Source: an optimization exercise on an open RTL-to-GDS flow (aim: small area and a short achievable clock period). Production flows keep margins and buffers that such runs may drop. RTL that was checked went through simulation tests only; none was proved equivalent to the original. Some runs may be left out. An edit can pass the tests and still lose a function that they never use. No functional check of the RTL was part of run 1.

**design.v**
```verilog
package pack_me;
typedef logic signed [15:0] sig;
endpackage
`timescale 1ns / 1ps
`default_nettype none
module am_modem(
    input wire clk_pin,
    input wire reset_pin,
    input wire [15:0] carrier,
    input wire [15:0] tone_a,
    input wire [15:0] tone_b,
    output wire [31:0] am_mod,
    output wire [15:0] demod
);
wire n1 = tone_a[0] & tone_b[0];
wire n2 = tone_a[0] ^ tone_b[0];
wire n3 = tone_a[1] & tone_b[1];
wire n4 = tone_a[1] ^ tone_b[1];
wire n5 = tone_a[2] & tone_b[2];
wire n6 = tone_a[2] ^ tone_b[2];
wire n7 = tone_a[3] & tone_b[3];
wire n8 = tone_a[3] ^ tone_b[3];
wire n9 = tone_a[4] & tone_b[4];
wire n10 = tone_a[4] ^ tone_b[4];
wire n11 = tone_a[5] & tone_b[5];
wire n12 = tone_a[5] ^ tone_b[5];
wire n13 = tone_a[6] & tone_b[6];
wire n14 = tone_a[6] ^ tone_b[6];
wire n15 = tone_a[7] & tone_b[7];
wire n16 = tone_a[7] ^ tone_b[7];
wire n17 = tone_a[8] & tone_b[8];
wire n18 = tone_a[8] ^ tone_b[8];
wire n19 = tone_a[9] & tone_b[9];
wire n20 = tone_a[9] ^ tone_b[9];
wire n21 = tone_a[10] & tone_b[10];
wire n22 = tone_a[10] ^ tone_b[10];
wire n23 = tone_a[11] & tone_b[11];
wire n24 = tone_a[11] ^ tone_b[11];
wire n25 = tone_a[12] & tone_b[12];
wire n26 = tone_a[12] ^ tone_b[12];
wire n27 = tone_a[13] & tone_b[13];
wire n28 = tone_a[13] ^ tone_b[13];
wire n29 = tone_a[14] & tone_b[14];
wire n30 = tone_a[14] ^ tone_b[14];
wire n31 = tone_a[15] & tone_b[15];
wire n32 = tone_a[15] ^ tone_b[15];
wire n33 = tone_a[15] & tone_b[15];
wire n34 = tone_a[15] ^ tone_b[15];
wire n35 = n5 | (n6 & n3);
wire n36 = n6 & n4;
wire n37 = n9 | (n10 & n7);
wire n38 = n10 & n8;
wire n39 = n13 | (n14 & n11);
wire n40 = n14 & n12;
wire n41 = n17 | (n18 & n15);
wire n42 = n18 & n16;
wire n43 = n21 | (n22 & n19);
wire n44 = n22 & n20;
wire n45 = n25 | (n26 & n23);
wire n46 = n26 & n24;
wire n47 = n29 | (n30 & n27);
wire n48 = n30 & n28;
wire n49 = n33 | (n34 & n31);
wire n50 = n34 & n32;
wire n51 = n3 | (n4 & n1);
wire n52 = n35 | (n36 & n1);
wire n53 = n11 | (n12 & n37);
wire n54 = n12 & n38;
wire n55 = n39 | (n40 & n37);
wire n56 = n40 & n38;
wire n57 = n19 | (n20 & n41);
wire n58 = n20 & n42;
wire n59 = n43 | (n44 & n41);
wire n60 = n44 & n42;
wire n61 = n27 | (n28 & n45);
wire n62 = n28 & n46;
wire n63 = n47 | (n48 & n45);
wire n64 = n48 & n46;
wire n65 = n7 | (n8 & n52);
wire n66 = n37 | (n38 & n52);
wire n67 = n53 | (n54 & n52);
wire n68 = n55 | (n56 & n52);
wire n69 = n23 | (n24 & n59);
wire n70 = n24 & n60;
wire n71 = n45 | (n46 & n59);
wire n72 = n46 & n60;
wire n73 = n61 | (n62 & n59);
wire n74 = n62 & n60;
wire n75 = n63 | (n64 & n59);
wire n76 = n64 & n60;
wire n77 = n15 | (n16 & n68);
wire n78 = n41 | (n42 & n68);
wire n79 = n57 | (n58 & n68);
wire n80 = n59 | (n60 & n68);
wire n81 = n69 | (n70 & n68);
wire n82 = n71 | (n72 & n68);
wire n83 = n73 | (n74 & n68);
wire n84 = n75 | (n76 & n68);
wire n85 = n31 | (n32 & n84);
wire n86 = n49 | (n50 & n84);
wire n87 = n4 ^ n1;
wire n88 = n6 ^ n51;
wire n89 = n8 ^ n52;
wire n90 = n10 ^ n65;
wire n91 = n12 ^ n66;
wire n92 = n14 ^ n67;
wire n93 = n16 ^ n68;
wire n94 = n18 ^ n77;
wire n95 = n20 ^ n78;
wire n96 = n22 ^ n79;
wire n97 = n24 ^ n80;
wire n98 = n26 ^ n81;
wire n99 = n28 ^ n82;
wire n100 = n30 ^ n83;
wire n101 = n32 ^ n84;
wire n102 = n34 ^ n85;
wire s103 = n92 ^ n91;
wire c104 = n92 & n91;
wire s105 = n93 ^ n92 ^ n89;
wire c106 = (n93 & n92) | (n93 & n89) | (n92 & n89);
wire s107 = n94 ^ n93 ^ n90;
wire c108 = (n94 & n93) | (n94 & n90) | (n93 & n90);
wire s109 = n95 ^ n94 ^ n91;
wire c110 = (n95 & n94) | (n95 & n91) | (n94 & n91);
wire s111 = n96 ^ n95 ^ n92;
wire c112 = (n96 & n95) | (n96 & n92) | (n95 & n92);
wire s113 = n97 ^ n96 ^ n93;
wire c114 = (n97 & n96) | (n97 & n93) | (n96 & n93);
wire s115 = n98 ^ n97 ^ n94;
wire c116 = (n98 & n97) | (n98 & n94) | (n97 & n94);
wire s117 = n99 ^ n98 ^ n95;
wire c118 = (n99 & n98) | (n99 & n95) | (n98 & n95);
wire s119 = n100 ^ n99 ^ n96;
wire c120 = (n100 & n99) | (n100 & n96) | (n99 & n96);
wire s121 = n101 ^ n100 ^ n97;
wire c122 = (n101 & n100) | (n101 & n97) | (n100 & n97);
wire s123 = n102 ^ n101 ^ n98;
wire c124 = (n102 & n101) | (n102 & n98) | (n101 & n98);
wire s125 = n102 ^ n102 ^ n99;
wire c126 = (n102 & n102) | (n102 & n99) | (n102 & n99);
wire s127 = n102 ^ n102 ^ n100;
wire c128 = (n102 & n102) | (n102 & n100) | (n102 & n100);
wire s129 = n102 ^ n102 ^ n101;
wire c130 = (n102 & n102) | (n102 & n101) | (n102 & n101);
wire s131 = n102 ^ n102 ^ n102;
wire c132 = (n102 & n102) | (n102 & n102) | (n102 & n102);
wire s133 = n102 ^ n102 ^ n102;
wire c134 = (n102 & n102) | (n102 & n102) | (n102 & n102);
wire s135 = n102 ^ n102 ^ n102;
wire c136 = (n102 & n102) | (n102 & n102) | (n102 & n102);
wire s137 = n91 ^ n90;
wire c138 = n91 & n90;
wire s139 = n88 ^ n87 ^ s103;
wire c140 = (n88 & n87) | (n88 & s103) | (n87 & s103);
wire s141 = n88 ^ c104 ^ s105;
wire c142 = (n88 & c104) | (n88 & s105) | (c104 & s105);
wire s143 = n89 ^ s107 ^ c106;
wire c144 = (n89 & s107) | (n89 & c106) | (s107 & c106);
wire s145 = n90 ^ s109 ^ c108;
wire c146 = (n90 & s109) | (n90 & c108) | (s109 & c108);
wire s147 = n91 ^ s111 ^ c110;
wire c148 = (n91 & s111) | (n91 & c110) | (s111 & c110);
wire s149 = n92 ^ s113 ^ c112;
wire c150 = (n92 & s113) | (n92 & c112) | (s113 & c112);
wire s151 = n93 ^ s115 ^ c114;
wire c152 = (n93 & s115) | (n93 & c114) | (s115 & c114);
wire s153 = n94 ^ s117 ^ c116;
wire c154 = (n94 & s117) | (n94 & c116) | (s117 & c116);
wire s155 = n95 ^ s119 ^ c118;
wire c156 = (n95 & s119) | (n95 & c118) | (s119 & c118);
wire s157 = n96 ^ s121 ^ c120;
wire c158 = (n96 & s121) | (n96 & c120) | (s121 & c120);
wire s159 = n97 ^ s123 ^ c122;
wire c160 = (n97 & s123) | (n97 & c122) | (s123 & c122);
wire s161 = n98 ^ s125 ^ c124;
wire c162 = (n98 & s125) | (n98 & c124) | (s125 & c124);
wire s163 = n99 ^ s127 ^ c126;
wire c164 = (n99 & s127) | (n99 & c126) | (s127 & c126);
wire s165 = n100 ^ s129 ^ c128;
wire c166 = (n100 & s129) | (n100 & c128) | (s129 & c128);
wire s167 = n101 ^ s131 ^ c130;
wire c168 = (n101 & s131) | (n101 & c130) | (s131 & c130);
wire s169 = n102 ^ s133 ^ c132;
wire c170 = (n102 & s133) | (n102 & c132) | (s133 & c132);
wire s171 = n102 ^ s135 ^ c134;
wire c172 = (n102 & s135) | (n102 & c134) | (s135 & c134);
wire [21:0] k51_a;
assign k51_a[0] = n87;
assign k51_a[1] = n88;
assign k51_a[2] = n89;
assign k51_a[3] = n90;
assign k51_a[4] = n87;
assign k51_a[5] = s139;
assign k51_a[6] = s141;
assign k51_a[7] = s143;
assign k51_a[8] = s145;
assign k51_a[9] = s147;
assign k51_a[10] = s149;
assign k51_a[11] = s151;
assign k51_a[12] = s153;
assign k51_a[13] = s155;
assign k51_a[14] = s157;
assign k51_a[15] = s159;
assign k51_a[16] = s161;
assign k51_a[17] = s163;
assign k51_a[18] = s165;
assign k51_a[19] = s167;
assign k51_a[20] = s169;
assign k51_a[21] = s171;
wire [21:0] k51_b;
assign k51_b[0] = 1'b0;
assign k51_b[1] = n87;
assign k51_b[2] = n88;
assign k51_b[3] = n89;
assign k51_b[4] = s137;
assign k51_b[5] = c138;
assign k51_b[6] = c140;
assign k51_b[7] = c142;
assign k51_b[8] = c144;
assign k51_b[9] = c146;
assign k51_b[10] = c148;
assign k51_b[11] = c150;
assign k51_b[12] = c152;
assign k51_b[13] = c154;
assign k51_b[14] = c156;
assign k51_b[15] = c158;
assign k51_b[16] = c160;
assign k51_b[17] = c162;
assign k51_b[18] = c164;
assign k51_b[19] = c166;
assign k51_b[20] = c168;
assign k51_b[21] = c170;
wire [21:0] k51_s;
k51_add u_k51(.a(k51_a), .b(k51_b), .s(k51_s));
wire qk173 = (carrier == 16'h8000) & (tone_a[15:1] == 15'h4000) & (tone_b[15:1] == 15'h4000) & ~(tone_a[0] & tone_b[0]);
wire n174 = k51_s[16] ^ qk173;
wire n175 = k51_s[17] ^ qk173;
wire n176 = k51_s[18] ^ qk173;
wire n177 = k51_s[19] ^ qk173;
wire n178 = k51_s[20] ^ qk173;
wire n179 = ~k51_s[21];
wire n180 = n179 ^ qk173;
wire [21:0] k_in;
assign k_in[0] = k51_s[0];
assign k_in[1] = k51_s[1];
assign k_in[2] = k51_s[2];
assign k_in[3] = k51_s[3];
assign k_in[4] = k51_s[4];
assign k_in[5] = k51_s[5];
assign k_in[6] = k51_s[6];
assign k_in[7] = k51_s[7];
assign k_in[8] = k51_s[8];
assign k_in[9] = k51_s[9];
assign k_in[10] = k51_s[10];
assign k_in[11] = k51_s[11];
assign k_in[12] = k51_s[12];
assign k_in[13] = k51_s[13];
assign k_in[14] = k51_s[14];
assign k_in[15] = k51_s[15];
assign k_in[16] = n174;
assign k_in[17] = n175;
assign k_in[18] = n176;
assign k_in[19] = n177;
assign k_in[20] = n178;
assign k_in[21] = n180;
wire n181 = carrier[1];
wire n182 = carrier[0];
wire n183 = carrier[1] & ~carrier[0];
wire n184 = carrier[3] & ~(carrier[2] & carrier[1]);
wire n185 = carrier[2] ^ carrier[1];
wire n186 = (carrier[3] & ~carrier[2] & ~carrier[1]) | (~carrier[3] & carrier[2] & carrier[1]);
wire n187 = carrier[5] & ~(carrier[4] & carrier[3]);
wire n188 = carrier[4] ^ carrier[3];
wire n189 = (carrier[5] & ~carrier[4] & ~carrier[3]) | (~carrier[5] & carrier[4] & carrier[3]);
wire n190 = carrier[7] & ~(carrier[6] & carrier[5]);
wire n191 = carrier[6] ^ carrier[5];
wire n192 = (carrier[7] & ~carrier[6] & ~carrier[5]) | (~carrier[7] & carrier[6] & carrier[5]);
wire n193 = carrier[9] & ~(carrier[8] & carrier[7]);
wire n194 = carrier[8] ^ carrier[7];
wire n195 = (carrier[9] & ~carrier[8] & ~carrier[7]) | (~carrier[9] & carrier[8] & carrier[7]);
wire n196 = carrier[11] & ~(carrier[10] & carrier[9]);
wire n197 = carrier[10] ^ carrier[9];
wire n198 = (carrier[11] & ~carrier[10] & ~carrier[9]) | (~carrier[11] & carrier[10] & carrier[9]);
wire n199 = carrier[13] & ~(carrier[12] & carrier[11]);
wire n200 = carrier[12] ^ carrier[11];
wire n201 = (carrier[13] & ~carrier[12] & ~carrier[11]) | (~carrier[13] & carrier[12] & carrier[11]);
wire n202 = carrier[15] & ~(carrier[14] & carrier[13]);
wire n203 = carrier[14] ^ carrier[13];
wire n204 = (carrier[15] & ~carrier[14] & ~carrier[13]) | (~carrier[15] & carrier[14] & carrier[13]);
wire [7:0] bneg_in;
assign bneg_in[0] = n181;
assign bneg_in[1] = n184;
assign bneg_in[2] = n187;
assign bneg_in[3] = n190;
assign bneg_in[4] = n193;
assign bneg_in[5] = n196;
assign bneg_in[6] = n199;
assign bneg_in[7] = n202;
wire [7:0] bone_in;
assign bone_in[0] = n182;
assign bone_in[1] = n185;
assign bone_in[2] = n188;
assign bone_in[3] = n191;
assign bone_in[4] = n194;
assign bone_in[5] = n197;
assign bone_in[6] = n200;
assign bone_in[7] = n203;
wire [7:0] btwo_in;
assign btwo_in[0] = n183;
assign btwo_in[1] = n186;
assign btwo_in[2] = n189;
assign btwo_in[3] = n192;
assign btwo_in[4] = n195;
assign btwo_in[5] = n198;
assign btwo_in[6] = n201;
assign btwo_in[7] = n204;
reg [21:0] k_r;
reg [21:0] kn_r;    
reg [7:0] bneg, bone, btwo;
reg [7:0] bnegn, bonen, btwon;    
always @(posedge clk_pin) begin
    k_r <= k_in;
    kn_r <= ~k_in;
    bneg <= bneg_in; bone <= bone_in; btwo <= btwo_in;
    bnegn <= ~bneg_in; bonen <= ~bone_in; btwon <= ~btwo_in;
end
wire pp205 = ((bone[0] & k_r[0])) ^ bneg[0];
wire pp206 = ((bone[0] & k_r[1]) | (btwo[0] & k_r[0])) ^ bneg[0];
wire pp207 = ((bone[0] & k_r[2]) | (btwo[0] & k_r[1])) ^ bneg[0];
wire pp208 = ((bone[0] & k_r[3]) | (btwo[0] & k_r[2])) ^ bneg[0];
wire pp209 = ((bone[0] & k_r[4]) | (btwo[0] & k_r[3])) ^ bneg[0];
wire pp210 = ((bone[0] & k_r[5]) | (btwo[0] & k_r[4])) ^ bneg[0];
wire pp211 = ((bone[0] & k_r[6]) | (btwo[0] & k_r[5])) ^ bneg[0];
wire pp212 = ((bone[0] & k_r[7]) | (btwo[0] & k_r[6])) ^ bneg[0];
wire pp213 = ((bone[0] & k_r[8]) | (btwo[0] & k_r[7])) ^ bneg[0];
wire pp214 = ((bone[0] & k_r[9]) | (btwo[0] & k_r[8])) ^ bneg[0];
wire pp215 = ((bone[0] & k_r[10]) | (btwo[0] & k_r[9])) ^ bneg[0];
wire pp216 = ((bone[0] & k_r[11]) | (btwo[0] & k_r[10])) ^ bneg[0];
wire pp217 = ((~bonen[0] & k_r[12]) | (~btwon[0] & k_r[11])) ^ ~bnegn[0];
wire pp218 = ((~bonen[0] & k_r[13]) | (~btwon[0] & k_r[12])) ^ ~bnegn[0];
wire pp219 = ((~bonen[0] & k_r[14]) | (~btwon[0] & k_r[13])) ^ ~bnegn[0];
wire pp220 = ((~bonen[0] & k_r[15]) | (~btwon[0] & k_r[14])) ^ ~bnegn[0];
wire pp221 = ((~bonen[0] & k_r[16]) | (~btwon[0] & k_r[15])) ^ ~bnegn[0];
wire pp222 = ((~bonen[0] & k_r[17]) | (~btwon[0] & k_r[16])) ^ ~bnegn[0];
wire pp223 = ((~bonen[0] & k_r[18]) | (~btwon[0] & k_r[17])) ^ ~bnegn[0];
wire pp224 = ((~bonen[0] & k_r[19]) | (~btwon[0] & k_r[18])) ^ ~bnegn[0];
wire pp225 = ((~bonen[0] & k_r[20]) | (~btwon[0] & k_r[19])) ^ ~bnegn[0];
wire pp226 = ((~bonen[0] & k_r[21]) | (~btwon[0] & k_r[20])) ^ ~bnegn[0];
wire pp227 = ((~btwon[0] & k_r[21])) ^ ~bnegn[0];
wire pp228 = ((bone[1] & k_r[0])) ^ bneg[1];
wire pp229 = ((bone[1] & k_r[1]) | (btwo[1] & k_r[0])) ^ bneg[1];
wire pp230 = ((bone[1] & k_r[2]) | (btwo[1] & k_r[1])) ^ bneg[1];
wire pp231 = ((bone[1] & k_r[3]) | (btwo[1] & k_r[2])) ^ bneg[1];
wire pp232 = ((bone[1] & k_r[4]) | (btwo[1] & k_r[3])) ^ bneg[1];
wire pp233 = ((bone[1] & k_r[5]) | (btwo[1] & k_r[4])) ^ bneg[1];
wire pp234 = ((bone[1] & k_r[6]) | (btwo[1] & k_r[5])) ^ bneg[1];
wire pp235 = ((bone[1] & k_r[7]) | (btwo[1] & k_r[6])) ^ bneg[1];
wire pp236 = ((bone[1] & k_r[8]) | (btwo[1] & k_r[7])) ^ bneg[1];
wire pp237 = ((bone[1] & k_r[9]) | (btwo[1] & k_r[8])) ^ bneg[1];
wire pp238 = ((bone[1] & k_r[10]) | (btwo[1] & k_r[9])) ^ bneg[1];
wire pp239 = ((bone[1] & k_r[11]) | (btwo[1] & k_r[10])) ^ bneg[1];
wire pp240 = ((~bonen[1] & k_r[12]) | (~btwon[1] & k_r[11])) ^ ~bnegn[1];
wire pp241 = ((~bonen[1] & k_r[13]) | (~btwon[1] & k_r[12])) ^ ~bnegn[1];
wire pp242 = ((~bonen[1] & k_r[14]) | (~btwon[1] & k_r[13])) ^ ~bnegn[1];
wire pp243 = ((~bonen[1] & k_r[15]) | (~btwon[1] & k_r[14])) ^ ~bnegn[1];
wire pp244 = ((~bonen[1] & k_r[16]) | (~btwon[1] & k_r[15])) ^ ~bnegn[1];
wire pp245 = ((~bonen[1] & k_r[17]) | (~btwon[1] & k_r[16])) ^ ~bnegn[1];
wire pp246 = ((~bonen[1] & k_r[18]) | (~btwon[1] & k_r[17])) ^ ~bnegn[1];
wire pp247 = ((~bonen[1] & k_r[19]) | (~btwon[1] & k_r[18])) ^ ~bnegn[1];
wire pp248 = ((~bonen[1] & k_r[20]) | (~btwon[1] & k_r[19])) ^ ~bnegn[1];
wire pp249 = ((~bonen[1] & k_r[21]) | (~btwon[1] & k_r[20])) ^ ~bnegn[1];
wire pp250 = ((~btwon[1] & k_r[21])) ^ ~bnegn[1];
wire pp251 = ((bone[2] & k_r[0])) ^ bneg[2];
wire pp252 = ((bone[2] & k_r[1]) | (btwo[2] & k_r[0])) ^ bneg[2];
wire pp253 = ((bone[2] & k_r[2]) | (btwo[2] & k_r[1])) ^ bneg[2];
wire pp254 = ((bone[2] & k_r[3]) | (btwo[2] & k_r[2])) ^ bneg[2];
wire pp255 = ((bone[2] & k_r[4]) | (btwo[2] & k_r[3])) ^ bneg[2];
wire pp256 = ((bone[2] & k_r[5]) | (btwo[2] & k_r[4])) ^ bneg[2];
wire pp257 = ((bone[2] & k_r[6]) | (btwo[2] & k_r[5])) ^ bneg[2];
wire pp258 = ((bone[2] & k_r[7]) | (btwo[2] & k_r[6])) ^ bneg[2];
wire pp259 = ((bone[2] & k_r[8]) | (btwo[2] & k_r[7])) ^ bneg[2];
wire pp260 = ((bone[2] & k_r[9]) | (btwo[2] & k_r[8])) ^ bneg[2];
wire pp261 = ((bone[2] & k_r[10]) | (btwo[2] & k_r[9])) ^ bneg[2];
wire pp262 = ((bone[2] & k_r[11]) | (btwo[2] & k_r[10])) ^ bneg[2];
wire pp263 = ((~bonen[2] & k_r[12]) | (~btwon[2] & k_r[11])) ^ ~bnegn[2];
wire pp264 = ((~bonen[2] & k_r[13]) | (~btwon[2] & k_r[12])) ^ ~bnegn[2];
wire pp265 = ((~bonen[2] & k_r[14]) | (~btwon[2] & k_r[13])) ^ ~bnegn[2];
wire pp266 = ((~bonen[2] & k_r[15]) | (~btwon[2] & k_r[14])) ^ ~bnegn[2];
wire pp267 = ((~bonen[2] & k_r[16]) | (~btwon[2] & k_r[15])) ^ ~bnegn[2];
wire pp268 = ((~bonen[2] & k_r[17]) | (~btwon[2] & k_r[16])) ^ ~bnegn[2];
wire pp269 = ((~bonen[2] & k_r[18]) | (~btwon[2] & k_r[17])) ^ ~bnegn[2];
wire pp270 = ((~bonen[2] & k_r[19]) | (~btwon[2] & k_r[18])) ^ ~bnegn[2];
wire pp271 = ((~bonen[2] & k_r[20]) | (~btwon[2] & k_r[19])) ^ ~bnegn[2];
wire pp272 = ((~bonen[2] & k_r[21]) | (~btwon[2] & k_r[20])) ^ ~bnegn[2];
wire pp273 = ((~btwon[2] & k_r[21])) ^ ~bnegn[2];
wire pp274 = ((bone[3] & k_r[0])) ^ bneg[3];
wire pp275 = ((bone[3] & k_r[1]) | (btwo[3] & k_r[0])) ^ bneg[3];
wire pp276 = ((bone[3] & k_r[2]) | (btwo[3] & k_r[1])) ^ bneg[3];
wire pp277 = ((bone[3] & k_r[3]) | (btwo[3] & k_r[2])) ^ bneg[3];
wire pp278 = ((bone[3] & k_r[4]) | (btwo[3] & k_r[3])) ^ bneg[3];
wire pp279 = ((bone[3] & k_r[5]) | (btwo[3] & k_r[4])) ^ bneg[3];
wire pp280 = ((bone[3] & k_r[6]) | (btwo[3] & k_r[5])) ^ bneg[3];
wire pp281 = ((bone[3] & k_r[7]) | (btwo[3] & k_r[6])) ^ bneg[3];
wire pp282 = ((bone[3] & k_r[8]) | (btwo[3] & k_r[7])) ^ bneg[3];
wire pp283 = ((bone[3] & k_r[9]) | (btwo[3] & k_r[8])) ^ bneg[3];
wire pp284 = ((bone[3] & k_r[10]) | (btwo[3] & k_r[9])) ^ bneg[3];
wire pp285 = ((bone[3] & k_r[11]) | (btwo[3] & k_r[10])) ^ bneg[3];
wire pp286 = ((~bonen[3] & k_r[12]) | (~btwon[3] & k_r[11])) ^ ~bnegn[3];
wire pp287 = ((~bonen[3] & k_r[13]) | (~btwon[3] & k_r[12])) ^ ~bnegn[3];
wire pp288 = ((~bonen[3] & k_r[14]) | (~btwon[3] & k_r[13])) ^ ~bnegn[3];
wire pp289 = ((~bonen[3] & k_r[15]) | (~btwon[3] & k_r[14])) ^ ~bnegn[3];
wire pp290 = ((~bonen[3] & k_r[16]) | (~btwon[3] & k_r[15])) ^ ~bnegn[3];
wire pp291 = ((~bonen[3] & k_r[17]) | (~btwon[3] & k_r[16])) ^ ~bnegn[3];
wire pp292 = ((~bonen[3] & k_r[18]) | (~btwon[3] & k_r[17])) ^ ~bnegn[3];
wire pp293 = ((~bonen[3] & k_r[19]) | (~btwon[3] & k_r[18])) ^ ~bnegn[3];
wire pp294 = ((~bonen[3] & k_r[20]) | (~btwon[3] & k_r[19])) ^ ~bnegn[3];
wire pp295 = ((~bonen[3] & k_r[21]) | (~btwon[3] & k_r[20])) ^ ~bnegn[3];
wire pp296 = ((~btwon[3] & k_r[21])) ^ ~bnegn[3];
wire pp297 = ((bone[4] & ~kn_r[0])) ^ bneg[4];
wire pp298 = ((bone[4] & ~kn_r[1]) | (btwo[4] & ~kn_r[0])) ^ bneg[4];
wire pp299 = ((bone[4] & ~kn_r[2]) | (btwo[4] & ~kn_r[1])) ^ bneg[4];
wire pp300 = ((bone[4] & ~kn_r[3]) | (btwo[4] & ~kn_r[2])) ^ bneg[4];
wire pp301 = ((bone[4] & ~kn_r[4]) | (btwo[4] & ~kn_r[3])) ^ bneg[4];
wire pp302 = ((bone[4] & ~kn_r[5]) | (btwo[4] & ~kn_r[4])) ^ bneg[4];
wire pp303 = ((bone[4] & ~kn_r[6]) | (btwo[4] & ~kn_r[5])) ^ bneg[4];
wire pp304 = ((bone[4] & ~kn_r[7]) | (btwo[4] & ~kn_r[6])) ^ bneg[4];
wire pp305 = ((bone[4] & ~kn_r[8]) | (btwo[4] & ~kn_r[7])) ^ bneg[4];
wire pp306 = ((bone[4] & ~kn_r[9]) | (btwo[4] & ~kn_r[8])) ^ bneg[4];
wire pp307 = ((bone[4] & ~kn_r[10]) | (btwo[4] & ~kn_r[9])) ^ bneg[4];
wire pp308 = ((bone[4] & ~kn_r[11]) | (btwo[4] & ~kn_r[10])) ^ bneg[4];
wire pp309 = ((~bonen[4] & ~kn_r[12]) | (~btwon[4] & ~kn_r[11])) ^ ~bnegn[4];
wire pp310 = ((~bonen[4] & ~kn_r[13]) | (~btwon[4] & ~kn_r[12])) ^ ~bnegn[4];
wire pp311 = ((~bonen[4] & ~kn_r[14]) | (~btwon[4] & ~kn_r[13])) ^ ~bnegn[4];
wire pp312 = ((~bonen[4] & ~kn_r[15]) | (~btwon[4] & ~kn_r[14])) ^ ~bnegn[4];
wire pp313 = ((~bonen[4] & ~kn_r[16]) | (~btwon[4] & ~kn_r[15])) ^ ~bnegn[4];
wire pp314 = ((~bonen[4] & ~kn_r[17]) | (~btwon[4] & ~kn_r[16])) ^ ~bnegn[4];
wire pp315 = ((~bonen[4] & ~kn_r[18]) | (~btwon[4] & ~kn_r[17])) ^ ~bnegn[4];
wire pp316 = ((~bonen[4] & ~kn_r[19]) | (~btwon[4] & ~kn_r[18])) ^ ~bnegn[4];
wire pp317 = ((~bonen[4] & ~kn_r[20]) | (~btwon[4] & ~kn_r[19])) ^ ~bnegn[4];
wire pp318 = ((~bonen[4] & ~kn_r[21]) | (~btwon[4] & ~kn_r[20])) ^ ~bnegn[4];
wire pp319 = ((~btwon[4] & ~kn_r[21])) ^ ~bnegn[4];
wire pp320 = ((bone[5] & ~kn_r[0])) ^ bneg[5];
wire pp321 = ((bone[5] & ~kn_r[1]) | (btwo[5] & ~kn_r[0])) ^ bneg[5];
wire pp322 = ((bone[5] & ~kn_r[2]) | (btwo[5] & ~kn_r[1])) ^ bneg[5];
wire pp323 = ((bone[5] & ~kn_r[3]) | (btwo[5] & ~kn_r[2])) ^ bneg[5];
wire pp324 = ((bone[5] & ~kn_r[4]) | (btwo[5] & ~kn_r[3])) ^ bneg[5];
wire pp325 = ((bone[5] & ~kn_r[5]) | (btwo[5] & ~kn_r[4])) ^ bneg[5];
wire pp326 = ((bone[5] & ~kn_r[6]) | (btwo[5] & ~kn_r[5])) ^ bneg[5];
wire pp327 = ((bone[5] & ~kn_r[7]) | (btwo[5] & ~kn_r[6])) ^ bneg[5];
wire pp328 = ((bone[5] & ~kn_r[8]) | (btwo[5] & ~kn_r[7])) ^ bneg[5];
wire pp329 = ((bone[5] & ~kn_r[9]) | (btwo[5] & ~kn_r[8])) ^ bneg[5];
wire pp330 = ((bone[5] & ~kn_r[10]) | (btwo[5] & ~kn_r[9])) ^ bneg[5];
wire pp331 = ((bone[5] & ~kn_r[11]) | (btwo[5] & ~kn_r[10])) ^ bneg[5];
wire pp332 = ((~bonen[5] & ~kn_r[12]) | (~btwon[5] & ~kn_r[11])) ^ ~bnegn[5];
wire pp333 = ((~bonen[5] & ~kn_r[13]) | (~btwon[5] & ~kn_r[12])) ^ ~bnegn[5];
wire pp334 = ((~bonen[5] & ~kn_r[14]) | (~btwon[5] & ~kn_r[13])) ^ ~bnegn[5];
wire pp335 = ((~bonen[5] & ~kn_r[15]) | (~btwon[5] & ~kn_r[14])) ^ ~bnegn[5];
wire pp336 = ((~bonen[5] & ~kn_r[16]) | (~btwon[5] & ~kn_r[15])) ^ ~bnegn[5];
wire pp337 = ((~bonen[5] & ~kn_r[17]) | (~btwon[5] & ~kn_r[16])) ^ ~bnegn[5];
wire pp338 = ((~bonen[5] & ~kn_r[18]) | (~btwon[5] & ~kn_r[17])) ^ ~bnegn[5];
wire pp339 = ((~bonen[5] & ~kn_r[19]) | (~btwon[5] & ~kn_r[18])) ^ ~bnegn[5];
wire pp340 = ((~bonen[5] & ~kn_r[20]) | (~btwon[5] & ~kn_r[19])) ^ ~bnegn[5];
wire pp341 = ((~bonen[5] & ~kn_r[21]) | (~btwon[5] & ~kn_r[20])) ^ ~bnegn[5];
wire pp342 = ((~btwon[5] & ~kn_r[21])) ^ ~bnegn[5];
wire pp343 = ((bone[6] & ~kn_r[0])) ^ bneg[6];
wire pp344 = ((bone[6] & ~kn_r[1]) | (btwo[6] & ~kn_r[0])) ^ bneg[6];
wire pp345 = ((bone[6] & ~kn_r[2]) | (btwo[6] & ~kn_r[1])) ^ bneg[6];
wire pp346 = ((bone[6] & ~kn_r[3]) | (btwo[6] & ~kn_r[2])) ^ bneg[6];
wire pp347 = ((bone[6] & ~kn_r[4]) | (btwo[6] & ~kn_r[3])) ^ bneg[6];
wire pp348 = ((bone[6] & ~kn_r[5]) | (btwo[6] & ~kn_r[4])) ^ bneg[6];
wire pp349 = ((bone[6] & ~kn_r[6]) | (btwo[6] & ~kn_r[5])) ^ bneg[6];
wire pp350 = ((bone[6] & ~kn_r[7]) | (btwo[6] & ~kn_r[6])) ^ bneg[6];
wire pp351 = ((bone[6] & ~kn_r[8]) | (btwo[6] & ~kn_r[7])) ^ bneg[6];
wire pp352 = ((bone[6] & ~kn_r[9]) | (btwo[6] & ~kn_r[8])) ^ bneg[6];
wire pp353 = ((bone[6] & ~kn_r[10]) | (btwo[6] & ~kn_r[9])) ^ bneg[6];
wire pp354 = ((bone[6] & ~kn_r[11]) | (btwo[6] & ~kn_r[10])) ^ bneg[6];
wire pp355 = ((~bonen[6] & ~kn_r[12]) | (~btwon[6] & ~kn_r[11])) ^ ~bnegn[6];
wire pp356 = ((~bonen[6] & ~kn_r[13]) | (~btwon[6] & ~kn_r[12])) ^ ~bnegn[6];
wire pp357 = ((~bonen[6] & ~kn_r[14]) | (~btwon[6] & ~kn_r[13])) ^ ~bnegn[6];
wire pp358 = ((~bonen[6] & ~kn_r[15]) | (~btwon[6] & ~kn_r[14])) ^ ~bnegn[6];
wire pp359 = ((~bonen[6] & ~kn_r[16]) | (~btwon[6] & ~kn_r[15])) ^ ~bnegn[6];
wire pp360 = ((~bonen[6] & ~kn_r[17]) | (~btwon[6] & ~kn_r[16])) ^ ~bnegn[6];
wire pp361 = ((~bonen[6] & ~kn_r[18]) | (~btwon[6] & ~kn_r[17])) ^ ~bnegn[6];
wire pp362 = ((~bonen[6] & ~kn_r[19]) | (~btwon[6] & ~kn_r[18])) ^ ~bnegn[6];
wire pp363 = ((~bonen[6] & ~kn_r[20]) | (~btwon[6] & ~kn_r[19])) ^ ~bnegn[6];
wire pp364 = ((~bonen[6] & ~kn_r[21]) | (~btwon[6] & ~kn_r[20])) ^ ~bnegn[6];
wire pp365 = ((~btwon[6] & ~kn_r[21])) ^ ~bnegn[6];
wire pp366 = ((bone[7] & ~kn_r[0])) ^ bneg[7];
wire pp367 = ((bone[7] & ~kn_r[1]) | (btwo[7] & ~kn_r[0])) ^ bneg[7];
wire pp368 = ((bone[7] & ~kn_r[2]) | (btwo[7] & ~kn_r[1])) ^ bneg[7];
wire pp369 = ((bone[7] & ~kn_r[3]) | (btwo[7] & ~kn_r[2])) ^ bneg[7];
wire pp370 = ((bone[7] & ~kn_r[4]) | (btwo[7] & ~kn_r[3])) ^ bneg[7];
wire pp371 = ((bone[7] & ~kn_r[5]) | (btwo[7] & ~kn_r[4])) ^ bneg[7];
wire pp372 = ((bone[7] & ~kn_r[6]) | (btwo[7] & ~kn_r[5])) ^ bneg[7];
wire pp373 = ((bone[7] & ~kn_r[7]) | (btwo[7] & ~kn_r[6])) ^ bneg[7];
wire pp374 = ((bone[7] & ~kn_r[8]) | (btwo[7] & ~kn_r[7])) ^ bneg[7];
wire pp375 = ((bone[7] & ~kn_r[9]) | (btwo[7] & ~kn_r[8])) ^ bneg[7];
wire pp376 = ((bone[7] & ~kn_r[10]) | (btwo[7] & ~kn_r[9])) ^ bneg[7];
wire pp377 = ((bone[7] & ~kn_r[11]) | (btwo[7] & ~kn_r[10])) ^ bneg[7];
wire pp378 = ((~bonen[7] & ~kn_r[12]) | (~btwon[7] & ~kn_r[11])) ^ ~bnegn[7];
wire pp379 = ((~bonen[7] & ~kn_r[13]) | (~btwon[7] & ~kn_r[12])) ^ ~bnegn[7];
wire pp380 = ((~bonen[7] & ~kn_r[14]) | (~btwon[7] & ~kn_r[13])) ^ ~bnegn[7];
wire pp381 = ((~bonen[7] & ~kn_r[15]) | (~btwon[7] & ~kn_r[14])) ^ ~bnegn[7];
wire pp382 = ((~bonen[7] & ~kn_r[16]) | (~btwon[7] & ~kn_r[15])) ^ ~bnegn[7];
wire pp383 = ((~bonen[7] & ~kn_r[17]) | (~btwon[7] & ~kn_r[16])) ^ ~bnegn[7];
wire pp384 = ((~bonen[7] & ~kn_r[18]) | (~btwon[7] & ~kn_r[17])) ^ ~bnegn[7];
wire pp385 = ((~bonen[7] & ~kn_r[19]) | (~btwon[7] & ~kn_r[18])) ^ ~bnegn[7];
wire pp386 = ((~bonen[7] & ~kn_r[20]) | (~btwon[7] & ~kn_r[19])) ^ ~bnegn[7];
wire pp387 = ((~bonen[7] & ~kn_r[21]) | (~btwon[7] & ~kn_r[20])) ^ ~bnegn[7];
wire pp388 = ((~btwon[7] & ~kn_r[21])) ^ ~bnegn[7];
wire s389 = pp215 ^ pp236;
wire c390 = pp215 & pp236;
wire s391 = pp216 ^ pp237;
wire c392 = pp216 & pp237;
wire s393 = pp217 ^ pp238 ^ pp259;
wire c394 = (pp217 & pp238) | (pp217 & pp259) | (pp238 & pp259);
wire s395 = pp280 ^ pp301;
wire c396 = pp280 & pp301;
wire s397 = pp218 ^ pp239 ^ pp260;
wire c398 = (pp218 & pp239) | (pp218 & pp260) | (pp239 & pp260);
wire s399 = pp281 ^ pp302;
wire c400 = pp281 & pp302;
wire s401 = pp219 ^ pp240 ^ pp261;
wire c402 = (pp219 & pp240) | (pp219 & pp261) | (pp240 & pp261);
wire s403 = pp282 ^ pp303 ^ pp324;
wire c404 = (pp282 & pp303) | (pp282 & pp324) | (pp303 & pp324);
wire s405 = pp345 ^ pp366;
wire c406 = pp345 & pp366;
wire s407 = pp220 ^ pp241 ^ pp262;
wire c408 = (pp220 & pp241) | (pp220 & pp262) | (pp241 & pp262);
wire s409 = pp283 ^ pp304 ^ pp325;
wire c410 = (pp283 & pp304) | (pp283 & pp325) | (pp304 & pp325);
wire s411 = pp346 ^ pp367;
wire c412 = pp346 & pp367;
wire s413 = pp221 ^ pp242 ^ pp263;
wire c414 = (pp221 & pp242) | (pp221 & pp263) | (pp242 & pp263);
wire s415 = pp284 ^ pp305 ^ pp326;
wire c416 = (pp284 & pp305) | (pp284 & pp326) | (pp305 & pp326);
wire s417 = pp347 ^ pp368;
wire c418 = pp347 & pp368;
wire s419 = pp222 ^ pp243 ^ pp264;
wire c420 = (pp222 & pp243) | (pp222 & pp264) | (pp243 & pp264);
wire s421 = pp285 ^ pp306 ^ pp327;
wire c422 = (pp285 & pp306) | (pp285 & pp327) | (pp306 & pp327);
wire s423 = pp348 ^ pp369;
wire c424 = pp348 & pp369;
wire s425 = pp223 ^ pp244 ^ pp265;
wire c426 = (pp223 & pp244) | (pp223 & pp265) | (pp244 & pp265);
wire s427 = pp286 ^ pp307 ^ pp328;
wire c428 = (pp286 & pp307) | (pp286 & pp328) | (pp307 & pp328);
wire s429 = pp349 ^ pp370;
wire c430 = pp349 & pp370;
wire s431 = pp224 ^ pp245 ^ pp266;
wire c432 = (pp224 & pp245) | (pp224 & pp266) | (pp245 & pp266);
wire s433 = pp287 ^ pp308 ^ pp329;
wire c434 = (pp287 & pp308) | (pp287 & pp329) | (pp308 & pp329);
wire s435 = pp350 ^ pp371;
wire c436 = pp350 & pp371;
wire s437 = pp225 ^ pp246 ^ pp267;
wire c438 = (pp225 & pp246) | (pp225 & pp267) | (pp246 & pp267);
wire s439 = pp288 ^ pp309 ^ pp330;
wire c440 = (pp288 & pp309) | (pp288 & pp330) | (pp309 & pp330);
wire s441 = pp351 ^ pp372;
wire c442 = pp351 & pp372;
wire s443 = pp226 ^ pp247 ^ pp268;
wire c444 = (pp226 & pp247) | (pp226 & pp268) | (pp247 & pp268);
wire s445 = pp289 ^ pp310 ^ pp331;
wire c446 = (pp289 & pp310) | (pp289 & pp331) | (pp310 & pp331);
wire s447 = pp352 ^ pp373;
wire c448 = pp352 & pp373;
wire s449 = pp227 ^ pp248 ^ pp269;
wire c450 = (pp227 & pp248) | (pp227 & pp269) | (pp248 & pp269);
wire s451 = pp290 ^ pp311 ^ pp332;
wire c452 = (pp290 & pp311) | (pp290 & pp332) | (pp311 & pp332);
wire s453 = pp353 ^ pp374;
wire c454 = pp353 & pp374;
wire s455 = bnegn[0] ^ pp249 ^ pp270;
wire c456 = (bnegn[0] & pp249) | (bnegn[0] & pp270) | (pp249 & pp270);
wire s457 = pp291 ^ pp312 ^ pp333;
wire c458 = (pp291 & pp312) | (pp291 & pp333) | (pp312 & pp333);
wire s459 = ~(pp354 ^ pp375);
wire c460 = pp354 | pp375;
wire s461 = pp250 ^ pp271 ^ pp292;
wire c462 = (pp250 & pp271) | (pp250 & pp292) | (pp271 & pp292);
wire s463 = pp313 ^ pp334 ^ pp355;
wire c464 = (pp313 & pp334) | (pp313 & pp355) | (pp334 & pp355);
wire n465 = ~pp376;
wire s466 = bnegn[1] ^ pp272 ^ pp293;
wire c467 = (bnegn[1] & pp272) | (bnegn[1] & pp293) | (pp272 & pp293);
wire s468 = pp314 ^ pp335 ^ pp356;
wire c469 = (pp314 & pp335) | (pp314 & pp356) | (pp335 & pp356);
wire s470 = pp273 ^ pp294 ^ pp315;
wire c471 = (pp273 & pp294) | (pp273 & pp315) | (pp294 & pp315);
wire s472 = pp336 ^ pp357;
wire c473 = pp336 & pp357;
wire s474 = bnegn[2] ^ pp295 ^ pp316;
wire c475 = (bnegn[2] & pp295) | (bnegn[2] & pp316) | (pp295 & pp316);
wire s476 = pp296 ^ pp317;
wire c477 = pp296 & pp317;
wire s478 = pp211 ^ pp232;
wire c479 = pp211 & pp232;
wire s480 = pp212 ^ pp233;
wire c481 = pp212 & pp233;
wire s482 = pp213 ^ pp234 ^ pp255;
wire c483 = (pp213 & pp234) | (pp213 & pp255) | (pp234 & pp255);
wire s484 = pp276 ^ pp297;
wire c485 = pp276 & pp297;
wire s486 = pp214 ^ pp235 ^ pp256;
wire c487 = (pp214 & pp235) | (pp214 & pp256) | (pp235 & pp256);
wire s488 = pp277 ^ pp298;
wire c489 = pp277 & pp298;
wire s490 = pp257 ^ pp278 ^ pp299;
wire c491 = (pp257 & pp278) | (pp257 & pp299) | (pp278 & pp299);
wire s492 = pp320 ^ bneg[5] ^ s389;
wire c493 = (pp320 & bneg[5]) | (pp320 & s389) | (bneg[5] & s389);
wire s494 = pp258 ^ pp279 ^ pp300;
wire c495 = (pp258 & pp279) | (pp258 & pp300) | (pp279 & pp300);
wire s496 = pp321 ^ s391 ^ c390;
wire c497 = (pp321 & s391) | (pp321 & c390) | (s391 & c390);
wire s498 = pp322 ^ pp343 ^ bneg[6];
wire c499 = (pp322 & pp343) | (pp322 & bneg[6]) | (pp343 & bneg[6]);
wire s500 = s395 ^ c392 ^ s393;
wire c501 = (s395 & c392) | (s395 & s393) | (c392 & s393);
wire s502 = pp323 ^ pp344 ^ s399;
wire c503 = (pp323 & pp344) | (pp323 & s399) | (pp344 & s399);
wire s504 = c396 ^ s397 ^ c394;
wire c505 = (c396 & s397) | (c396 & c394) | (s397 & c394);
wire s506 = bneg[7] ^ s405 ^ c400;
wire c507 = (bneg[7] & s405) | (bneg[7] & c400) | (s405 & c400);
wire s508 = s401 ^ s403 ^ c398;
wire c509 = (s401 & s403) | (s401 & c398) | (s403 & c398);
wire s510 = s411 ^ c406 ^ s407;
wire c511 = (s411 & c406) | (s411 & s407) | (c406 & s407);
wire s512 = s409 ^ c402 ^ c404;
wire c513 = (s409 & c402) | (s409 & c404) | (c402 & c404);
wire s514 = s417 ^ c412 ^ s413;
wire c515 = (s417 & c412) | (s417 & s413) | (c412 & s413);
wire s516 = s415 ^ c408 ^ c410;
wire c517 = (s415 & c408) | (s415 & c410) | (c408 & c410);
wire s518 = s423 ^ c418 ^ s419;
wire c519 = (s423 & c418) | (s423 & s419) | (c418 & s419);
wire s520 = s421 ^ c414 ^ c416;
wire c521 = (s421 & c414) | (s421 & c416) | (c414 & c416);
wire s522 = s429 ^ c424 ^ s425;
wire c523 = (s429 & c424) | (s429 & s425) | (c424 & s425);
wire s524 = s427 ^ c420 ^ c422;
wire c525 = (s427 & c420) | (s427 & c422) | (c420 & c422);
wire s526 = s435 ^ c430 ^ s431;
wire c527 = (s435 & c430) | (s435 & s431) | (c430 & s431);
wire s528 = s433 ^ c426 ^ c428;
wire c529 = (s433 & c426) | (s433 & c428) | (c426 & c428);
wire s530 = s441 ^ c436 ^ s437;
wire c531 = (s441 & c436) | (s441 & s437) | (c436 & s437);
wire s532 = s439 ^ c432 ^ c434;
wire c533 = (s439 & c432) | (s439 & c434) | (c432 & c434);
wire s534 = s447 ^ c442 ^ s443;
wire c535 = (s447 & c442) | (s447 & s443) | (c442 & s443);
wire s536 = s445 ^ c438 ^ c440;
wire c537 = (s445 & c438) | (s445 & c440) | (c438 & c440);
wire s538 = s453 ^ c448 ^ s449;
wire c539 = (s453 & c448) | (s453 & s449) | (c448 & s449);
wire s540 = s451 ^ c444 ^ c446;
wire c541 = (s451 & c444) | (s451 & c446) | (c444 & c446);
wire s542 = c454 ^ s455 ^ s457;
wire c543 = (c454 & s455) | (c454 & s457) | (s455 & s457);
wire s544 = s459 ^ c450 ^ c452;
wire c545 = (s459 & c450) | (s459 & c452) | (c450 & c452);
wire s546 = n465 ^ s461 ^ s463;
wire c547 = (n465 & s461) | (n465 & s463) | (s461 & s463);
wire s548 = c456 ^ c458 ^ c460;
wire c549 = (c456 & c458) | (c456 & c460) | (c458 & c460);
wire s550 = pp377 ^ pp376 ^ s466;
wire c551 = (pp377 & pp376) | (pp377 & s466) | (pp376 & s466);
wire s552 = s468 ^ c462 ^ c464;
wire c553 = (s468 & c462) | (s468 & c464) | (c462 & c464);
wire s554 = ~(pp378 ^ s472);
wire c555 = pp378 | s472;
wire s556 = s470 ^ c467 ^ c469;
wire c557 = (s470 & c467) | (s470 & c469) | (c467 & c469);
wire s558 = pp337 ^ pp358 ^ pp379;
wire c559 = (pp337 & pp358) | (pp337 & pp379) | (pp358 & pp379);
wire s560 = c473 ^ s474 ^ c471;
wire c561 = (c473 & s474) | (c473 & c471) | (s474 & c471);
wire s562 = pp338 ^ pp359 ^ pp380;
wire c563 = (pp338 & pp359) | (pp338 & pp380) | (pp359 & pp380);
wire s564 = ~(s476 ^ c475);
wire c565 = s476 | c475;
wire s566 = bnegn[3] ^ pp318 ^ pp339;
wire c567 = (bnegn[3] & pp318) | (bnegn[3] & pp339) | (pp318 & pp339);
wire s568 = pp360 ^ pp381 ^ c477;
wire c569 = (pp360 & pp381) | (pp360 & c477) | (pp381 & c477);
wire s570 = pp319 ^ pp340 ^ pp361;
wire c571 = (pp319 & pp340) | (pp319 & pp361) | (pp340 & pp361);
wire n572 = ~pp382;
wire s573 = bnegn[4] ^ pp341 ^ pp362;
wire c574 = (bnegn[4] & pp341) | (bnegn[4] & pp362) | (pp341 & pp362);
wire s575 = pp342 ^ pp363;
wire c576 = pp342 & pp363;
wire s577 = pp209 ^ pp230;
wire c578 = pp209 & pp230;
wire s579 = pp210 ^ pp231;
wire c580 = pp210 & pp231;
wire s581 = pp253 ^ pp274 ^ bneg[3];
wire c582 = (pp253 & pp274) | (pp253 & bneg[3]) | (pp274 & bneg[3]);
wire s583 = pp254 ^ pp275 ^ s480;
wire c584 = (pp254 & pp275) | (pp254 & s480) | (pp275 & s480);
wire s585 = bneg[4] ^ s484 ^ c481;
wire c586 = (bneg[4] & s484) | (bneg[4] & c481) | (s484 & c481);
wire s587 = s488 ^ c485 ^ s486;
wire c588 = (s488 & c485) | (s488 & s486) | (c485 & s486);
wire s589 = c489 ^ s490 ^ c487;
wire c590 = (c489 & s490) | (c489 & c487) | (s490 & c487);
wire s591 = s494 ^ c491 ^ s496;
wire c592 = (s494 & c491) | (s494 & s496) | (c491 & s496);
wire s593 = s498 ^ c495 ^ c497;
wire c594 = (s498 & c495) | (s498 & c497) | (c495 & c497);
wire s595 = c499 ^ s502 ^ s504;
wire c596 = (c499 & s502) | (c499 & s504) | (s502 & s504);
wire s597 = s506 ^ c503 ^ s508;
wire c598 = (s506 & c503) | (s506 & s508) | (c503 & s508);
wire s599 = c507 ^ s510 ^ s512;
wire c600 = (c507 & s510) | (c507 & s512) | (s510 & s512);
wire s601 = s514 ^ s516 ^ c511;
wire c602 = (s514 & s516) | (s514 & c511) | (s516 & c511);
wire s603 = s518 ^ s520 ^ c515;
wire c604 = (s518 & s520) | (s518 & c515) | (s520 & c515);
wire s605 = s522 ^ s524 ^ c519;
wire c606 = (s522 & s524) | (s522 & c519) | (s524 & c519);
wire s607 = s526 ^ s528 ^ c523;
wire c608 = (s526 & s528) | (s526 & c523) | (s528 & c523);
wire s609 = s530 ^ s532 ^ c527;
wire c610 = (s530 & s532) | (s530 & c527) | (s532 & c527);
wire s611 = s534 ^ s536 ^ c531;
wire c612 = (s534 & s536) | (s534 & c531) | (s536 & c531);
wire s613 = s538 ^ s540 ^ c535;
wire c614 = (s538 & s540) | (s538 & c535) | (s540 & c535);
wire s615 = s542 ^ s544 ^ c539;
wire c616 = (s542 & s544) | (s542 & c539) | (s544 & c539);
wire s617 = s546 ^ s548 ^ c543;
wire c618 = (s546 & s548) | (s546 & c543) | (s548 & c543);
wire s619 = s550 ^ s552 ^ c547;
wire c620 = (s550 & s552) | (s550 & c547) | (s552 & c547);
wire s621 = s554 ^ s556 ^ c551;
wire c622 = (s554 & s556) | (s554 & c551) | (s556 & c551);
wire s623 = s558 ^ c555 ^ s560;
wire c624 = (s558 & c555) | (s558 & s560) | (c555 & s560);
wire s625 = s562 ^ c559 ^ s564;
wire c626 = (s562 & c559) | (s562 & s564) | (c559 & s564);
wire s627 = s566 ^ c563 ^ s568;
wire c628 = (s566 & c563) | (s566 & s568) | (c563 & s568);
wire s629 = n572 ^ s570 ^ c567;
wire c630 = (n572 & s570) | (n572 & c567) | (s570 & c567);
wire s631 = pp383 ^ pp382 ^ s573;
wire c632 = (pp383 & pp382) | (pp383 & s573) | (pp382 & s573);
wire s633 = ~(pp384 ^ s575);
wire c634 = pp384 | s575;
wire s635 = bnegn[5] ^ pp364 ^ pp385;
wire c636 = (bnegn[5] & pp364) | (bnegn[5] & pp385) | (pp364 & pp385);
wire s637 = pp365 ^ pp386;
wire c638 = pp365 & pp386;
wire s639 = pp207 ^ pp228;
wire c640 = pp207 & pp228;
wire s641 = pp208 ^ pp229;
wire c642 = pp208 & pp229;
wire s643 = pp251 ^ bneg[2] ^ s577;
wire c644 = (pp251 & bneg[2]) | (pp251 & s577) | (bneg[2] & s577);
wire s645 = pp252 ^ s579 ^ c578;
wire c646 = (pp252 & s579) | (pp252 & c578) | (s579 & c578);
wire s647 = s478 ^ c580 ^ s581;
wire c648 = (s478 & c580) | (s478 & s581) | (c580 & s581);
wire s649 = c479 ^ c582 ^ s583;
wire c650 = (c479 & c582) | (c479 & s583) | (c582 & s583);
wire s651 = s482 ^ s585 ^ c584;
wire c652 = (s482 & s585) | (s482 & c584) | (s585 & c584);
wire s653 = c483 ^ c586 ^ s587;
wire c654 = (c483 & c586) | (c483 & s587) | (c586 & s587);
wire s655 = s492 ^ s589 ^ c588;
wire c656 = (s492 & s589) | (s492 & c588) | (s589 & c588);
wire s657 = c493 ^ c590 ^ s591;
wire c658 = (c493 & c590) | (c493 & s591) | (c590 & s591);
wire s659 = s500 ^ s593 ^ c592;
wire c660 = (s500 & s593) | (s500 & c592) | (s593 & c592);
wire s661 = c501 ^ c594 ^ s595;
wire c662 = (c501 & c594) | (c501 & s595) | (c594 & s595);
wire s663 = c505 ^ s597 ^ c596;
wire c664 = (c505 & s597) | (c505 & c596) | (s597 & c596);
wire s665 = c509 ^ s599 ^ c598;
wire c666 = (c509 & s599) | (c509 & c598) | (s599 & c598);
wire s667 = c513 ^ s601 ^ c600;
wire c668 = (c513 & s601) | (c513 & c600) | (s601 & c600);
wire s669 = c517 ^ s603 ^ c602;
wire c670 = (c517 & s603) | (c517 & c602) | (s603 & c602);
wire s671 = c521 ^ s605 ^ c604;
wire c672 = (c521 & s605) | (c521 & c604) | (s605 & c604);
wire s673 = c525 ^ s607 ^ c606;
wire c674 = (c525 & s607) | (c525 & c606) | (s607 & c606);
wire s675 = c529 ^ s609 ^ c608;
wire c676 = (c529 & s609) | (c529 & c608) | (s609 & c608);
wire s677 = c533 ^ s611 ^ c610;
wire c678 = (c533 & s611) | (c533 & c610) | (s611 & c610);
wire s679 = c537 ^ s613 ^ c612;
wire c680 = (c537 & s613) | (c537 & c612) | (s613 & c612);
wire s681 = c541 ^ s615 ^ c614;
wire c682 = (c541 & s615) | (c541 & c614) | (s615 & c614);
wire s683 = c545 ^ s617 ^ c616;
wire c684 = (c545 & s617) | (c545 & c616) | (s617 & c616);
wire s685 = c549 ^ s619 ^ c618;
wire c686 = (c549 & s619) | (c549 & c618) | (s619 & c618);
wire s687 = c553 ^ s621 ^ c620;
wire c688 = (c553 & s621) | (c553 & c620) | (s621 & c620);
wire s689 = c557 ^ s623 ^ c622;
wire c690 = (c557 & s623) | (c557 & c622) | (s623 & c622);
wire s691 = c561 ^ s625 ^ c624;
wire c692 = (c561 & s625) | (c561 & c624) | (s625 & c624);
wire s693 = c565 ^ s627 ^ c626;
wire c694 = (c565 & s627) | (c565 & c626) | (s627 & c626);
wire s695 = c569 ^ s629 ^ c628;
wire c696 = (c569 & s629) | (c569 & c628) | (s629 & c628);
wire s697 = c571 ^ s631 ^ c630;
wire c698 = (c571 & s631) | (c571 & c630) | (s631 & c630);
wire s699 = c574 ^ s633 ^ c632;
wire c700 = (c574 & s633) | (c574 & c632) | (s633 & c632);
wire s701 = c576 ^ s635 ^ c634;
wire c702 = (c576 & s635) | (c576 & c634) | (s635 & c634);
wire s703 = ~(s637 ^ c636);
wire c704 = s637 | c636;
wire s705 = bnegn[6] ^ pp387 ^ c638;
wire c706 = (bnegn[6] & pp387) | (bnegn[6] & c638) | (pp387 & c638);
wire n707 = ~pp388;
wire [37:0] prod_a;
assign prod_a[0] = pp205;
assign prod_a[1] = pp206;
assign prod_a[2] = bneg[1];
assign prod_a[3] = s641;
assign prod_a[4] = s643;
assign prod_a[5] = s645;
assign prod_a[6] = s647;
assign prod_a[7] = s649;
assign prod_a[8] = s651;
assign prod_a[9] = s653;
assign prod_a[10] = s655;
assign prod_a[11] = s657;
assign prod_a[12] = s659;
assign prod_a[13] = s661;
assign prod_a[14] = s663;
assign prod_a[15] = s665;
assign prod_a[16] = s667;
assign prod_a[17] = s669;
assign prod_a[18] = s671;
assign prod_a[19] = s673;
assign prod_a[20] = s675;
assign prod_a[21] = s677;
assign prod_a[22] = s679;
assign prod_a[23] = s681;
assign prod_a[24] = s683;
assign prod_a[25] = s685;
assign prod_a[26] = s687;
assign prod_a[27] = s689;
assign prod_a[28] = s691;
assign prod_a[29] = s693;
assign prod_a[30] = s695;
assign prod_a[31] = s697;
assign prod_a[32] = s699;
assign prod_a[33] = s701;
assign prod_a[34] = s703;
assign prod_a[35] = s705;
assign prod_a[36] = n707;
assign prod_a[37] = bnegn[7];
wire [37:0] prod_b;
assign prod_b[0] = bneg[0];
assign prod_b[1] = 1'b0;
assign prod_b[2] = s639;
assign prod_b[3] = c640;
assign prod_b[4] = c642;
assign prod_b[5] = c644;
assign prod_b[6] = c646;
assign prod_b[7] = c648;
assign prod_b[8] = c650;
assign prod_b[9] = c652;
assign prod_b[10] = c654;
assign prod_b[11] = c656;
assign prod_b[12] = c658;
assign prod_b[13] = c660;
assign prod_b[14] = c662;
assign prod_b[15] = c664;
assign prod_b[16] = c666;
assign prod_b[17] = c668;
assign prod_b[18] = c670;
assign prod_b[19] = c672;
assign prod_b[20] = c674;
assign prod_b[21] = c676;
assign prod_b[22] = c678;
assign prod_b[23] = c680;
assign prod_b[24] = c682;
assign prod_b[25] = c684;
assign prod_b[26] = c686;
assign prod_b[27] = c688;
assign prod_b[28] = c690;
assign prod_b[29] = c692;
assign prod_b[30] = c694;
assign prod_b[31] = c696;
assign prod_b[32] = c698;
assign prod_b[33] = c700;
assign prod_b[34] = c702;
assign prod_b[35] = c704;
assign prod_b[36] = c706;
assign prod_b[37] = pp388;
wire [37:6] prod_s;
prod_add u_prod(.a(prod_a), .b(prod_b), .s(prod_s));
wire [31:0] am;
assign am[0] = prod_s[6];
assign am[1] = prod_s[7];
assign am[2] = prod_s[8];
assign am[3] = prod_s[9];
assign am[4] = prod_s[10];
assign am[5] = prod_s[11];
assign am[6] = prod_s[12];
assign am[7] = prod_s[13];
assign am[8] = prod_s[14];
assign am[9] = prod_s[15];
assign am[10] = prod_s[16];
assign am[11] = prod_s[17];
assign am[12] = prod_s[18];
assign am[13] = prod_s[19];
assign am[14] = prod_s[20];
assign am[15] = prod_s[21];
assign am[16] = prod_s[22];
assign am[17] = prod_s[23];
assign am[18] = prod_s[24];
assign am[19] = prod_s[25];
assign am[20] = prod_s[26];
assign am[21] = prod_s[27];
assign am[22] = prod_s[28];
assign am[23] = prod_s[29];
assign am[24] = prod_s[30];
assign am[25] = prod_s[31];
assign am[26] = prod_s[32];
assign am[27] = prod_s[33];
assign am[28] = prod_s[34];
assign am[29] = prod_s[35];
assign am[30] = prod_s[36];
assign am[31] = prod_s[37];
assign am_mod = am;
reg [30:0] env, lp;
reg [28:0] dq;         
reg [31:0] hp;
reg [15:0] dm;
wire n708 = am[0] ^ am[31];
wire n709 = am[1] ^ am[31];
wire n710 = am[2] ^ am[31];
wire n711 = am[3] ^ am[31];
wire n712 = am[4] ^ am[31];
wire n713 = am[5] ^ am[31];
wire n714 = am[6] ^ am[31];
wire n715 = am[7] ^ am[31];
wire n716 = am[8] ^ am[31];
wire n717 = am[9] ^ am[31];
wire n718 = am[10] ^ am[31];
wire n719 = am[11] ^ am[31];
wire n720 = am[12] ^ am[31];
wire n721 = am[13] ^ am[31];
wire n722 = am[14] ^ am[31];
wire n723 = am[15] ^ am[31];
wire n724 = am[16] ^ am[31];
wire n725 = am[17] ^ am[31];
wire n726 = am[18] ^ am[31];
wire n727 = am[19] ^ am[31];
wire n728 = am[20] ^ am[31];
wire n729 = am[21] ^ am[31];
wire n730 = am[22] ^ am[31];
wire n731 = am[23] ^ am[31];
wire n732 = am[24] ^ am[31];
wire n733 = am[25] ^ am[31];
wire n734 = am[26] ^ am[31];
wire n735 = am[27] ^ am[31];
wire n736 = am[28] ^ am[31];
wire n737 = am[29] ^ am[31];
wire n738 = am[30] ^ am[31];
wire n739 = ~am[31];
wire n740 = ~n708;
wire cmp741 = (env[0] & n740) | (env[0] & n739) | (n740 & n739);
wire n742 = ~n709;
wire cmp743 = (env[1] & n742) | (env[1] & cmp741) | (n742 & cmp741);
wire n744 = ~n710;
wire cmp745 = (env[2] & n744) | (env[2] & cmp743) | (n744 & cmp743);
wire n746 = ~n711;
wire cmp747 = (env[3] & n746) | (env[3] & cmp745) | (n746 & cmp745);
wire n748 = ~n712;
wire cmp749 = (env[4] & n748) | (env[4] & cmp747) | (n748 & cmp747);
wire n750 = ~n713;
wire cmp751 = (env[5] & n750) | (env[5] & cmp749) | (n750 & cmp749);
wire n752 = ~n714;
wire cmp753 = (env[6] & n752) | (env[6] & cmp751) | (n752 & cmp751);
wire n754 = ~n715;
wire cmp755 = (env[7] & n754) | (env[7] & cmp753) | (n754 & cmp753);
wire n756 = ~n716;
wire cmp757 = (env[8] & n756) | (env[8] & cmp755) | (n756 & cmp755);
wire n758 = ~n717;
wire cmp759 = (env[9] & n758) | (env[9] & cmp757) | (n758 & cmp757);
wire n760 = ~n718;
wire cmp761 = (env[10] & n760) | (env[10] & cmp759) | (n760 & cmp759);
wire n762 = ~n719;
wire cmp763 = (env[11] & n762) | (env[11] & cmp761) | (n762 & cmp761);
wire n764 = ~n720;
wire cmp765 = (env[12] & n764) | (env[12] & cmp763) | (n764 & cmp763);
wire n766 = ~n721;
wire cmp767 = (env[13] & n766) | (env[13] & cmp765) | (n766 & cmp765);
wire n768 = ~n722;
wire cmp769 = (env[14] & n768) | (env[14] & cmp767) | (n768 & cmp767);
wire n770 = ~n723;
wire cmp771 = (env[15] & n770) | (env[15] & cmp769) | (n770 & cmp769);
wire n772 = ~n724;
wire cmp773 = (env[16] & n772) | (env[16] & cmp771) | (n772 & cmp771);
wire n774 = ~n725;
wire cmp775 = (env[17] & n774) | (env[17] & cmp773) | (n774 & cmp773);
wire n776 = ~n726;
wire cmp777 = (env[18] & n776) | (env[18] & cmp775) | (n776 & cmp775);
wire n778 = ~n727;
wire cmp779 = (env[19] & n778) | (env[19] & cmp777) | (n778 & cmp777);
wire n780 = ~n728;
wire cmp781 = (env[20] & n780) | (env[20] & cmp779) | (n780 & cmp779);
wire n782 = ~n729;
wire cmp783 = (env[21] & n782) | (env[21] & cmp781) | (n782 & cmp781);
wire n784 = ~n730;
wire cmp785 = (env[22] & n784) | (env[22] & cmp783) | (n784 & cmp783);
wire n786 = ~n731;
wire cmp787 = (env[23] & n786) | (env[23] & cmp785) | (n786 & cmp785);
wire n788 = ~n732;
wire cmp789 = (env[24] & n788) | (env[24] & cmp787) | (n788 & cmp787);
wire n790 = ~n733;
wire cmp791 = (env[25] & n790) | (env[25] & cmp789) | (n790 & cmp789);
wire n792 = ~n734;
wire cmp793 = (env[26] & n792) | (env[26] & cmp791) | (n792 & cmp791);
wire n794 = ~n735;
wire cmp795 = (env[27] & n794) | (env[27] & cmp793) | (n794 & cmp793);
wire n796 = ~n736;
wire cmp797 = (env[28] & n796) | (env[28] & cmp795) | (n796 & cmp795);
wire n798 = ~n737;
wire cmp799 = (env[29] & n798) | (env[29] & cmp797) | (n798 & cmp797);
wire n800 = ~n738;
wire cmp801 = (env[30] & n800) | (env[30] & cmp799) | (n800 & cmp799);
wire n802 = ~cmp801;
wire ab803 = n708 ^ am[31];
wire at804 = n708 & am[31];
wire ab805 = n709 ^ at804;
wire at806 = n709 & at804;
wire ab807 = n710 ^ at806;
wire at808 = n710 & at806;
wire ab809 = n711 ^ at808;
wire at810 = n711 & at808;
wire ab811 = n712 ^ at810;
wire at812 = n712 & at810;
wire ab813 = n713 ^ at812;
wire at814 = n713 & at812;
wire ab815 = n714 ^ at814;
wire at816 = n714 & at814;
wire ab817 = n715 ^ at816;
wire at818 = n715 & at816;
wire ab819 = n716 ^ at818;
wire at820 = n716 & at818;
wire ab821 = n717 ^ at820;
wire at822 = n717 & at820;
wire ab823 = n718 ^ at822;
wire at824 = n718 & at822;
wire ab825 = n719 ^ at824;
wire at826 = n719 & at824;
wire ab827 = n720 ^ at826;
wire at828 = n720 & at826;
wire ab829 = n721 ^ at828;
wire at830 = n721 & at828;
wire ab831 = n722 ^ at830;
wire at832 = n722 & at830;
wire ab833 = n723 ^ at832;
wire at834 = n723 & at832;
wire ab835 = n724 ^ at834;
wire at836 = n724 & at834;
wire ab837 = n725 ^ at836;
wire at838 = n725 & at836;
wire ab839 = n726 ^ at838;
wire at840 = n726 & at838;
wire ab841 = n727 ^ at840;
wire at842 = n727 & at840;
wire ab843 = n728 ^ at842;
wire at844 = n728 & at842;
wire ab845 = n729 ^ at844;
wire at846 = n729 & at844;
wire ab847 = n730 ^ at846;
wire at848 = n730 & at846;
wire ab849 = n731 ^ at848;
wire at850 = n731 & at848;
wire ab851 = n732 ^ at850;
wire at852 = n732 & at850;
wire ab853 = n733 ^ at852;
wire at854 = n733 & at852;
wire ab855 = n734 ^ at854;
wire at856 = n734 & at854;
wire ab857 = n735 ^ at856;
wire at858 = n735 & at856;
wire ab859 = n736 ^ at858;
wire at860 = n736 & at858;
wire ab861 = n737 ^ at860;
wire at862 = n737 & at860;
wire ab863 = n738 ^ at862;
wire at864 = n738 & at862;
wire dv865 = (~env[30] & env[30]) | (env[29] & 1'b0);
wire dv866 = (~env[29] & env[30] & ~1'b0) | (env[29] & ~env[30] & ~1'b0);
wire dv867 = (~env[29] & env[30]) | (env[29] & ~env[30]) | (env[30] & ~1'b0);
wire dv868 = (~env[29] & env[30]) | (env[29] & ~env[30] & env[30]);
wire dv869 = (~dv866 & dv867) | (env[28] & dv868);
wire dv870 = (~env[28] & dv867 & ~dv868) | (env[28] & ~dv866 & ~dv868);
wire dv871 = (~env[28] & dv867) | (env[28] & ~dv866) | (dv867 & ~dv868);
wire dv872 = (~env[28] & dv866) | (env[28] & ~dv866 & dv867);
wire dv873 = (~dv870 & dv871) | (env[27] & dv872);
wire dv874 = (~env[27] & dv871 & ~dv872) | (env[27] & ~dv870 & ~dv872);
wire dv875 = (~env[27] & dv871) | (env[27] & ~dv870) | (dv871 & ~dv872);
wire dv876 = (~env[27] & dv870) | (env[27] & ~dv870 & dv871);
wire dv877 = (~dv874 & dv875) | (env[26] & dv876);
wire dv878 = (~env[26] & dv875 & ~dv876) | (env[26] & ~dv874 & ~dv876);
wire dv879 = (~env[26] & dv875) | (env[26] & ~dv874) | (dv875 & ~dv876);
wire dv880 = (~env[26] & dv874) | (env[26] & ~dv874 & dv875);
wire dv881 = (~dv878 & dv879) | (env[25] & dv880);
wire dv882 = (~env[25] & dv879 & ~dv880) | (env[25] & ~dv878 & ~dv880);
wire dv883 = (~env[25] & dv879) | (env[25] & ~dv878) | (dv879 & ~dv880);
wire dv884 = (~env[25] & dv878) | (env[25] & ~dv878 & dv879);
wire dv885 = (~dv882 & dv883) | (env[24] & dv884);
wire dv886 = (~env[24] & dv883 & ~dv884) | (env[24] & ~dv882 & ~dv884);
wire dv887 = (~env[24] & dv883) | (env[24] & ~dv882) | (dv883 & ~dv884);
wire dv888 = (~env[24] & dv882) | (env[24] & ~dv882 & dv883);
wire dv889 = (~dv886 & dv887) | (env[23] & dv888);
wire dv890 = (~env[23] & dv887 & ~dv888) | (env[23] & ~dv886 & ~dv888);
wire dv891 = (~env[23] & dv887) | (env[23] & ~dv886) | (dv887 & ~dv888);
wire dv892 = (~env[23] & dv886) | (env[23] & ~dv886 & dv887);
wire dv893 = (~dv890 & dv891) | (env[22] & dv892);
wire dv894 = (~env[22] & dv891 & ~dv892) | (env[22] & ~dv890 & ~dv892);
wire dv895 = (~env[22] & dv891) | (env[22] & ~dv890) | (dv891 & ~dv892);
wire dv896 = (~env[22] & dv890) | (env[22] & ~dv890 & dv891);
wire dv897 = (~dv894 & dv895) | (env[21] & dv896);
wire dv898 = (~env[21] & dv895 & ~dv896) | (env[21] & ~dv894 & ~dv896);
wire dv899 = (~env[21] & dv895) | (env[21] & ~dv894) | (dv895 & ~dv896);
wire dv900 = (~env[21] & dv894) | (env[21] & ~dv894 & dv895);
wire dv901 = (~dv898 & dv899) | (env[20] & dv900);
wire dv902 = (~env[20] & dv899 & ~dv900) | (env[20] & ~dv898 & ~dv900);
wire dv903 = (~env[20] & dv899) | (env[20] & ~dv898) | (dv899 & ~dv900);
wire dv904 = (~env[20] & dv898) | (env[20] & ~dv898 & dv899);
wire dv905 = (~dv902 & dv903) | (env[19] & dv904);
wire dv906 = (~env[19] & dv903 & ~dv904) | (env[19] & ~dv902 & ~dv904);
wire dv907 = (~env[19] & dv903) | (env[19] & ~dv902) | (dv903 & ~dv904);
wire dv908 = (~env[19] & dv902) | (env[19] & ~dv902 & dv903);
wire dv909 = (~dv906 & dv907) | (env[18] & dv908);
wire dv910 = (~env[18] & dv907 & ~dv908) | (env[18] & ~dv906 & ~dv908);
wire dv911 = (~env[18] & dv907) | (env[18] & ~dv906) | (dv907 & ~dv908);
wire dv912 = (~env[18] & dv906) | (env[18] & ~dv906 & dv907);
wire dv913 = (~dv910 & dv911) | (env[17] & dv912);
wire dv914 = (~env[17] & dv911 & ~dv912) | (env[17] & ~dv910 & ~dv912);
wire dv915 = (~env[17] & dv911) | (env[17] & ~dv910) | (dv911 & ~dv912);
wire dv916 = (~env[17] & dv910) | (env[17] & ~dv910 & dv911);
wire dv917 = (~dv914 & dv915) | (env[16] & dv916);
wire dv918 = (~env[16] & dv915 & ~dv916) | (env[16] & ~dv914 & ~dv916);
wire dv919 = (~env[16] & dv915) | (env[16] & ~dv914) | (dv915 & ~dv916);
wire dv920 = (~env[16] & dv914) | (env[16] & ~dv914 & dv915);
wire dv921 = (~dv918 & dv919) | (env[15] & dv920);
wire dv922 = (~env[15] & dv919 & ~dv920) | (env[15] & ~dv918 & ~dv920);
wire dv923 = (~env[15] & dv919) | (env[15] & ~dv918) | (dv919 & ~dv920);
wire dv924 = (~env[15] & dv918) | (env[15] & ~dv918 & dv919);
wire dv925 = (~dv922 & dv923) | (env[14] & dv924);
wire dv926 = (~env[14] & dv923 & ~dv924) | (env[14] & ~dv922 & ~dv924);
wire dv927 = (~env[14] & dv923) | (env[14] & ~dv922) | (dv923 & ~dv924);
wire dv928 = (~env[14] & dv922) | (env[14] & ~dv922 & dv923);
wire dv929 = (~dv926 & dv927) | (env[13] & dv928);
wire dv930 = (~env[13] & dv927 & ~dv928) | (env[13] & ~dv926 & ~dv928);
wire dv931 = (~env[13] & dv927) | (env[13] & ~dv926) | (dv927 & ~dv928);
wire dv932 = (~env[13] & dv926) | (env[13] & ~dv926 & dv927);
wire dv933 = (~dv930 & dv931) | (env[12] & dv932);
wire dv934 = (~env[12] & dv931 & ~dv932) | (env[12] & ~dv930 & ~dv932);
wire dv935 = (~env[12] & dv931) | (env[12] & ~dv930) | (dv931 & ~dv932);
wire dv936 = (~env[12] & dv930) | (env[12] & ~dv930 & dv931);
wire dv937 = (~dv934 & dv935) | (env[11] & dv936);
wire dv938 = (~env[11] & dv935 & ~dv936) | (env[11] & ~dv934 & ~dv936);
wire dv939 = (~env[11] & dv935) | (env[11] & ~dv934) | (dv935 & ~dv936);
wire dv940 = (~env[11] & dv934) | (env[11] & ~dv934 & dv935);
wire dv941 = (~dv938 & dv939) | (env[10] & dv940);
wire dv942 = (~env[10] & dv939 & ~dv940) | (env[10] & ~dv938 & ~dv940);
wire dv943 = (~env[10] & dv939) | (env[10] & ~dv938) | (dv939 & ~dv940);
wire dv944 = (~env[10] & dv938) | (env[10] & ~dv938 & dv939);
wire dv945 = (~dv942 & dv943) | (env[9] & dv944);
wire dv946 = (~env[9] & dv943 & ~dv944) | (env[9] & ~dv942 & ~dv944);
wire dv947 = (~env[9] & dv943) | (env[9] & ~dv942) | (dv943 & ~dv944);
wire dv948 = (~env[9] & dv942) | (env[9] & ~dv942 & dv943);
wire dv949 = (~dv946 & dv947) | (env[8] & dv948);
wire dv950 = (~env[8] & dv947 & ~dv948) | (env[8] & ~dv946 & ~dv948);
wire dv951 = (~env[8] & dv947) | (env[8] & ~dv946) | (dv947 & ~dv948);
wire dv952 = (~env[8] & dv946) | (env[8] & ~dv946 & dv947);
wire dv953 = (~dv950 & dv951) | (env[7] & dv952);
wire dv954 = (~env[7] & dv951 & ~dv952) | (env[7] & ~dv950 & ~dv952);
wire dv955 = (~env[7] & dv951) | (env[7] & ~dv950) | (dv951 & ~dv952);
wire dv956 = (~env[7] & dv950) | (env[7] & ~dv950 & dv951);
wire dv957 = (~dv954 & dv955) | (env[6] & dv956);
wire dv958 = (~env[6] & dv955 & ~dv956) | (env[6] & ~dv954 & ~dv956);
wire dv959 = (~env[6] & dv955) | (env[6] & ~dv954) | (dv955 & ~dv956);
wire dv960 = (~env[6] & dv954) | (env[6] & ~dv954 & dv955);
wire dv961 = (~dv958 & dv959) | (env[5] & dv960);
wire dv962 = (~env[5] & dv959 & ~dv960) | (env[5] & ~dv958 & ~dv960);
wire dv963 = (~env[5] & dv959) | (env[5] & ~dv958) | (dv959 & ~dv960);
wire dv964 = (~env[5] & dv958) | (env[5] & ~dv958 & dv959);
wire dv965 = (~dv962 & dv963) | (env[4] & dv964);
wire dv966 = (~env[4] & dv963 & ~dv964) | (env[4] & ~dv962 & ~dv964);
wire dv967 = (~env[4] & dv963) | (env[4] & ~dv962) | (dv963 & ~dv964);
wire dv968 = (~env[4] & dv962) | (env[4] & ~dv962 & dv963);
wire dv969 = (~dv966 & dv967) | (env[3] & dv968);
wire dv970 = (~env[3] & dv967 & ~dv968) | (env[3] & ~dv966 & ~dv968);
wire dv971 = (~env[3] & dv967) | (env[3] & ~dv966) | (dv967 & ~dv968);
wire dv972 = (~env[3] & dv966) | (env[3] & ~dv966 & dv967);
wire dv973 = (~dv970 & dv971) | (env[2] & dv972);
wire dv974 = (~env[2] & dv971 & ~dv972) | (env[2] & ~dv970 & ~dv972);
wire dv975 = (~env[2] & dv971) | (env[2] & ~dv970) | (dv971 & ~dv972);
wire dv976 = (~env[2] & dv970) | (env[2] & ~dv970 & dv971);
wire dv977 = (~dv974 & dv975) | (env[1] & dv976);
wire dv978 = (~env[1] & dv975 & ~dv976) | (env[1] & ~dv974 & ~dv976);
wire dv979 = (~env[1] & dv975) | (env[1] & ~dv974) | (dv975 & ~dv976);
wire dv980 = (~env[1] & dv974) | (env[1] & ~dv974 & dv975);
wire dv981 = (~dv865 & dv865) | (dv869 & 1'b0);
wire dv982 = (~dv869 & dv865 & ~1'b0) | (dv869 & ~dv865 & ~1'b0);
wire dv983 = (~dv869 & dv865) | (dv869 & ~dv865) | (dv865 & ~1'b0);
wire dv984 = (~dv869 & dv865) | (dv869 & ~dv865 & dv865);
wire dv985 = (~dv982 & dv983) | (dv873 & dv984);
wire dv986 = (~dv873 & dv983 & ~dv984) | (dv873 & ~dv982 & ~dv984);
wire dv987 = (~dv873 & dv983) | (dv873 & ~dv982) | (dv983 & ~dv984);
wire dv988 = (~dv873 & dv982) | (dv873 & ~dv982 & dv983);
wire dv989 = (~dv986 & dv987) | (dv877 & dv988);
wire dv990 = (~dv877 & dv987 & ~dv988) | (dv877 & ~dv986 & ~dv988);
wire dv991 = (~dv877 & dv987) | (dv877 & ~dv986) | (dv987 & ~dv988);
wire dv992 = (~dv877 & dv986) | (dv877 & ~dv986 & dv987);
wire dv993 = (~dv990 & dv991) | (dv881 & dv992);
wire dv994 = (~dv881 & dv991 & ~dv992) | (dv881 & ~dv990 & ~dv992);
wire dv995 = (~dv881 & dv991) | (dv881 & ~dv990) | (dv991 & ~dv992);
wire dv996 = (~dv881 & dv990) | (dv881 & ~dv990 & dv991);
wire dv997 = (~dv994 & dv995) | (dv885 & dv996);
wire dv998 = (~dv885 & dv995 & ~dv996) | (dv885 & ~dv994 & ~dv996);
wire dv999 = (~dv885 & dv995) | (dv885 & ~dv994) | (dv995 & ~dv996);
wire dv1000 = (~dv885 & dv994) | (dv885 & ~dv994 & dv995);
wire dv1001 = (~dv998 & dv999) | (dv889 & dv1000);
wire dv1002 = (~dv889 & dv999 & ~dv1000) | (dv889 & ~dv998 & ~dv1000);
wire dv1003 = (~dv889 & dv999) | (dv889 & ~dv998) | (dv999 & ~dv1000);
wire dv1004 = (~dv889 & dv998) | (dv889 & ~dv998 & dv999);
wire dv1005 = (~dv1002 & dv1003) | (dv893 & dv1004);
wire dv1006 = (~dv893 & dv1003 & ~dv1004) | (dv893 & ~dv1002 & ~dv1004);
wire dv1007 = (~dv893 & dv1003) | (dv893 & ~dv1002) | (dv1003 & ~dv1004);
wire dv1008 = (~dv893 & dv1002) | (dv893 & ~dv1002 & dv1003);
wire dv1009 = (~dv1006 & dv1007) | (dv897 & dv1008);
wire dv1010 = (~dv897 & dv1007 & ~dv1008) | (dv897 & ~dv1006 & ~dv1008);
wire dv1011 = (~dv897 & dv1007) | (dv897 & ~dv1006) | (dv1007 & ~dv1008);
wire dv1012 = (~dv897 & dv1006) | (dv897 & ~dv1006 & dv1007);
wire dv1013 = (~dv1010 & dv1011) | (dv901 & dv1012);
wire dv1014 = (~dv901 & dv1011 & ~dv1012) | (dv901 & ~dv1010 & ~dv1012);
wire dv1015 = (~dv901 & dv1011) | (dv901 & ~dv1010) | (dv1011 & ~dv1012);
wire dv1016 = (~dv901 & dv1010) | (dv901 & ~dv1010 & dv1011);
wire dv1017 = (~dv1014 & dv1015) | (dv905 & dv1016);
wire dv1018 = (~dv905 & dv1015 & ~dv1016) | (dv905 & ~dv1014 & ~dv1016);
wire dv1019 = (~dv905 & dv1015) | (dv905 & ~dv1014) | (dv1015 & ~dv1016);
wire dv1020 = (~dv905 & dv1014) | (dv905 & ~dv1014 & dv1015);
wire dv1021 = (~dv1018 & dv1019) | (dv909 & dv1020);
wire dv1022 = (~dv909 & dv1019 & ~dv1020) | (dv909 & ~dv1018 & ~dv1020);
wire dv1023 = (~dv909 & dv1019) | (dv909 & ~dv1018) | (dv1019 & ~dv1020);
wire dv1024 = (~dv909 & dv1018) | (dv909 & ~dv1018 & dv1019);
wire dv1025 = (~dv1022 & dv1023) | (dv913 & dv1024);
wire dv1026 = (~dv913 & dv1023 & ~dv1024) | (dv913 & ~dv1022 & ~dv1024);
wire dv1027 = (~dv913 & dv1023) | (dv913 & ~dv1022) | (dv1023 & ~dv1024);
wire dv1028 = (~dv913 & dv1022) | (dv913 & ~dv1022 & dv1023);
wire dv1029 = (~dv1026 & dv1027) | (dv917 & dv1028);
wire dv1030 = (~dv917 & dv1027 & ~dv1028) | (dv917 & ~dv1026 & ~dv1028);
wire dv1031 = (~dv917 & dv1027) | (dv917 & ~dv1026) | (dv1027 & ~dv1028);
wire dv1032 = (~dv917 & dv1026) | (dv917 & ~dv1026 & dv1027);
wire dv1033 = (~dv1030 & dv1031) | (dv921 & dv1032);
wire dv1034 = (~dv921 & dv1031 & ~dv1032) | (dv921 & ~dv1030 & ~dv1032);
wire dv1035 = (~dv921 & dv1031) | (dv921 & ~dv1030) | (dv1031 & ~dv1032);
wire dv1036 = (~dv921 & dv1030) | (dv921 & ~dv1030 & dv1031);
wire dv1037 = (~dv1034 & dv1035) | (dv925 & dv1036);
wire dv1038 = (~dv925 & dv1035 & ~dv1036) | (dv925 & ~dv1034 & ~dv1036);
wire dv1039 = (~dv925 & dv1035) | (dv925 & ~dv1034) | (dv1035 & ~dv1036);
wire dv1040 = (~dv925 & dv1034) | (dv925 & ~dv1034 & dv1035);
wire dv1041 = (~dv1038 & dv1039) | (dv929 & dv1040);
wire dv1042 = (~dv929 & dv1039 & ~dv1040) | (dv929 & ~dv1038 & ~dv1040);
wire dv1043 = (~dv929 & dv1039) | (dv929 & ~dv1038) | (dv1039 & ~dv1040);
wire dv1044 = (~dv929 & dv1038) | (dv929 & ~dv1038 & dv1039);
wire dv1045 = (~dv1042 & dv1043) | (dv933 & dv1044);
wire dv1046 = (~dv933 & dv1043 & ~dv1044) | (dv933 & ~dv1042 & ~dv1044);
wire dv1047 = (~dv933 & dv1043) | (dv933 & ~dv1042) | (dv1043 & ~dv1044);
wire dv1048 = (~dv933 & dv1042) | (dv933 & ~dv1042 & dv1043);
wire dv1049 = (~dv1046 & dv1047) | (dv937 & dv1048);
wire dv1050 = (~dv937 & dv1047 & ~dv1048) | (dv937 & ~dv1046 & ~dv1048);
wire dv1051 = (~dv937 & dv1047) | (dv937 & ~dv1046) | (dv1047 & ~dv1048);
wire dv1052 = (~dv937 & dv1046) | (dv937 & ~dv1046 & dv1047);
wire dv1053 = (~dv1050 & dv1051) | (dv941 & dv1052);
wire dv1054 = (~dv941 & dv1051 & ~dv1052) | (dv941 & ~dv1050 & ~dv1052);
wire dv1055 = (~dv941 & dv1051) | (dv941 & ~dv1050) | (dv1051 & ~dv1052);
wire dv1056 = (~dv941 & dv1050) | (dv941 & ~dv1050 & dv1051);
wire dv1057 = (~dv1054 & dv1055) | (dv945 & dv1056);
wire dv1058 = (~dv945 & dv1055 & ~dv1056) | (dv945 & ~dv1054 & ~dv1056);
wire dv1059 = (~dv945 & dv1055) | (dv945 & ~dv1054) | (dv1055 & ~dv1056);
wire dv1060 = (~dv945 & dv1054) | (dv945 & ~dv1054 & dv1055);
wire dv1061 = (~dv1058 & dv1059) | (dv949 & dv1060);
wire dv1062 = (~dv949 & dv1059 & ~dv1060) | (dv949 & ~dv1058 & ~dv1060);
wire dv1063 = (~dv949 & dv1059) | (dv949 & ~dv1058) | (dv1059 & ~dv1060);
wire dv1064 = (~dv949 & dv1058) | (dv949 & ~dv1058 & dv1059);
wire dv1065 = (~dv1062 & dv1063) | (dv953 & dv1064);
wire dv1066 = (~dv953 & dv1063 & ~dv1064) | (dv953 & ~dv1062 & ~dv1064);
wire dv1067 = (~dv953 & dv1063) | (dv953 & ~dv1062) | (dv1063 & ~dv1064);
wire dv1068 = (~dv953 & dv1062) | (dv953 & ~dv1062 & dv1063);
wire dv1069 = (~dv1066 & dv1067) | (dv957 & dv1068);
wire dv1070 = (~dv957 & dv1067 & ~dv1068) | (dv957 & ~dv1066 & ~dv1068);
wire dv1071 = (~dv957 & dv1067) | (dv957 & ~dv1066) | (dv1067 & ~dv1068);
wire dv1072 = (~dv957 & dv1066) | (dv957 & ~dv1066 & dv1067);
wire dv1073 = (~dv1070 & dv1071) | (dv961 & dv1072);
wire dv1074 = (~dv961 & dv1071 & ~dv1072) | (dv961 & ~dv1070 & ~dv1072);
wire dv1075 = (~dv961 & dv1071) | (dv961 & ~dv1070) | (dv1071 & ~dv1072);
wire dv1076 = (~dv961 & dv1070) | (dv961 & ~dv1070 & dv1071);
wire dv1077 = (~dv1074 & dv1075) | (dv965 & dv1076);
wire dv1078 = (~dv965 & dv1075 & ~dv1076) | (dv965 & ~dv1074 & ~dv1076);
wire dv1079 = (~dv965 & dv1075) | (dv965 & ~dv1074) | (dv1075 & ~dv1076);
wire dv1080 = (~dv965 & dv1074) | (dv965 & ~dv1074 & dv1075);
wire dv1081 = (~dv1078 & dv1079) | (dv969 & dv1080);
wire dv1082 = (~dv969 & dv1079 & ~dv1080) | (dv969 & ~dv1078 & ~dv1080);
wire dv1083 = (~dv969 & dv1079) | (dv969 & ~dv1078) | (dv1079 & ~dv1080);
wire dv1084 = (~dv969 & dv1078) | (dv969 & ~dv1078 & dv1079);
wire dv1085 = (~dv1082 & dv1083) | (dv973 & dv1084);
wire dv1086 = (~dv973 & dv1083 & ~dv1084) | (dv973 & ~dv1082 & ~dv1084);
wire dv1087 = (~dv973 & dv1083) | (dv973 & ~dv1082) | (dv1083 & ~dv1084);
wire dv1088 = (~dv973 & dv1082) | (dv973 & ~dv1082 & dv1083);
wire dv1089 = (~dv1086 & dv1087) | (dv977 & dv1088);
wire dv1090 = (~dv977 & dv1087 & ~dv1088) | (dv977 & ~dv1086 & ~dv1088);
wire dv1091 = (~dv977 & dv1087) | (dv977 & ~dv1086) | (dv1087 & ~dv1088);
wire dv1092 = (~dv977 & dv1086) | (dv977 & ~dv1086 & dv1087);
wire n1093 = env[0] | dv978 | dv979 | dv980 | dv1090 | dv1091 | dv1092;
wire n1094 = ~dv1089;
wire n1095 = ~dv1085;
wire n1096 = ~dv1081;
wire n1097 = ~dv1077;
wire n1098 = ~dv1073;
wire n1099 = ~dv1069;
wire n1100 = ~dv1065;
wire n1101 = ~dv1061;
wire n1102 = ~dv1057;
wire n1103 = ~dv1053;
wire n1104 = ~dv1049;
wire n1105 = ~dv1045;
wire n1106 = ~dv1041;
wire n1107 = ~dv1037;
wire n1108 = ~dv1033;
wire n1109 = ~dv1029;
wire n1110 = ~dv1025;
wire n1111 = ~dv1021;
wire n1112 = ~dv1017;
wire n1113 = ~dv1013;
wire n1114 = ~dv1009;
wire n1115 = ~dv1005;
wire n1116 = ~dv1001;
wire n1117 = ~dv997;
wire n1118 = ~dv993;
wire n1119 = ~dv989;
wire n1120 = ~dv985;
wire n1121 = ~dv981;
wire n1122 = ~n1093;
wire n1123 = env[0] & n1094;
wire n1124 = env[0] ^ n1094;
wire n1125 = env[1] & n1095;
wire n1126 = env[1] ^ n1095;
wire n1127 = env[2] & n1096;
wire n1128 = env[2] ^ n1096;
wire n1129 = env[3] & n1097;
wire n1130 = env[3] ^ n1097;
wire n1131 = env[4] & n1098;
wire n1132 = env[4] ^ n1098;
wire n1133 = env[5] & n1099;
wire n1134 = env[5] ^ n1099;
wire n1135 = env[6] & n1100;
wire n1136 = env[6] ^ n1100;
wire n1137 = env[7] & n1101;
wire n1138 = env[7] ^ n1101;
wire n1139 = env[8] & n1102;
wire n1140 = env[8] ^ n1102;
wire n1141 = env[9] & n1103;
wire n1142 = env[9] ^ n1103;
wire n1143 = env[10] & n1104;
wire n1144 = env[10] ^ n1104;
wire n1145 = env[11] & n1105;
wire n1146 = env[11] ^ n1105;
wire n1147 = env[12] & n1106;
wire n1148 = env[12] ^ n1106;
wire n1149 = env[13] & n1107;
wire n1150 = env[13] ^ n1107;
wire n1151 = env[14] & n1108;
wire n1152 = env[14] ^ n1108;
wire n1153 = env[15] & n1109;
wire n1154 = env[15] ^ n1109;
wire n1155 = env[16] & n1110;
wire n1156 = env[16] ^ n1110;
wire n1157 = env[17] & n1111;
wire n1158 = env[17] ^ n1111;
wire n1159 = env[18] & n1112;
wire n1160 = env[18] ^ n1112;
wire n1161 = env[19] & n1113;
wire n1162 = env[19] ^ n1113;
wire n1163 = env[20] & n1114;
wire n1164 = env[20] ^ n1114;
wire n1165 = env[21] & n1115;
wire n1166 = env[21] ^ n1115;
wire n1167 = env[22] & n1116;
wire n1168 = env[22] ^ n1116;
wire n1169 = env[23] & n1117;
wire n1170 = env[23] ^ n1117;
wire n1171 = env[24] & n1118;
wire n1172 = env[24] ^ n1118;
wire n1173 = env[25] & n1119;
wire n1174 = env[25] ^ n1119;
wire n1175 = env[26] & n1120;
wire n1176 = env[26] ^ n1120;
wire n1177 = env[27] & n1121;
wire n1178 = env[27] ^ n1121;
wire n1179 = ~env[28];
wire n1180 = ~env[29];
wire n1181 = ~env[30];
wire n1182 = n1123 | (n1124 & n1122);
wire n1183 = n1127 | (n1128 & n1125);
wire n1184 = n1128 & n1126;
wire n1185 = n1131 | (n1132 & n1129);
wire n1186 = n1132 & n1130;
wire n1187 = n1135 | (n1136 & n1133);
wire n1188 = n1136 & n1134;
wire n1189 = n1139 | (n1140 & n1137);
wire n1190 = n1140 & n1138;
wire n1191 = n1143 | (n1144 & n1141);
wire n1192 = n1144 & n1142;
wire n1193 = n1147 | (n1148 & n1145);
wire n1194 = n1148 & n1146;
wire n1195 = n1151 | (n1152 & n1149);
wire n1196 = n1152 & n1150;
wire n1197 = n1155 | (n1156 & n1153);
wire n1198 = n1156 & n1154;
wire n1199 = n1159 | (n1160 & n1157);
wire n1200 = n1160 & n1158;
wire n1201 = n1163 | (n1164 & n1161);
wire n1202 = n1164 & n1162;
wire n1203 = n1167 | (n1168 & n1165);
wire n1204 = n1168 & n1166;
wire n1205 = n1171 | (n1172 & n1169);
wire n1206 = n1172 & n1170;
wire n1207 = n1175 | (n1176 & n1173);
wire n1208 = n1176 & n1174;
wire n1209 = env[28] | (n1179 & n1177);
wire n1210 = n1179 & n1178;
wire n1211 = env[30] | (n1181 & env[29]);
wire n1212 = n1181 & n1180;
wire n1213 = n1125 | (n1126 & n1182);
wire n1214 = n1183 | (n1184 & n1182);
wire n1215 = n1133 | (n1134 & n1185);
wire n1216 = n1134 & n1186;
wire n1217 = n1187 | (n1188 & n1185);
wire n1218 = n1188 & n1186;
wire n1219 = n1141 | (n1142 & n1189);
wire n1220 = n1142 & n1190;
wire n1221 = n1191 | (n1192 & n1189);
wire n1222 = n1192 & n1190;
wire n1223 = n1149 | (n1150 & n1193);
wire n1224 = n1150 & n1194;
wire n1225 = n1195 | (n1196 & n1193);
wire n1226 = n1196 & n1194;
wire n1227 = n1157 | (n1158 & n1197);
wire n1228 = n1158 & n1198;
wire n1229 = n1199 | (n1200 & n1197);
wire n1230 = n1200 & n1198;
wire n1231 = n1165 | (n1166 & n1201);
wire n1232 = n1166 & n1202;
wire n1233 = n1203 | (n1204 & n1201);
wire n1234 = n1204 & n1202;
wire n1235 = n1173 | (n1174 & n1205);
wire n1236 = n1174 & n1206;
wire n1237 = n1207 | (n1208 & n1205);
wire n1238 = n1208 & n1206;
wire n1239 = env[29] | (n1180 & n1209);
wire n1240 = n1180 & n1210;
wire n1241 = n1211 | (n1212 & n1209);
wire n1242 = n1212 & n1210;
wire n1243 = n1129 | (n1130 & n1214);
wire n1244 = n1185 | (n1186 & n1214);
wire n1245 = n1215 | (n1216 & n1214);
wire n1246 = n1217 | (n1218 & n1214);
wire n1247 = n1145 | (n1146 & n1221);
wire n1248 = n1146 & n1222;
wire n1249 = n1193 | (n1194 & n1221);
wire n1250 = n1194 & n1222;
wire n1251 = n1223 | (n1224 & n1221);
wire n1252 = n1224 & n1222;
wire n1253 = n1225 | (n1226 & n1221);
wire n1254 = n1226 & n1222;
wire n1255 = n1161 | (n1162 & n1229);
wire n1256 = n1162 & n1230;
wire n1257 = n1201 | (n1202 & n1229);
wire n1258 = n1202 & n1230;
wire n1259 = n1231 | (n1232 & n1229);
wire n1260 = n1232 & n1230;
wire n1261 = n1233 | (n1234 & n1229);
wire n1262 = n1234 & n1230;
wire n1263 = n1177 | (n1178 & n1237);
wire n1264 = n1178 & n1238;
wire n1265 = n1209 | (n1210 & n1237);
wire n1266 = n1210 & n1238;
wire n1267 = n1239 | (n1240 & n1237);
wire n1268 = n1240 & n1238;
wire n1269 = n1241 | (n1242 & n1237);
wire n1270 = n1242 & n1238;
wire n1271 = n1137 | (n1138 & n1246);
wire n1272 = n1189 | (n1190 & n1246);
wire n1273 = n1219 | (n1220 & n1246);
wire n1274 = n1221 | (n1222 & n1246);
wire n1275 = n1247 | (n1248 & n1246);
wire n1276 = n1249 | (n1250 & n1246);
wire n1277 = n1251 | (n1252 & n1246);
wire n1278 = n1253 | (n1254 & n1246);
wire n1279 = n1169 | (n1170 & n1261);
wire n1280 = n1170 & n1262;
wire n1281 = n1205 | (n1206 & n1261);
wire n1282 = n1206 & n1262;
wire n1283 = n1235 | (n1236 & n1261);
wire n1284 = n1236 & n1262;
wire n1285 = n1237 | (n1238 & n1261);
wire n1286 = n1238 & n1262;
wire n1287 = n1263 | (n1264 & n1261);
wire n1288 = n1264 & n1262;
wire n1289 = n1265 | (n1266 & n1261);
wire n1290 = n1266 & n1262;
wire n1291 = n1267 | (n1268 & n1261);
wire n1292 = n1268 & n1262;
wire n1293 = n1269 | (n1270 & n1261);
wire n1294 = n1270 & n1262;
wire n1295 = n1153 | (n1154 & n1278);
wire n1296 = n1197 | (n1198 & n1278);
wire n1297 = n1227 | (n1228 & n1278);
wire n1298 = n1229 | (n1230 & n1278);
wire n1299 = n1255 | (n1256 & n1278);
wire n1300 = n1257 | (n1258 & n1278);
wire n1301 = n1259 | (n1260 & n1278);
wire n1302 = n1261 | (n1262 & n1278);
wire n1303 = n1279 | (n1280 & n1278);
wire n1304 = n1281 | (n1282 & n1278);
wire n1305 = n1283 | (n1284 & n1278);
wire n1306 = n1285 | (n1286 & n1278);
wire n1307 = n1287 | (n1288 & n1278);
wire n1308 = n1289 | (n1290 & n1278);
wire n1309 = n1291 | (n1292 & n1278);
wire n1310 = n1293 | (n1294 & n1278);
wire n1311 = n1124 ^ n1122;
wire n1312 = n1126 ^ n1182;
wire n1313 = n1128 ^ n1213;
wire n1314 = n1130 ^ n1214;
wire n1315 = n1132 ^ n1243;
wire n1316 = n1134 ^ n1244;
wire n1317 = n1136 ^ n1245;
wire n1318 = n1138 ^ n1246;
wire n1319 = n1140 ^ n1271;
wire n1320 = n1142 ^ n1272;
wire n1321 = n1144 ^ n1273;
wire n1322 = n1146 ^ n1274;
wire n1323 = n1148 ^ n1275;
wire n1324 = n1150 ^ n1276;
wire n1325 = n1152 ^ n1277;
wire n1326 = n1154 ^ n1278;
wire n1327 = n1156 ^ n1295;
wire n1328 = n1158 ^ n1296;
wire n1329 = n1160 ^ n1297;
wire n1330 = n1162 ^ n1298;
wire n1331 = n1164 ^ n1299;
wire n1332 = n1166 ^ n1300;
wire n1333 = n1168 ^ n1301;
wire n1334 = n1170 ^ n1302;
wire n1335 = n1172 ^ n1303;
wire n1336 = n1174 ^ n1304;
wire n1337 = n1176 ^ n1305;
wire n1338 = n1178 ^ n1306;
wire n1339 = n1179 ^ n1307;
wire n1340 = n1180 ^ n1308;
wire n1341 = n1181 ^ n1309;
wire n1342 = n802 & ~reset_pin;
wire n1343 = ~n802 & ~reset_pin;
wire n1344 = (n1342 & ab803) | (n1343 & n1311);
wire n1345 = (n1342 & ab805) | (n1343 & n1312);
wire n1346 = (n1342 & ab807) | (n1343 & n1313);
wire n1347 = (n1342 & ab809) | (n1343 & n1314);
wire n1348 = (n1342 & ab811) | (n1343 & n1315);
wire n1349 = (n1342 & ab813) | (n1343 & n1316);
wire n1350 = (n1342 & ab815) | (n1343 & n1317);
wire n1351 = (n1342 & ab817) | (n1343 & n1318);
wire n1352 = (n1342 & ab819) | (n1343 & n1319);
wire n1353 = (n1342 & ab821) | (n1343 & n1320);
wire n1354 = (n1342 & ab823) | (n1343 & n1321);
wire n1355 = (n1342 & ab825) | (n1343 & n1322);
wire n1356 = (n1342 & ab827) | (n1343 & n1323);
wire n1357 = (n1342 & ab829) | (n1343 & n1324);
wire n1358 = (n1342 & ab831) | (n1343 & n1325);
wire n1359 = (n1342 & ab833) | (n1343 & n1326);
wire n1360 = (n1342 & ab835) | (n1343 & n1327);
wire n1361 = (n1342 & ab837) | (n1343 & n1328);
wire n1362 = (n1342 & ab839) | (n1343 & n1329);
wire n1363 = (n1342 & ab841) | (n1343 & n1330);
wire n1364 = (n1342 & ab843) | (n1343 & n1331);
wire n1365 = (n1342 & ab845) | (n1343 & n1332);
wire n1366 = (n1342 & ab847) | (n1343 & n1333);
wire n1367 = (n1342 & ab849) | (n1343 & n1334);
wire n1368 = (n1342 & ab851) | (n1343 & n1335);
wire n1369 = (n1342 & ab853) | (n1343 & n1336);
wire n1370 = (n1342 & ab855) | (n1343 & n1337);
wire n1371 = (n1342 & ab857) | (n1343 & n1338);
wire n1372 = (n1342 & ab859) | (n1343 & n1339);
wire n1373 = (n1342 & ab861) | (n1343 & n1340);
wire n1374 = (n1342 & ab863) | (n1343 & n1341);
wire [30:0] env_n;
assign env_n[0] = n1344;
assign env_n[1] = n1345;
assign env_n[2] = n1346;
assign env_n[3] = n1347;
assign env_n[4] = n1348;
assign env_n[5] = n1349;
assign env_n[6] = n1350;
assign env_n[7] = n1351;
assign env_n[8] = n1352;
assign env_n[9] = n1353;
assign env_n[10] = n1354;
assign env_n[11] = n1355;
assign env_n[12] = n1356;
assign env_n[13] = n1357;
assign env_n[14] = n1358;
assign env_n[15] = n1359;
assign env_n[16] = n1360;
assign env_n[17] = n1361;
assign env_n[18] = n1362;
assign env_n[19] = n1363;
assign env_n[20] = n1364;
assign env_n[21] = n1365;
assign env_n[22] = n1366;
assign env_n[23] = n1367;
assign env_n[24] = n1368;
assign env_n[25] = n1369;
assign env_n[26] = n1370;
assign env_n[27] = n1371;
assign env_n[28] = n1372;
assign env_n[29] = n1373;
assign env_n[30] = n1374;
wire n1375 = ~lp[0];
wire n1376 = ~lp[1];
wire n1377 = ~lp[2];
wire n1378 = ~lp[3];
wire n1379 = ~lp[4];
wire n1380 = ~lp[5];
wire n1381 = ~lp[6];
wire n1382 = ~lp[7];
wire n1383 = ~lp[8];
wire n1384 = ~lp[9];
wire n1385 = ~lp[10];
wire n1386 = ~lp[11];
wire n1387 = ~lp[12];
wire n1388 = ~lp[13];
wire n1389 = ~lp[14];
wire n1390 = ~lp[15];
wire n1391 = ~lp[16];
wire n1392 = ~lp[17];
wire n1393 = ~lp[18];
wire n1394 = ~lp[19];
wire n1395 = ~lp[20];
wire n1396 = ~lp[21];
wire n1397 = ~lp[22];
wire n1398 = ~lp[23];
wire n1399 = ~lp[24];
wire n1400 = ~lp[25];
wire n1401 = ~lp[26];
wire n1402 = ~lp[27];
wire n1403 = ~lp[28];
wire n1404 = ~lp[29];
wire n1405 = ~lp[30];
wire n1406 = env[0] & n1375;
wire n1407 = env[0] ^ n1375;
wire n1408 = env[1] & n1376;
wire n1409 = env[1] ^ n1376;
wire n1410 = env[2] & n1377;
wire n1411 = env[2] ^ n1377;
wire n1412 = env[3] & n1378;
wire n1413 = env[3] ^ n1378;
wire n1414 = env[4] & n1379;
wire n1415 = env[4] ^ n1379;
wire n1416 = env[5] & n1380;
wire n1417 = env[5] ^ n1380;
wire n1418 = env[6] & n1381;
wire n1419 = env[6] ^ n1381;
wire n1420 = env[7] & n1382;
wire n1421 = env[7] ^ n1382;
wire n1422 = env[8] & n1383;
wire n1423 = env[8] ^ n1383;
wire n1424 = env[9] & n1384;
wire n1425 = env[9] ^ n1384;
wire n1426 = env[10] & n1385;
wire n1427 = env[10] ^ n1385;
wire n1428 = env[11] & n1386;
wire n1429 = env[11] ^ n1386;
wire n1430 = env[12] & n1387;
wire n1431 = env[12] ^ n1387;
wire n1432 = env[13] & n1388;
wire n1433 = env[13] ^ n1388;
wire n1434 = env[14] & n1389;
wire n1435 = env[14] ^ n1389;
wire n1436 = env[15] & n1390;
wire n1437 = env[15] ^ n1390;
wire n1438 = env[16] & n1391;
wire n1439 = env[16] ^ n1391;
wire n1440 = env[17] & n1392;
wire n1441 = env[17] ^ n1392;
wire n1442 = env[18] & n1393;
wire n1443 = env[18] ^ n1393;
wire n1444 = env[19] & n1394;
wire n1445 = env[19] ^ n1394;
wire n1446 = env[20] & n1395;
wire n1447 = env[20] ^ n1395;
wire n1448 = env[21] & n1396;
wire n1449 = env[21] ^ n1396;
wire n1450 = env[22] & n1397;
wire n1451 = env[22] ^ n1397;
wire n1452 = env[23] & n1398;
wire n1453 = env[23] ^ n1398;
wire n1454 = env[24] & n1399;
wire n1455 = env[24] ^ n1399;
wire n1456 = env[25] & n1400;
wire n1457 = env[25] ^ n1400;
wire n1458 = env[26] & n1401;
wire n1459 = env[26] ^ n1401;
wire n1460 = env[27] & n1402;
wire n1461 = env[27] ^ n1402;
wire n1462 = env[28] & n1403;
wire n1463 = env[28] ^ n1403;
wire n1464 = env[29] & n1404;
wire n1465 = env[29] ^ n1404;
wire n1466 = env[30] & n1405;
wire n1467 = env[30] ^ n1405;
wire n1468 = n1406 | (n1407 & 1'b1);
wire n1469 = n1410 | (n1411 & n1408);
wire n1470 = n1411 & n1409;
wire n1471 = n1414 | (n1415 & n1412);
wire n1472 = n1415 & n1413;
wire n1473 = n1418 | (n1419 & n1416);
wire n1474 = n1419 & n1417;
wire n1475 = n1422 | (n1423 & n1420);
wire n1476 = n1423 & n1421;
wire n1477 = n1426 | (n1427 & n1424);
wire n1478 = n1427 & n1425;
wire n1479 = n1430 | (n1431 & n1428);
wire n1480 = n1431 & n1429;
wire n1481 = n1434 | (n1435 & n1432);
wire n1482 = n1435 & n1433;
wire n1483 = n1438 | (n1439 & n1436);
wire n1484 = n1439 & n1437;
wire n1485 = n1442 | (n1443 & n1440);
wire n1486 = n1443 & n1441;
wire n1487 = n1446 | (n1447 & n1444);
wire n1488 = n1447 & n1445;
wire n1489 = n1450 | (n1451 & n1448);
wire n1490 = n1451 & n1449;
wire n1491 = n1454 | (n1455 & n1452);
wire n1492 = n1455 & n1453;
wire n1493 = n1458 | (n1459 & n1456);
wire n1494 = n1459 & n1457;
wire n1495 = n1462 | (n1463 & n1460);
wire n1496 = n1463 & n1461;
wire n1497 = n1466 | (n1467 & n1464);
wire n1498 = n1467 & n1465;
wire n1499 = n1408 | (n1409 & n1468);
wire n1500 = n1469 | (n1470 & n1468);
wire n1501 = n1416 | (n1417 & n1471);
wire n1502 = n1417 & n1472;
wire n1503 = n1473 | (n1474 & n1471);
wire n1504 = n1474 & n1472;
wire n1505 = n1424 | (n1425 & n1475);
wire n1506 = n1425 & n1476;
wire n1507 = n1477 | (n1478 & n1475);
wire n1508 = n1478 & n1476;
wire n1509 = n1432 | (n1433 & n1479);
wire n1510 = n1433 & n1480;
wire n1511 = n1481 | (n1482 & n1479);
wire n1512 = n1482 & n1480;
wire n1513 = n1440 | (n1441 & n1483);
wire n1514 = n1441 & n1484;
wire n1515 = n1485 | (n1486 & n1483);
wire n1516 = n1486 & n1484;
wire n1517 = n1448 | (n1449 & n1487);
wire n1518 = n1449 & n1488;
wire n1519 = n1489 | (n1490 & n1487);
wire n1520 = n1490 & n1488;
wire n1521 = n1456 | (n1457 & n1491);
wire n1522 = n1457 & n1492;
wire n1523 = n1493 | (n1494 & n1491);
wire n1524 = n1494 & n1492;
wire n1525 = n1464 | (n1465 & n1495);
wire n1526 = n1465 & n1496;
wire n1527 = n1497 | (n1498 & n1495);
wire n1528 = n1498 & n1496;
wire n1529 = n1412 | (n1413 & n1500);
wire n1530 = n1471 | (n1472 & n1500);
wire n1531 = n1501 | (n1502 & n1500);
wire n1532 = n1503 | (n1504 & n1500);
wire n1533 = n1428 | (n1429 & n1507);
wire n1534 = n1429 & n1508;
wire n1535 = n1479 | (n1480 & n1507);
wire n1536 = n1480 & n1508;
wire n1537 = n1509 | (n1510 & n1507);
wire n1538 = n1510 & n1508;
wire n1539 = n1511 | (n1512 & n1507);
wire n1540 = n1512 & n1508;
wire n1541 = n1444 | (n1445 & n1515);
wire n1542 = n1445 & n1516;
wire n1543 = n1487 | (n1488 & n1515);
wire n1544 = n1488 & n1516;
wire n1545 = n1517 | (n1518 & n1515);
wire n1546 = n1518 & n1516;
wire n1547 = n1519 | (n1520 & n1515);
wire n1548 = n1520 & n1516;
wire n1549 = n1460 | (n1461 & n1523);
wire n1550 = n1461 & n1524;
wire n1551 = n1495 | (n1496 & n1523);
wire n1552 = n1496 & n1524;
wire n1553 = n1525 | (n1526 & n1523);
wire n1554 = n1526 & n1524;
wire n1555 = n1527 | (n1528 & n1523);
wire n1556 = n1528 & n1524;
wire n1557 = n1420 | (n1421 & n1532);
wire n1558 = n1475 | (n1476 & n1532);
wire n1559 = n1505 | (n1506 & n1532);
wire n1560 = n1507 | (n1508 & n1532);
wire n1561 = n1533 | (n1534 & n1532);
wire n1562 = n1535 | (n1536 & n1532);
wire n1563 = n1537 | (n1538 & n1532);
wire n1564 = n1539 | (n1540 & n1532);
wire n1565 = n1452 | (n1453 & n1547);
wire n1566 = n1453 & n1548;
wire n1567 = n1491 | (n1492 & n1547);
wire n1568 = n1492 & n1548;
wire n1569 = n1521 | (n1522 & n1547);
wire n1570 = n1522 & n1548;
wire n1571 = n1523 | (n1524 & n1547);
wire n1572 = n1524 & n1548;
wire n1573 = n1549 | (n1550 & n1547);
wire n1574 = n1550 & n1548;
wire n1575 = n1551 | (n1552 & n1547);
wire n1576 = n1552 & n1548;
wire n1577 = n1553 | (n1554 & n1547);
wire n1578 = n1554 & n1548;
wire n1579 = n1555 | (n1556 & n1547);
wire n1580 = n1556 & n1548;
wire n1581 = n1436 | (n1437 & n1564);
wire n1582 = n1483 | (n1484 & n1564);
wire n1583 = n1513 | (n1514 & n1564);
wire n1584 = n1515 | (n1516 & n1564);
wire n1585 = n1541 | (n1542 & n1564);
wire n1586 = n1543 | (n1544 & n1564);
wire n1587 = n1545 | (n1546 & n1564);
wire n1588 = n1547 | (n1548 & n1564);
wire n1589 = n1565 | (n1566 & n1564);
wire n1590 = n1567 | (n1568 & n1564);
wire n1591 = n1569 | (n1570 & n1564);
wire n1592 = n1571 | (n1572 & n1564);
wire n1593 = n1573 | (n1574 & n1564);
wire n1594 = n1575 | (n1576 & n1564);
wire n1595 = n1577 | (n1578 & n1564);
wire n1596 = n1579 | (n1580 & n1564);
wire n1597 = n1407 ^ 1'b1;
wire n1598 = n1409 ^ n1468;
wire n1599 = n1411 ^ n1499;
wire n1600 = n1413 ^ n1500;
wire n1601 = n1415 ^ n1529;
wire n1602 = n1417 ^ n1530;
wire n1603 = n1419 ^ n1531;
wire n1604 = n1421 ^ n1532;
wire n1605 = n1423 ^ n1557;
wire n1606 = n1425 ^ n1558;
wire n1607 = n1427 ^ n1559;
wire n1608 = n1429 ^ n1560;
wire n1609 = n1431 ^ n1561;
wire n1610 = n1433 ^ n1562;
wire n1611 = n1435 ^ n1563;
wire n1612 = n1437 ^ n1564;
wire n1613 = n1439 ^ n1581;
wire n1614 = n1441 ^ n1582;
wire n1615 = n1443 ^ n1583;
wire n1616 = n1445 ^ n1584;
wire n1617 = n1447 ^ n1585;
wire n1618 = n1449 ^ n1586;
wire n1619 = n1451 ^ n1587;
wire n1620 = n1453 ^ n1588;
wire n1621 = n1455 ^ n1589;
wire n1622 = n1457 ^ n1590;
wire n1623 = n1459 ^ n1591;
wire n1624 = n1461 ^ n1592;
wire n1625 = n1463 ^ n1593;
wire n1626 = n1465 ^ n1594;
wire n1627 = n1467 ^ n1595;
wire n1628 = 1'b1 ^ n1596;
wire n1629 = ~n1628;
wire lv1630 = (~1'b1 & 1'b1) | (1'b0 & 1'b0);
wire lv1631 = (~1'b0 & 1'b1 & ~1'b0) | (1'b0 & ~1'b1 & ~1'b0);
wire lv1632 = (~1'b0 & 1'b1) | (1'b0 & ~1'b1) | (1'b1 & ~1'b0);
wire lv1633 = (~1'b0 & 1'b1) | (1'b0 & ~1'b1 & 1'b1);
wire lv1634 = (~lv1631 & lv1632) | (n1629 & lv1633);
wire lv1635 = (~n1629 & lv1632 & ~lv1633) | (n1629 & ~lv1631 & ~lv1633);
wire lv1636 = (~n1629 & lv1632) | (n1629 & ~lv1631) | (lv1632 & ~lv1633);
wire lv1637 = (~n1629 & lv1631) | (n1629 & ~lv1631 & lv1632);
wire lv1638 = (~lv1635 & lv1636) | (n1628 & lv1637);
wire lv1639 = (~n1628 & lv1636 & ~lv1637) | (n1628 & ~lv1635 & ~lv1637);
wire lv1640 = (~n1628 & lv1636) | (n1628 & ~lv1635) | (lv1636 & ~lv1637);
wire lv1641 = (~n1628 & lv1635) | (n1628 & ~lv1635 & lv1636);
wire lv1642 = (~lv1639 & lv1640) | (n1627 & lv1641);
wire lv1643 = (~n1627 & lv1640 & ~lv1641) | (n1627 & ~lv1639 & ~lv1641);
wire lv1644 = (~n1627 & lv1640) | (n1627 & ~lv1639) | (lv1640 & ~lv1641);
wire lv1645 = (~n1627 & lv1639) | (n1627 & ~lv1639 & lv1640);
wire lv1646 = (~lv1643 & lv1644) | (n1626 & lv1645);
wire lv1647 = (~n1626 & lv1644 & ~lv1645) | (n1626 & ~lv1643 & ~lv1645);
wire lv1648 = (~n1626 & lv1644) | (n1626 & ~lv1643) | (lv1644 & ~lv1645);
wire lv1649 = (~n1626 & lv1643) | (n1626 & ~lv1643 & lv1644);
wire lv1650 = (~lv1647 & lv1648) | (n1625 & lv1649);
wire lv1651 = (~n1625 & lv1648 & ~lv1649) | (n1625 & ~lv1647 & ~lv1649);
wire lv1652 = (~n1625 & lv1648) | (n1625 & ~lv1647) | (lv1648 & ~lv1649);
wire lv1653 = (~n1625 & lv1647) | (n1625 & ~lv1647 & lv1648);
wire lv1654 = (~lv1651 & lv1652) | (n1624 & lv1653);
wire lv1655 = (~n1624 & lv1652 & ~lv1653) | (n1624 & ~lv1651 & ~lv1653);
wire lv1656 = (~n1624 & lv1652) | (n1624 & ~lv1651) | (lv1652 & ~lv1653);
wire lv1657 = (~n1624 & lv1651) | (n1624 & ~lv1651 & lv1652);
wire lv1658 = (~lv1655 & lv1656) | (n1623 & lv1657);
wire lv1659 = (~n1623 & lv1656 & ~lv1657) | (n1623 & ~lv1655 & ~lv1657);
wire lv1660 = (~n1623 & lv1656) | (n1623 & ~lv1655) | (lv1656 & ~lv1657);
wire lv1661 = (~n1623 & lv1655) | (n1623 & ~lv1655 & lv1656);
wire lv1662 = (~lv1659 & lv1660) | (n1622 & lv1661);
wire lv1663 = (~n1622 & lv1660 & ~lv1661) | (n1622 & ~lv1659 & ~lv1661);
wire lv1664 = (~n1622 & lv1660) | (n1622 & ~lv1659) | (lv1660 & ~lv1661);
wire lv1665 = (~n1622 & lv1659) | (n1622 & ~lv1659 & lv1660);
wire lv1666 = (~lv1663 & lv1664) | (n1621 & lv1665);
wire lv1667 = (~n1621 & lv1664 & ~lv1665) | (n1621 & ~lv1663 & ~lv1665);
wire lv1668 = (~n1621 & lv1664) | (n1621 & ~lv1663) | (lv1664 & ~lv1665);
wire lv1669 = (~n1621 & lv1663) | (n1621 & ~lv1663 & lv1664);
wire lv1670 = (~lv1667 & lv1668) | (n1620 & lv1669);
wire lv1671 = (~n1620 & lv1668 & ~lv1669) | (n1620 & ~lv1667 & ~lv1669);
wire lv1672 = (~n1620 & lv1668) | (n1620 & ~lv1667) | (lv1668 & ~lv1669);
wire lv1673 = (~n1620 & lv1667) | (n1620 & ~lv1667 & lv1668);
wire lv1674 = (~lv1671 & lv1672) | (n1619 & lv1673);
wire lv1675 = (~n1619 & lv1672 & ~lv1673) | (n1619 & ~lv1671 & ~lv1673);
wire lv1676 = (~n1619 & lv1672) | (n1619 & ~lv1671) | (lv1672 & ~lv1673);
wire lv1677 = (~n1619 & lv1671) | (n1619 & ~lv1671 & lv1672);
wire lv1678 = (~lv1675 & lv1676) | (n1618 & lv1677);
wire lv1679 = (~n1618 & lv1676 & ~lv1677) | (n1618 & ~lv1675 & ~lv1677);
wire lv1680 = (~n1618 & lv1676) | (n1618 & ~lv1675) | (lv1676 & ~lv1677);
wire lv1681 = (~n1618 & lv1675) | (n1618 & ~lv1675 & lv1676);
wire lv1682 = (~lv1679 & lv1680) | (n1617 & lv1681);
wire lv1683 = (~n1617 & lv1680 & ~lv1681) | (n1617 & ~lv1679 & ~lv1681);
wire lv1684 = (~n1617 & lv1680) | (n1617 & ~lv1679) | (lv1680 & ~lv1681);
wire lv1685 = (~n1617 & lv1679) | (n1617 & ~lv1679 & lv1680);
wire lv1686 = (~lv1683 & lv1684) | (n1616 & lv1685);
wire lv1687 = (~n1616 & lv1684 & ~lv1685) | (n1616 & ~lv1683 & ~lv1685);
wire lv1688 = (~n1616 & lv1684) | (n1616 & ~lv1683) | (lv1684 & ~lv1685);
wire lv1689 = (~n1616 & lv1683) | (n1616 & ~lv1683 & lv1684);
wire lv1690 = (~lv1687 & lv1688) | (n1615 & lv1689);
wire lv1691 = (~n1615 & lv1688 & ~lv1689) | (n1615 & ~lv1687 & ~lv1689);
wire lv1692 = (~n1615 & lv1688) | (n1615 & ~lv1687) | (lv1688 & ~lv1689);
wire lv1693 = (~n1615 & lv1687) | (n1615 & ~lv1687 & lv1688);
wire lv1694 = (~lv1691 & lv1692) | (n1614 & lv1693);
wire lv1695 = (~n1614 & lv1692 & ~lv1693) | (n1614 & ~lv1691 & ~lv1693);
wire lv1696 = (~n1614 & lv1692) | (n1614 & ~lv1691) | (lv1692 & ~lv1693);
wire lv1697 = (~n1614 & lv1691) | (n1614 & ~lv1691 & lv1692);
wire lv1698 = (~lv1695 & lv1696) | (n1613 & lv1697);
wire lv1699 = (~n1613 & lv1696 & ~lv1697) | (n1613 & ~lv1695 & ~lv1697);
wire lv1700 = (~n1613 & lv1696) | (n1613 & ~lv1695) | (lv1696 & ~lv1697);
wire lv1701 = (~n1613 & lv1695) | (n1613 & ~lv1695 & lv1696);
wire lv1702 = (~lv1699 & lv1700) | (n1612 & lv1701);
wire lv1703 = (~n1612 & lv1700 & ~lv1701) | (n1612 & ~lv1699 & ~lv1701);
wire lv1704 = (~n1612 & lv1700) | (n1612 & ~lv1699) | (lv1700 & ~lv1701);
wire lv1705 = (~n1612 & lv1699) | (n1612 & ~lv1699 & lv1700);
wire lv1706 = (~lv1703 & lv1704) | (n1611 & lv1705);
wire lv1707 = (~n1611 & lv1704 & ~lv1705) | (n1611 & ~lv1703 & ~lv1705);
wire lv1708 = (~n1611 & lv1704) | (n1611 & ~lv1703) | (lv1704 & ~lv1705);
wire lv1709 = (~n1611 & lv1703) | (n1611 & ~lv1703 & lv1704);
wire lv1710 = (~lv1707 & lv1708) | (n1610 & lv1709);
wire lv1711 = (~n1610 & lv1708 & ~lv1709) | (n1610 & ~lv1707 & ~lv1709);
wire lv1712 = (~n1610 & lv1708) | (n1610 & ~lv1707) | (lv1708 & ~lv1709);
wire lv1713 = (~n1610 & lv1707) | (n1610 & ~lv1707 & lv1708);
wire lv1714 = (~lv1711 & lv1712) | (n1609 & lv1713);
wire lv1715 = (~n1609 & lv1712 & ~lv1713) | (n1609 & ~lv1711 & ~lv1713);
wire lv1716 = (~n1609 & lv1712) | (n1609 & ~lv1711) | (lv1712 & ~lv1713);
wire lv1717 = (~n1609 & lv1711) | (n1609 & ~lv1711 & lv1712);
wire lv1718 = (~lv1715 & lv1716) | (n1608 & lv1717);
wire lv1719 = (~n1608 & lv1716 & ~lv1717) | (n1608 & ~lv1715 & ~lv1717);
wire lv1720 = (~n1608 & lv1716) | (n1608 & ~lv1715) | (lv1716 & ~lv1717);
wire lv1721 = (~n1608 & lv1715) | (n1608 & ~lv1715 & lv1716);
wire lv1722 = (~lv1719 & lv1720) | (n1607 & lv1721);
wire lv1723 = (~n1607 & lv1720 & ~lv1721) | (n1607 & ~lv1719 & ~lv1721);
wire lv1724 = (~n1607 & lv1720) | (n1607 & ~lv1719) | (lv1720 & ~lv1721);
wire lv1725 = (~n1607 & lv1719) | (n1607 & ~lv1719 & lv1720);
wire lv1726 = (~lv1723 & lv1724) | (n1606 & lv1725);
wire lv1727 = (~n1606 & lv1724 & ~lv1725) | (n1606 & ~lv1723 & ~lv1725);
wire lv1728 = (~n1606 & lv1724) | (n1606 & ~lv1723) | (lv1724 & ~lv1725);
wire lv1729 = (~n1606 & lv1723) | (n1606 & ~lv1723 & lv1724);
wire lv1730 = (~lv1727 & lv1728) | (n1605 & lv1729);
wire lv1731 = (~n1605 & lv1728 & ~lv1729) | (n1605 & ~lv1727 & ~lv1729);
wire lv1732 = (~n1605 & lv1728) | (n1605 & ~lv1727) | (lv1728 & ~lv1729);
wire lv1733 = (~n1605 & lv1727) | (n1605 & ~lv1727 & lv1728);
wire lv1734 = (~lv1731 & lv1732) | (n1604 & lv1733);
wire lv1735 = (~n1604 & lv1732 & ~lv1733) | (n1604 & ~lv1731 & ~lv1733);
wire lv1736 = (~n1604 & lv1732) | (n1604 & ~lv1731) | (lv1732 & ~lv1733);
wire lv1737 = (~n1604 & lv1731) | (n1604 & ~lv1731 & lv1732);
wire lv1738 = (~lv1735 & lv1736) | (n1603 & lv1737);
wire lv1739 = (~n1603 & lv1736 & ~lv1737) | (n1603 & ~lv1735 & ~lv1737);
wire lv1740 = (~n1603 & lv1736) | (n1603 & ~lv1735) | (lv1736 & ~lv1737);
wire lv1741 = (~n1603 & lv1735) | (n1603 & ~lv1735 & lv1736);
wire lv1742 = (~lv1739 & lv1740) | (n1602 & lv1741);
wire lv1743 = (~n1602 & lv1740 & ~lv1741) | (n1602 & ~lv1739 & ~lv1741);
wire lv1744 = (~n1602 & lv1740) | (n1602 & ~lv1739) | (lv1740 & ~lv1741);
wire lv1745 = (~n1602 & lv1739) | (n1602 & ~lv1739 & lv1740);
wire lv1746 = (~lv1743 & lv1744) | (n1601 & lv1745);
wire lv1747 = (~n1601 & lv1744 & ~lv1745) | (n1601 & ~lv1743 & ~lv1745);
wire lv1748 = (~n1601 & lv1744) | (n1601 & ~lv1743) | (lv1744 & ~lv1745);
wire lv1749 = (~n1601 & lv1743) | (n1601 & ~lv1743 & lv1744);
wire lv1750 = (~lv1747 & lv1748) | (n1600 & lv1749);
wire lv1751 = (~n1600 & lv1748 & ~lv1749) | (n1600 & ~lv1747 & ~lv1749);
wire lv1752 = (~n1600 & lv1748) | (n1600 & ~lv1747) | (lv1748 & ~lv1749);
wire lv1753 = (~n1600 & lv1747) | (n1600 & ~lv1747 & lv1748);
wire lv1754 = (~lv1751 & lv1752) | (n1599 & lv1753);
wire lv1755 = (~n1599 & lv1752 & ~lv1753) | (n1599 & ~lv1751 & ~lv1753);
wire lv1756 = (~n1599 & lv1752) | (n1599 & ~lv1751) | (lv1752 & ~lv1753);
wire lv1757 = (~n1599 & lv1751) | (n1599 & ~lv1751 & lv1752);
wire lv1758 = (~lv1755 & lv1756) | (n1598 & lv1757);
wire lv1759 = (~n1598 & lv1756 & ~lv1757) | (n1598 & ~lv1755 & ~lv1757);
wire lv1760 = (~n1598 & lv1756) | (n1598 & ~lv1755) | (lv1756 & ~lv1757);
wire lv1761 = (~n1598 & lv1755) | (n1598 & ~lv1755 & lv1756);
wire n1762 = ~lv1634;
wire n1763 = lp[0] & lv1758;
wire n1764 = lp[0] ^ lv1758;
wire n1765 = lp[1] & lv1754;
wire n1766 = lp[1] ^ lv1754;
wire n1767 = lp[2] & lv1750;
wire n1768 = lp[2] ^ lv1750;
wire n1769 = lp[3] & lv1746;
wire n1770 = lp[3] ^ lv1746;
wire n1771 = lp[4] & lv1742;
wire n1772 = lp[4] ^ lv1742;
wire n1773 = lp[5] & lv1738;
wire n1774 = lp[5] ^ lv1738;
wire n1775 = lp[6] & lv1734;
wire n1776 = lp[6] ^ lv1734;
wire n1777 = lp[7] & lv1730;
wire n1778 = lp[7] ^ lv1730;
wire n1779 = lp[8] & lv1726;
wire n1780 = lp[8] ^ lv1726;
wire n1781 = lp[9] & lv1722;
wire n1782 = lp[9] ^ lv1722;
wire n1783 = lp[10] & lv1718;
wire n1784 = lp[10] ^ lv1718;
wire n1785 = lp[11] & lv1714;
wire n1786 = lp[11] ^ lv1714;
wire n1787 = lp[12] & lv1710;
wire n1788 = lp[12] ^ lv1710;
wire n1789 = lp[13] & lv1706;
wire n1790 = lp[13] ^ lv1706;
wire n1791 = lp[14] & lv1702;
wire n1792 = lp[14] ^ lv1702;
wire n1793 = lp[15] & lv1698;
wire n1794 = lp[15] ^ lv1698;
wire n1795 = lp[16] & lv1694;
wire n1796 = lp[16] ^ lv1694;
wire n1797 = lp[17] & lv1690;
wire n1798 = lp[17] ^ lv1690;
wire n1799 = lp[18] & lv1686;
wire n1800 = lp[18] ^ lv1686;
wire n1801 = lp[19] & lv1682;
wire n1802 = lp[19] ^ lv1682;
wire n1803 = lp[20] & lv1678;
wire n1804 = lp[20] ^ lv1678;
wire n1805 = lp[21] & lv1674;
wire n1806 = lp[21] ^ lv1674;
wire n1807 = lp[22] & lv1670;
wire n1808 = lp[22] ^ lv1670;
wire n1809 = lp[23] & lv1666;
wire n1810 = lp[23] ^ lv1666;
wire n1811 = lp[24] & lv1662;
wire n1812 = lp[24] ^ lv1662;
wire n1813 = lp[25] & lv1658;
wire n1814 = lp[25] ^ lv1658;
wire n1815 = lp[26] & lv1654;
wire n1816 = lp[26] ^ lv1654;
wire n1817 = lp[27] & lv1650;
wire n1818 = lp[27] ^ lv1650;
wire n1819 = lp[28] & lv1646;
wire n1820 = lp[28] ^ lv1646;
wire n1821 = lp[29] & lv1642;
wire n1822 = lp[29] ^ lv1642;
wire n1823 = lp[30] & lv1638;
wire n1824 = lp[30] ^ lv1638;
wire n1825 = n1767 | (n1768 & n1765);
wire n1826 = n1768 & n1766;
wire n1827 = n1771 | (n1772 & n1769);
wire n1828 = n1772 & n1770;
wire n1829 = n1775 | (n1776 & n1773);
wire n1830 = n1776 & n1774;
wire n1831 = n1779 | (n1780 & n1777);
wire n1832 = n1780 & n1778;
wire n1833 = n1783 | (n1784 & n1781);
wire n1834 = n1784 & n1782;
wire n1835 = n1787 | (n1788 & n1785);
wire n1836 = n1788 & n1786;
wire n1837 = n1791 | (n1792 & n1789);
wire n1838 = n1792 & n1790;
wire n1839 = n1795 | (n1796 & n1793);
wire n1840 = n1796 & n1794;
wire n1841 = n1799 | (n1800 & n1797);
wire n1842 = n1800 & n1798;
wire n1843 = n1803 | (n1804 & n1801);
wire n1844 = n1804 & n1802;
wire n1845 = n1807 | (n1808 & n1805);
wire n1846 = n1808 & n1806;
wire n1847 = n1811 | (n1812 & n1809);
wire n1848 = n1812 & n1810;
wire n1849 = n1815 | (n1816 & n1813);
wire n1850 = n1816 & n1814;
wire n1851 = n1819 | (n1820 & n1817);
wire n1852 = n1820 & n1818;
wire n1853 = n1823 | (n1824 & n1821);
wire n1854 = n1824 & n1822;
wire n1855 = n1765 | (n1766 & n1763);
wire n1856 = n1825 | (n1826 & n1763);
wire n1857 = n1773 | (n1774 & n1827);
wire n1858 = n1774 & n1828;
wire n1859 = n1829 | (n1830 & n1827);
wire n1860 = n1830 & n1828;
wire n1861 = n1781 | (n1782 & n1831);
wire n1862 = n1782 & n1832;
wire n1863 = n1833 | (n1834 & n1831);
wire n1864 = n1834 & n1832;
wire n1865 = n1789 | (n1790 & n1835);
wire n1866 = n1790 & n1836;
wire n1867 = n1837 | (n1838 & n1835);
wire n1868 = n1838 & n1836;
wire n1869 = n1797 | (n1798 & n1839);
wire n1870 = n1798 & n1840;
wire n1871 = n1841 | (n1842 & n1839);
wire n1872 = n1842 & n1840;
wire n1873 = n1805 | (n1806 & n1843);
wire n1874 = n1806 & n1844;
wire n1875 = n1845 | (n1846 & n1843);
wire n1876 = n1846 & n1844;
wire n1877 = n1813 | (n1814 & n1847);
wire n1878 = n1814 & n1848;
wire n1879 = n1849 | (n1850 & n1847);
wire n1880 = n1850 & n1848;
wire n1881 = n1821 | (n1822 & n1851);
wire n1882 = n1822 & n1852;
wire n1883 = n1853 | (n1854 & n1851);
wire n1884 = n1854 & n1852;
wire n1885 = n1769 | (n1770 & n1856);
wire n1886 = n1827 | (n1828 & n1856);
wire n1887 = n1857 | (n1858 & n1856);
wire n1888 = n1859 | (n1860 & n1856);
wire n1889 = n1785 | (n1786 & n1863);
wire n1890 = n1786 & n1864;
wire n1891 = n1835 | (n1836 & n1863);
wire n1892 = n1836 & n1864;
wire n1893 = n1865 | (n1866 & n1863);
wire n1894 = n1866 & n1864;
wire n1895 = n1867 | (n1868 & n1863);
wire n1896 = n1868 & n1864;
wire n1897 = n1801 | (n1802 & n1871);
wire n1898 = n1802 & n1872;
wire n1899 = n1843 | (n1844 & n1871);
wire n1900 = n1844 & n1872;
wire n1901 = n1873 | (n1874 & n1871);
wire n1902 = n1874 & n1872;
wire n1903 = n1875 | (n1876 & n1871);
wire n1904 = n1876 & n1872;
wire n1905 = n1817 | (n1818 & n1879);
wire n1906 = n1818 & n1880;
wire n1907 = n1851 | (n1852 & n1879);
wire n1908 = n1852 & n1880;
wire n1909 = n1881 | (n1882 & n1879);
wire n1910 = n1882 & n1880;
wire n1911 = n1883 | (n1884 & n1879);
wire n1912 = n1884 & n1880;
wire n1913 = n1777 | (n1778 & n1888);
wire n1914 = n1831 | (n1832 & n1888);
wire n1915 = n1861 | (n1862 & n1888);
wire n1916 = n1863 | (n1864 & n1888);
wire n1917 = n1889 | (n1890 & n1888);
wire n1918 = n1891 | (n1892 & n1888);
wire n1919 = n1893 | (n1894 & n1888);
wire n1920 = n1895 | (n1896 & n1888);
wire n1921 = n1809 | (n1810 & n1903);
wire n1922 = n1810 & n1904;
wire n1923 = n1847 | (n1848 & n1903);
wire n1924 = n1848 & n1904;
wire n1925 = n1877 | (n1878 & n1903);
wire n1926 = n1878 & n1904;
wire n1927 = n1879 | (n1880 & n1903);
wire n1928 = n1880 & n1904;
wire n1929 = n1905 | (n1906 & n1903);
wire n1930 = n1906 & n1904;
wire n1931 = n1907 | (n1908 & n1903);
wire n1932 = n1908 & n1904;
wire n1933 = n1909 | (n1910 & n1903);
wire n1934 = n1910 & n1904;
wire n1935 = n1911 | (n1912 & n1903);
wire n1936 = n1912 & n1904;
wire n1937 = n1793 | (n1794 & n1920);
wire n1938 = n1839 | (n1840 & n1920);
wire n1939 = n1869 | (n1870 & n1920);
wire n1940 = n1871 | (n1872 & n1920);
wire n1941 = n1897 | (n1898 & n1920);
wire n1942 = n1899 | (n1900 & n1920);
wire n1943 = n1901 | (n1902 & n1920);
wire n1944 = n1903 | (n1904 & n1920);
wire n1945 = n1921 | (n1922 & n1920);
wire n1946 = n1923 | (n1924 & n1920);
wire n1947 = n1925 | (n1926 & n1920);
wire n1948 = n1927 | (n1928 & n1920);
wire n1949 = n1929 | (n1930 & n1920);
wire n1950 = n1931 | (n1932 & n1920);
wire n1951 = n1933 | (n1934 & n1920);
wire n1952 = n1935 | (n1936 & n1920);
wire n1953 = n1766 ^ n1763;
wire n1954 = n1768 ^ n1855;
wire n1955 = n1770 ^ n1856;
wire n1956 = n1772 ^ n1885;
wire n1957 = n1774 ^ n1886;
wire n1958 = n1776 ^ n1887;
wire n1959 = n1778 ^ n1888;
wire n1960 = n1780 ^ n1913;
wire n1961 = n1782 ^ n1914;
wire n1962 = n1784 ^ n1915;
wire n1963 = n1786 ^ n1916;
wire n1964 = n1788 ^ n1917;
wire n1965 = n1790 ^ n1918;
wire n1966 = n1792 ^ n1919;
wire n1967 = n1794 ^ n1920;
wire n1968 = n1796 ^ n1937;
wire n1969 = n1798 ^ n1938;
wire n1970 = n1800 ^ n1939;
wire n1971 = n1802 ^ n1940;
wire n1972 = n1804 ^ n1941;
wire n1973 = n1806 ^ n1942;
wire n1974 = n1808 ^ n1943;
wire n1975 = n1810 ^ n1944;
wire n1976 = n1812 ^ n1945;
wire n1977 = n1814 ^ n1946;
wire n1978 = n1816 ^ n1947;
wire n1979 = n1818 ^ n1948;
wire n1980 = n1820 ^ n1949;
wire n1981 = n1822 ^ n1950;
wire n1982 = n1824 ^ n1951;
wire n1983 = n1764 & ~reset_pin;
wire n1984 = n1953 & ~reset_pin;
wire n1985 = n1954 & ~reset_pin;
wire n1986 = n1955 & ~reset_pin;
wire n1987 = n1956 & ~reset_pin;
wire n1988 = n1957 & ~reset_pin;
wire n1989 = n1958 & ~reset_pin;
wire n1990 = n1959 & ~reset_pin;
wire n1991 = n1960 & ~reset_pin;
wire n1992 = n1961 & ~reset_pin;
wire n1993 = n1962 & ~reset_pin;
wire n1994 = n1963 & ~reset_pin;
wire n1995 = n1964 & ~reset_pin;
wire n1996 = n1965 & ~reset_pin;
wire n1997 = n1966 & ~reset_pin;
wire n1998 = n1967 & ~reset_pin;
wire n1999 = n1968 & ~reset_pin;
wire n2000 = n1969 & ~reset_pin;
wire n2001 = n1970 & ~reset_pin;
wire n2002 = n1971 & ~reset_pin;
wire n2003 = n1972 & ~reset_pin;
wire n2004 = n1973 & ~reset_pin;
wire n2005 = n1974 & ~reset_pin;
wire n2006 = n1975 & ~reset_pin;
wire n2007 = n1976 & ~reset_pin;
wire n2008 = n1977 & ~reset_pin;
wire n2009 = n1978 & ~reset_pin;
wire n2010 = n1979 & ~reset_pin;
wire n2011 = n1980 & ~reset_pin;
wire n2012 = n1981 & ~reset_pin;
wire n2013 = n1982 & ~reset_pin;
wire [30:0] lp_n;
assign lp_n[0] = n1983;
assign lp_n[1] = n1984;
assign lp_n[2] = n1985;
assign lp_n[3] = n1986;
assign lp_n[4] = n1987;
assign lp_n[5] = n1988;
assign lp_n[6] = n1989;
assign lp_n[7] = n1990;
assign lp_n[8] = n1991;
assign lp_n[9] = n1992;
assign lp_n[10] = n1993;
assign lp_n[11] = n1994;
assign lp_n[12] = n1995;
assign lp_n[13] = n1996;
assign lp_n[14] = n1997;
assign lp_n[15] = n1998;
assign lp_n[16] = n1999;
assign lp_n[17] = n2000;
assign lp_n[18] = n2001;
assign lp_n[19] = n2002;
assign lp_n[20] = n2003;
assign lp_n[21] = n2004;
assign lp_n[22] = n2005;
assign lp_n[23] = n2006;
assign lp_n[24] = n2007;
assign lp_n[25] = n2008;
assign lp_n[26] = n2009;
assign lp_n[27] = n2010;
assign lp_n[28] = n2011;
assign lp_n[29] = n2012;
assign lp_n[30] = n2013;
wire [28:0] dq_n;
assign dq_n[0] = lv1758;
assign dq_n[1] = lv1754;
assign dq_n[2] = lv1750;
assign dq_n[3] = lv1746;
assign dq_n[4] = lv1742;
assign dq_n[5] = lv1738;
assign dq_n[6] = lv1734;
assign dq_n[7] = lv1730;
assign dq_n[8] = lv1726;
assign dq_n[9] = lv1722;
assign dq_n[10] = lv1718;
assign dq_n[11] = lv1714;
assign dq_n[12] = lv1710;
assign dq_n[13] = lv1706;
assign dq_n[14] = lv1702;
assign dq_n[15] = lv1698;
assign dq_n[16] = lv1694;
assign dq_n[17] = lv1690;
assign dq_n[18] = lv1686;
assign dq_n[19] = lv1682;
assign dq_n[20] = lv1678;
assign dq_n[21] = lv1674;
assign dq_n[22] = lv1670;
assign dq_n[23] = lv1666;
assign dq_n[24] = lv1662;
assign dq_n[25] = lv1658;
assign dq_n[26] = lv1654;
assign dq_n[27] = lv1650;
assign dq_n[28] = lv1646;
wire n2014 = ~hp[10];
wire n2015 = ~hp[11];
wire n2016 = ~hp[12];
wire n2017 = ~hp[13];
wire n2018 = ~hp[14];
wire n2019 = ~hp[15];
wire n2020 = ~hp[16];
wire n2021 = ~hp[17];
wire n2022 = ~hp[18];
wire n2023 = ~hp[19];
wire n2024 = ~hp[20];
wire n2025 = ~hp[21];
wire n2026 = ~hp[22];
wire n2027 = ~hp[23];
wire n2028 = ~hp[24];
wire n2029 = ~hp[25];
wire n2030 = ~hp[26];
wire n2031 = ~hp[27];
wire n2032 = ~hp[28];
wire n2033 = ~hp[29];
wire n2034 = ~hp[30];
wire n2035 = ~hp[31];
wire n2036 = hp[9:0] == 10'd0;
wire s2037 = hp[0] ^ dq[0] ^ n2014;
wire c2038 = (hp[0] & dq[0]) | (hp[0] & n2014) | (dq[0] & n2014);
wire s2039 = hp[1] ^ dq[1] ^ n2015;
wire c2040 = (hp[1] & dq[1]) | (hp[1] & n2015) | (dq[1] & n2015);
wire s2041 = hp[2] ^ dq[2] ^ n2016;
wire c2042 = (hp[2] & dq[2]) | (hp[2] & n2016) | (dq[2] & n2016);
wire s2043 = hp[3] ^ dq[3] ^ n2017;
wire c2044 = (hp[3] & dq[3]) | (hp[3] & n2017) | (dq[3] & n2017);
wire s2045 = hp[4] ^ dq[4] ^ n2018;
wire c2046 = (hp[4] & dq[4]) | (hp[4] & n2018) | (dq[4] & n2018);
wire s2047 = hp[5] ^ dq[5] ^ n2019;
wire c2048 = (hp[5] & dq[5]) | (hp[5] & n2019) | (dq[5] & n2019);
wire s2049 = hp[6] ^ dq[6] ^ n2020;
wire c2050 = (hp[6] & dq[6]) | (hp[6] & n2020) | (dq[6] & n2020);
wire s2051 = hp[7] ^ dq[7] ^ n2021;
wire c2052 = (hp[7] & dq[7]) | (hp[7] & n2021) | (dq[7] & n2021);
wire s2053 = hp[8] ^ dq[8] ^ n2022;
wire c2054 = (hp[8] & dq[8]) | (hp[8] & n2022) | (dq[8] & n2022);
wire s2055 = hp[9] ^ dq[9] ^ n2023;
wire c2056 = (hp[9] & dq[9]) | (hp[9] & n2023) | (dq[9] & n2023);
wire s2057 = hp[10] ^ dq[10] ^ n2024;
wire c2058 = (hp[10] & dq[10]) | (hp[10] & n2024) | (dq[10] & n2024);
wire s2059 = hp[11] ^ dq[11] ^ n2025;
wire c2060 = (hp[11] & dq[11]) | (hp[11] & n2025) | (dq[11] & n2025);
wire s2061 = hp[12] ^ dq[12] ^ n2026;
wire c2062 = (hp[12] & dq[12]) | (hp[12] & n2026) | (dq[12] & n2026);
wire s2063 = hp[13] ^ dq[13] ^ n2027;
wire c2064 = (hp[13] & dq[13]) | (hp[13] & n2027) | (dq[13] & n2027);
wire s2065 = hp[14] ^ dq[14] ^ n2028;
wire c2066 = (hp[14] & dq[14]) | (hp[14] & n2028) | (dq[14] & n2028);
wire s2067 = hp[15] ^ dq[15] ^ n2029;
wire c2068 = (hp[15] & dq[15]) | (hp[15] & n2029) | (dq[15] & n2029);
wire s2069 = hp[16] ^ dq[16] ^ n2030;
wire c2070 = (hp[16] & dq[16]) | (hp[16] & n2030) | (dq[16] & n2030);
wire s2071 = hp[17] ^ dq[17] ^ n2031;
wire c2072 = (hp[17] & dq[17]) | (hp[17] & n2031) | (dq[17] & n2031);
wire s2073 = hp[18] ^ dq[18] ^ n2032;
wire c2074 = (hp[18] & dq[18]) | (hp[18] & n2032) | (dq[18] & n2032);
wire s2075 = hp[19] ^ dq[19] ^ n2033;
wire c2076 = (hp[19] & dq[19]) | (hp[19] & n2033) | (dq[19] & n2033);
wire s2077 = hp[20] ^ dq[20] ^ n2034;
wire c2078 = (hp[20] & dq[20]) | (hp[20] & n2034) | (dq[20] & n2034);
wire s2079 = hp[21] ^ dq[21] ^ n2035;
wire c2080 = (hp[21] & dq[21]) | (hp[21] & n2035) | (dq[21] & n2035);
wire s2081 = hp[22] ^ dq[22] ^ n2035;
wire c2082 = (hp[22] & dq[22]) | (hp[22] & n2035) | (dq[22] & n2035);
wire s2083 = hp[23] ^ dq[23] ^ n2035;
wire c2084 = (hp[23] & dq[23]) | (hp[23] & n2035) | (dq[23] & n2035);
wire s2085 = hp[24] ^ dq[24] ^ n2035;
wire c2086 = (hp[24] & dq[24]) | (hp[24] & n2035) | (dq[24] & n2035);
wire s2087 = hp[25] ^ dq[25] ^ n2035;
wire c2088 = (hp[25] & dq[25]) | (hp[25] & n2035) | (dq[25] & n2035);
wire s2089 = hp[26] ^ dq[26] ^ n2035;
wire c2090 = (hp[26] & dq[26]) | (hp[26] & n2035) | (dq[26] & n2035);
wire s2091 = hp[27] ^ dq[27] ^ n2035;
wire c2092 = (hp[27] & dq[27]) | (hp[27] & n2035) | (dq[27] & n2035);
wire s2093 = hp[28] ^ dq[28] ^ n2035;
wire c2094 = (hp[28] & dq[28]) | (hp[28] & n2035) | (dq[28] & n2035);
wire s2095 = hp[29] ^ dq[28] ^ n2035;
wire c2096 = (hp[29] & dq[28]) | (hp[29] & n2035) | (dq[28] & n2035);
wire s2097 = hp[30] ^ dq[28] ^ n2035;
wire c2098 = (hp[30] & dq[28]) | (hp[30] & n2035) | (dq[28] & n2035);
wire s2099 = hp[31] ^ dq[28] ^ n2035;
wire c2100 = (hp[31] & dq[28]) | (hp[31] & n2035) | (dq[28] & n2035);
wire s2101 = s2037 ^ n2036;
wire c2102 = s2037 & n2036;
wire s2103 = s2039 ^ c2038 ^ c2102;
wire c2104 = (s2039 & c2038) | (s2039 & c2102) | (c2038 & c2102);
wire s2105 = s2041 ^ c2040 ^ c2104;
wire c2106 = (s2041 & c2040) | (s2041 & c2104) | (c2040 & c2104);
wire s2107 = s2043 ^ c2042 ^ c2106;
wire c2108 = (s2043 & c2042) | (s2043 & c2106) | (c2042 & c2106);
wire s2109 = s2045 ^ c2044 ^ c2108;
wire c2110 = (s2045 & c2044) | (s2045 & c2108) | (c2044 & c2108);
wire s2111 = s2047 ^ c2046 ^ c2110;
wire c2112 = (s2047 & c2046) | (s2047 & c2110) | (c2046 & c2110);
wire s2113 = s2049 ^ c2048 ^ c2112;
wire c2114 = (s2049 & c2048) | (s2049 & c2112) | (c2048 & c2112);
wire s2115 = s2051 ^ c2050 ^ c2114;
wire c2116 = (s2051 & c2050) | (s2051 & c2114) | (c2050 & c2114);
wire s2117 = s2053 ^ c2052 ^ c2116;
wire c2118 = (s2053 & c2052) | (s2053 & c2116) | (c2052 & c2116);
wire s2119 = s2055 ^ c2054 ^ c2118;
wire c2120 = (s2055 & c2054) | (s2055 & c2118) | (c2054 & c2118);
wire s2121 = s2057 ^ c2056 ^ c2120;
wire c2122 = (s2057 & c2056) | (s2057 & c2120) | (c2056 & c2120);
wire s2123 = s2059 ^ c2058 ^ c2122;
wire c2124 = (s2059 & c2058) | (s2059 & c2122) | (c2058 & c2122);
wire s2125 = s2061 ^ c2060 ^ c2124;
wire c2126 = (s2061 & c2060) | (s2061 & c2124) | (c2060 & c2124);
wire s2127 = s2063 ^ c2062 ^ c2126;
wire c2128 = (s2063 & c2062) | (s2063 & c2126) | (c2062 & c2126);
wire s2129 = s2065 ^ c2064 ^ c2128;
wire c2130 = (s2065 & c2064) | (s2065 & c2128) | (c2064 & c2128);
wire s2131 = s2067 ^ c2066 ^ c2130;
wire c2132 = (s2067 & c2066) | (s2067 & c2130) | (c2066 & c2130);
wire s2133 = s2069 ^ c2068 ^ c2132;
wire c2134 = (s2069 & c2068) | (s2069 & c2132) | (c2068 & c2132);
wire s2135 = s2071 ^ c2070 ^ c2134;
wire c2136 = (s2071 & c2070) | (s2071 & c2134) | (c2070 & c2134);
wire s2137 = s2073 ^ c2072 ^ c2136;
wire c2138 = (s2073 & c2072) | (s2073 & c2136) | (c2072 & c2136);
wire s2139 = s2075 ^ c2074 ^ c2138;
wire c2140 = (s2075 & c2074) | (s2075 & c2138) | (c2074 & c2138);
wire s2141 = s2077 ^ c2076 ^ c2140;
wire c2142 = (s2077 & c2076) | (s2077 & c2140) | (c2076 & c2140);
wire s2143 = s2079 ^ c2078 ^ c2142;
wire c2144 = (s2079 & c2078) | (s2079 & c2142) | (c2078 & c2142);
wire s2145 = s2081 ^ c2080 ^ c2144;
wire c2146 = (s2081 & c2080) | (s2081 & c2144) | (c2080 & c2144);
wire s2147 = s2083 ^ c2082 ^ c2146;
wire c2148 = (s2083 & c2082) | (s2083 & c2146) | (c2082 & c2146);
wire s2149 = s2085 ^ c2084 ^ c2148;
wire c2150 = (s2085 & c2084) | (s2085 & c2148) | (c2084 & c2148);
wire s2151 = s2087 ^ c2086 ^ c2150;
wire c2152 = (s2087 & c2086) | (s2087 & c2150) | (c2086 & c2150);
wire s2153 = s2089 ^ c2088 ^ c2152;
wire c2154 = (s2089 & c2088) | (s2089 & c2152) | (c2088 & c2152);
wire s2155 = s2091 ^ c2090 ^ c2154;
wire c2156 = (s2091 & c2090) | (s2091 & c2154) | (c2090 & c2154);
wire s2157 = s2093 ^ c2092 ^ c2156;
wire c2158 = (s2093 & c2092) | (s2093 & c2156) | (c2092 & c2156);
wire s2159 = s2095 ^ c2094 ^ c2158;
wire c2160 = (s2095 & c2094) | (s2095 & c2158) | (c2094 & c2158);
wire s2161 = s2097 ^ c2096 ^ c2160;
wire c2162 = (s2097 & c2096) | (s2097 & c2160) | (c2096 & c2160);
wire s2163 = s2099 ^ c2098 ^ c2162;
wire c2164 = (s2099 & c2098) | (s2099 & c2162) | (c2098 & c2162);
wire n2165 = s2101 & ~reset_pin;
wire n2166 = s2103 & ~reset_pin;
wire n2167 = s2105 & ~reset_pin;
wire n2168 = s2107 & ~reset_pin;
wire n2169 = s2109 & ~reset_pin;
wire n2170 = s2111 & ~reset_pin;
wire n2171 = s2113 & ~reset_pin;
wire n2172 = s2115 & ~reset_pin;
wire n2173 = s2117 & ~reset_pin;
wire n2174 = s2119 & ~reset_pin;
wire n2175 = s2121 & ~reset_pin;
wire n2176 = s2123 & ~reset_pin;
wire n2177 = s2125 & ~reset_pin;
wire n2178 = s2127 & ~reset_pin;
wire n2179 = s2129 & ~reset_pin;
wire n2180 = s2131 & ~reset_pin;
wire n2181 = s2133 & ~reset_pin;
wire n2182 = s2135 & ~reset_pin;
wire n2183 = s2137 & ~reset_pin;
wire n2184 = s2139 & ~reset_pin;
wire n2185 = s2141 & ~reset_pin;
wire n2186 = s2143 & ~reset_pin;
wire n2187 = s2145 & ~reset_pin;
wire n2188 = s2147 & ~reset_pin;
wire n2189 = s2149 & ~reset_pin;
wire n2190 = s2151 & ~reset_pin;
wire n2191 = s2153 & ~reset_pin;
wire n2192 = s2155 & ~reset_pin;
wire n2193 = s2157 & ~reset_pin;
wire n2194 = s2159 & ~reset_pin;
wire n2195 = s2161 & ~reset_pin;
wire n2196 = s2163 & ~reset_pin;
wire [31:0] hp_n;
assign hp_n[0] = n2165;
assign hp_n[1] = n2166;
assign hp_n[2] = n2167;
assign hp_n[3] = n2168;
assign hp_n[4] = n2169;
assign hp_n[5] = n2170;
assign hp_n[6] = n2171;
assign hp_n[7] = n2172;
assign hp_n[8] = n2173;
assign hp_n[9] = n2174;
assign hp_n[10] = n2175;
assign hp_n[11] = n2176;
assign hp_n[12] = n2177;
assign hp_n[13] = n2178;
assign hp_n[14] = n2179;
assign hp_n[15] = n2180;
assign hp_n[16] = n2181;
assign hp_n[17] = n2182;
assign hp_n[18] = n2183;
assign hp_n[19] = n2184;
assign hp_n[20] = n2185;
assign hp_n[21] = n2186;
assign hp_n[22] = n2187;
assign hp_n[23] = n2188;
assign hp_n[24] = n2189;
assign hp_n[25] = n2190;
assign hp_n[26] = n2191;
assign hp_n[27] = n2192;
assign hp_n[28] = n2193;
assign hp_n[29] = n2194;
assign hp_n[30] = n2195;
assign hp_n[31] = n2196;
wire s2197 = hp[0] ^ hp[2];
wire c2198 = hp[0] & hp[2];
wire s2199 = hp[1] ^ hp[3] ^ c2198;
wire c2200 = (hp[1] & hp[3]) | (hp[1] & c2198) | (hp[3] & c2198);
wire s2201 = hp[2] ^ hp[4] ^ c2200;
wire c2202 = (hp[2] & hp[4]) | (hp[2] & c2200) | (hp[4] & c2200);
wire s2203 = hp[3] ^ hp[5] ^ c2202;
wire c2204 = (hp[3] & hp[5]) | (hp[3] & c2202) | (hp[5] & c2202);
wire s2205 = hp[4] ^ hp[6] ^ c2204;
wire c2206 = (hp[4] & hp[6]) | (hp[4] & c2204) | (hp[6] & c2204);
wire s2207 = hp[5] ^ hp[7] ^ c2206;
wire c2208 = (hp[5] & hp[7]) | (hp[5] & c2206) | (hp[7] & c2206);
wire s2209 = hp[6] ^ hp[8] ^ c2208;
wire c2210 = (hp[6] & hp[8]) | (hp[6] & c2208) | (hp[8] & c2208);
wire s2211 = hp[7] ^ hp[9] ^ c2210;
wire c2212 = (hp[7] & hp[9]) | (hp[7] & c2210) | (hp[9] & c2210);
wire s2213 = hp[8] ^ hp[10] ^ c2212;
wire c2214 = (hp[8] & hp[10]) | (hp[8] & c2212) | (hp[10] & c2212);
wire s2215 = hp[9] ^ hp[11] ^ c2214;
wire c2216 = (hp[9] & hp[11]) | (hp[9] & c2214) | (hp[11] & c2214);
wire s2217 = hp[10] ^ hp[12] ^ c2216;
wire c2218 = (hp[10] & hp[12]) | (hp[10] & c2216) | (hp[12] & c2216);
wire s2219 = hp[11] ^ hp[13] ^ c2218;
wire c2220 = (hp[11] & hp[13]) | (hp[11] & c2218) | (hp[13] & c2218);
wire s2221 = hp[12] ^ hp[14] ^ c2220;
wire c2222 = (hp[12] & hp[14]) | (hp[12] & c2220) | (hp[14] & c2220);
wire s2223 = hp[13] ^ hp[15] ^ c2222;
wire c2224 = (hp[13] & hp[15]) | (hp[13] & c2222) | (hp[15] & c2222);
wire s2225 = hp[14] ^ hp[16] ^ c2224;
wire c2226 = (hp[14] & hp[16]) | (hp[14] & c2224) | (hp[16] & c2224);
wire s2227 = hp[15] ^ hp[17] ^ c2226;
wire c2228 = (hp[15] & hp[17]) | (hp[15] & c2226) | (hp[17] & c2226);
wire s2229 = hp[16] ^ hp[18] ^ c2228;
wire c2230 = (hp[16] & hp[18]) | (hp[16] & c2228) | (hp[18] & c2228);
wire s2231 = hp[17] ^ hp[19] ^ c2230;
wire c2232 = (hp[17] & hp[19]) | (hp[17] & c2230) | (hp[19] & c2230);
wire s2233 = hp[18] ^ hp[20] ^ c2232;
wire c2234 = (hp[18] & hp[20]) | (hp[18] & c2232) | (hp[20] & c2232);
wire s2235 = hp[19] ^ hp[21] ^ c2234;
wire c2236 = (hp[19] & hp[21]) | (hp[19] & c2234) | (hp[21] & c2234);
wire s2237 = hp[20] ^ hp[22] ^ c2236;
wire c2238 = (hp[20] & hp[22]) | (hp[20] & c2236) | (hp[22] & c2236);
wire s2239 = hp[21] ^ hp[23] ^ c2238;
wire c2240 = (hp[21] & hp[23]) | (hp[21] & c2238) | (hp[23] & c2238);
wire s2241 = hp[22] ^ hp[24] ^ c2240;
wire c2242 = (hp[22] & hp[24]) | (hp[22] & c2240) | (hp[24] & c2240);
wire s2243 = hp[23] ^ hp[25] ^ c2242;
wire c2244 = (hp[23] & hp[25]) | (hp[23] & c2242) | (hp[25] & c2242);
wire s2245 = hp[24] ^ hp[26] ^ c2244;
wire c2246 = (hp[24] & hp[26]) | (hp[24] & c2244) | (hp[26] & c2244);
wire s2247 = hp[25] ^ hp[27] ^ c2246;
wire c2248 = (hp[25] & hp[27]) | (hp[25] & c2246) | (hp[27] & c2246);
wire s2249 = hp[26] ^ hp[28] ^ c2248;
wire c2250 = (hp[26] & hp[28]) | (hp[26] & c2248) | (hp[28] & c2248);
wire s2251 = hp[27] ^ hp[29] ^ c2250;
wire c2252 = (hp[27] & hp[29]) | (hp[27] & c2250) | (hp[29] & c2250);
wire s2253 = hp[28] ^ hp[30] ^ c2252;
wire c2254 = (hp[28] & hp[30]) | (hp[28] & c2252) | (hp[30] & c2252);
wire s2255 = hp[29] ^ hp[31] ^ c2254;
wire c2256 = (hp[29] & hp[31]) | (hp[29] & c2254) | (hp[31] & c2254);
wire s2257 = hp[30] ^ hp[31] ^ c2256;
wire c2258 = (hp[30] & hp[31]) | (hp[30] & c2256) | (hp[31] & c2256);
wire [15:0] dm_n;
assign dm_n[0] = s2227;
assign dm_n[1] = s2229;
assign dm_n[2] = s2231;
assign dm_n[3] = s2233;
assign dm_n[4] = s2235;
assign dm_n[5] = s2237;
assign dm_n[6] = s2239;
assign dm_n[7] = s2241;
assign dm_n[8] = s2243;
assign dm_n[9] = s2245;
assign dm_n[10] = s2247;
assign dm_n[11] = s2249;
assign dm_n[12] = s2251;
assign dm_n[13] = s2253;
assign dm_n[14] = s2255;
assign dm_n[15] = s2257;
always @(posedge clk_pin) begin
    env <= env_n;
    lp <= lp_n;
    dq <= dq_n;
    hp <= hp_n;
    dm <= dm_n;
end
assign demod = dm;
endmodule
module k51_add(input wire [21:0] a, input wire [21:0] b, output wire [21:0] s);
wire n1 = a[0] & b[0];
wire n2 = a[0] ^ b[0];
wire n3 = a[1] & b[1];
wire n4 = a[1] ^ b[1];
wire n5 = a[2] & b[2];
wire n6 = a[2] ^ b[2];
wire n7 = a[3] & b[3];
wire n8 = a[3] ^ b[3];
wire n9 = a[4] & b[4];
wire n10 = a[4] ^ b[4];
wire n11 = a[5] & b[5];
wire n12 = a[5] ^ b[5];
wire n13 = a[6] & b[6];
wire n14 = a[6] ^ b[6];
wire n15 = a[7] & b[7];
wire n16 = a[7] ^ b[7];
wire n17 = a[8] & b[8];
wire n18 = a[8] ^ b[8];
wire n19 = a[9] & b[9];
wire n20 = a[9] ^ b[9];
wire n21 = a[10] & b[10];
wire n22 = a[10] ^ b[10];
wire n23 = a[11] & b[11];
wire n24 = a[11] ^ b[11];
wire n25 = a[12] & b[12];
wire n26 = a[12] ^ b[12];
wire n27 = a[13] & b[13];
wire n28 = a[13] ^ b[13];
wire n29 = a[14] & b[14];
wire n30 = a[14] ^ b[14];
wire n31 = a[15] & b[15];
wire n32 = a[15] ^ b[15];
wire n33 = a[16] & b[16];
wire n34 = a[16] ^ b[16];
wire n35 = a[17] & b[17];
wire n36 = a[17] ^ b[17];
wire n37 = a[18] & b[18];
wire n38 = a[18] ^ b[18];
wire n39 = a[19] & b[19];
wire n40 = a[19] ^ b[19];
wire n41 = a[20] & b[20];
wire n42 = a[20] ^ b[20];
wire n43 = a[21] & b[21];
wire n44 = a[21] ^ b[21];
wire n45 = n5 | (n6 & n3);
wire n46 = n6 & n4;
wire n47 = n9 | (n10 & n7);
wire n48 = n10 & n8;
wire n49 = n13 | (n14 & n11);
wire n50 = n14 & n12;
wire n51 = n17 | (n18 & n15);
wire n52 = n18 & n16;
wire n53 = n21 | (n22 & n19);
wire n54 = n22 & n20;
wire n55 = n25 | (n26 & n23);
wire n56 = n26 & n24;
wire n57 = n29 | (n30 & n27);
wire n58 = n30 & n28;
wire n59 = n33 | (n34 & n31);
wire n60 = n34 & n32;
wire n61 = n37 | (n38 & n35);
wire n62 = n38 & n36;
wire n63 = n41 | (n42 & n39);
wire n64 = n42 & n40;
wire n65 = n3 | (n4 & n1);
wire n66 = n45 | (n46 & n1);
wire n67 = n11 | (n12 & n47);
wire n68 = n12 & n48;
wire n69 = n49 | (n50 & n47);
wire n70 = n50 & n48;
wire n71 = n19 | (n20 & n51);
wire n72 = n20 & n52;
wire n73 = n53 | (n54 & n51);
wire n74 = n54 & n52;
wire n75 = n27 | (n28 & n55);
wire n76 = n28 & n56;
wire n77 = n57 | (n58 & n55);
wire n78 = n58 & n56;
wire n79 = n35 | (n36 & n59);
wire n80 = n36 & n60;
wire n81 = n61 | (n62 & n59);
wire n82 = n62 & n60;
wire n83 = n43 | (n44 & n63);
wire n84 = n44 & n64;
wire n85 = n7 | (n8 & n66);
wire n86 = n47 | (n48 & n66);
wire n87 = n67 | (n68 & n66);
wire n88 = n69 | (n70 & n66);
wire n89 = n23 | (n24 & n73);
wire n90 = n24 & n74;
wire n91 = n55 | (n56 & n73);
wire n92 = n56 & n74;
wire n93 = n75 | (n76 & n73);
wire n94 = n76 & n74;
wire n95 = n77 | (n78 & n73);
wire n96 = n78 & n74;
wire n97 = n39 | (n40 & n81);
wire n98 = n40 & n82;
wire n99 = n63 | (n64 & n81);
wire n100 = n64 & n82;
wire n101 = n83 | (n84 & n81);
wire n102 = n84 & n82;
wire n103 = n15 | (n16 & n88);
wire n104 = n51 | (n52 & n88);
wire n105 = n71 | (n72 & n88);
wire n106 = n73 | (n74 & n88);
wire n107 = n89 | (n90 & n88);
wire n108 = n91 | (n92 & n88);
wire n109 = n93 | (n94 & n88);
wire n110 = n95 | (n96 & n88);
wire n111 = n31 | (n32 & n110);
wire n112 = n59 | (n60 & n110);
wire n113 = n79 | (n80 & n110);
wire n114 = n81 | (n82 & n110);
wire n115 = n97 | (n98 & n110);
wire n116 = n99 | (n100 & n110);
wire n117 = n101 | (n102 & n110);
wire n118 = n4 ^ n1;
wire n119 = n6 ^ n65;
wire n120 = n8 ^ n66;
wire n121 = n10 ^ n85;
wire n122 = n12 ^ n86;
wire n123 = n14 ^ n87;
wire n124 = n16 ^ n88;
wire n125 = n18 ^ n103;
wire n126 = n20 ^ n104;
wire n127 = n22 ^ n105;
wire n128 = n24 ^ n106;
wire n129 = n26 ^ n107;
wire n130 = n28 ^ n108;
wire n131 = n30 ^ n109;
wire n132 = n32 ^ n110;
wire n133 = n34 ^ n111;
wire n134 = n36 ^ n112;
wire n135 = n38 ^ n113;
wire n136 = n40 ^ n114;
wire n137 = n42 ^ n115;
wire n138 = n44 ^ n116;
wire [21:0] y;
assign y[0] = n2;
assign y[1] = n118;
assign y[2] = n119;
assign y[3] = n120;
assign y[4] = n121;
assign y[5] = n122;
assign y[6] = n123;
assign y[7] = n124;
assign y[8] = n125;
assign y[9] = n126;
assign y[10] = n127;
assign y[11] = n128;
assign y[12] = n129;
assign y[13] = n130;
assign y[14] = n131;
assign y[15] = n132;
assign y[16] = n133;
assign y[17] = n134;
assign y[18] = n135;
assign y[19] = n136;
assign y[20] = n137;
assign y[21] = n138;
assign s = y[21:0];
endmodule
module prod_add(input wire [37:0] a, input wire [37:0] b, output wire [37:6] s);
wire n1 = a[0] & b[0];
wire n2 = a[0] ^ b[0];
wire n3 = a[1] & b[1];
wire n4 = a[1] ^ b[1];
wire n5 = a[2] & b[2];
wire n6 = a[2] ^ b[2];
wire n7 = a[3] & b[3];
wire n8 = a[3] ^ b[3];
wire n9 = a[4] & b[4];
wire n10 = a[4] ^ b[4];
wire n11 = a[5] & b[5];
wire n12 = a[5] ^ b[5];
wire n13 = a[6] & b[6];
wire n14 = a[6] ^ b[6];
wire n15 = a[7] & b[7];
wire n16 = a[7] ^ b[7];
wire n17 = a[8] & b[8];
wire n18 = a[8] ^ b[8];
wire n19 = a[9] & b[9];
wire n20 = a[9] ^ b[9];
wire n21 = a[10] & b[10];
wire n22 = a[10] ^ b[10];
wire n23 = a[11] & b[11];
wire n24 = a[11] ^ b[11];
wire n25 = a[12] & b[12];
wire n26 = a[12] ^ b[12];
wire n27 = a[13] & b[13];
wire n28 = a[13] ^ b[13];
wire n29 = a[14] & b[14];
wire n30 = a[14] ^ b[14];
wire n31 = a[15] & b[15];
wire n32 = a[15] ^ b[15];
wire n33 = a[16] & b[16];
wire n34 = a[16] ^ b[16];
wire n35 = a[17] & b[17];
wire n36 = a[17] ^ b[17];
wire n37 = a[18] & b[18];
wire n38 = a[18] ^ b[18];
wire n39 = a[19] & b[19];
wire n40 = a[19] ^ b[19];
wire n41 = a[20] & b[20];
wire n42 = a[20] ^ b[20];
wire n43 = a[21] & b[21];
wire n44 = a[21] ^ b[21];
wire n45 = a[22] & b[22];
wire n46 = a[22] ^ b[22];
wire n47 = a[23] & b[23];
wire n48 = a[23] ^ b[23];
wire n49 = a[24] & b[24];
wire n50 = a[24] ^ b[24];
wire n51 = a[25] & b[25];
wire n52 = a[25] ^ b[25];
wire n53 = a[26] & b[26];
wire n54 = a[26] ^ b[26];
wire n55 = a[27] & b[27];
wire n56 = a[27] ^ b[27];
wire n57 = a[28] & b[28];
wire n58 = a[28] ^ b[28];
wire n59 = a[29] & b[29];
wire n60 = a[29] ^ b[29];
wire n61 = a[30] & b[30];
wire n62 = a[30] ^ b[30];
wire n63 = a[31] & b[31];
wire n64 = a[31] ^ b[31];
wire n65 = a[32] & b[32];
wire n66 = a[32] ^ b[32];
wire n67 = a[33] & b[33];
wire n68 = a[33] ^ b[33];
wire n69 = a[34] & b[34];
wire n70 = a[34] ^ b[34];
wire n71 = a[35] & b[35];
wire n72 = a[35] ^ b[35];
wire n73 = a[36] & b[36];
wire n74 = a[36] ^ b[36];
wire n75 = a[37] & b[37];
wire n76 = a[37] ^ b[37];
wire n77 = n5 | (n6 & n3);
wire n78 = n6 & n4;
wire n79 = n9 | (n10 & n7);
wire n80 = n10 & n8;
wire n81 = n13 | (n14 & n11);
wire n82 = n14 & n12;
wire n83 = n17 | (n18 & n15);
wire n84 = n18 & n16;
wire n85 = n21 | (n22 & n19);
wire n86 = n22 & n20;
wire n87 = n25 | (n26 & n23);
wire n88 = n26 & n24;
wire n89 = n29 | (n30 & n27);
wire n90 = n30 & n28;
wire n91 = n33 | (n34 & n31);
wire n92 = n34 & n32;
wire n93 = n37 | (n38 & n35);
wire n94 = n38 & n36;
wire n95 = n41 | (n42 & n39);
wire n96 = n42 & n40;
wire n97 = n45 | (n46 & n43);
wire n98 = n46 & n44;
wire n99 = n49 | (n50 & n47);
wire n100 = n50 & n48;
wire n101 = n53 | (n54 & n51);
wire n102 = n54 & n52;
wire n103 = n57 | (n58 & n55);
wire n104 = n58 & n56;
wire n105 = n61 | (n62 & n59);
wire n106 = n62 & n60;
wire n107 = n65 | (n66 & n63);
wire n108 = n66 & n64;
wire n109 = n69 | (n70 & n67);
wire n110 = n70 & n68;
wire n111 = n73 | (n74 & n71);
wire n112 = n74 & n72;
wire n113 = n3 | (n4 & n1);
wire n114 = n77 | (n78 & n1);
wire n115 = n11 | (n12 & n79);
wire n116 = n12 & n80;
wire n117 = n81 | (n82 & n79);
wire n118 = n82 & n80;
wire n119 = n19 | (n20 & n83);
wire n120 = n20 & n84;
wire n121 = n85 | (n86 & n83);
wire n122 = n86 & n84;
wire n123 = n27 | (n28 & n87);
wire n124 = n28 & n88;
wire n125 = n89 | (n90 & n87);
wire n126 = n90 & n88;
wire n127 = n35 | (n36 & n91);
wire n128 = n36 & n92;
wire n129 = n93 | (n94 & n91);
wire n130 = n94 & n92;
wire n131 = n43 | (n44 & n95);
wire n132 = n44 & n96;
wire n133 = n97 | (n98 & n95);
wire n134 = n98 & n96;
wire n135 = n51 | (n52 & n99);
wire n136 = n52 & n100;
wire n137 = n101 | (n102 & n99);
wire n138 = n102 & n100;
wire n139 = n59 | (n60 & n103);
wire n140 = n60 & n104;
wire n141 = n105 | (n106 & n103);
wire n142 = n106 & n104;
wire n143 = n67 | (n68 & n107);
wire n144 = n68 & n108;
wire n145 = n109 | (n110 & n107);
wire n146 = n110 & n108;
wire n147 = n75 | (n76 & n111);
wire n148 = n76 & n112;
wire n149 = n7 | (n8 & n114);
wire n150 = n79 | (n80 & n114);
wire n151 = n115 | (n116 & n114);
wire n152 = n117 | (n118 & n114);
wire n153 = n23 | (n24 & n121);
wire n154 = n24 & n122;
wire n155 = n87 | (n88 & n121);
wire n156 = n88 & n122;
wire n157 = n123 | (n124 & n121);
wire n158 = n124 & n122;
wire n159 = n125 | (n126 & n121);
wire n160 = n126 & n122;
wire n161 = n39 | (n40 & n129);
wire n162 = n40 & n130;
wire n163 = n95 | (n96 & n129);
wire n164 = n96 & n130;
wire n165 = n131 | (n132 & n129);
wire n166 = n132 & n130;
wire n167 = n133 | (n134 & n129);
wire n168 = n134 & n130;
wire n169 = n55 | (n56 & n137);
wire n170 = n56 & n138;
wire n171 = n103 | (n104 & n137);
wire n172 = n104 & n138;
wire n173 = n139 | (n140 & n137);
wire n174 = n140 & n138;
wire n175 = n141 | (n142 & n137);
wire n176 = n142 & n138;
wire n177 = n71 | (n72 & n145);
wire n178 = n72 & n146;
wire n179 = n111 | (n112 & n145);
wire n180 = n112 & n146;
wire n181 = n147 | (n148 & n145);
wire n182 = n148 & n146;
wire n183 = n15 | (n16 & n152);
wire n184 = n83 | (n84 & n152);
wire n185 = n119 | (n120 & n152);
wire n186 = n121 | (n122 & n152);
wire n187 = n153 | (n154 & n152);
wire n188 = n155 | (n156 & n152);
wire n189 = n157 | (n158 & n152);
wire n190 = n159 | (n160 & n152);
wire n191 = n47 | (n48 & n167);
wire n192 = n48 & n168;
wire n193 = n99 | (n100 & n167);
wire n194 = n100 & n168;
wire n195 = n135 | (n136 & n167);
wire n196 = n136 & n168;
wire n197 = n137 | (n138 & n167);
wire n198 = n138 & n168;
wire n199 = n169 | (n170 & n167);
wire n200 = n170 & n168;
wire n201 = n171 | (n172 & n167);
wire n202 = n172 & n168;
wire n203 = n173 | (n174 & n167);
wire n204 = n174 & n168;
wire n205 = n175 | (n176 & n167);
wire n206 = n176 & n168;
wire n207 = n31 | (n32 & n190);
wire n208 = n91 | (n92 & n190);
wire n209 = n127 | (n128 & n190);
wire n210 = n129 | (n130 & n190);
wire n211 = n161 | (n162 & n190);
wire n212 = n163 | (n164 & n190);
wire n213 = n165 | (n166 & n190);
wire n214 = n167 | (n168 & n190);
wire n215 = n191 | (n192 & n190);
wire n216 = n193 | (n194 & n190);
wire n217 = n195 | (n196 & n190);
wire n218 = n197 | (n198 & n190);
wire n219 = n199 | (n200 & n190);
wire n220 = n201 | (n202 & n190);
wire n221 = n203 | (n204 & n190);
wire n222 = n205 | (n206 & n190);
wire n223 = n63 | (n64 & n222);
wire n224 = n107 | (n108 & n222);
wire n225 = n143 | (n144 & n222);
wire n226 = n145 | (n146 & n222);
wire n227 = n177 | (n178 & n222);
wire n228 = n179 | (n180 & n222);
wire n229 = n181 | (n182 & n222);
wire n230 = n4 ^ n1;
wire n231 = n6 ^ n113;
wire n232 = n8 ^ n114;
wire n233 = n10 ^ n149;
wire n234 = n12 ^ n150;
wire n235 = n14 ^ n151;
wire n236 = n16 ^ n152;
wire n237 = n18 ^ n183;
wire n238 = n20 ^ n184;
wire n239 = n22 ^ n185;
wire n240 = n24 ^ n186;
wire n241 = n26 ^ n187;
wire n242 = n28 ^ n188;
wire n243 = n30 ^ n189;
wire n244 = n32 ^ n190;
wire n245 = n34 ^ n207;
wire n246 = n36 ^ n208;
wire n247 = n38 ^ n209;
wire n248 = n40 ^ n210;
wire n249 = n42 ^ n211;
wire n250 = n44 ^ n212;
wire n251 = n46 ^ n213;
wire n252 = n48 ^ n214;
wire n253 = n50 ^ n215;
wire n254 = n52 ^ n216;
wire n255 = n54 ^ n217;
wire n256 = n56 ^ n218;
wire n257 = n58 ^ n219;
wire n258 = n60 ^ n220;
wire n259 = n62 ^ n221;
wire n260 = n64 ^ n222;
wire n261 = n66 ^ n223;
wire n262 = n68 ^ n224;
wire n263 = n70 ^ n225;
wire n264 = n72 ^ n226;
wire n265 = n74 ^ n227;
wire n266 = n76 ^ n228;
wire [37:0] y;
assign y[0] = n2;
assign y[1] = n230;
assign y[2] = n231;
assign y[3] = n232;
assign y[4] = n233;
assign y[5] = n234;
assign y[6] = n235;
assign y[7] = n236;
assign y[8] = n237;
assign y[9] = n238;
assign y[10] = n239;
assign y[11] = n240;
assign y[12] = n241;
assign y[13] = n242;
assign y[14] = n243;
assign y[15] = n244;
assign y[16] = n245;
assign y[17] = n246;
assign y[18] = n247;
assign y[19] = n248;
assign y[20] = n249;
assign y[21] = n250;
assign y[22] = n251;
assign y[23] = n252;
assign y[24] = n253;
assign y[25] = n254;
assign y[26] = n255;
assign y[27] = n256;
assign y[28] = n257;
assign y[29] = n258;
assign y[30] = n259;
assign y[31] = n260;
assign y[32] = n261;
assign y[33] = n262;
assign y[34] = n263;
assign y[35] = n264;
assign y[36] = n265;
assign y[37] = n266;
assign s = y[37:6];
endmodule
```
**flow/run.sh**
```bash
#!/bin/bash
# Layout flow: the standard flow (standard.sh) with these changes:
#  - synthesis is synth_recipe.tcl with ORFS's synth.tcl replaced by a copy in which the final
#    ABC mapping of the top module uses flow/top.abc (ABC's area-recovering map without the
#    buffering and gate sizing steps; the layout's own repair sizes and buffers later); the
#    adder modules are mapped with the standard script. Registers and their names are unchanged.
#  - Yosys's generic synth skips its internal ABC pass (SYNTH_ARGS=-noabc), so the full-adder
#    extraction sees the adders as written; only full adders are extracted (half adders are left
#    to ABC, which merges them into the surrounding logic).
#  - ports are buffered with buf_2 cells instead of the default clkdlybuf4s50_1.
# Each step's output goes to its own log here; ORFS keeps each tool's log under orfs/logs/.
set -uo pipefail
WORK="$(pwd)"
python3 - "$FLOW_HOME/scripts/synth.tcl" "$WORK/flow/top.abc" "$WORK/synth_mod.tcl" <<'PY' > prep.log 2>&1 || exit 1
import sys
src, abc, out = sys.argv[1:4]
s = open(src).read()
old = "  log_cmd abc {*}$abc_args\n"
assert s.count(old) == 1
new = ("  set top_args $abc_args\n"
       "  lset top_args [expr {[lsearch -exact $top_args -script] + 1}] " + abc + "\n"
       "  log_cmd abc {*}$top_args $::env(DESIGN_NAME)\n"
       "  log_cmd abc {*}$abc_args {*_add}\n")
s = s.replace(old, new)
old = "  extract_fa {*}[dont_use_extract_fa_args]"
assert s.count(old) == 1
s = s.replace(old, "  extract_fa -fa")
open(out, "w").write(s)
print("wrote", out)
PY
python3 - "$WORK/synth_recipe.tcl" "$WORK/synth_mod.tcl" "$WORK/synth_own.tcl" <<'PY' >> prep.log 2>&1 || exit 1
import sys
src, mod, out = sys.argv[1:4]
s = open(src).read()
old = "source $::env(SCRIPTS_DIR)/synth.tcl"
assert s.count(old) == 1
open(out, "w").write(s.replace(old, "source " + mod))
print("wrote", out)
PY
bash standard.sh SYNTH_ARGS=-noabc "BUFFER_PORTS_ARGS=-buffer_cell sky130_fd_sc_hd__buf_2" \
    "SYNTH_SCRIPT=$WORK/synth_own.tcl" finish > standard.log 2>&1
status=$?
tail -n 20 standard.log
exit $status
```
**standard.sh**
```bash
#!/bin/bash
# synth_recipe.tcl (not shown) runs the flow's synth.tcl, then flattens the netlist and writes it again
# the make line also repeats each setting of config.mk as NAME=value (left out here)
make -C /OpenROAD-flow-scripts/flow DESIGN_CONFIG=/design/flow/config.mk WORK_HOME=/design/flow/orfs CLKGATE_MAP_FILE= SYNTH_SCRIPT=/design/flow/synth_recipe.tcl "${@:-finish}"
```
**constraint.sdc**
```tcl
create_clock -name core_clock -period 60.0 [get_ports {clk_pin}]
set_input_delay 12.0000 -clock core_clock [delete_from_list [all_inputs] [get_ports {clk_pin}]]
set_output_delay 12.0000 -clock core_clock [all_outputs]
set_load 0.01 [all_outputs]
```
**flow/top.abc**
```
strash
dch
map -B 0.9
topo
stime -c
```
**config.mk**
```make
export PLATFORM = sky130hd
export DESIGN_NAME = am_modem
export DESIGN_NICKNAME = am_modem
export VERILOG_FILES = /design/flow/design.v
export SDC_FILE = /design/flow/constraint.sdc
export NUM_CORES = 4
export LEC_CHECK = 0
export ABC_AREA = 1
export CAP_MARGIN = 20
export CORE_MARGIN = 2
export CORE_UTILIZATION = 70
export CTS_CLUSTER_DIAMETER = 150
export CTS_CLUSTER_SIZE = 24
export SLEW_MARGIN = 20
export SYNTH_HIERARCHICAL = 1
```
Run 1, placement by cell class:
(2 px per um) Fill, decap, tap and diode cells in grey.
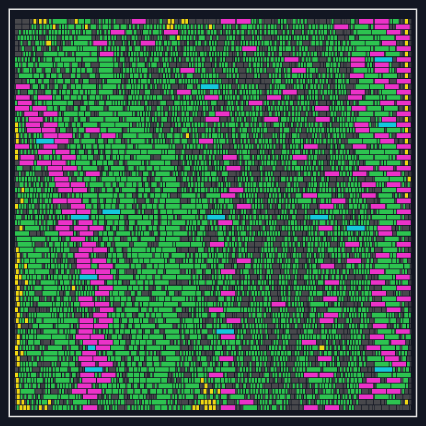
[cyan] clock drivers and dummy loads | cells: 14 | share of their area: 1.2%
[magenta] registers | cells: 231 | share of their area: 16%
[green] remaining logic cells | cells: 3962 | share of their area: 81%
[yellow] remaining buffers and delay cells | cells: 99 | share of their area: 1.8%
Core Footprint: 38800 um2
FP Rows: 72

Run 1, routed clock nets over the placement:
(3 px per um)
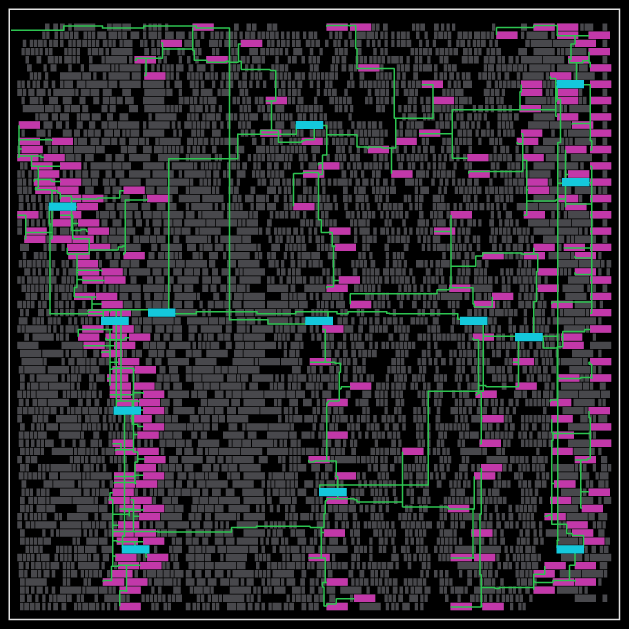
[magenta] flip-flops | count: 231
[cyan] clock-net drivers | count: 13
[green] clock wires | length: 3080 um
routed clock nets: 14
flops lie: widely spread
Clock Latency Late Sink: 520 ps

Run 1, power grid:
(2 px per um) Pins as bars on the die edge.
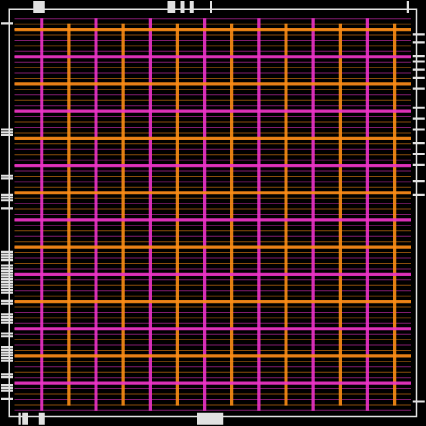
[orange] VDD
[magenta] VSS
met4 straps: 14
met5 straps: 14
die extent in y: 203 um
width of the die: 203 um

==> results.txt, run 1 <==
Synthesis
Summing the areas of all and, or, nand and nor instances in the mapped netlist gives 32.6% of the synthesized area. In this run the mean area of a mapped cell was 6.52 um2. Summed over all instances, the cell type with the most area after synthesis is sky130_fd_sc_hd__fa_1. The instance count of the mapped netlist is 4247.

The most instantiated library cell after synthesis is sky130_fd_sc_hd__nand2_1. In the synthesized netlist, mux cells make up 0% of the area. Counting instances in the post-synthesis netlist gives the leading cell types as sky130_fd_sc_hd__nand2_1 (1281), sky130_fd_sc_hd__clkinv_1 (550), sky130_fd_sc_hd__nor2_1 (445). For this run, the leading register cell type out of synthesis is sky130_fd_sc_hd__dfxtp_1. By area, the combinational part of the netlist is dominated by simple AND/OR/NAND/NOR gates. In the post-synthesis netlist, the biggest area contributors are sky130_fd_sc_hd__fa_1 (18%), sky130_fd_sc_hd__nand2_1 (17%), sky130_fd_sc_hd__dfxtp_1 (17%), sky130_fd_sc_hd__xor2_1 (9.5%), sky130_fd_sc_hd__clkinv_1 (7.5%). The proportion of synthesized chip area in sequential cells is 16.7%.

Yosys printed 7 warnings.

Setup path
The critical path crosses 20 cells after its start point. Tracing the worst setup path back leads to its startpoint at bnegn[0]. The end of the worst register-to-register path is hp[31]. The buffering stage count on the worst path with inverters included is 3.

The most numerous cell type found on the critical path is sky130_fd_sc_hd__nand2_1. The critical path goes through clkinv_1 -> xor2_1 -> fa_1 -> fa_1 -> fa_1 -> fa_1 -> nor2_1 -> nor2_1 -> nand3_1 -> nor3_4 -> nand2_1 -> nor2_1 -> nand2_1 -> nand2_4 -> nand2_1 -> nand2_1 -> nand2_1 -> nand2_2 -> buf_4 -> buf_2. For this run, the slowest stage of the critical path takes 560 ps. The start-to-end type of the worst setup path is flip-flop to output pin. In this run the critical register-to-register path is launched from hp[10]. The largest driver fanout on the critical path is 33. Data on the critical path arrives at its endpoint at 5860 ps.

Outcome
The flow ran to the end and the layout has no timing, DRC or antenna violations.

Routing
The count of TritonRoute iterations in the first routing pass is 5. In the final routed layout, each cell accounts on average for 13.0 um. The routed layout has 26400 vias. After detailed routing, the number of remaining DRC violations is 0. After detailed routing, the number of vias per cell comes to 5.48. The detailed-route wire length is 62.6 mm. Summed over all nets, wire length on met2 after detailed routing comes to 30.5 mm.

Layout
The count of inverters other than clock inverters in the layout is 663. The area taken by multi-input logic gates is 20200 um2. Leaving out fill and tap cells, the most frequent cells in the layout are sky130_fd_sc_hd__nand2_1 (1280), sky130_fd_sc_hd__clkinv_1 (550), sky130_fd_sc_hd__nor2_1 (445), sky130_fd_sc_hd__xor2_1 (300), sky130_fd_sc_hd__nand3_1 (298). In the final layout, clock buffers and inverters account for 1.17% of the cell area. The area added between synthesis and finish is 3.87%. The fraction of area in multi-input gates is 70.1%. The most flop-heavy register is hp. At the end of the flow the core is filled with cells to 74.1%. Of the total standard cell area in the layout, the sequential portion is 16.1%. The most frequent standard cell in the layout excluding fill and tap cells is sky130_fd_sc_hd__nand2_1. The multi-input logic cell count is 3299.

Non-clock buffering takes up 1.74% of total cell area after layout. The number of clock-tree buffers in the layout is 13. After routing the design area is 28800 um2. In the final layout, the registers with the most flip-flops are hp: 32 flops, env: 31 flops, lp: 31 flops. The count of non-CTS buffers in the layout is 99.

STA
In this run the tightest slew margin relative to its limit is 41.7%. The minimum clock period is 17860 ps. Setup repair after global routing left no endpoint under its margin. In the final timing run, aggregate negative setup slack is 0 ps. Setup violations remaining at the end of the flow were counted as 0.

The maximum clock frequency is 56.0 MHz. Hold timing on the final database bottoms out at a slack of 566 ps. The smallest setup slack after layout is 42140 ps. For the final database, setup skew stands at 39.7 ps. For the pin with the worst max-slew slack, the measured transition is 869 ps.

Placed design
The placed instance area is 28400 um2. Once placement completed, the tool counted placed cells totaling 4810. OpenSTA, run right after detailed placement, puts the worst setup slack at 42210 ps. The quantity of I/O buffers inserted on ports is 97.

Die
Once the floorplan was initialized, standard cells occupied 71.3% of the core. The area of the die is 41200 um2.

CTS
The clock drives 231 sinks. The clock passes through at most 3 buffers. In this run, post-CTS repair resized a total of 0 instances. The number of setup buffers added after CTS is 0. The total clock buffers created by CTS is 13.

GRT
For this run, global-route usage on met3 was measured as 2.84%. The largest net degree at the start of global routing is 38.

Min path
The worst hold path terminates at lp[0].
## Run 2: large edit since run 1, in outline
design.v: 3123 -> 2958 lines; modules unchanged: 0
  am_modem: edited, 2646 -> 2953 lines
  removed: k51_add, prod_add
==> run.sh (new file) <==
#!/bin/bash
# synth_recipe.tcl (not shown) runs the flow's synth.tcl, then flattens the netlist and writes it again
# the make line also repeats each setting of config.mk as NAME=value (left out here)
make -C /OpenROAD-flow-scripts/flow DESIGN_CONFIG=/design/flow/config.mk WORK_HOME=/design/flow/orfs CLKGATE_MAP_FILE= SYNTH_SCRIPT=/design/flow/synth_recipe.tcl finish
--- a/config.mk
+++ b/config.mk
@@ -9,7 +9,4 @@
 export CAP_MARGIN = 20
 export CORE_MARGIN = 2
-export CORE_UTILIZATION = 70
-export CTS_CLUSTER_DIAMETER = 150
-export CTS_CLUSTER_SIZE = 24
+export CORE_UTILIZATION = 40
 export SLEW_MARGIN = 20
-export SYNTH_HIERARCHICAL = 1
removed: flow/run.sh
removed: flow/top.abc
removed: standard.sh
Run 2, routed clock nets over the placement:
(2 px per um)
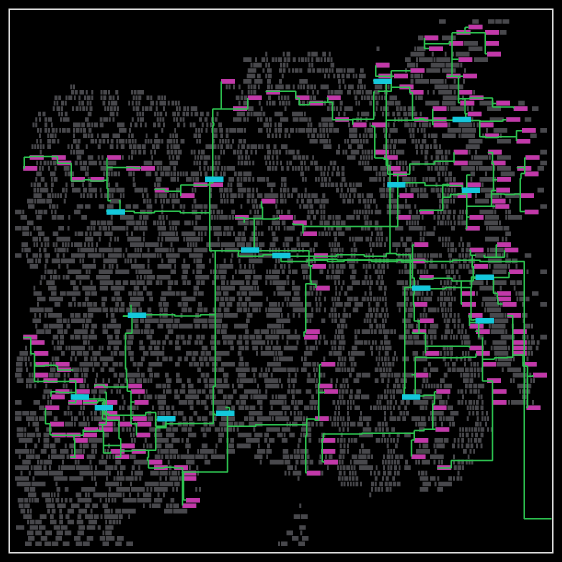
[green] clock wires | length: 3370 um
[cyan] clock-net drivers | count: 17
[magenta] flip-flops | count: 185
routed clock nets: 18
flops lie: widely spread
skew final: 13.2 ps
Clock Latency Late Sink: 510 ps

Run 2, wiring by layer:
(1.5 px per um)
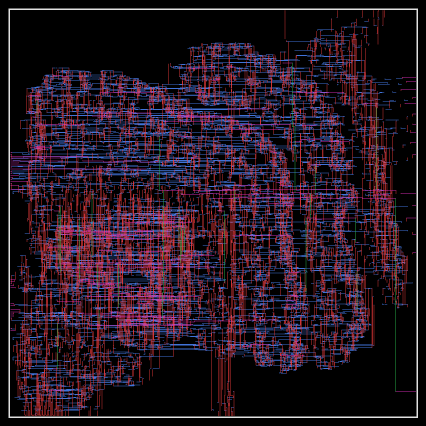
[blue] M1 | wire length: 32.3 mm
[red] M2 | wire length: 30.8 mm
[magenta] M3 | wire length: 2920 um
[green] M4 | wire length: 913 um
total routed wirelength: 67.0 mm
total number of vias: 24700

==> run 2 against run 1 <==
Net effect:
- maximum frequency down 12%
- design area up 7.0%
- clock skew down 26 ps
- via count down 6.5%
- worst setup slack worse by 2400 ps
- synthesized area up 3.0%
- critical path type unchanged
==> results.txt, run 2 <==
Setup path
The cell class contributing the biggest share of worst-path delay was adder cells (unchanged). The critical path launch point was bneg[1] (was bnegn[0]). The delay of the slowest critical-path stage is 720 ps (was 560 ps). The buffering stage count on the worst path with inverters included was 8 (was 3). The cell seen most often among critical-path stages is sky130_fd_sc_hd__nand2_1 (unchanged).

The start-to-end type of the worst setup path is flip-flop to output pin (unchanged). The endpoint required time on the critical path is 48000 ps (about the same). The endpoint type of the worst setup path is an output pin (unchanged).

The slowest cell on the critical path is sky130_fd_sc_hd__clkinv_1 (was sky130_fd_sc_hd__fa_1). The signal arrival time at the worst endpoint is 8300 ps (was 5860 ps). The end of the worst register-to-register path is lp[30] (was hp[31]). The critical path launch point type is a flip-flop (unchanged). The critical path depth in cells is 31 (was 20). The largest driver fanout on the critical path was 14 (was 33). The depth of the most critical reg-to-reg path is 127 (was 36).

The launch instance of the worst register-to-register path is env[2] (was hp[10]). The minimum setup slack among reg-to-reg paths is 45290 ps (was 46120 ps). The critical path endpoint was am_mod[31] (unchanged).

STA
The smallest setup slack after layout is 39700 ps (was 42140 ps). The final count of hold timing violations is 0 (unchanged). The relative slew slack is 28.6% (was 41.7%). The final-report setup violation count came to 0 (unchanged). The maximum clock frequency is 49.3 MHz (was 56.0 MHz). The final critical-path share of the clock period is 33.8% (was 29.8%).

The worst hold-check slack is 624 ps (was 566 ps). RSZ-0062 raised after global routing: no (unchanged). The actual slew at the worst max-slew pin is 1070 ps (was 869 ps).

The minimum clock period is 20300 ps (was 17860 ps). The max-slew violation count is 0 (unchanged).

GRT
The overall fraction of global-route tracks in use is 18.6% (was 30.9%). The most heavily used metal layer in global routing was met2 (unchanged). The number of global-route vias before repair is 23400 (was 24400). The first-pass GRT wire length is 113 mm (was 107 mm). The met2 track demand over resource is 31.0% (was 55.9%). The met1 track demand over resource in global routing is 25.3% (was 38.9%). The overflow left after global routing is 0 (unchanged). The largest net degree at the start of global routing came to 78 (was 38). The global-route track usage on met3 is 2.80% (was 2.84%). The initial antenna violation count is 0 (unchanged).

Synthesis
The number of enable-type register cells in the synthesized netlist is 0 (unchanged). The total of warnings raised by yosys is 1 (was 7). The mean instance size in the synthesized netlist is 7.17 um2 (was 6.52 um2).

The area share of the largest cell type after synthesis is 17.4% (was 18.3%). The instance count of the mapped netlist is 3974 (was 4247). The main flop type after synthesis is sky130_fd_sc_hd__dfxtp_1 (unchanged). The xor/xnor cell area share of the yosys netlist came to 9.79% (was 10.3%).

The multiplexer area fraction after synthesis is 0% (unchanged). The post-synthesis instance area came to 28500 um2 (was 27700 um2). The dominant combinational cell family by area after synthesis is adder cells (was simple AND/OR/NAND/NOR gates). The compound-gate portion of the synthesized area is 10.7% (was 11.6%).

The share of synthesized registers carrying an async set or reset is 0% (unchanged). The number of synthesized register bits is 185 (was 231). Cells taking the most area after synthesis: sky130_fd_sc_hd__fa_1 (17%), sky130_fd_sc_hd__dfxtp_1 (13%), sky130_fd_sc_hd__nand2_1 (10%), sky130_fd_sc_hd__ha_1 (10%), sky130_fd_sc_hd__inv_1 (8.9%) (was sky130_fd_sc_hd__fa_1 (18%), sky130_fd_sc_hd__nand2_1 (17%), sky130_fd_sc_hd__dfxtp_1 (17%), sky130_fd_sc_hd__xor2_1 (9.5%), sky130_fd_sc_hd__clkinv_1 (7.5%)). The leading area contributor after synthesis was sky130_fd_sc_hd__fa_1 (unchanged). The area fraction in and, or, nand and nor cells after synthesis is 27.4% (was 32.6%). Synth cell count leaders: sky130_fd_sc_hd__nand2_1 (782), sky130_fd_sc_hd__inv_1 (674), sky130_fd_sc_hd__nand3_1 (323) (was sky130_fd_sc_hd__nand2_1 (1281), sky130_fd_sc_hd__clkinv_1 (550), sky130_fd_sc_hd__nor2_1 (445)). The fraction of the mapped netlist area in adder cells is 27.5% (was 18.3%). The distinct cell type count of the synthesized netlist is 59 (was 53). The most instantiated library cell after synthesis is sky130_fd_sc_hd__nand2_1 (unchanged). The proportion of synthesized chip area in sequential cells is 13.0% (was 16.7%).

Layout
The number of antenna repair diodes is 0 (unchanged). The clock-cell share of area is 2.07% (was 1.17%). The share of post-route cells with drive strength above 1 is 8.55% (was 4.92%).

The fraction of area in multi-input gates came to 69.8% (was 70.1%). The final net count came to 4501 (was 4610). The area taken by multi-input logic gates is 21500 um2 (was 20200 um2). The flip-flop and latch area was 3700 um2 (was 4620 um2). The sequential cell count of the final layout is 185 (was 231). The non-clock buffer share of cell area is 3.41% (was 1.74%).

The most flop-heavy register was hp (unchanged). The fill cell total of the finished layout was 7171 (was 3354). The number of clock-tree buffers in the layout is 17 (was 13). Largest registers in the final layout: hp: 32 flops, env: 31 flops, lp: 31 flops (unchanged).

The flip-flop count of the largest register, all copies and words added came to 32 (unchanged). The area added between synthesis and finish is 7.96% (was 3.87%). Most frequent cells in the layout: sky130_fd_sc_hd__nand2_1 (780), sky130_fd_sc_hd__inv_1 (674), sky130_fd_sc_hd__nand3_1 (323), sky130_fd_sc_hd__xor2_1 (260), sky130_fd_sc_hd__fa_1 (248) (was sky130_fd_sc_hd__nand2_1 (1280), sky130_fd_sc_hd__clkinv_1 (550), sky130_fd_sc_hd__nor2_1 (445), sky130_fd_sc_hd__xor2_1 (300), sky130_fd_sc_hd__nand3_1 (298)). The fraction of area in registers is 12.0% (was 16.1%).

The count of inverters other than clock inverters in the layout is 726 (was 663). The most frequent standard cell in the layout excluding fill and tap cells is sky130_fd_sc_hd__nand2_1 (unchanged). The largest contributor to cell area by class is multi-input combinational cells (unchanged). The multi-input logic cell count is 2936 (was 3299). The count of non-CTS buffers in the layout is 108 (was 99). The design area is 30800 um2 (was 28800 um2).

Routing
The remaining antenna violation count after routing is 0 (unchanged). The routed length per instance came to 13.6 um (was 13.0 um). The remaining design rule violation count was 0 (unchanged). The average via count per standard cell is 5.02 (was 5.48). The top layer reached by signal wires is met4 (unchanged). The routed wire length on met3 came to 2.92 mm (was 2.95 mm).

The routed metal-1 wire length came to 32.3 mm (was 27.1 mm). The number of DRC violations after detailed-routing iteration 0 came to 1358 (was 1461). The wire length on met2 is 30.8 mm (was 30.5 mm). The count of TritonRoute iterations in the first routing pass came to 6 (was 5).

CTS
The library cell used as clock root buffer is sky130_fd_sc_hd__clkbuf_16 (unchanged). The number of setup buffers added after CTS is 0 (unchanged). The TritonCTS clock tree was built (unchanged).

The number of buffers inserted by hold repair at cts is 0 (unchanged). The total clock buffers created by CTS came to 17 (was 13). The number of gates resized after cts is 0 (unchanged). The number of buffers on the longest clock path is 2 (was 3). The number of levels the H-tree was split into came to 4 (was 1).

The clock input transition at the sequential cells of the worst setup and hold paths is 90 ps (was 100 ps). The clock sink count is 185 (was 231).

Die
The I/O pin count was 98 (unchanged). The total core area is 70300 um2 (was 38800 um2). The width of the chip is 271 um (was 203 um). The area of the die is 73400 um2 (was 41200 um2). The number of rows created at floorplan is 97 (was 72).

The number of tapcells came to 940 (was 518). The starting density of the core is 40.6% (was 71.3%).

Min path
The capture endpoint of the worst hold path is lp[0] (unchanged). The start point of the worst min-delay path is lp[0] (unchanged). The number of stages on the worst hold path is 3 (was 2). The worst hold-check path type is flip-flop to flip-flop (unchanged).

Placed design
The cell count after placement was 4895 (was 4810). The placed instance area came to 30100 um2 (was 28400 um2). The HPWL after detailed placement was 55.0 mm (was 52.7 mm). The placement-stage worst setup slack is 40150 ps (was 42210 ps). The last weighted congestion value of the routability-driven placer came to 0.843 (was 0.935). The quantity of I/O buffers inserted on ports is 97 (unchanged).

Outcome
Run status: no timing/DRC/antenna violations (unchanged).

Flow run
The total of max-cap violations is 0 (unchanged).
Run 2, the worst timing path:
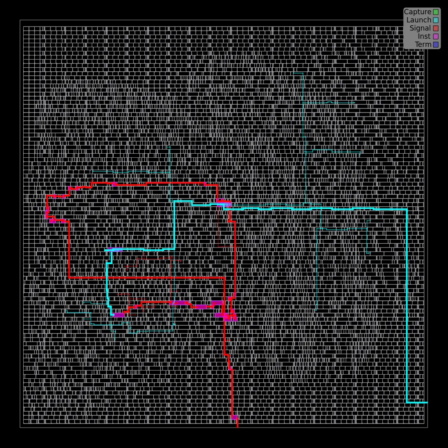
summed negative setup slack over all endpoints: 0 ps
core utilization of the finished layout: 43.8%
Finished Layout Cells: 4927

Run 2, power grid:
(1.5 px per um) Pins as bars on the die edge.
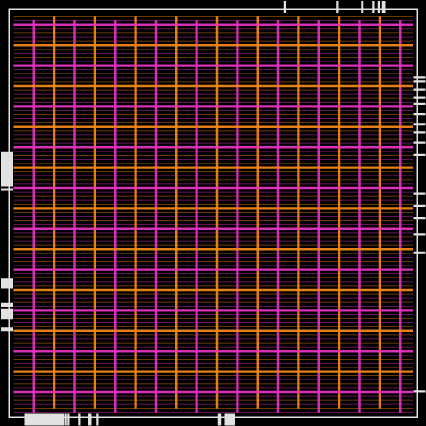
[magenta] VSS
[orange] VDD
met5 straps: 19
signal pins: 98
die extent in y: 271 um

==> what the ideal ports hide <==
In the flow no input, the clock included, has a driving cell. The finished layouts below were timed again as built, in two steps.
Step 1: set_driving_cell puts a clkbuf_16 on clk_pin and a buf_2 on each other input, an assumption about the parent block.
Step 2 times the ports against the registers' clock, not the clock port: input delays grow and output delays shrink by t, the midpoint of the rising clock arrivals with the driver on.
a / b / c = ideal ports / drivers / drivers and shift; a / b = the first two.
run | t, ns | setup slack, ns | hold WS [ns]
run 1 | 0.559 | 42.140 / 42.080 / 42.242 | 0.566 / 0.566 / 0.566
run 2 | 0.566 | 39.704 / 39.637 / 40.203 | 0.624 / 0.624 / 0.624
After both steps setup and hold are still met in every run listed.
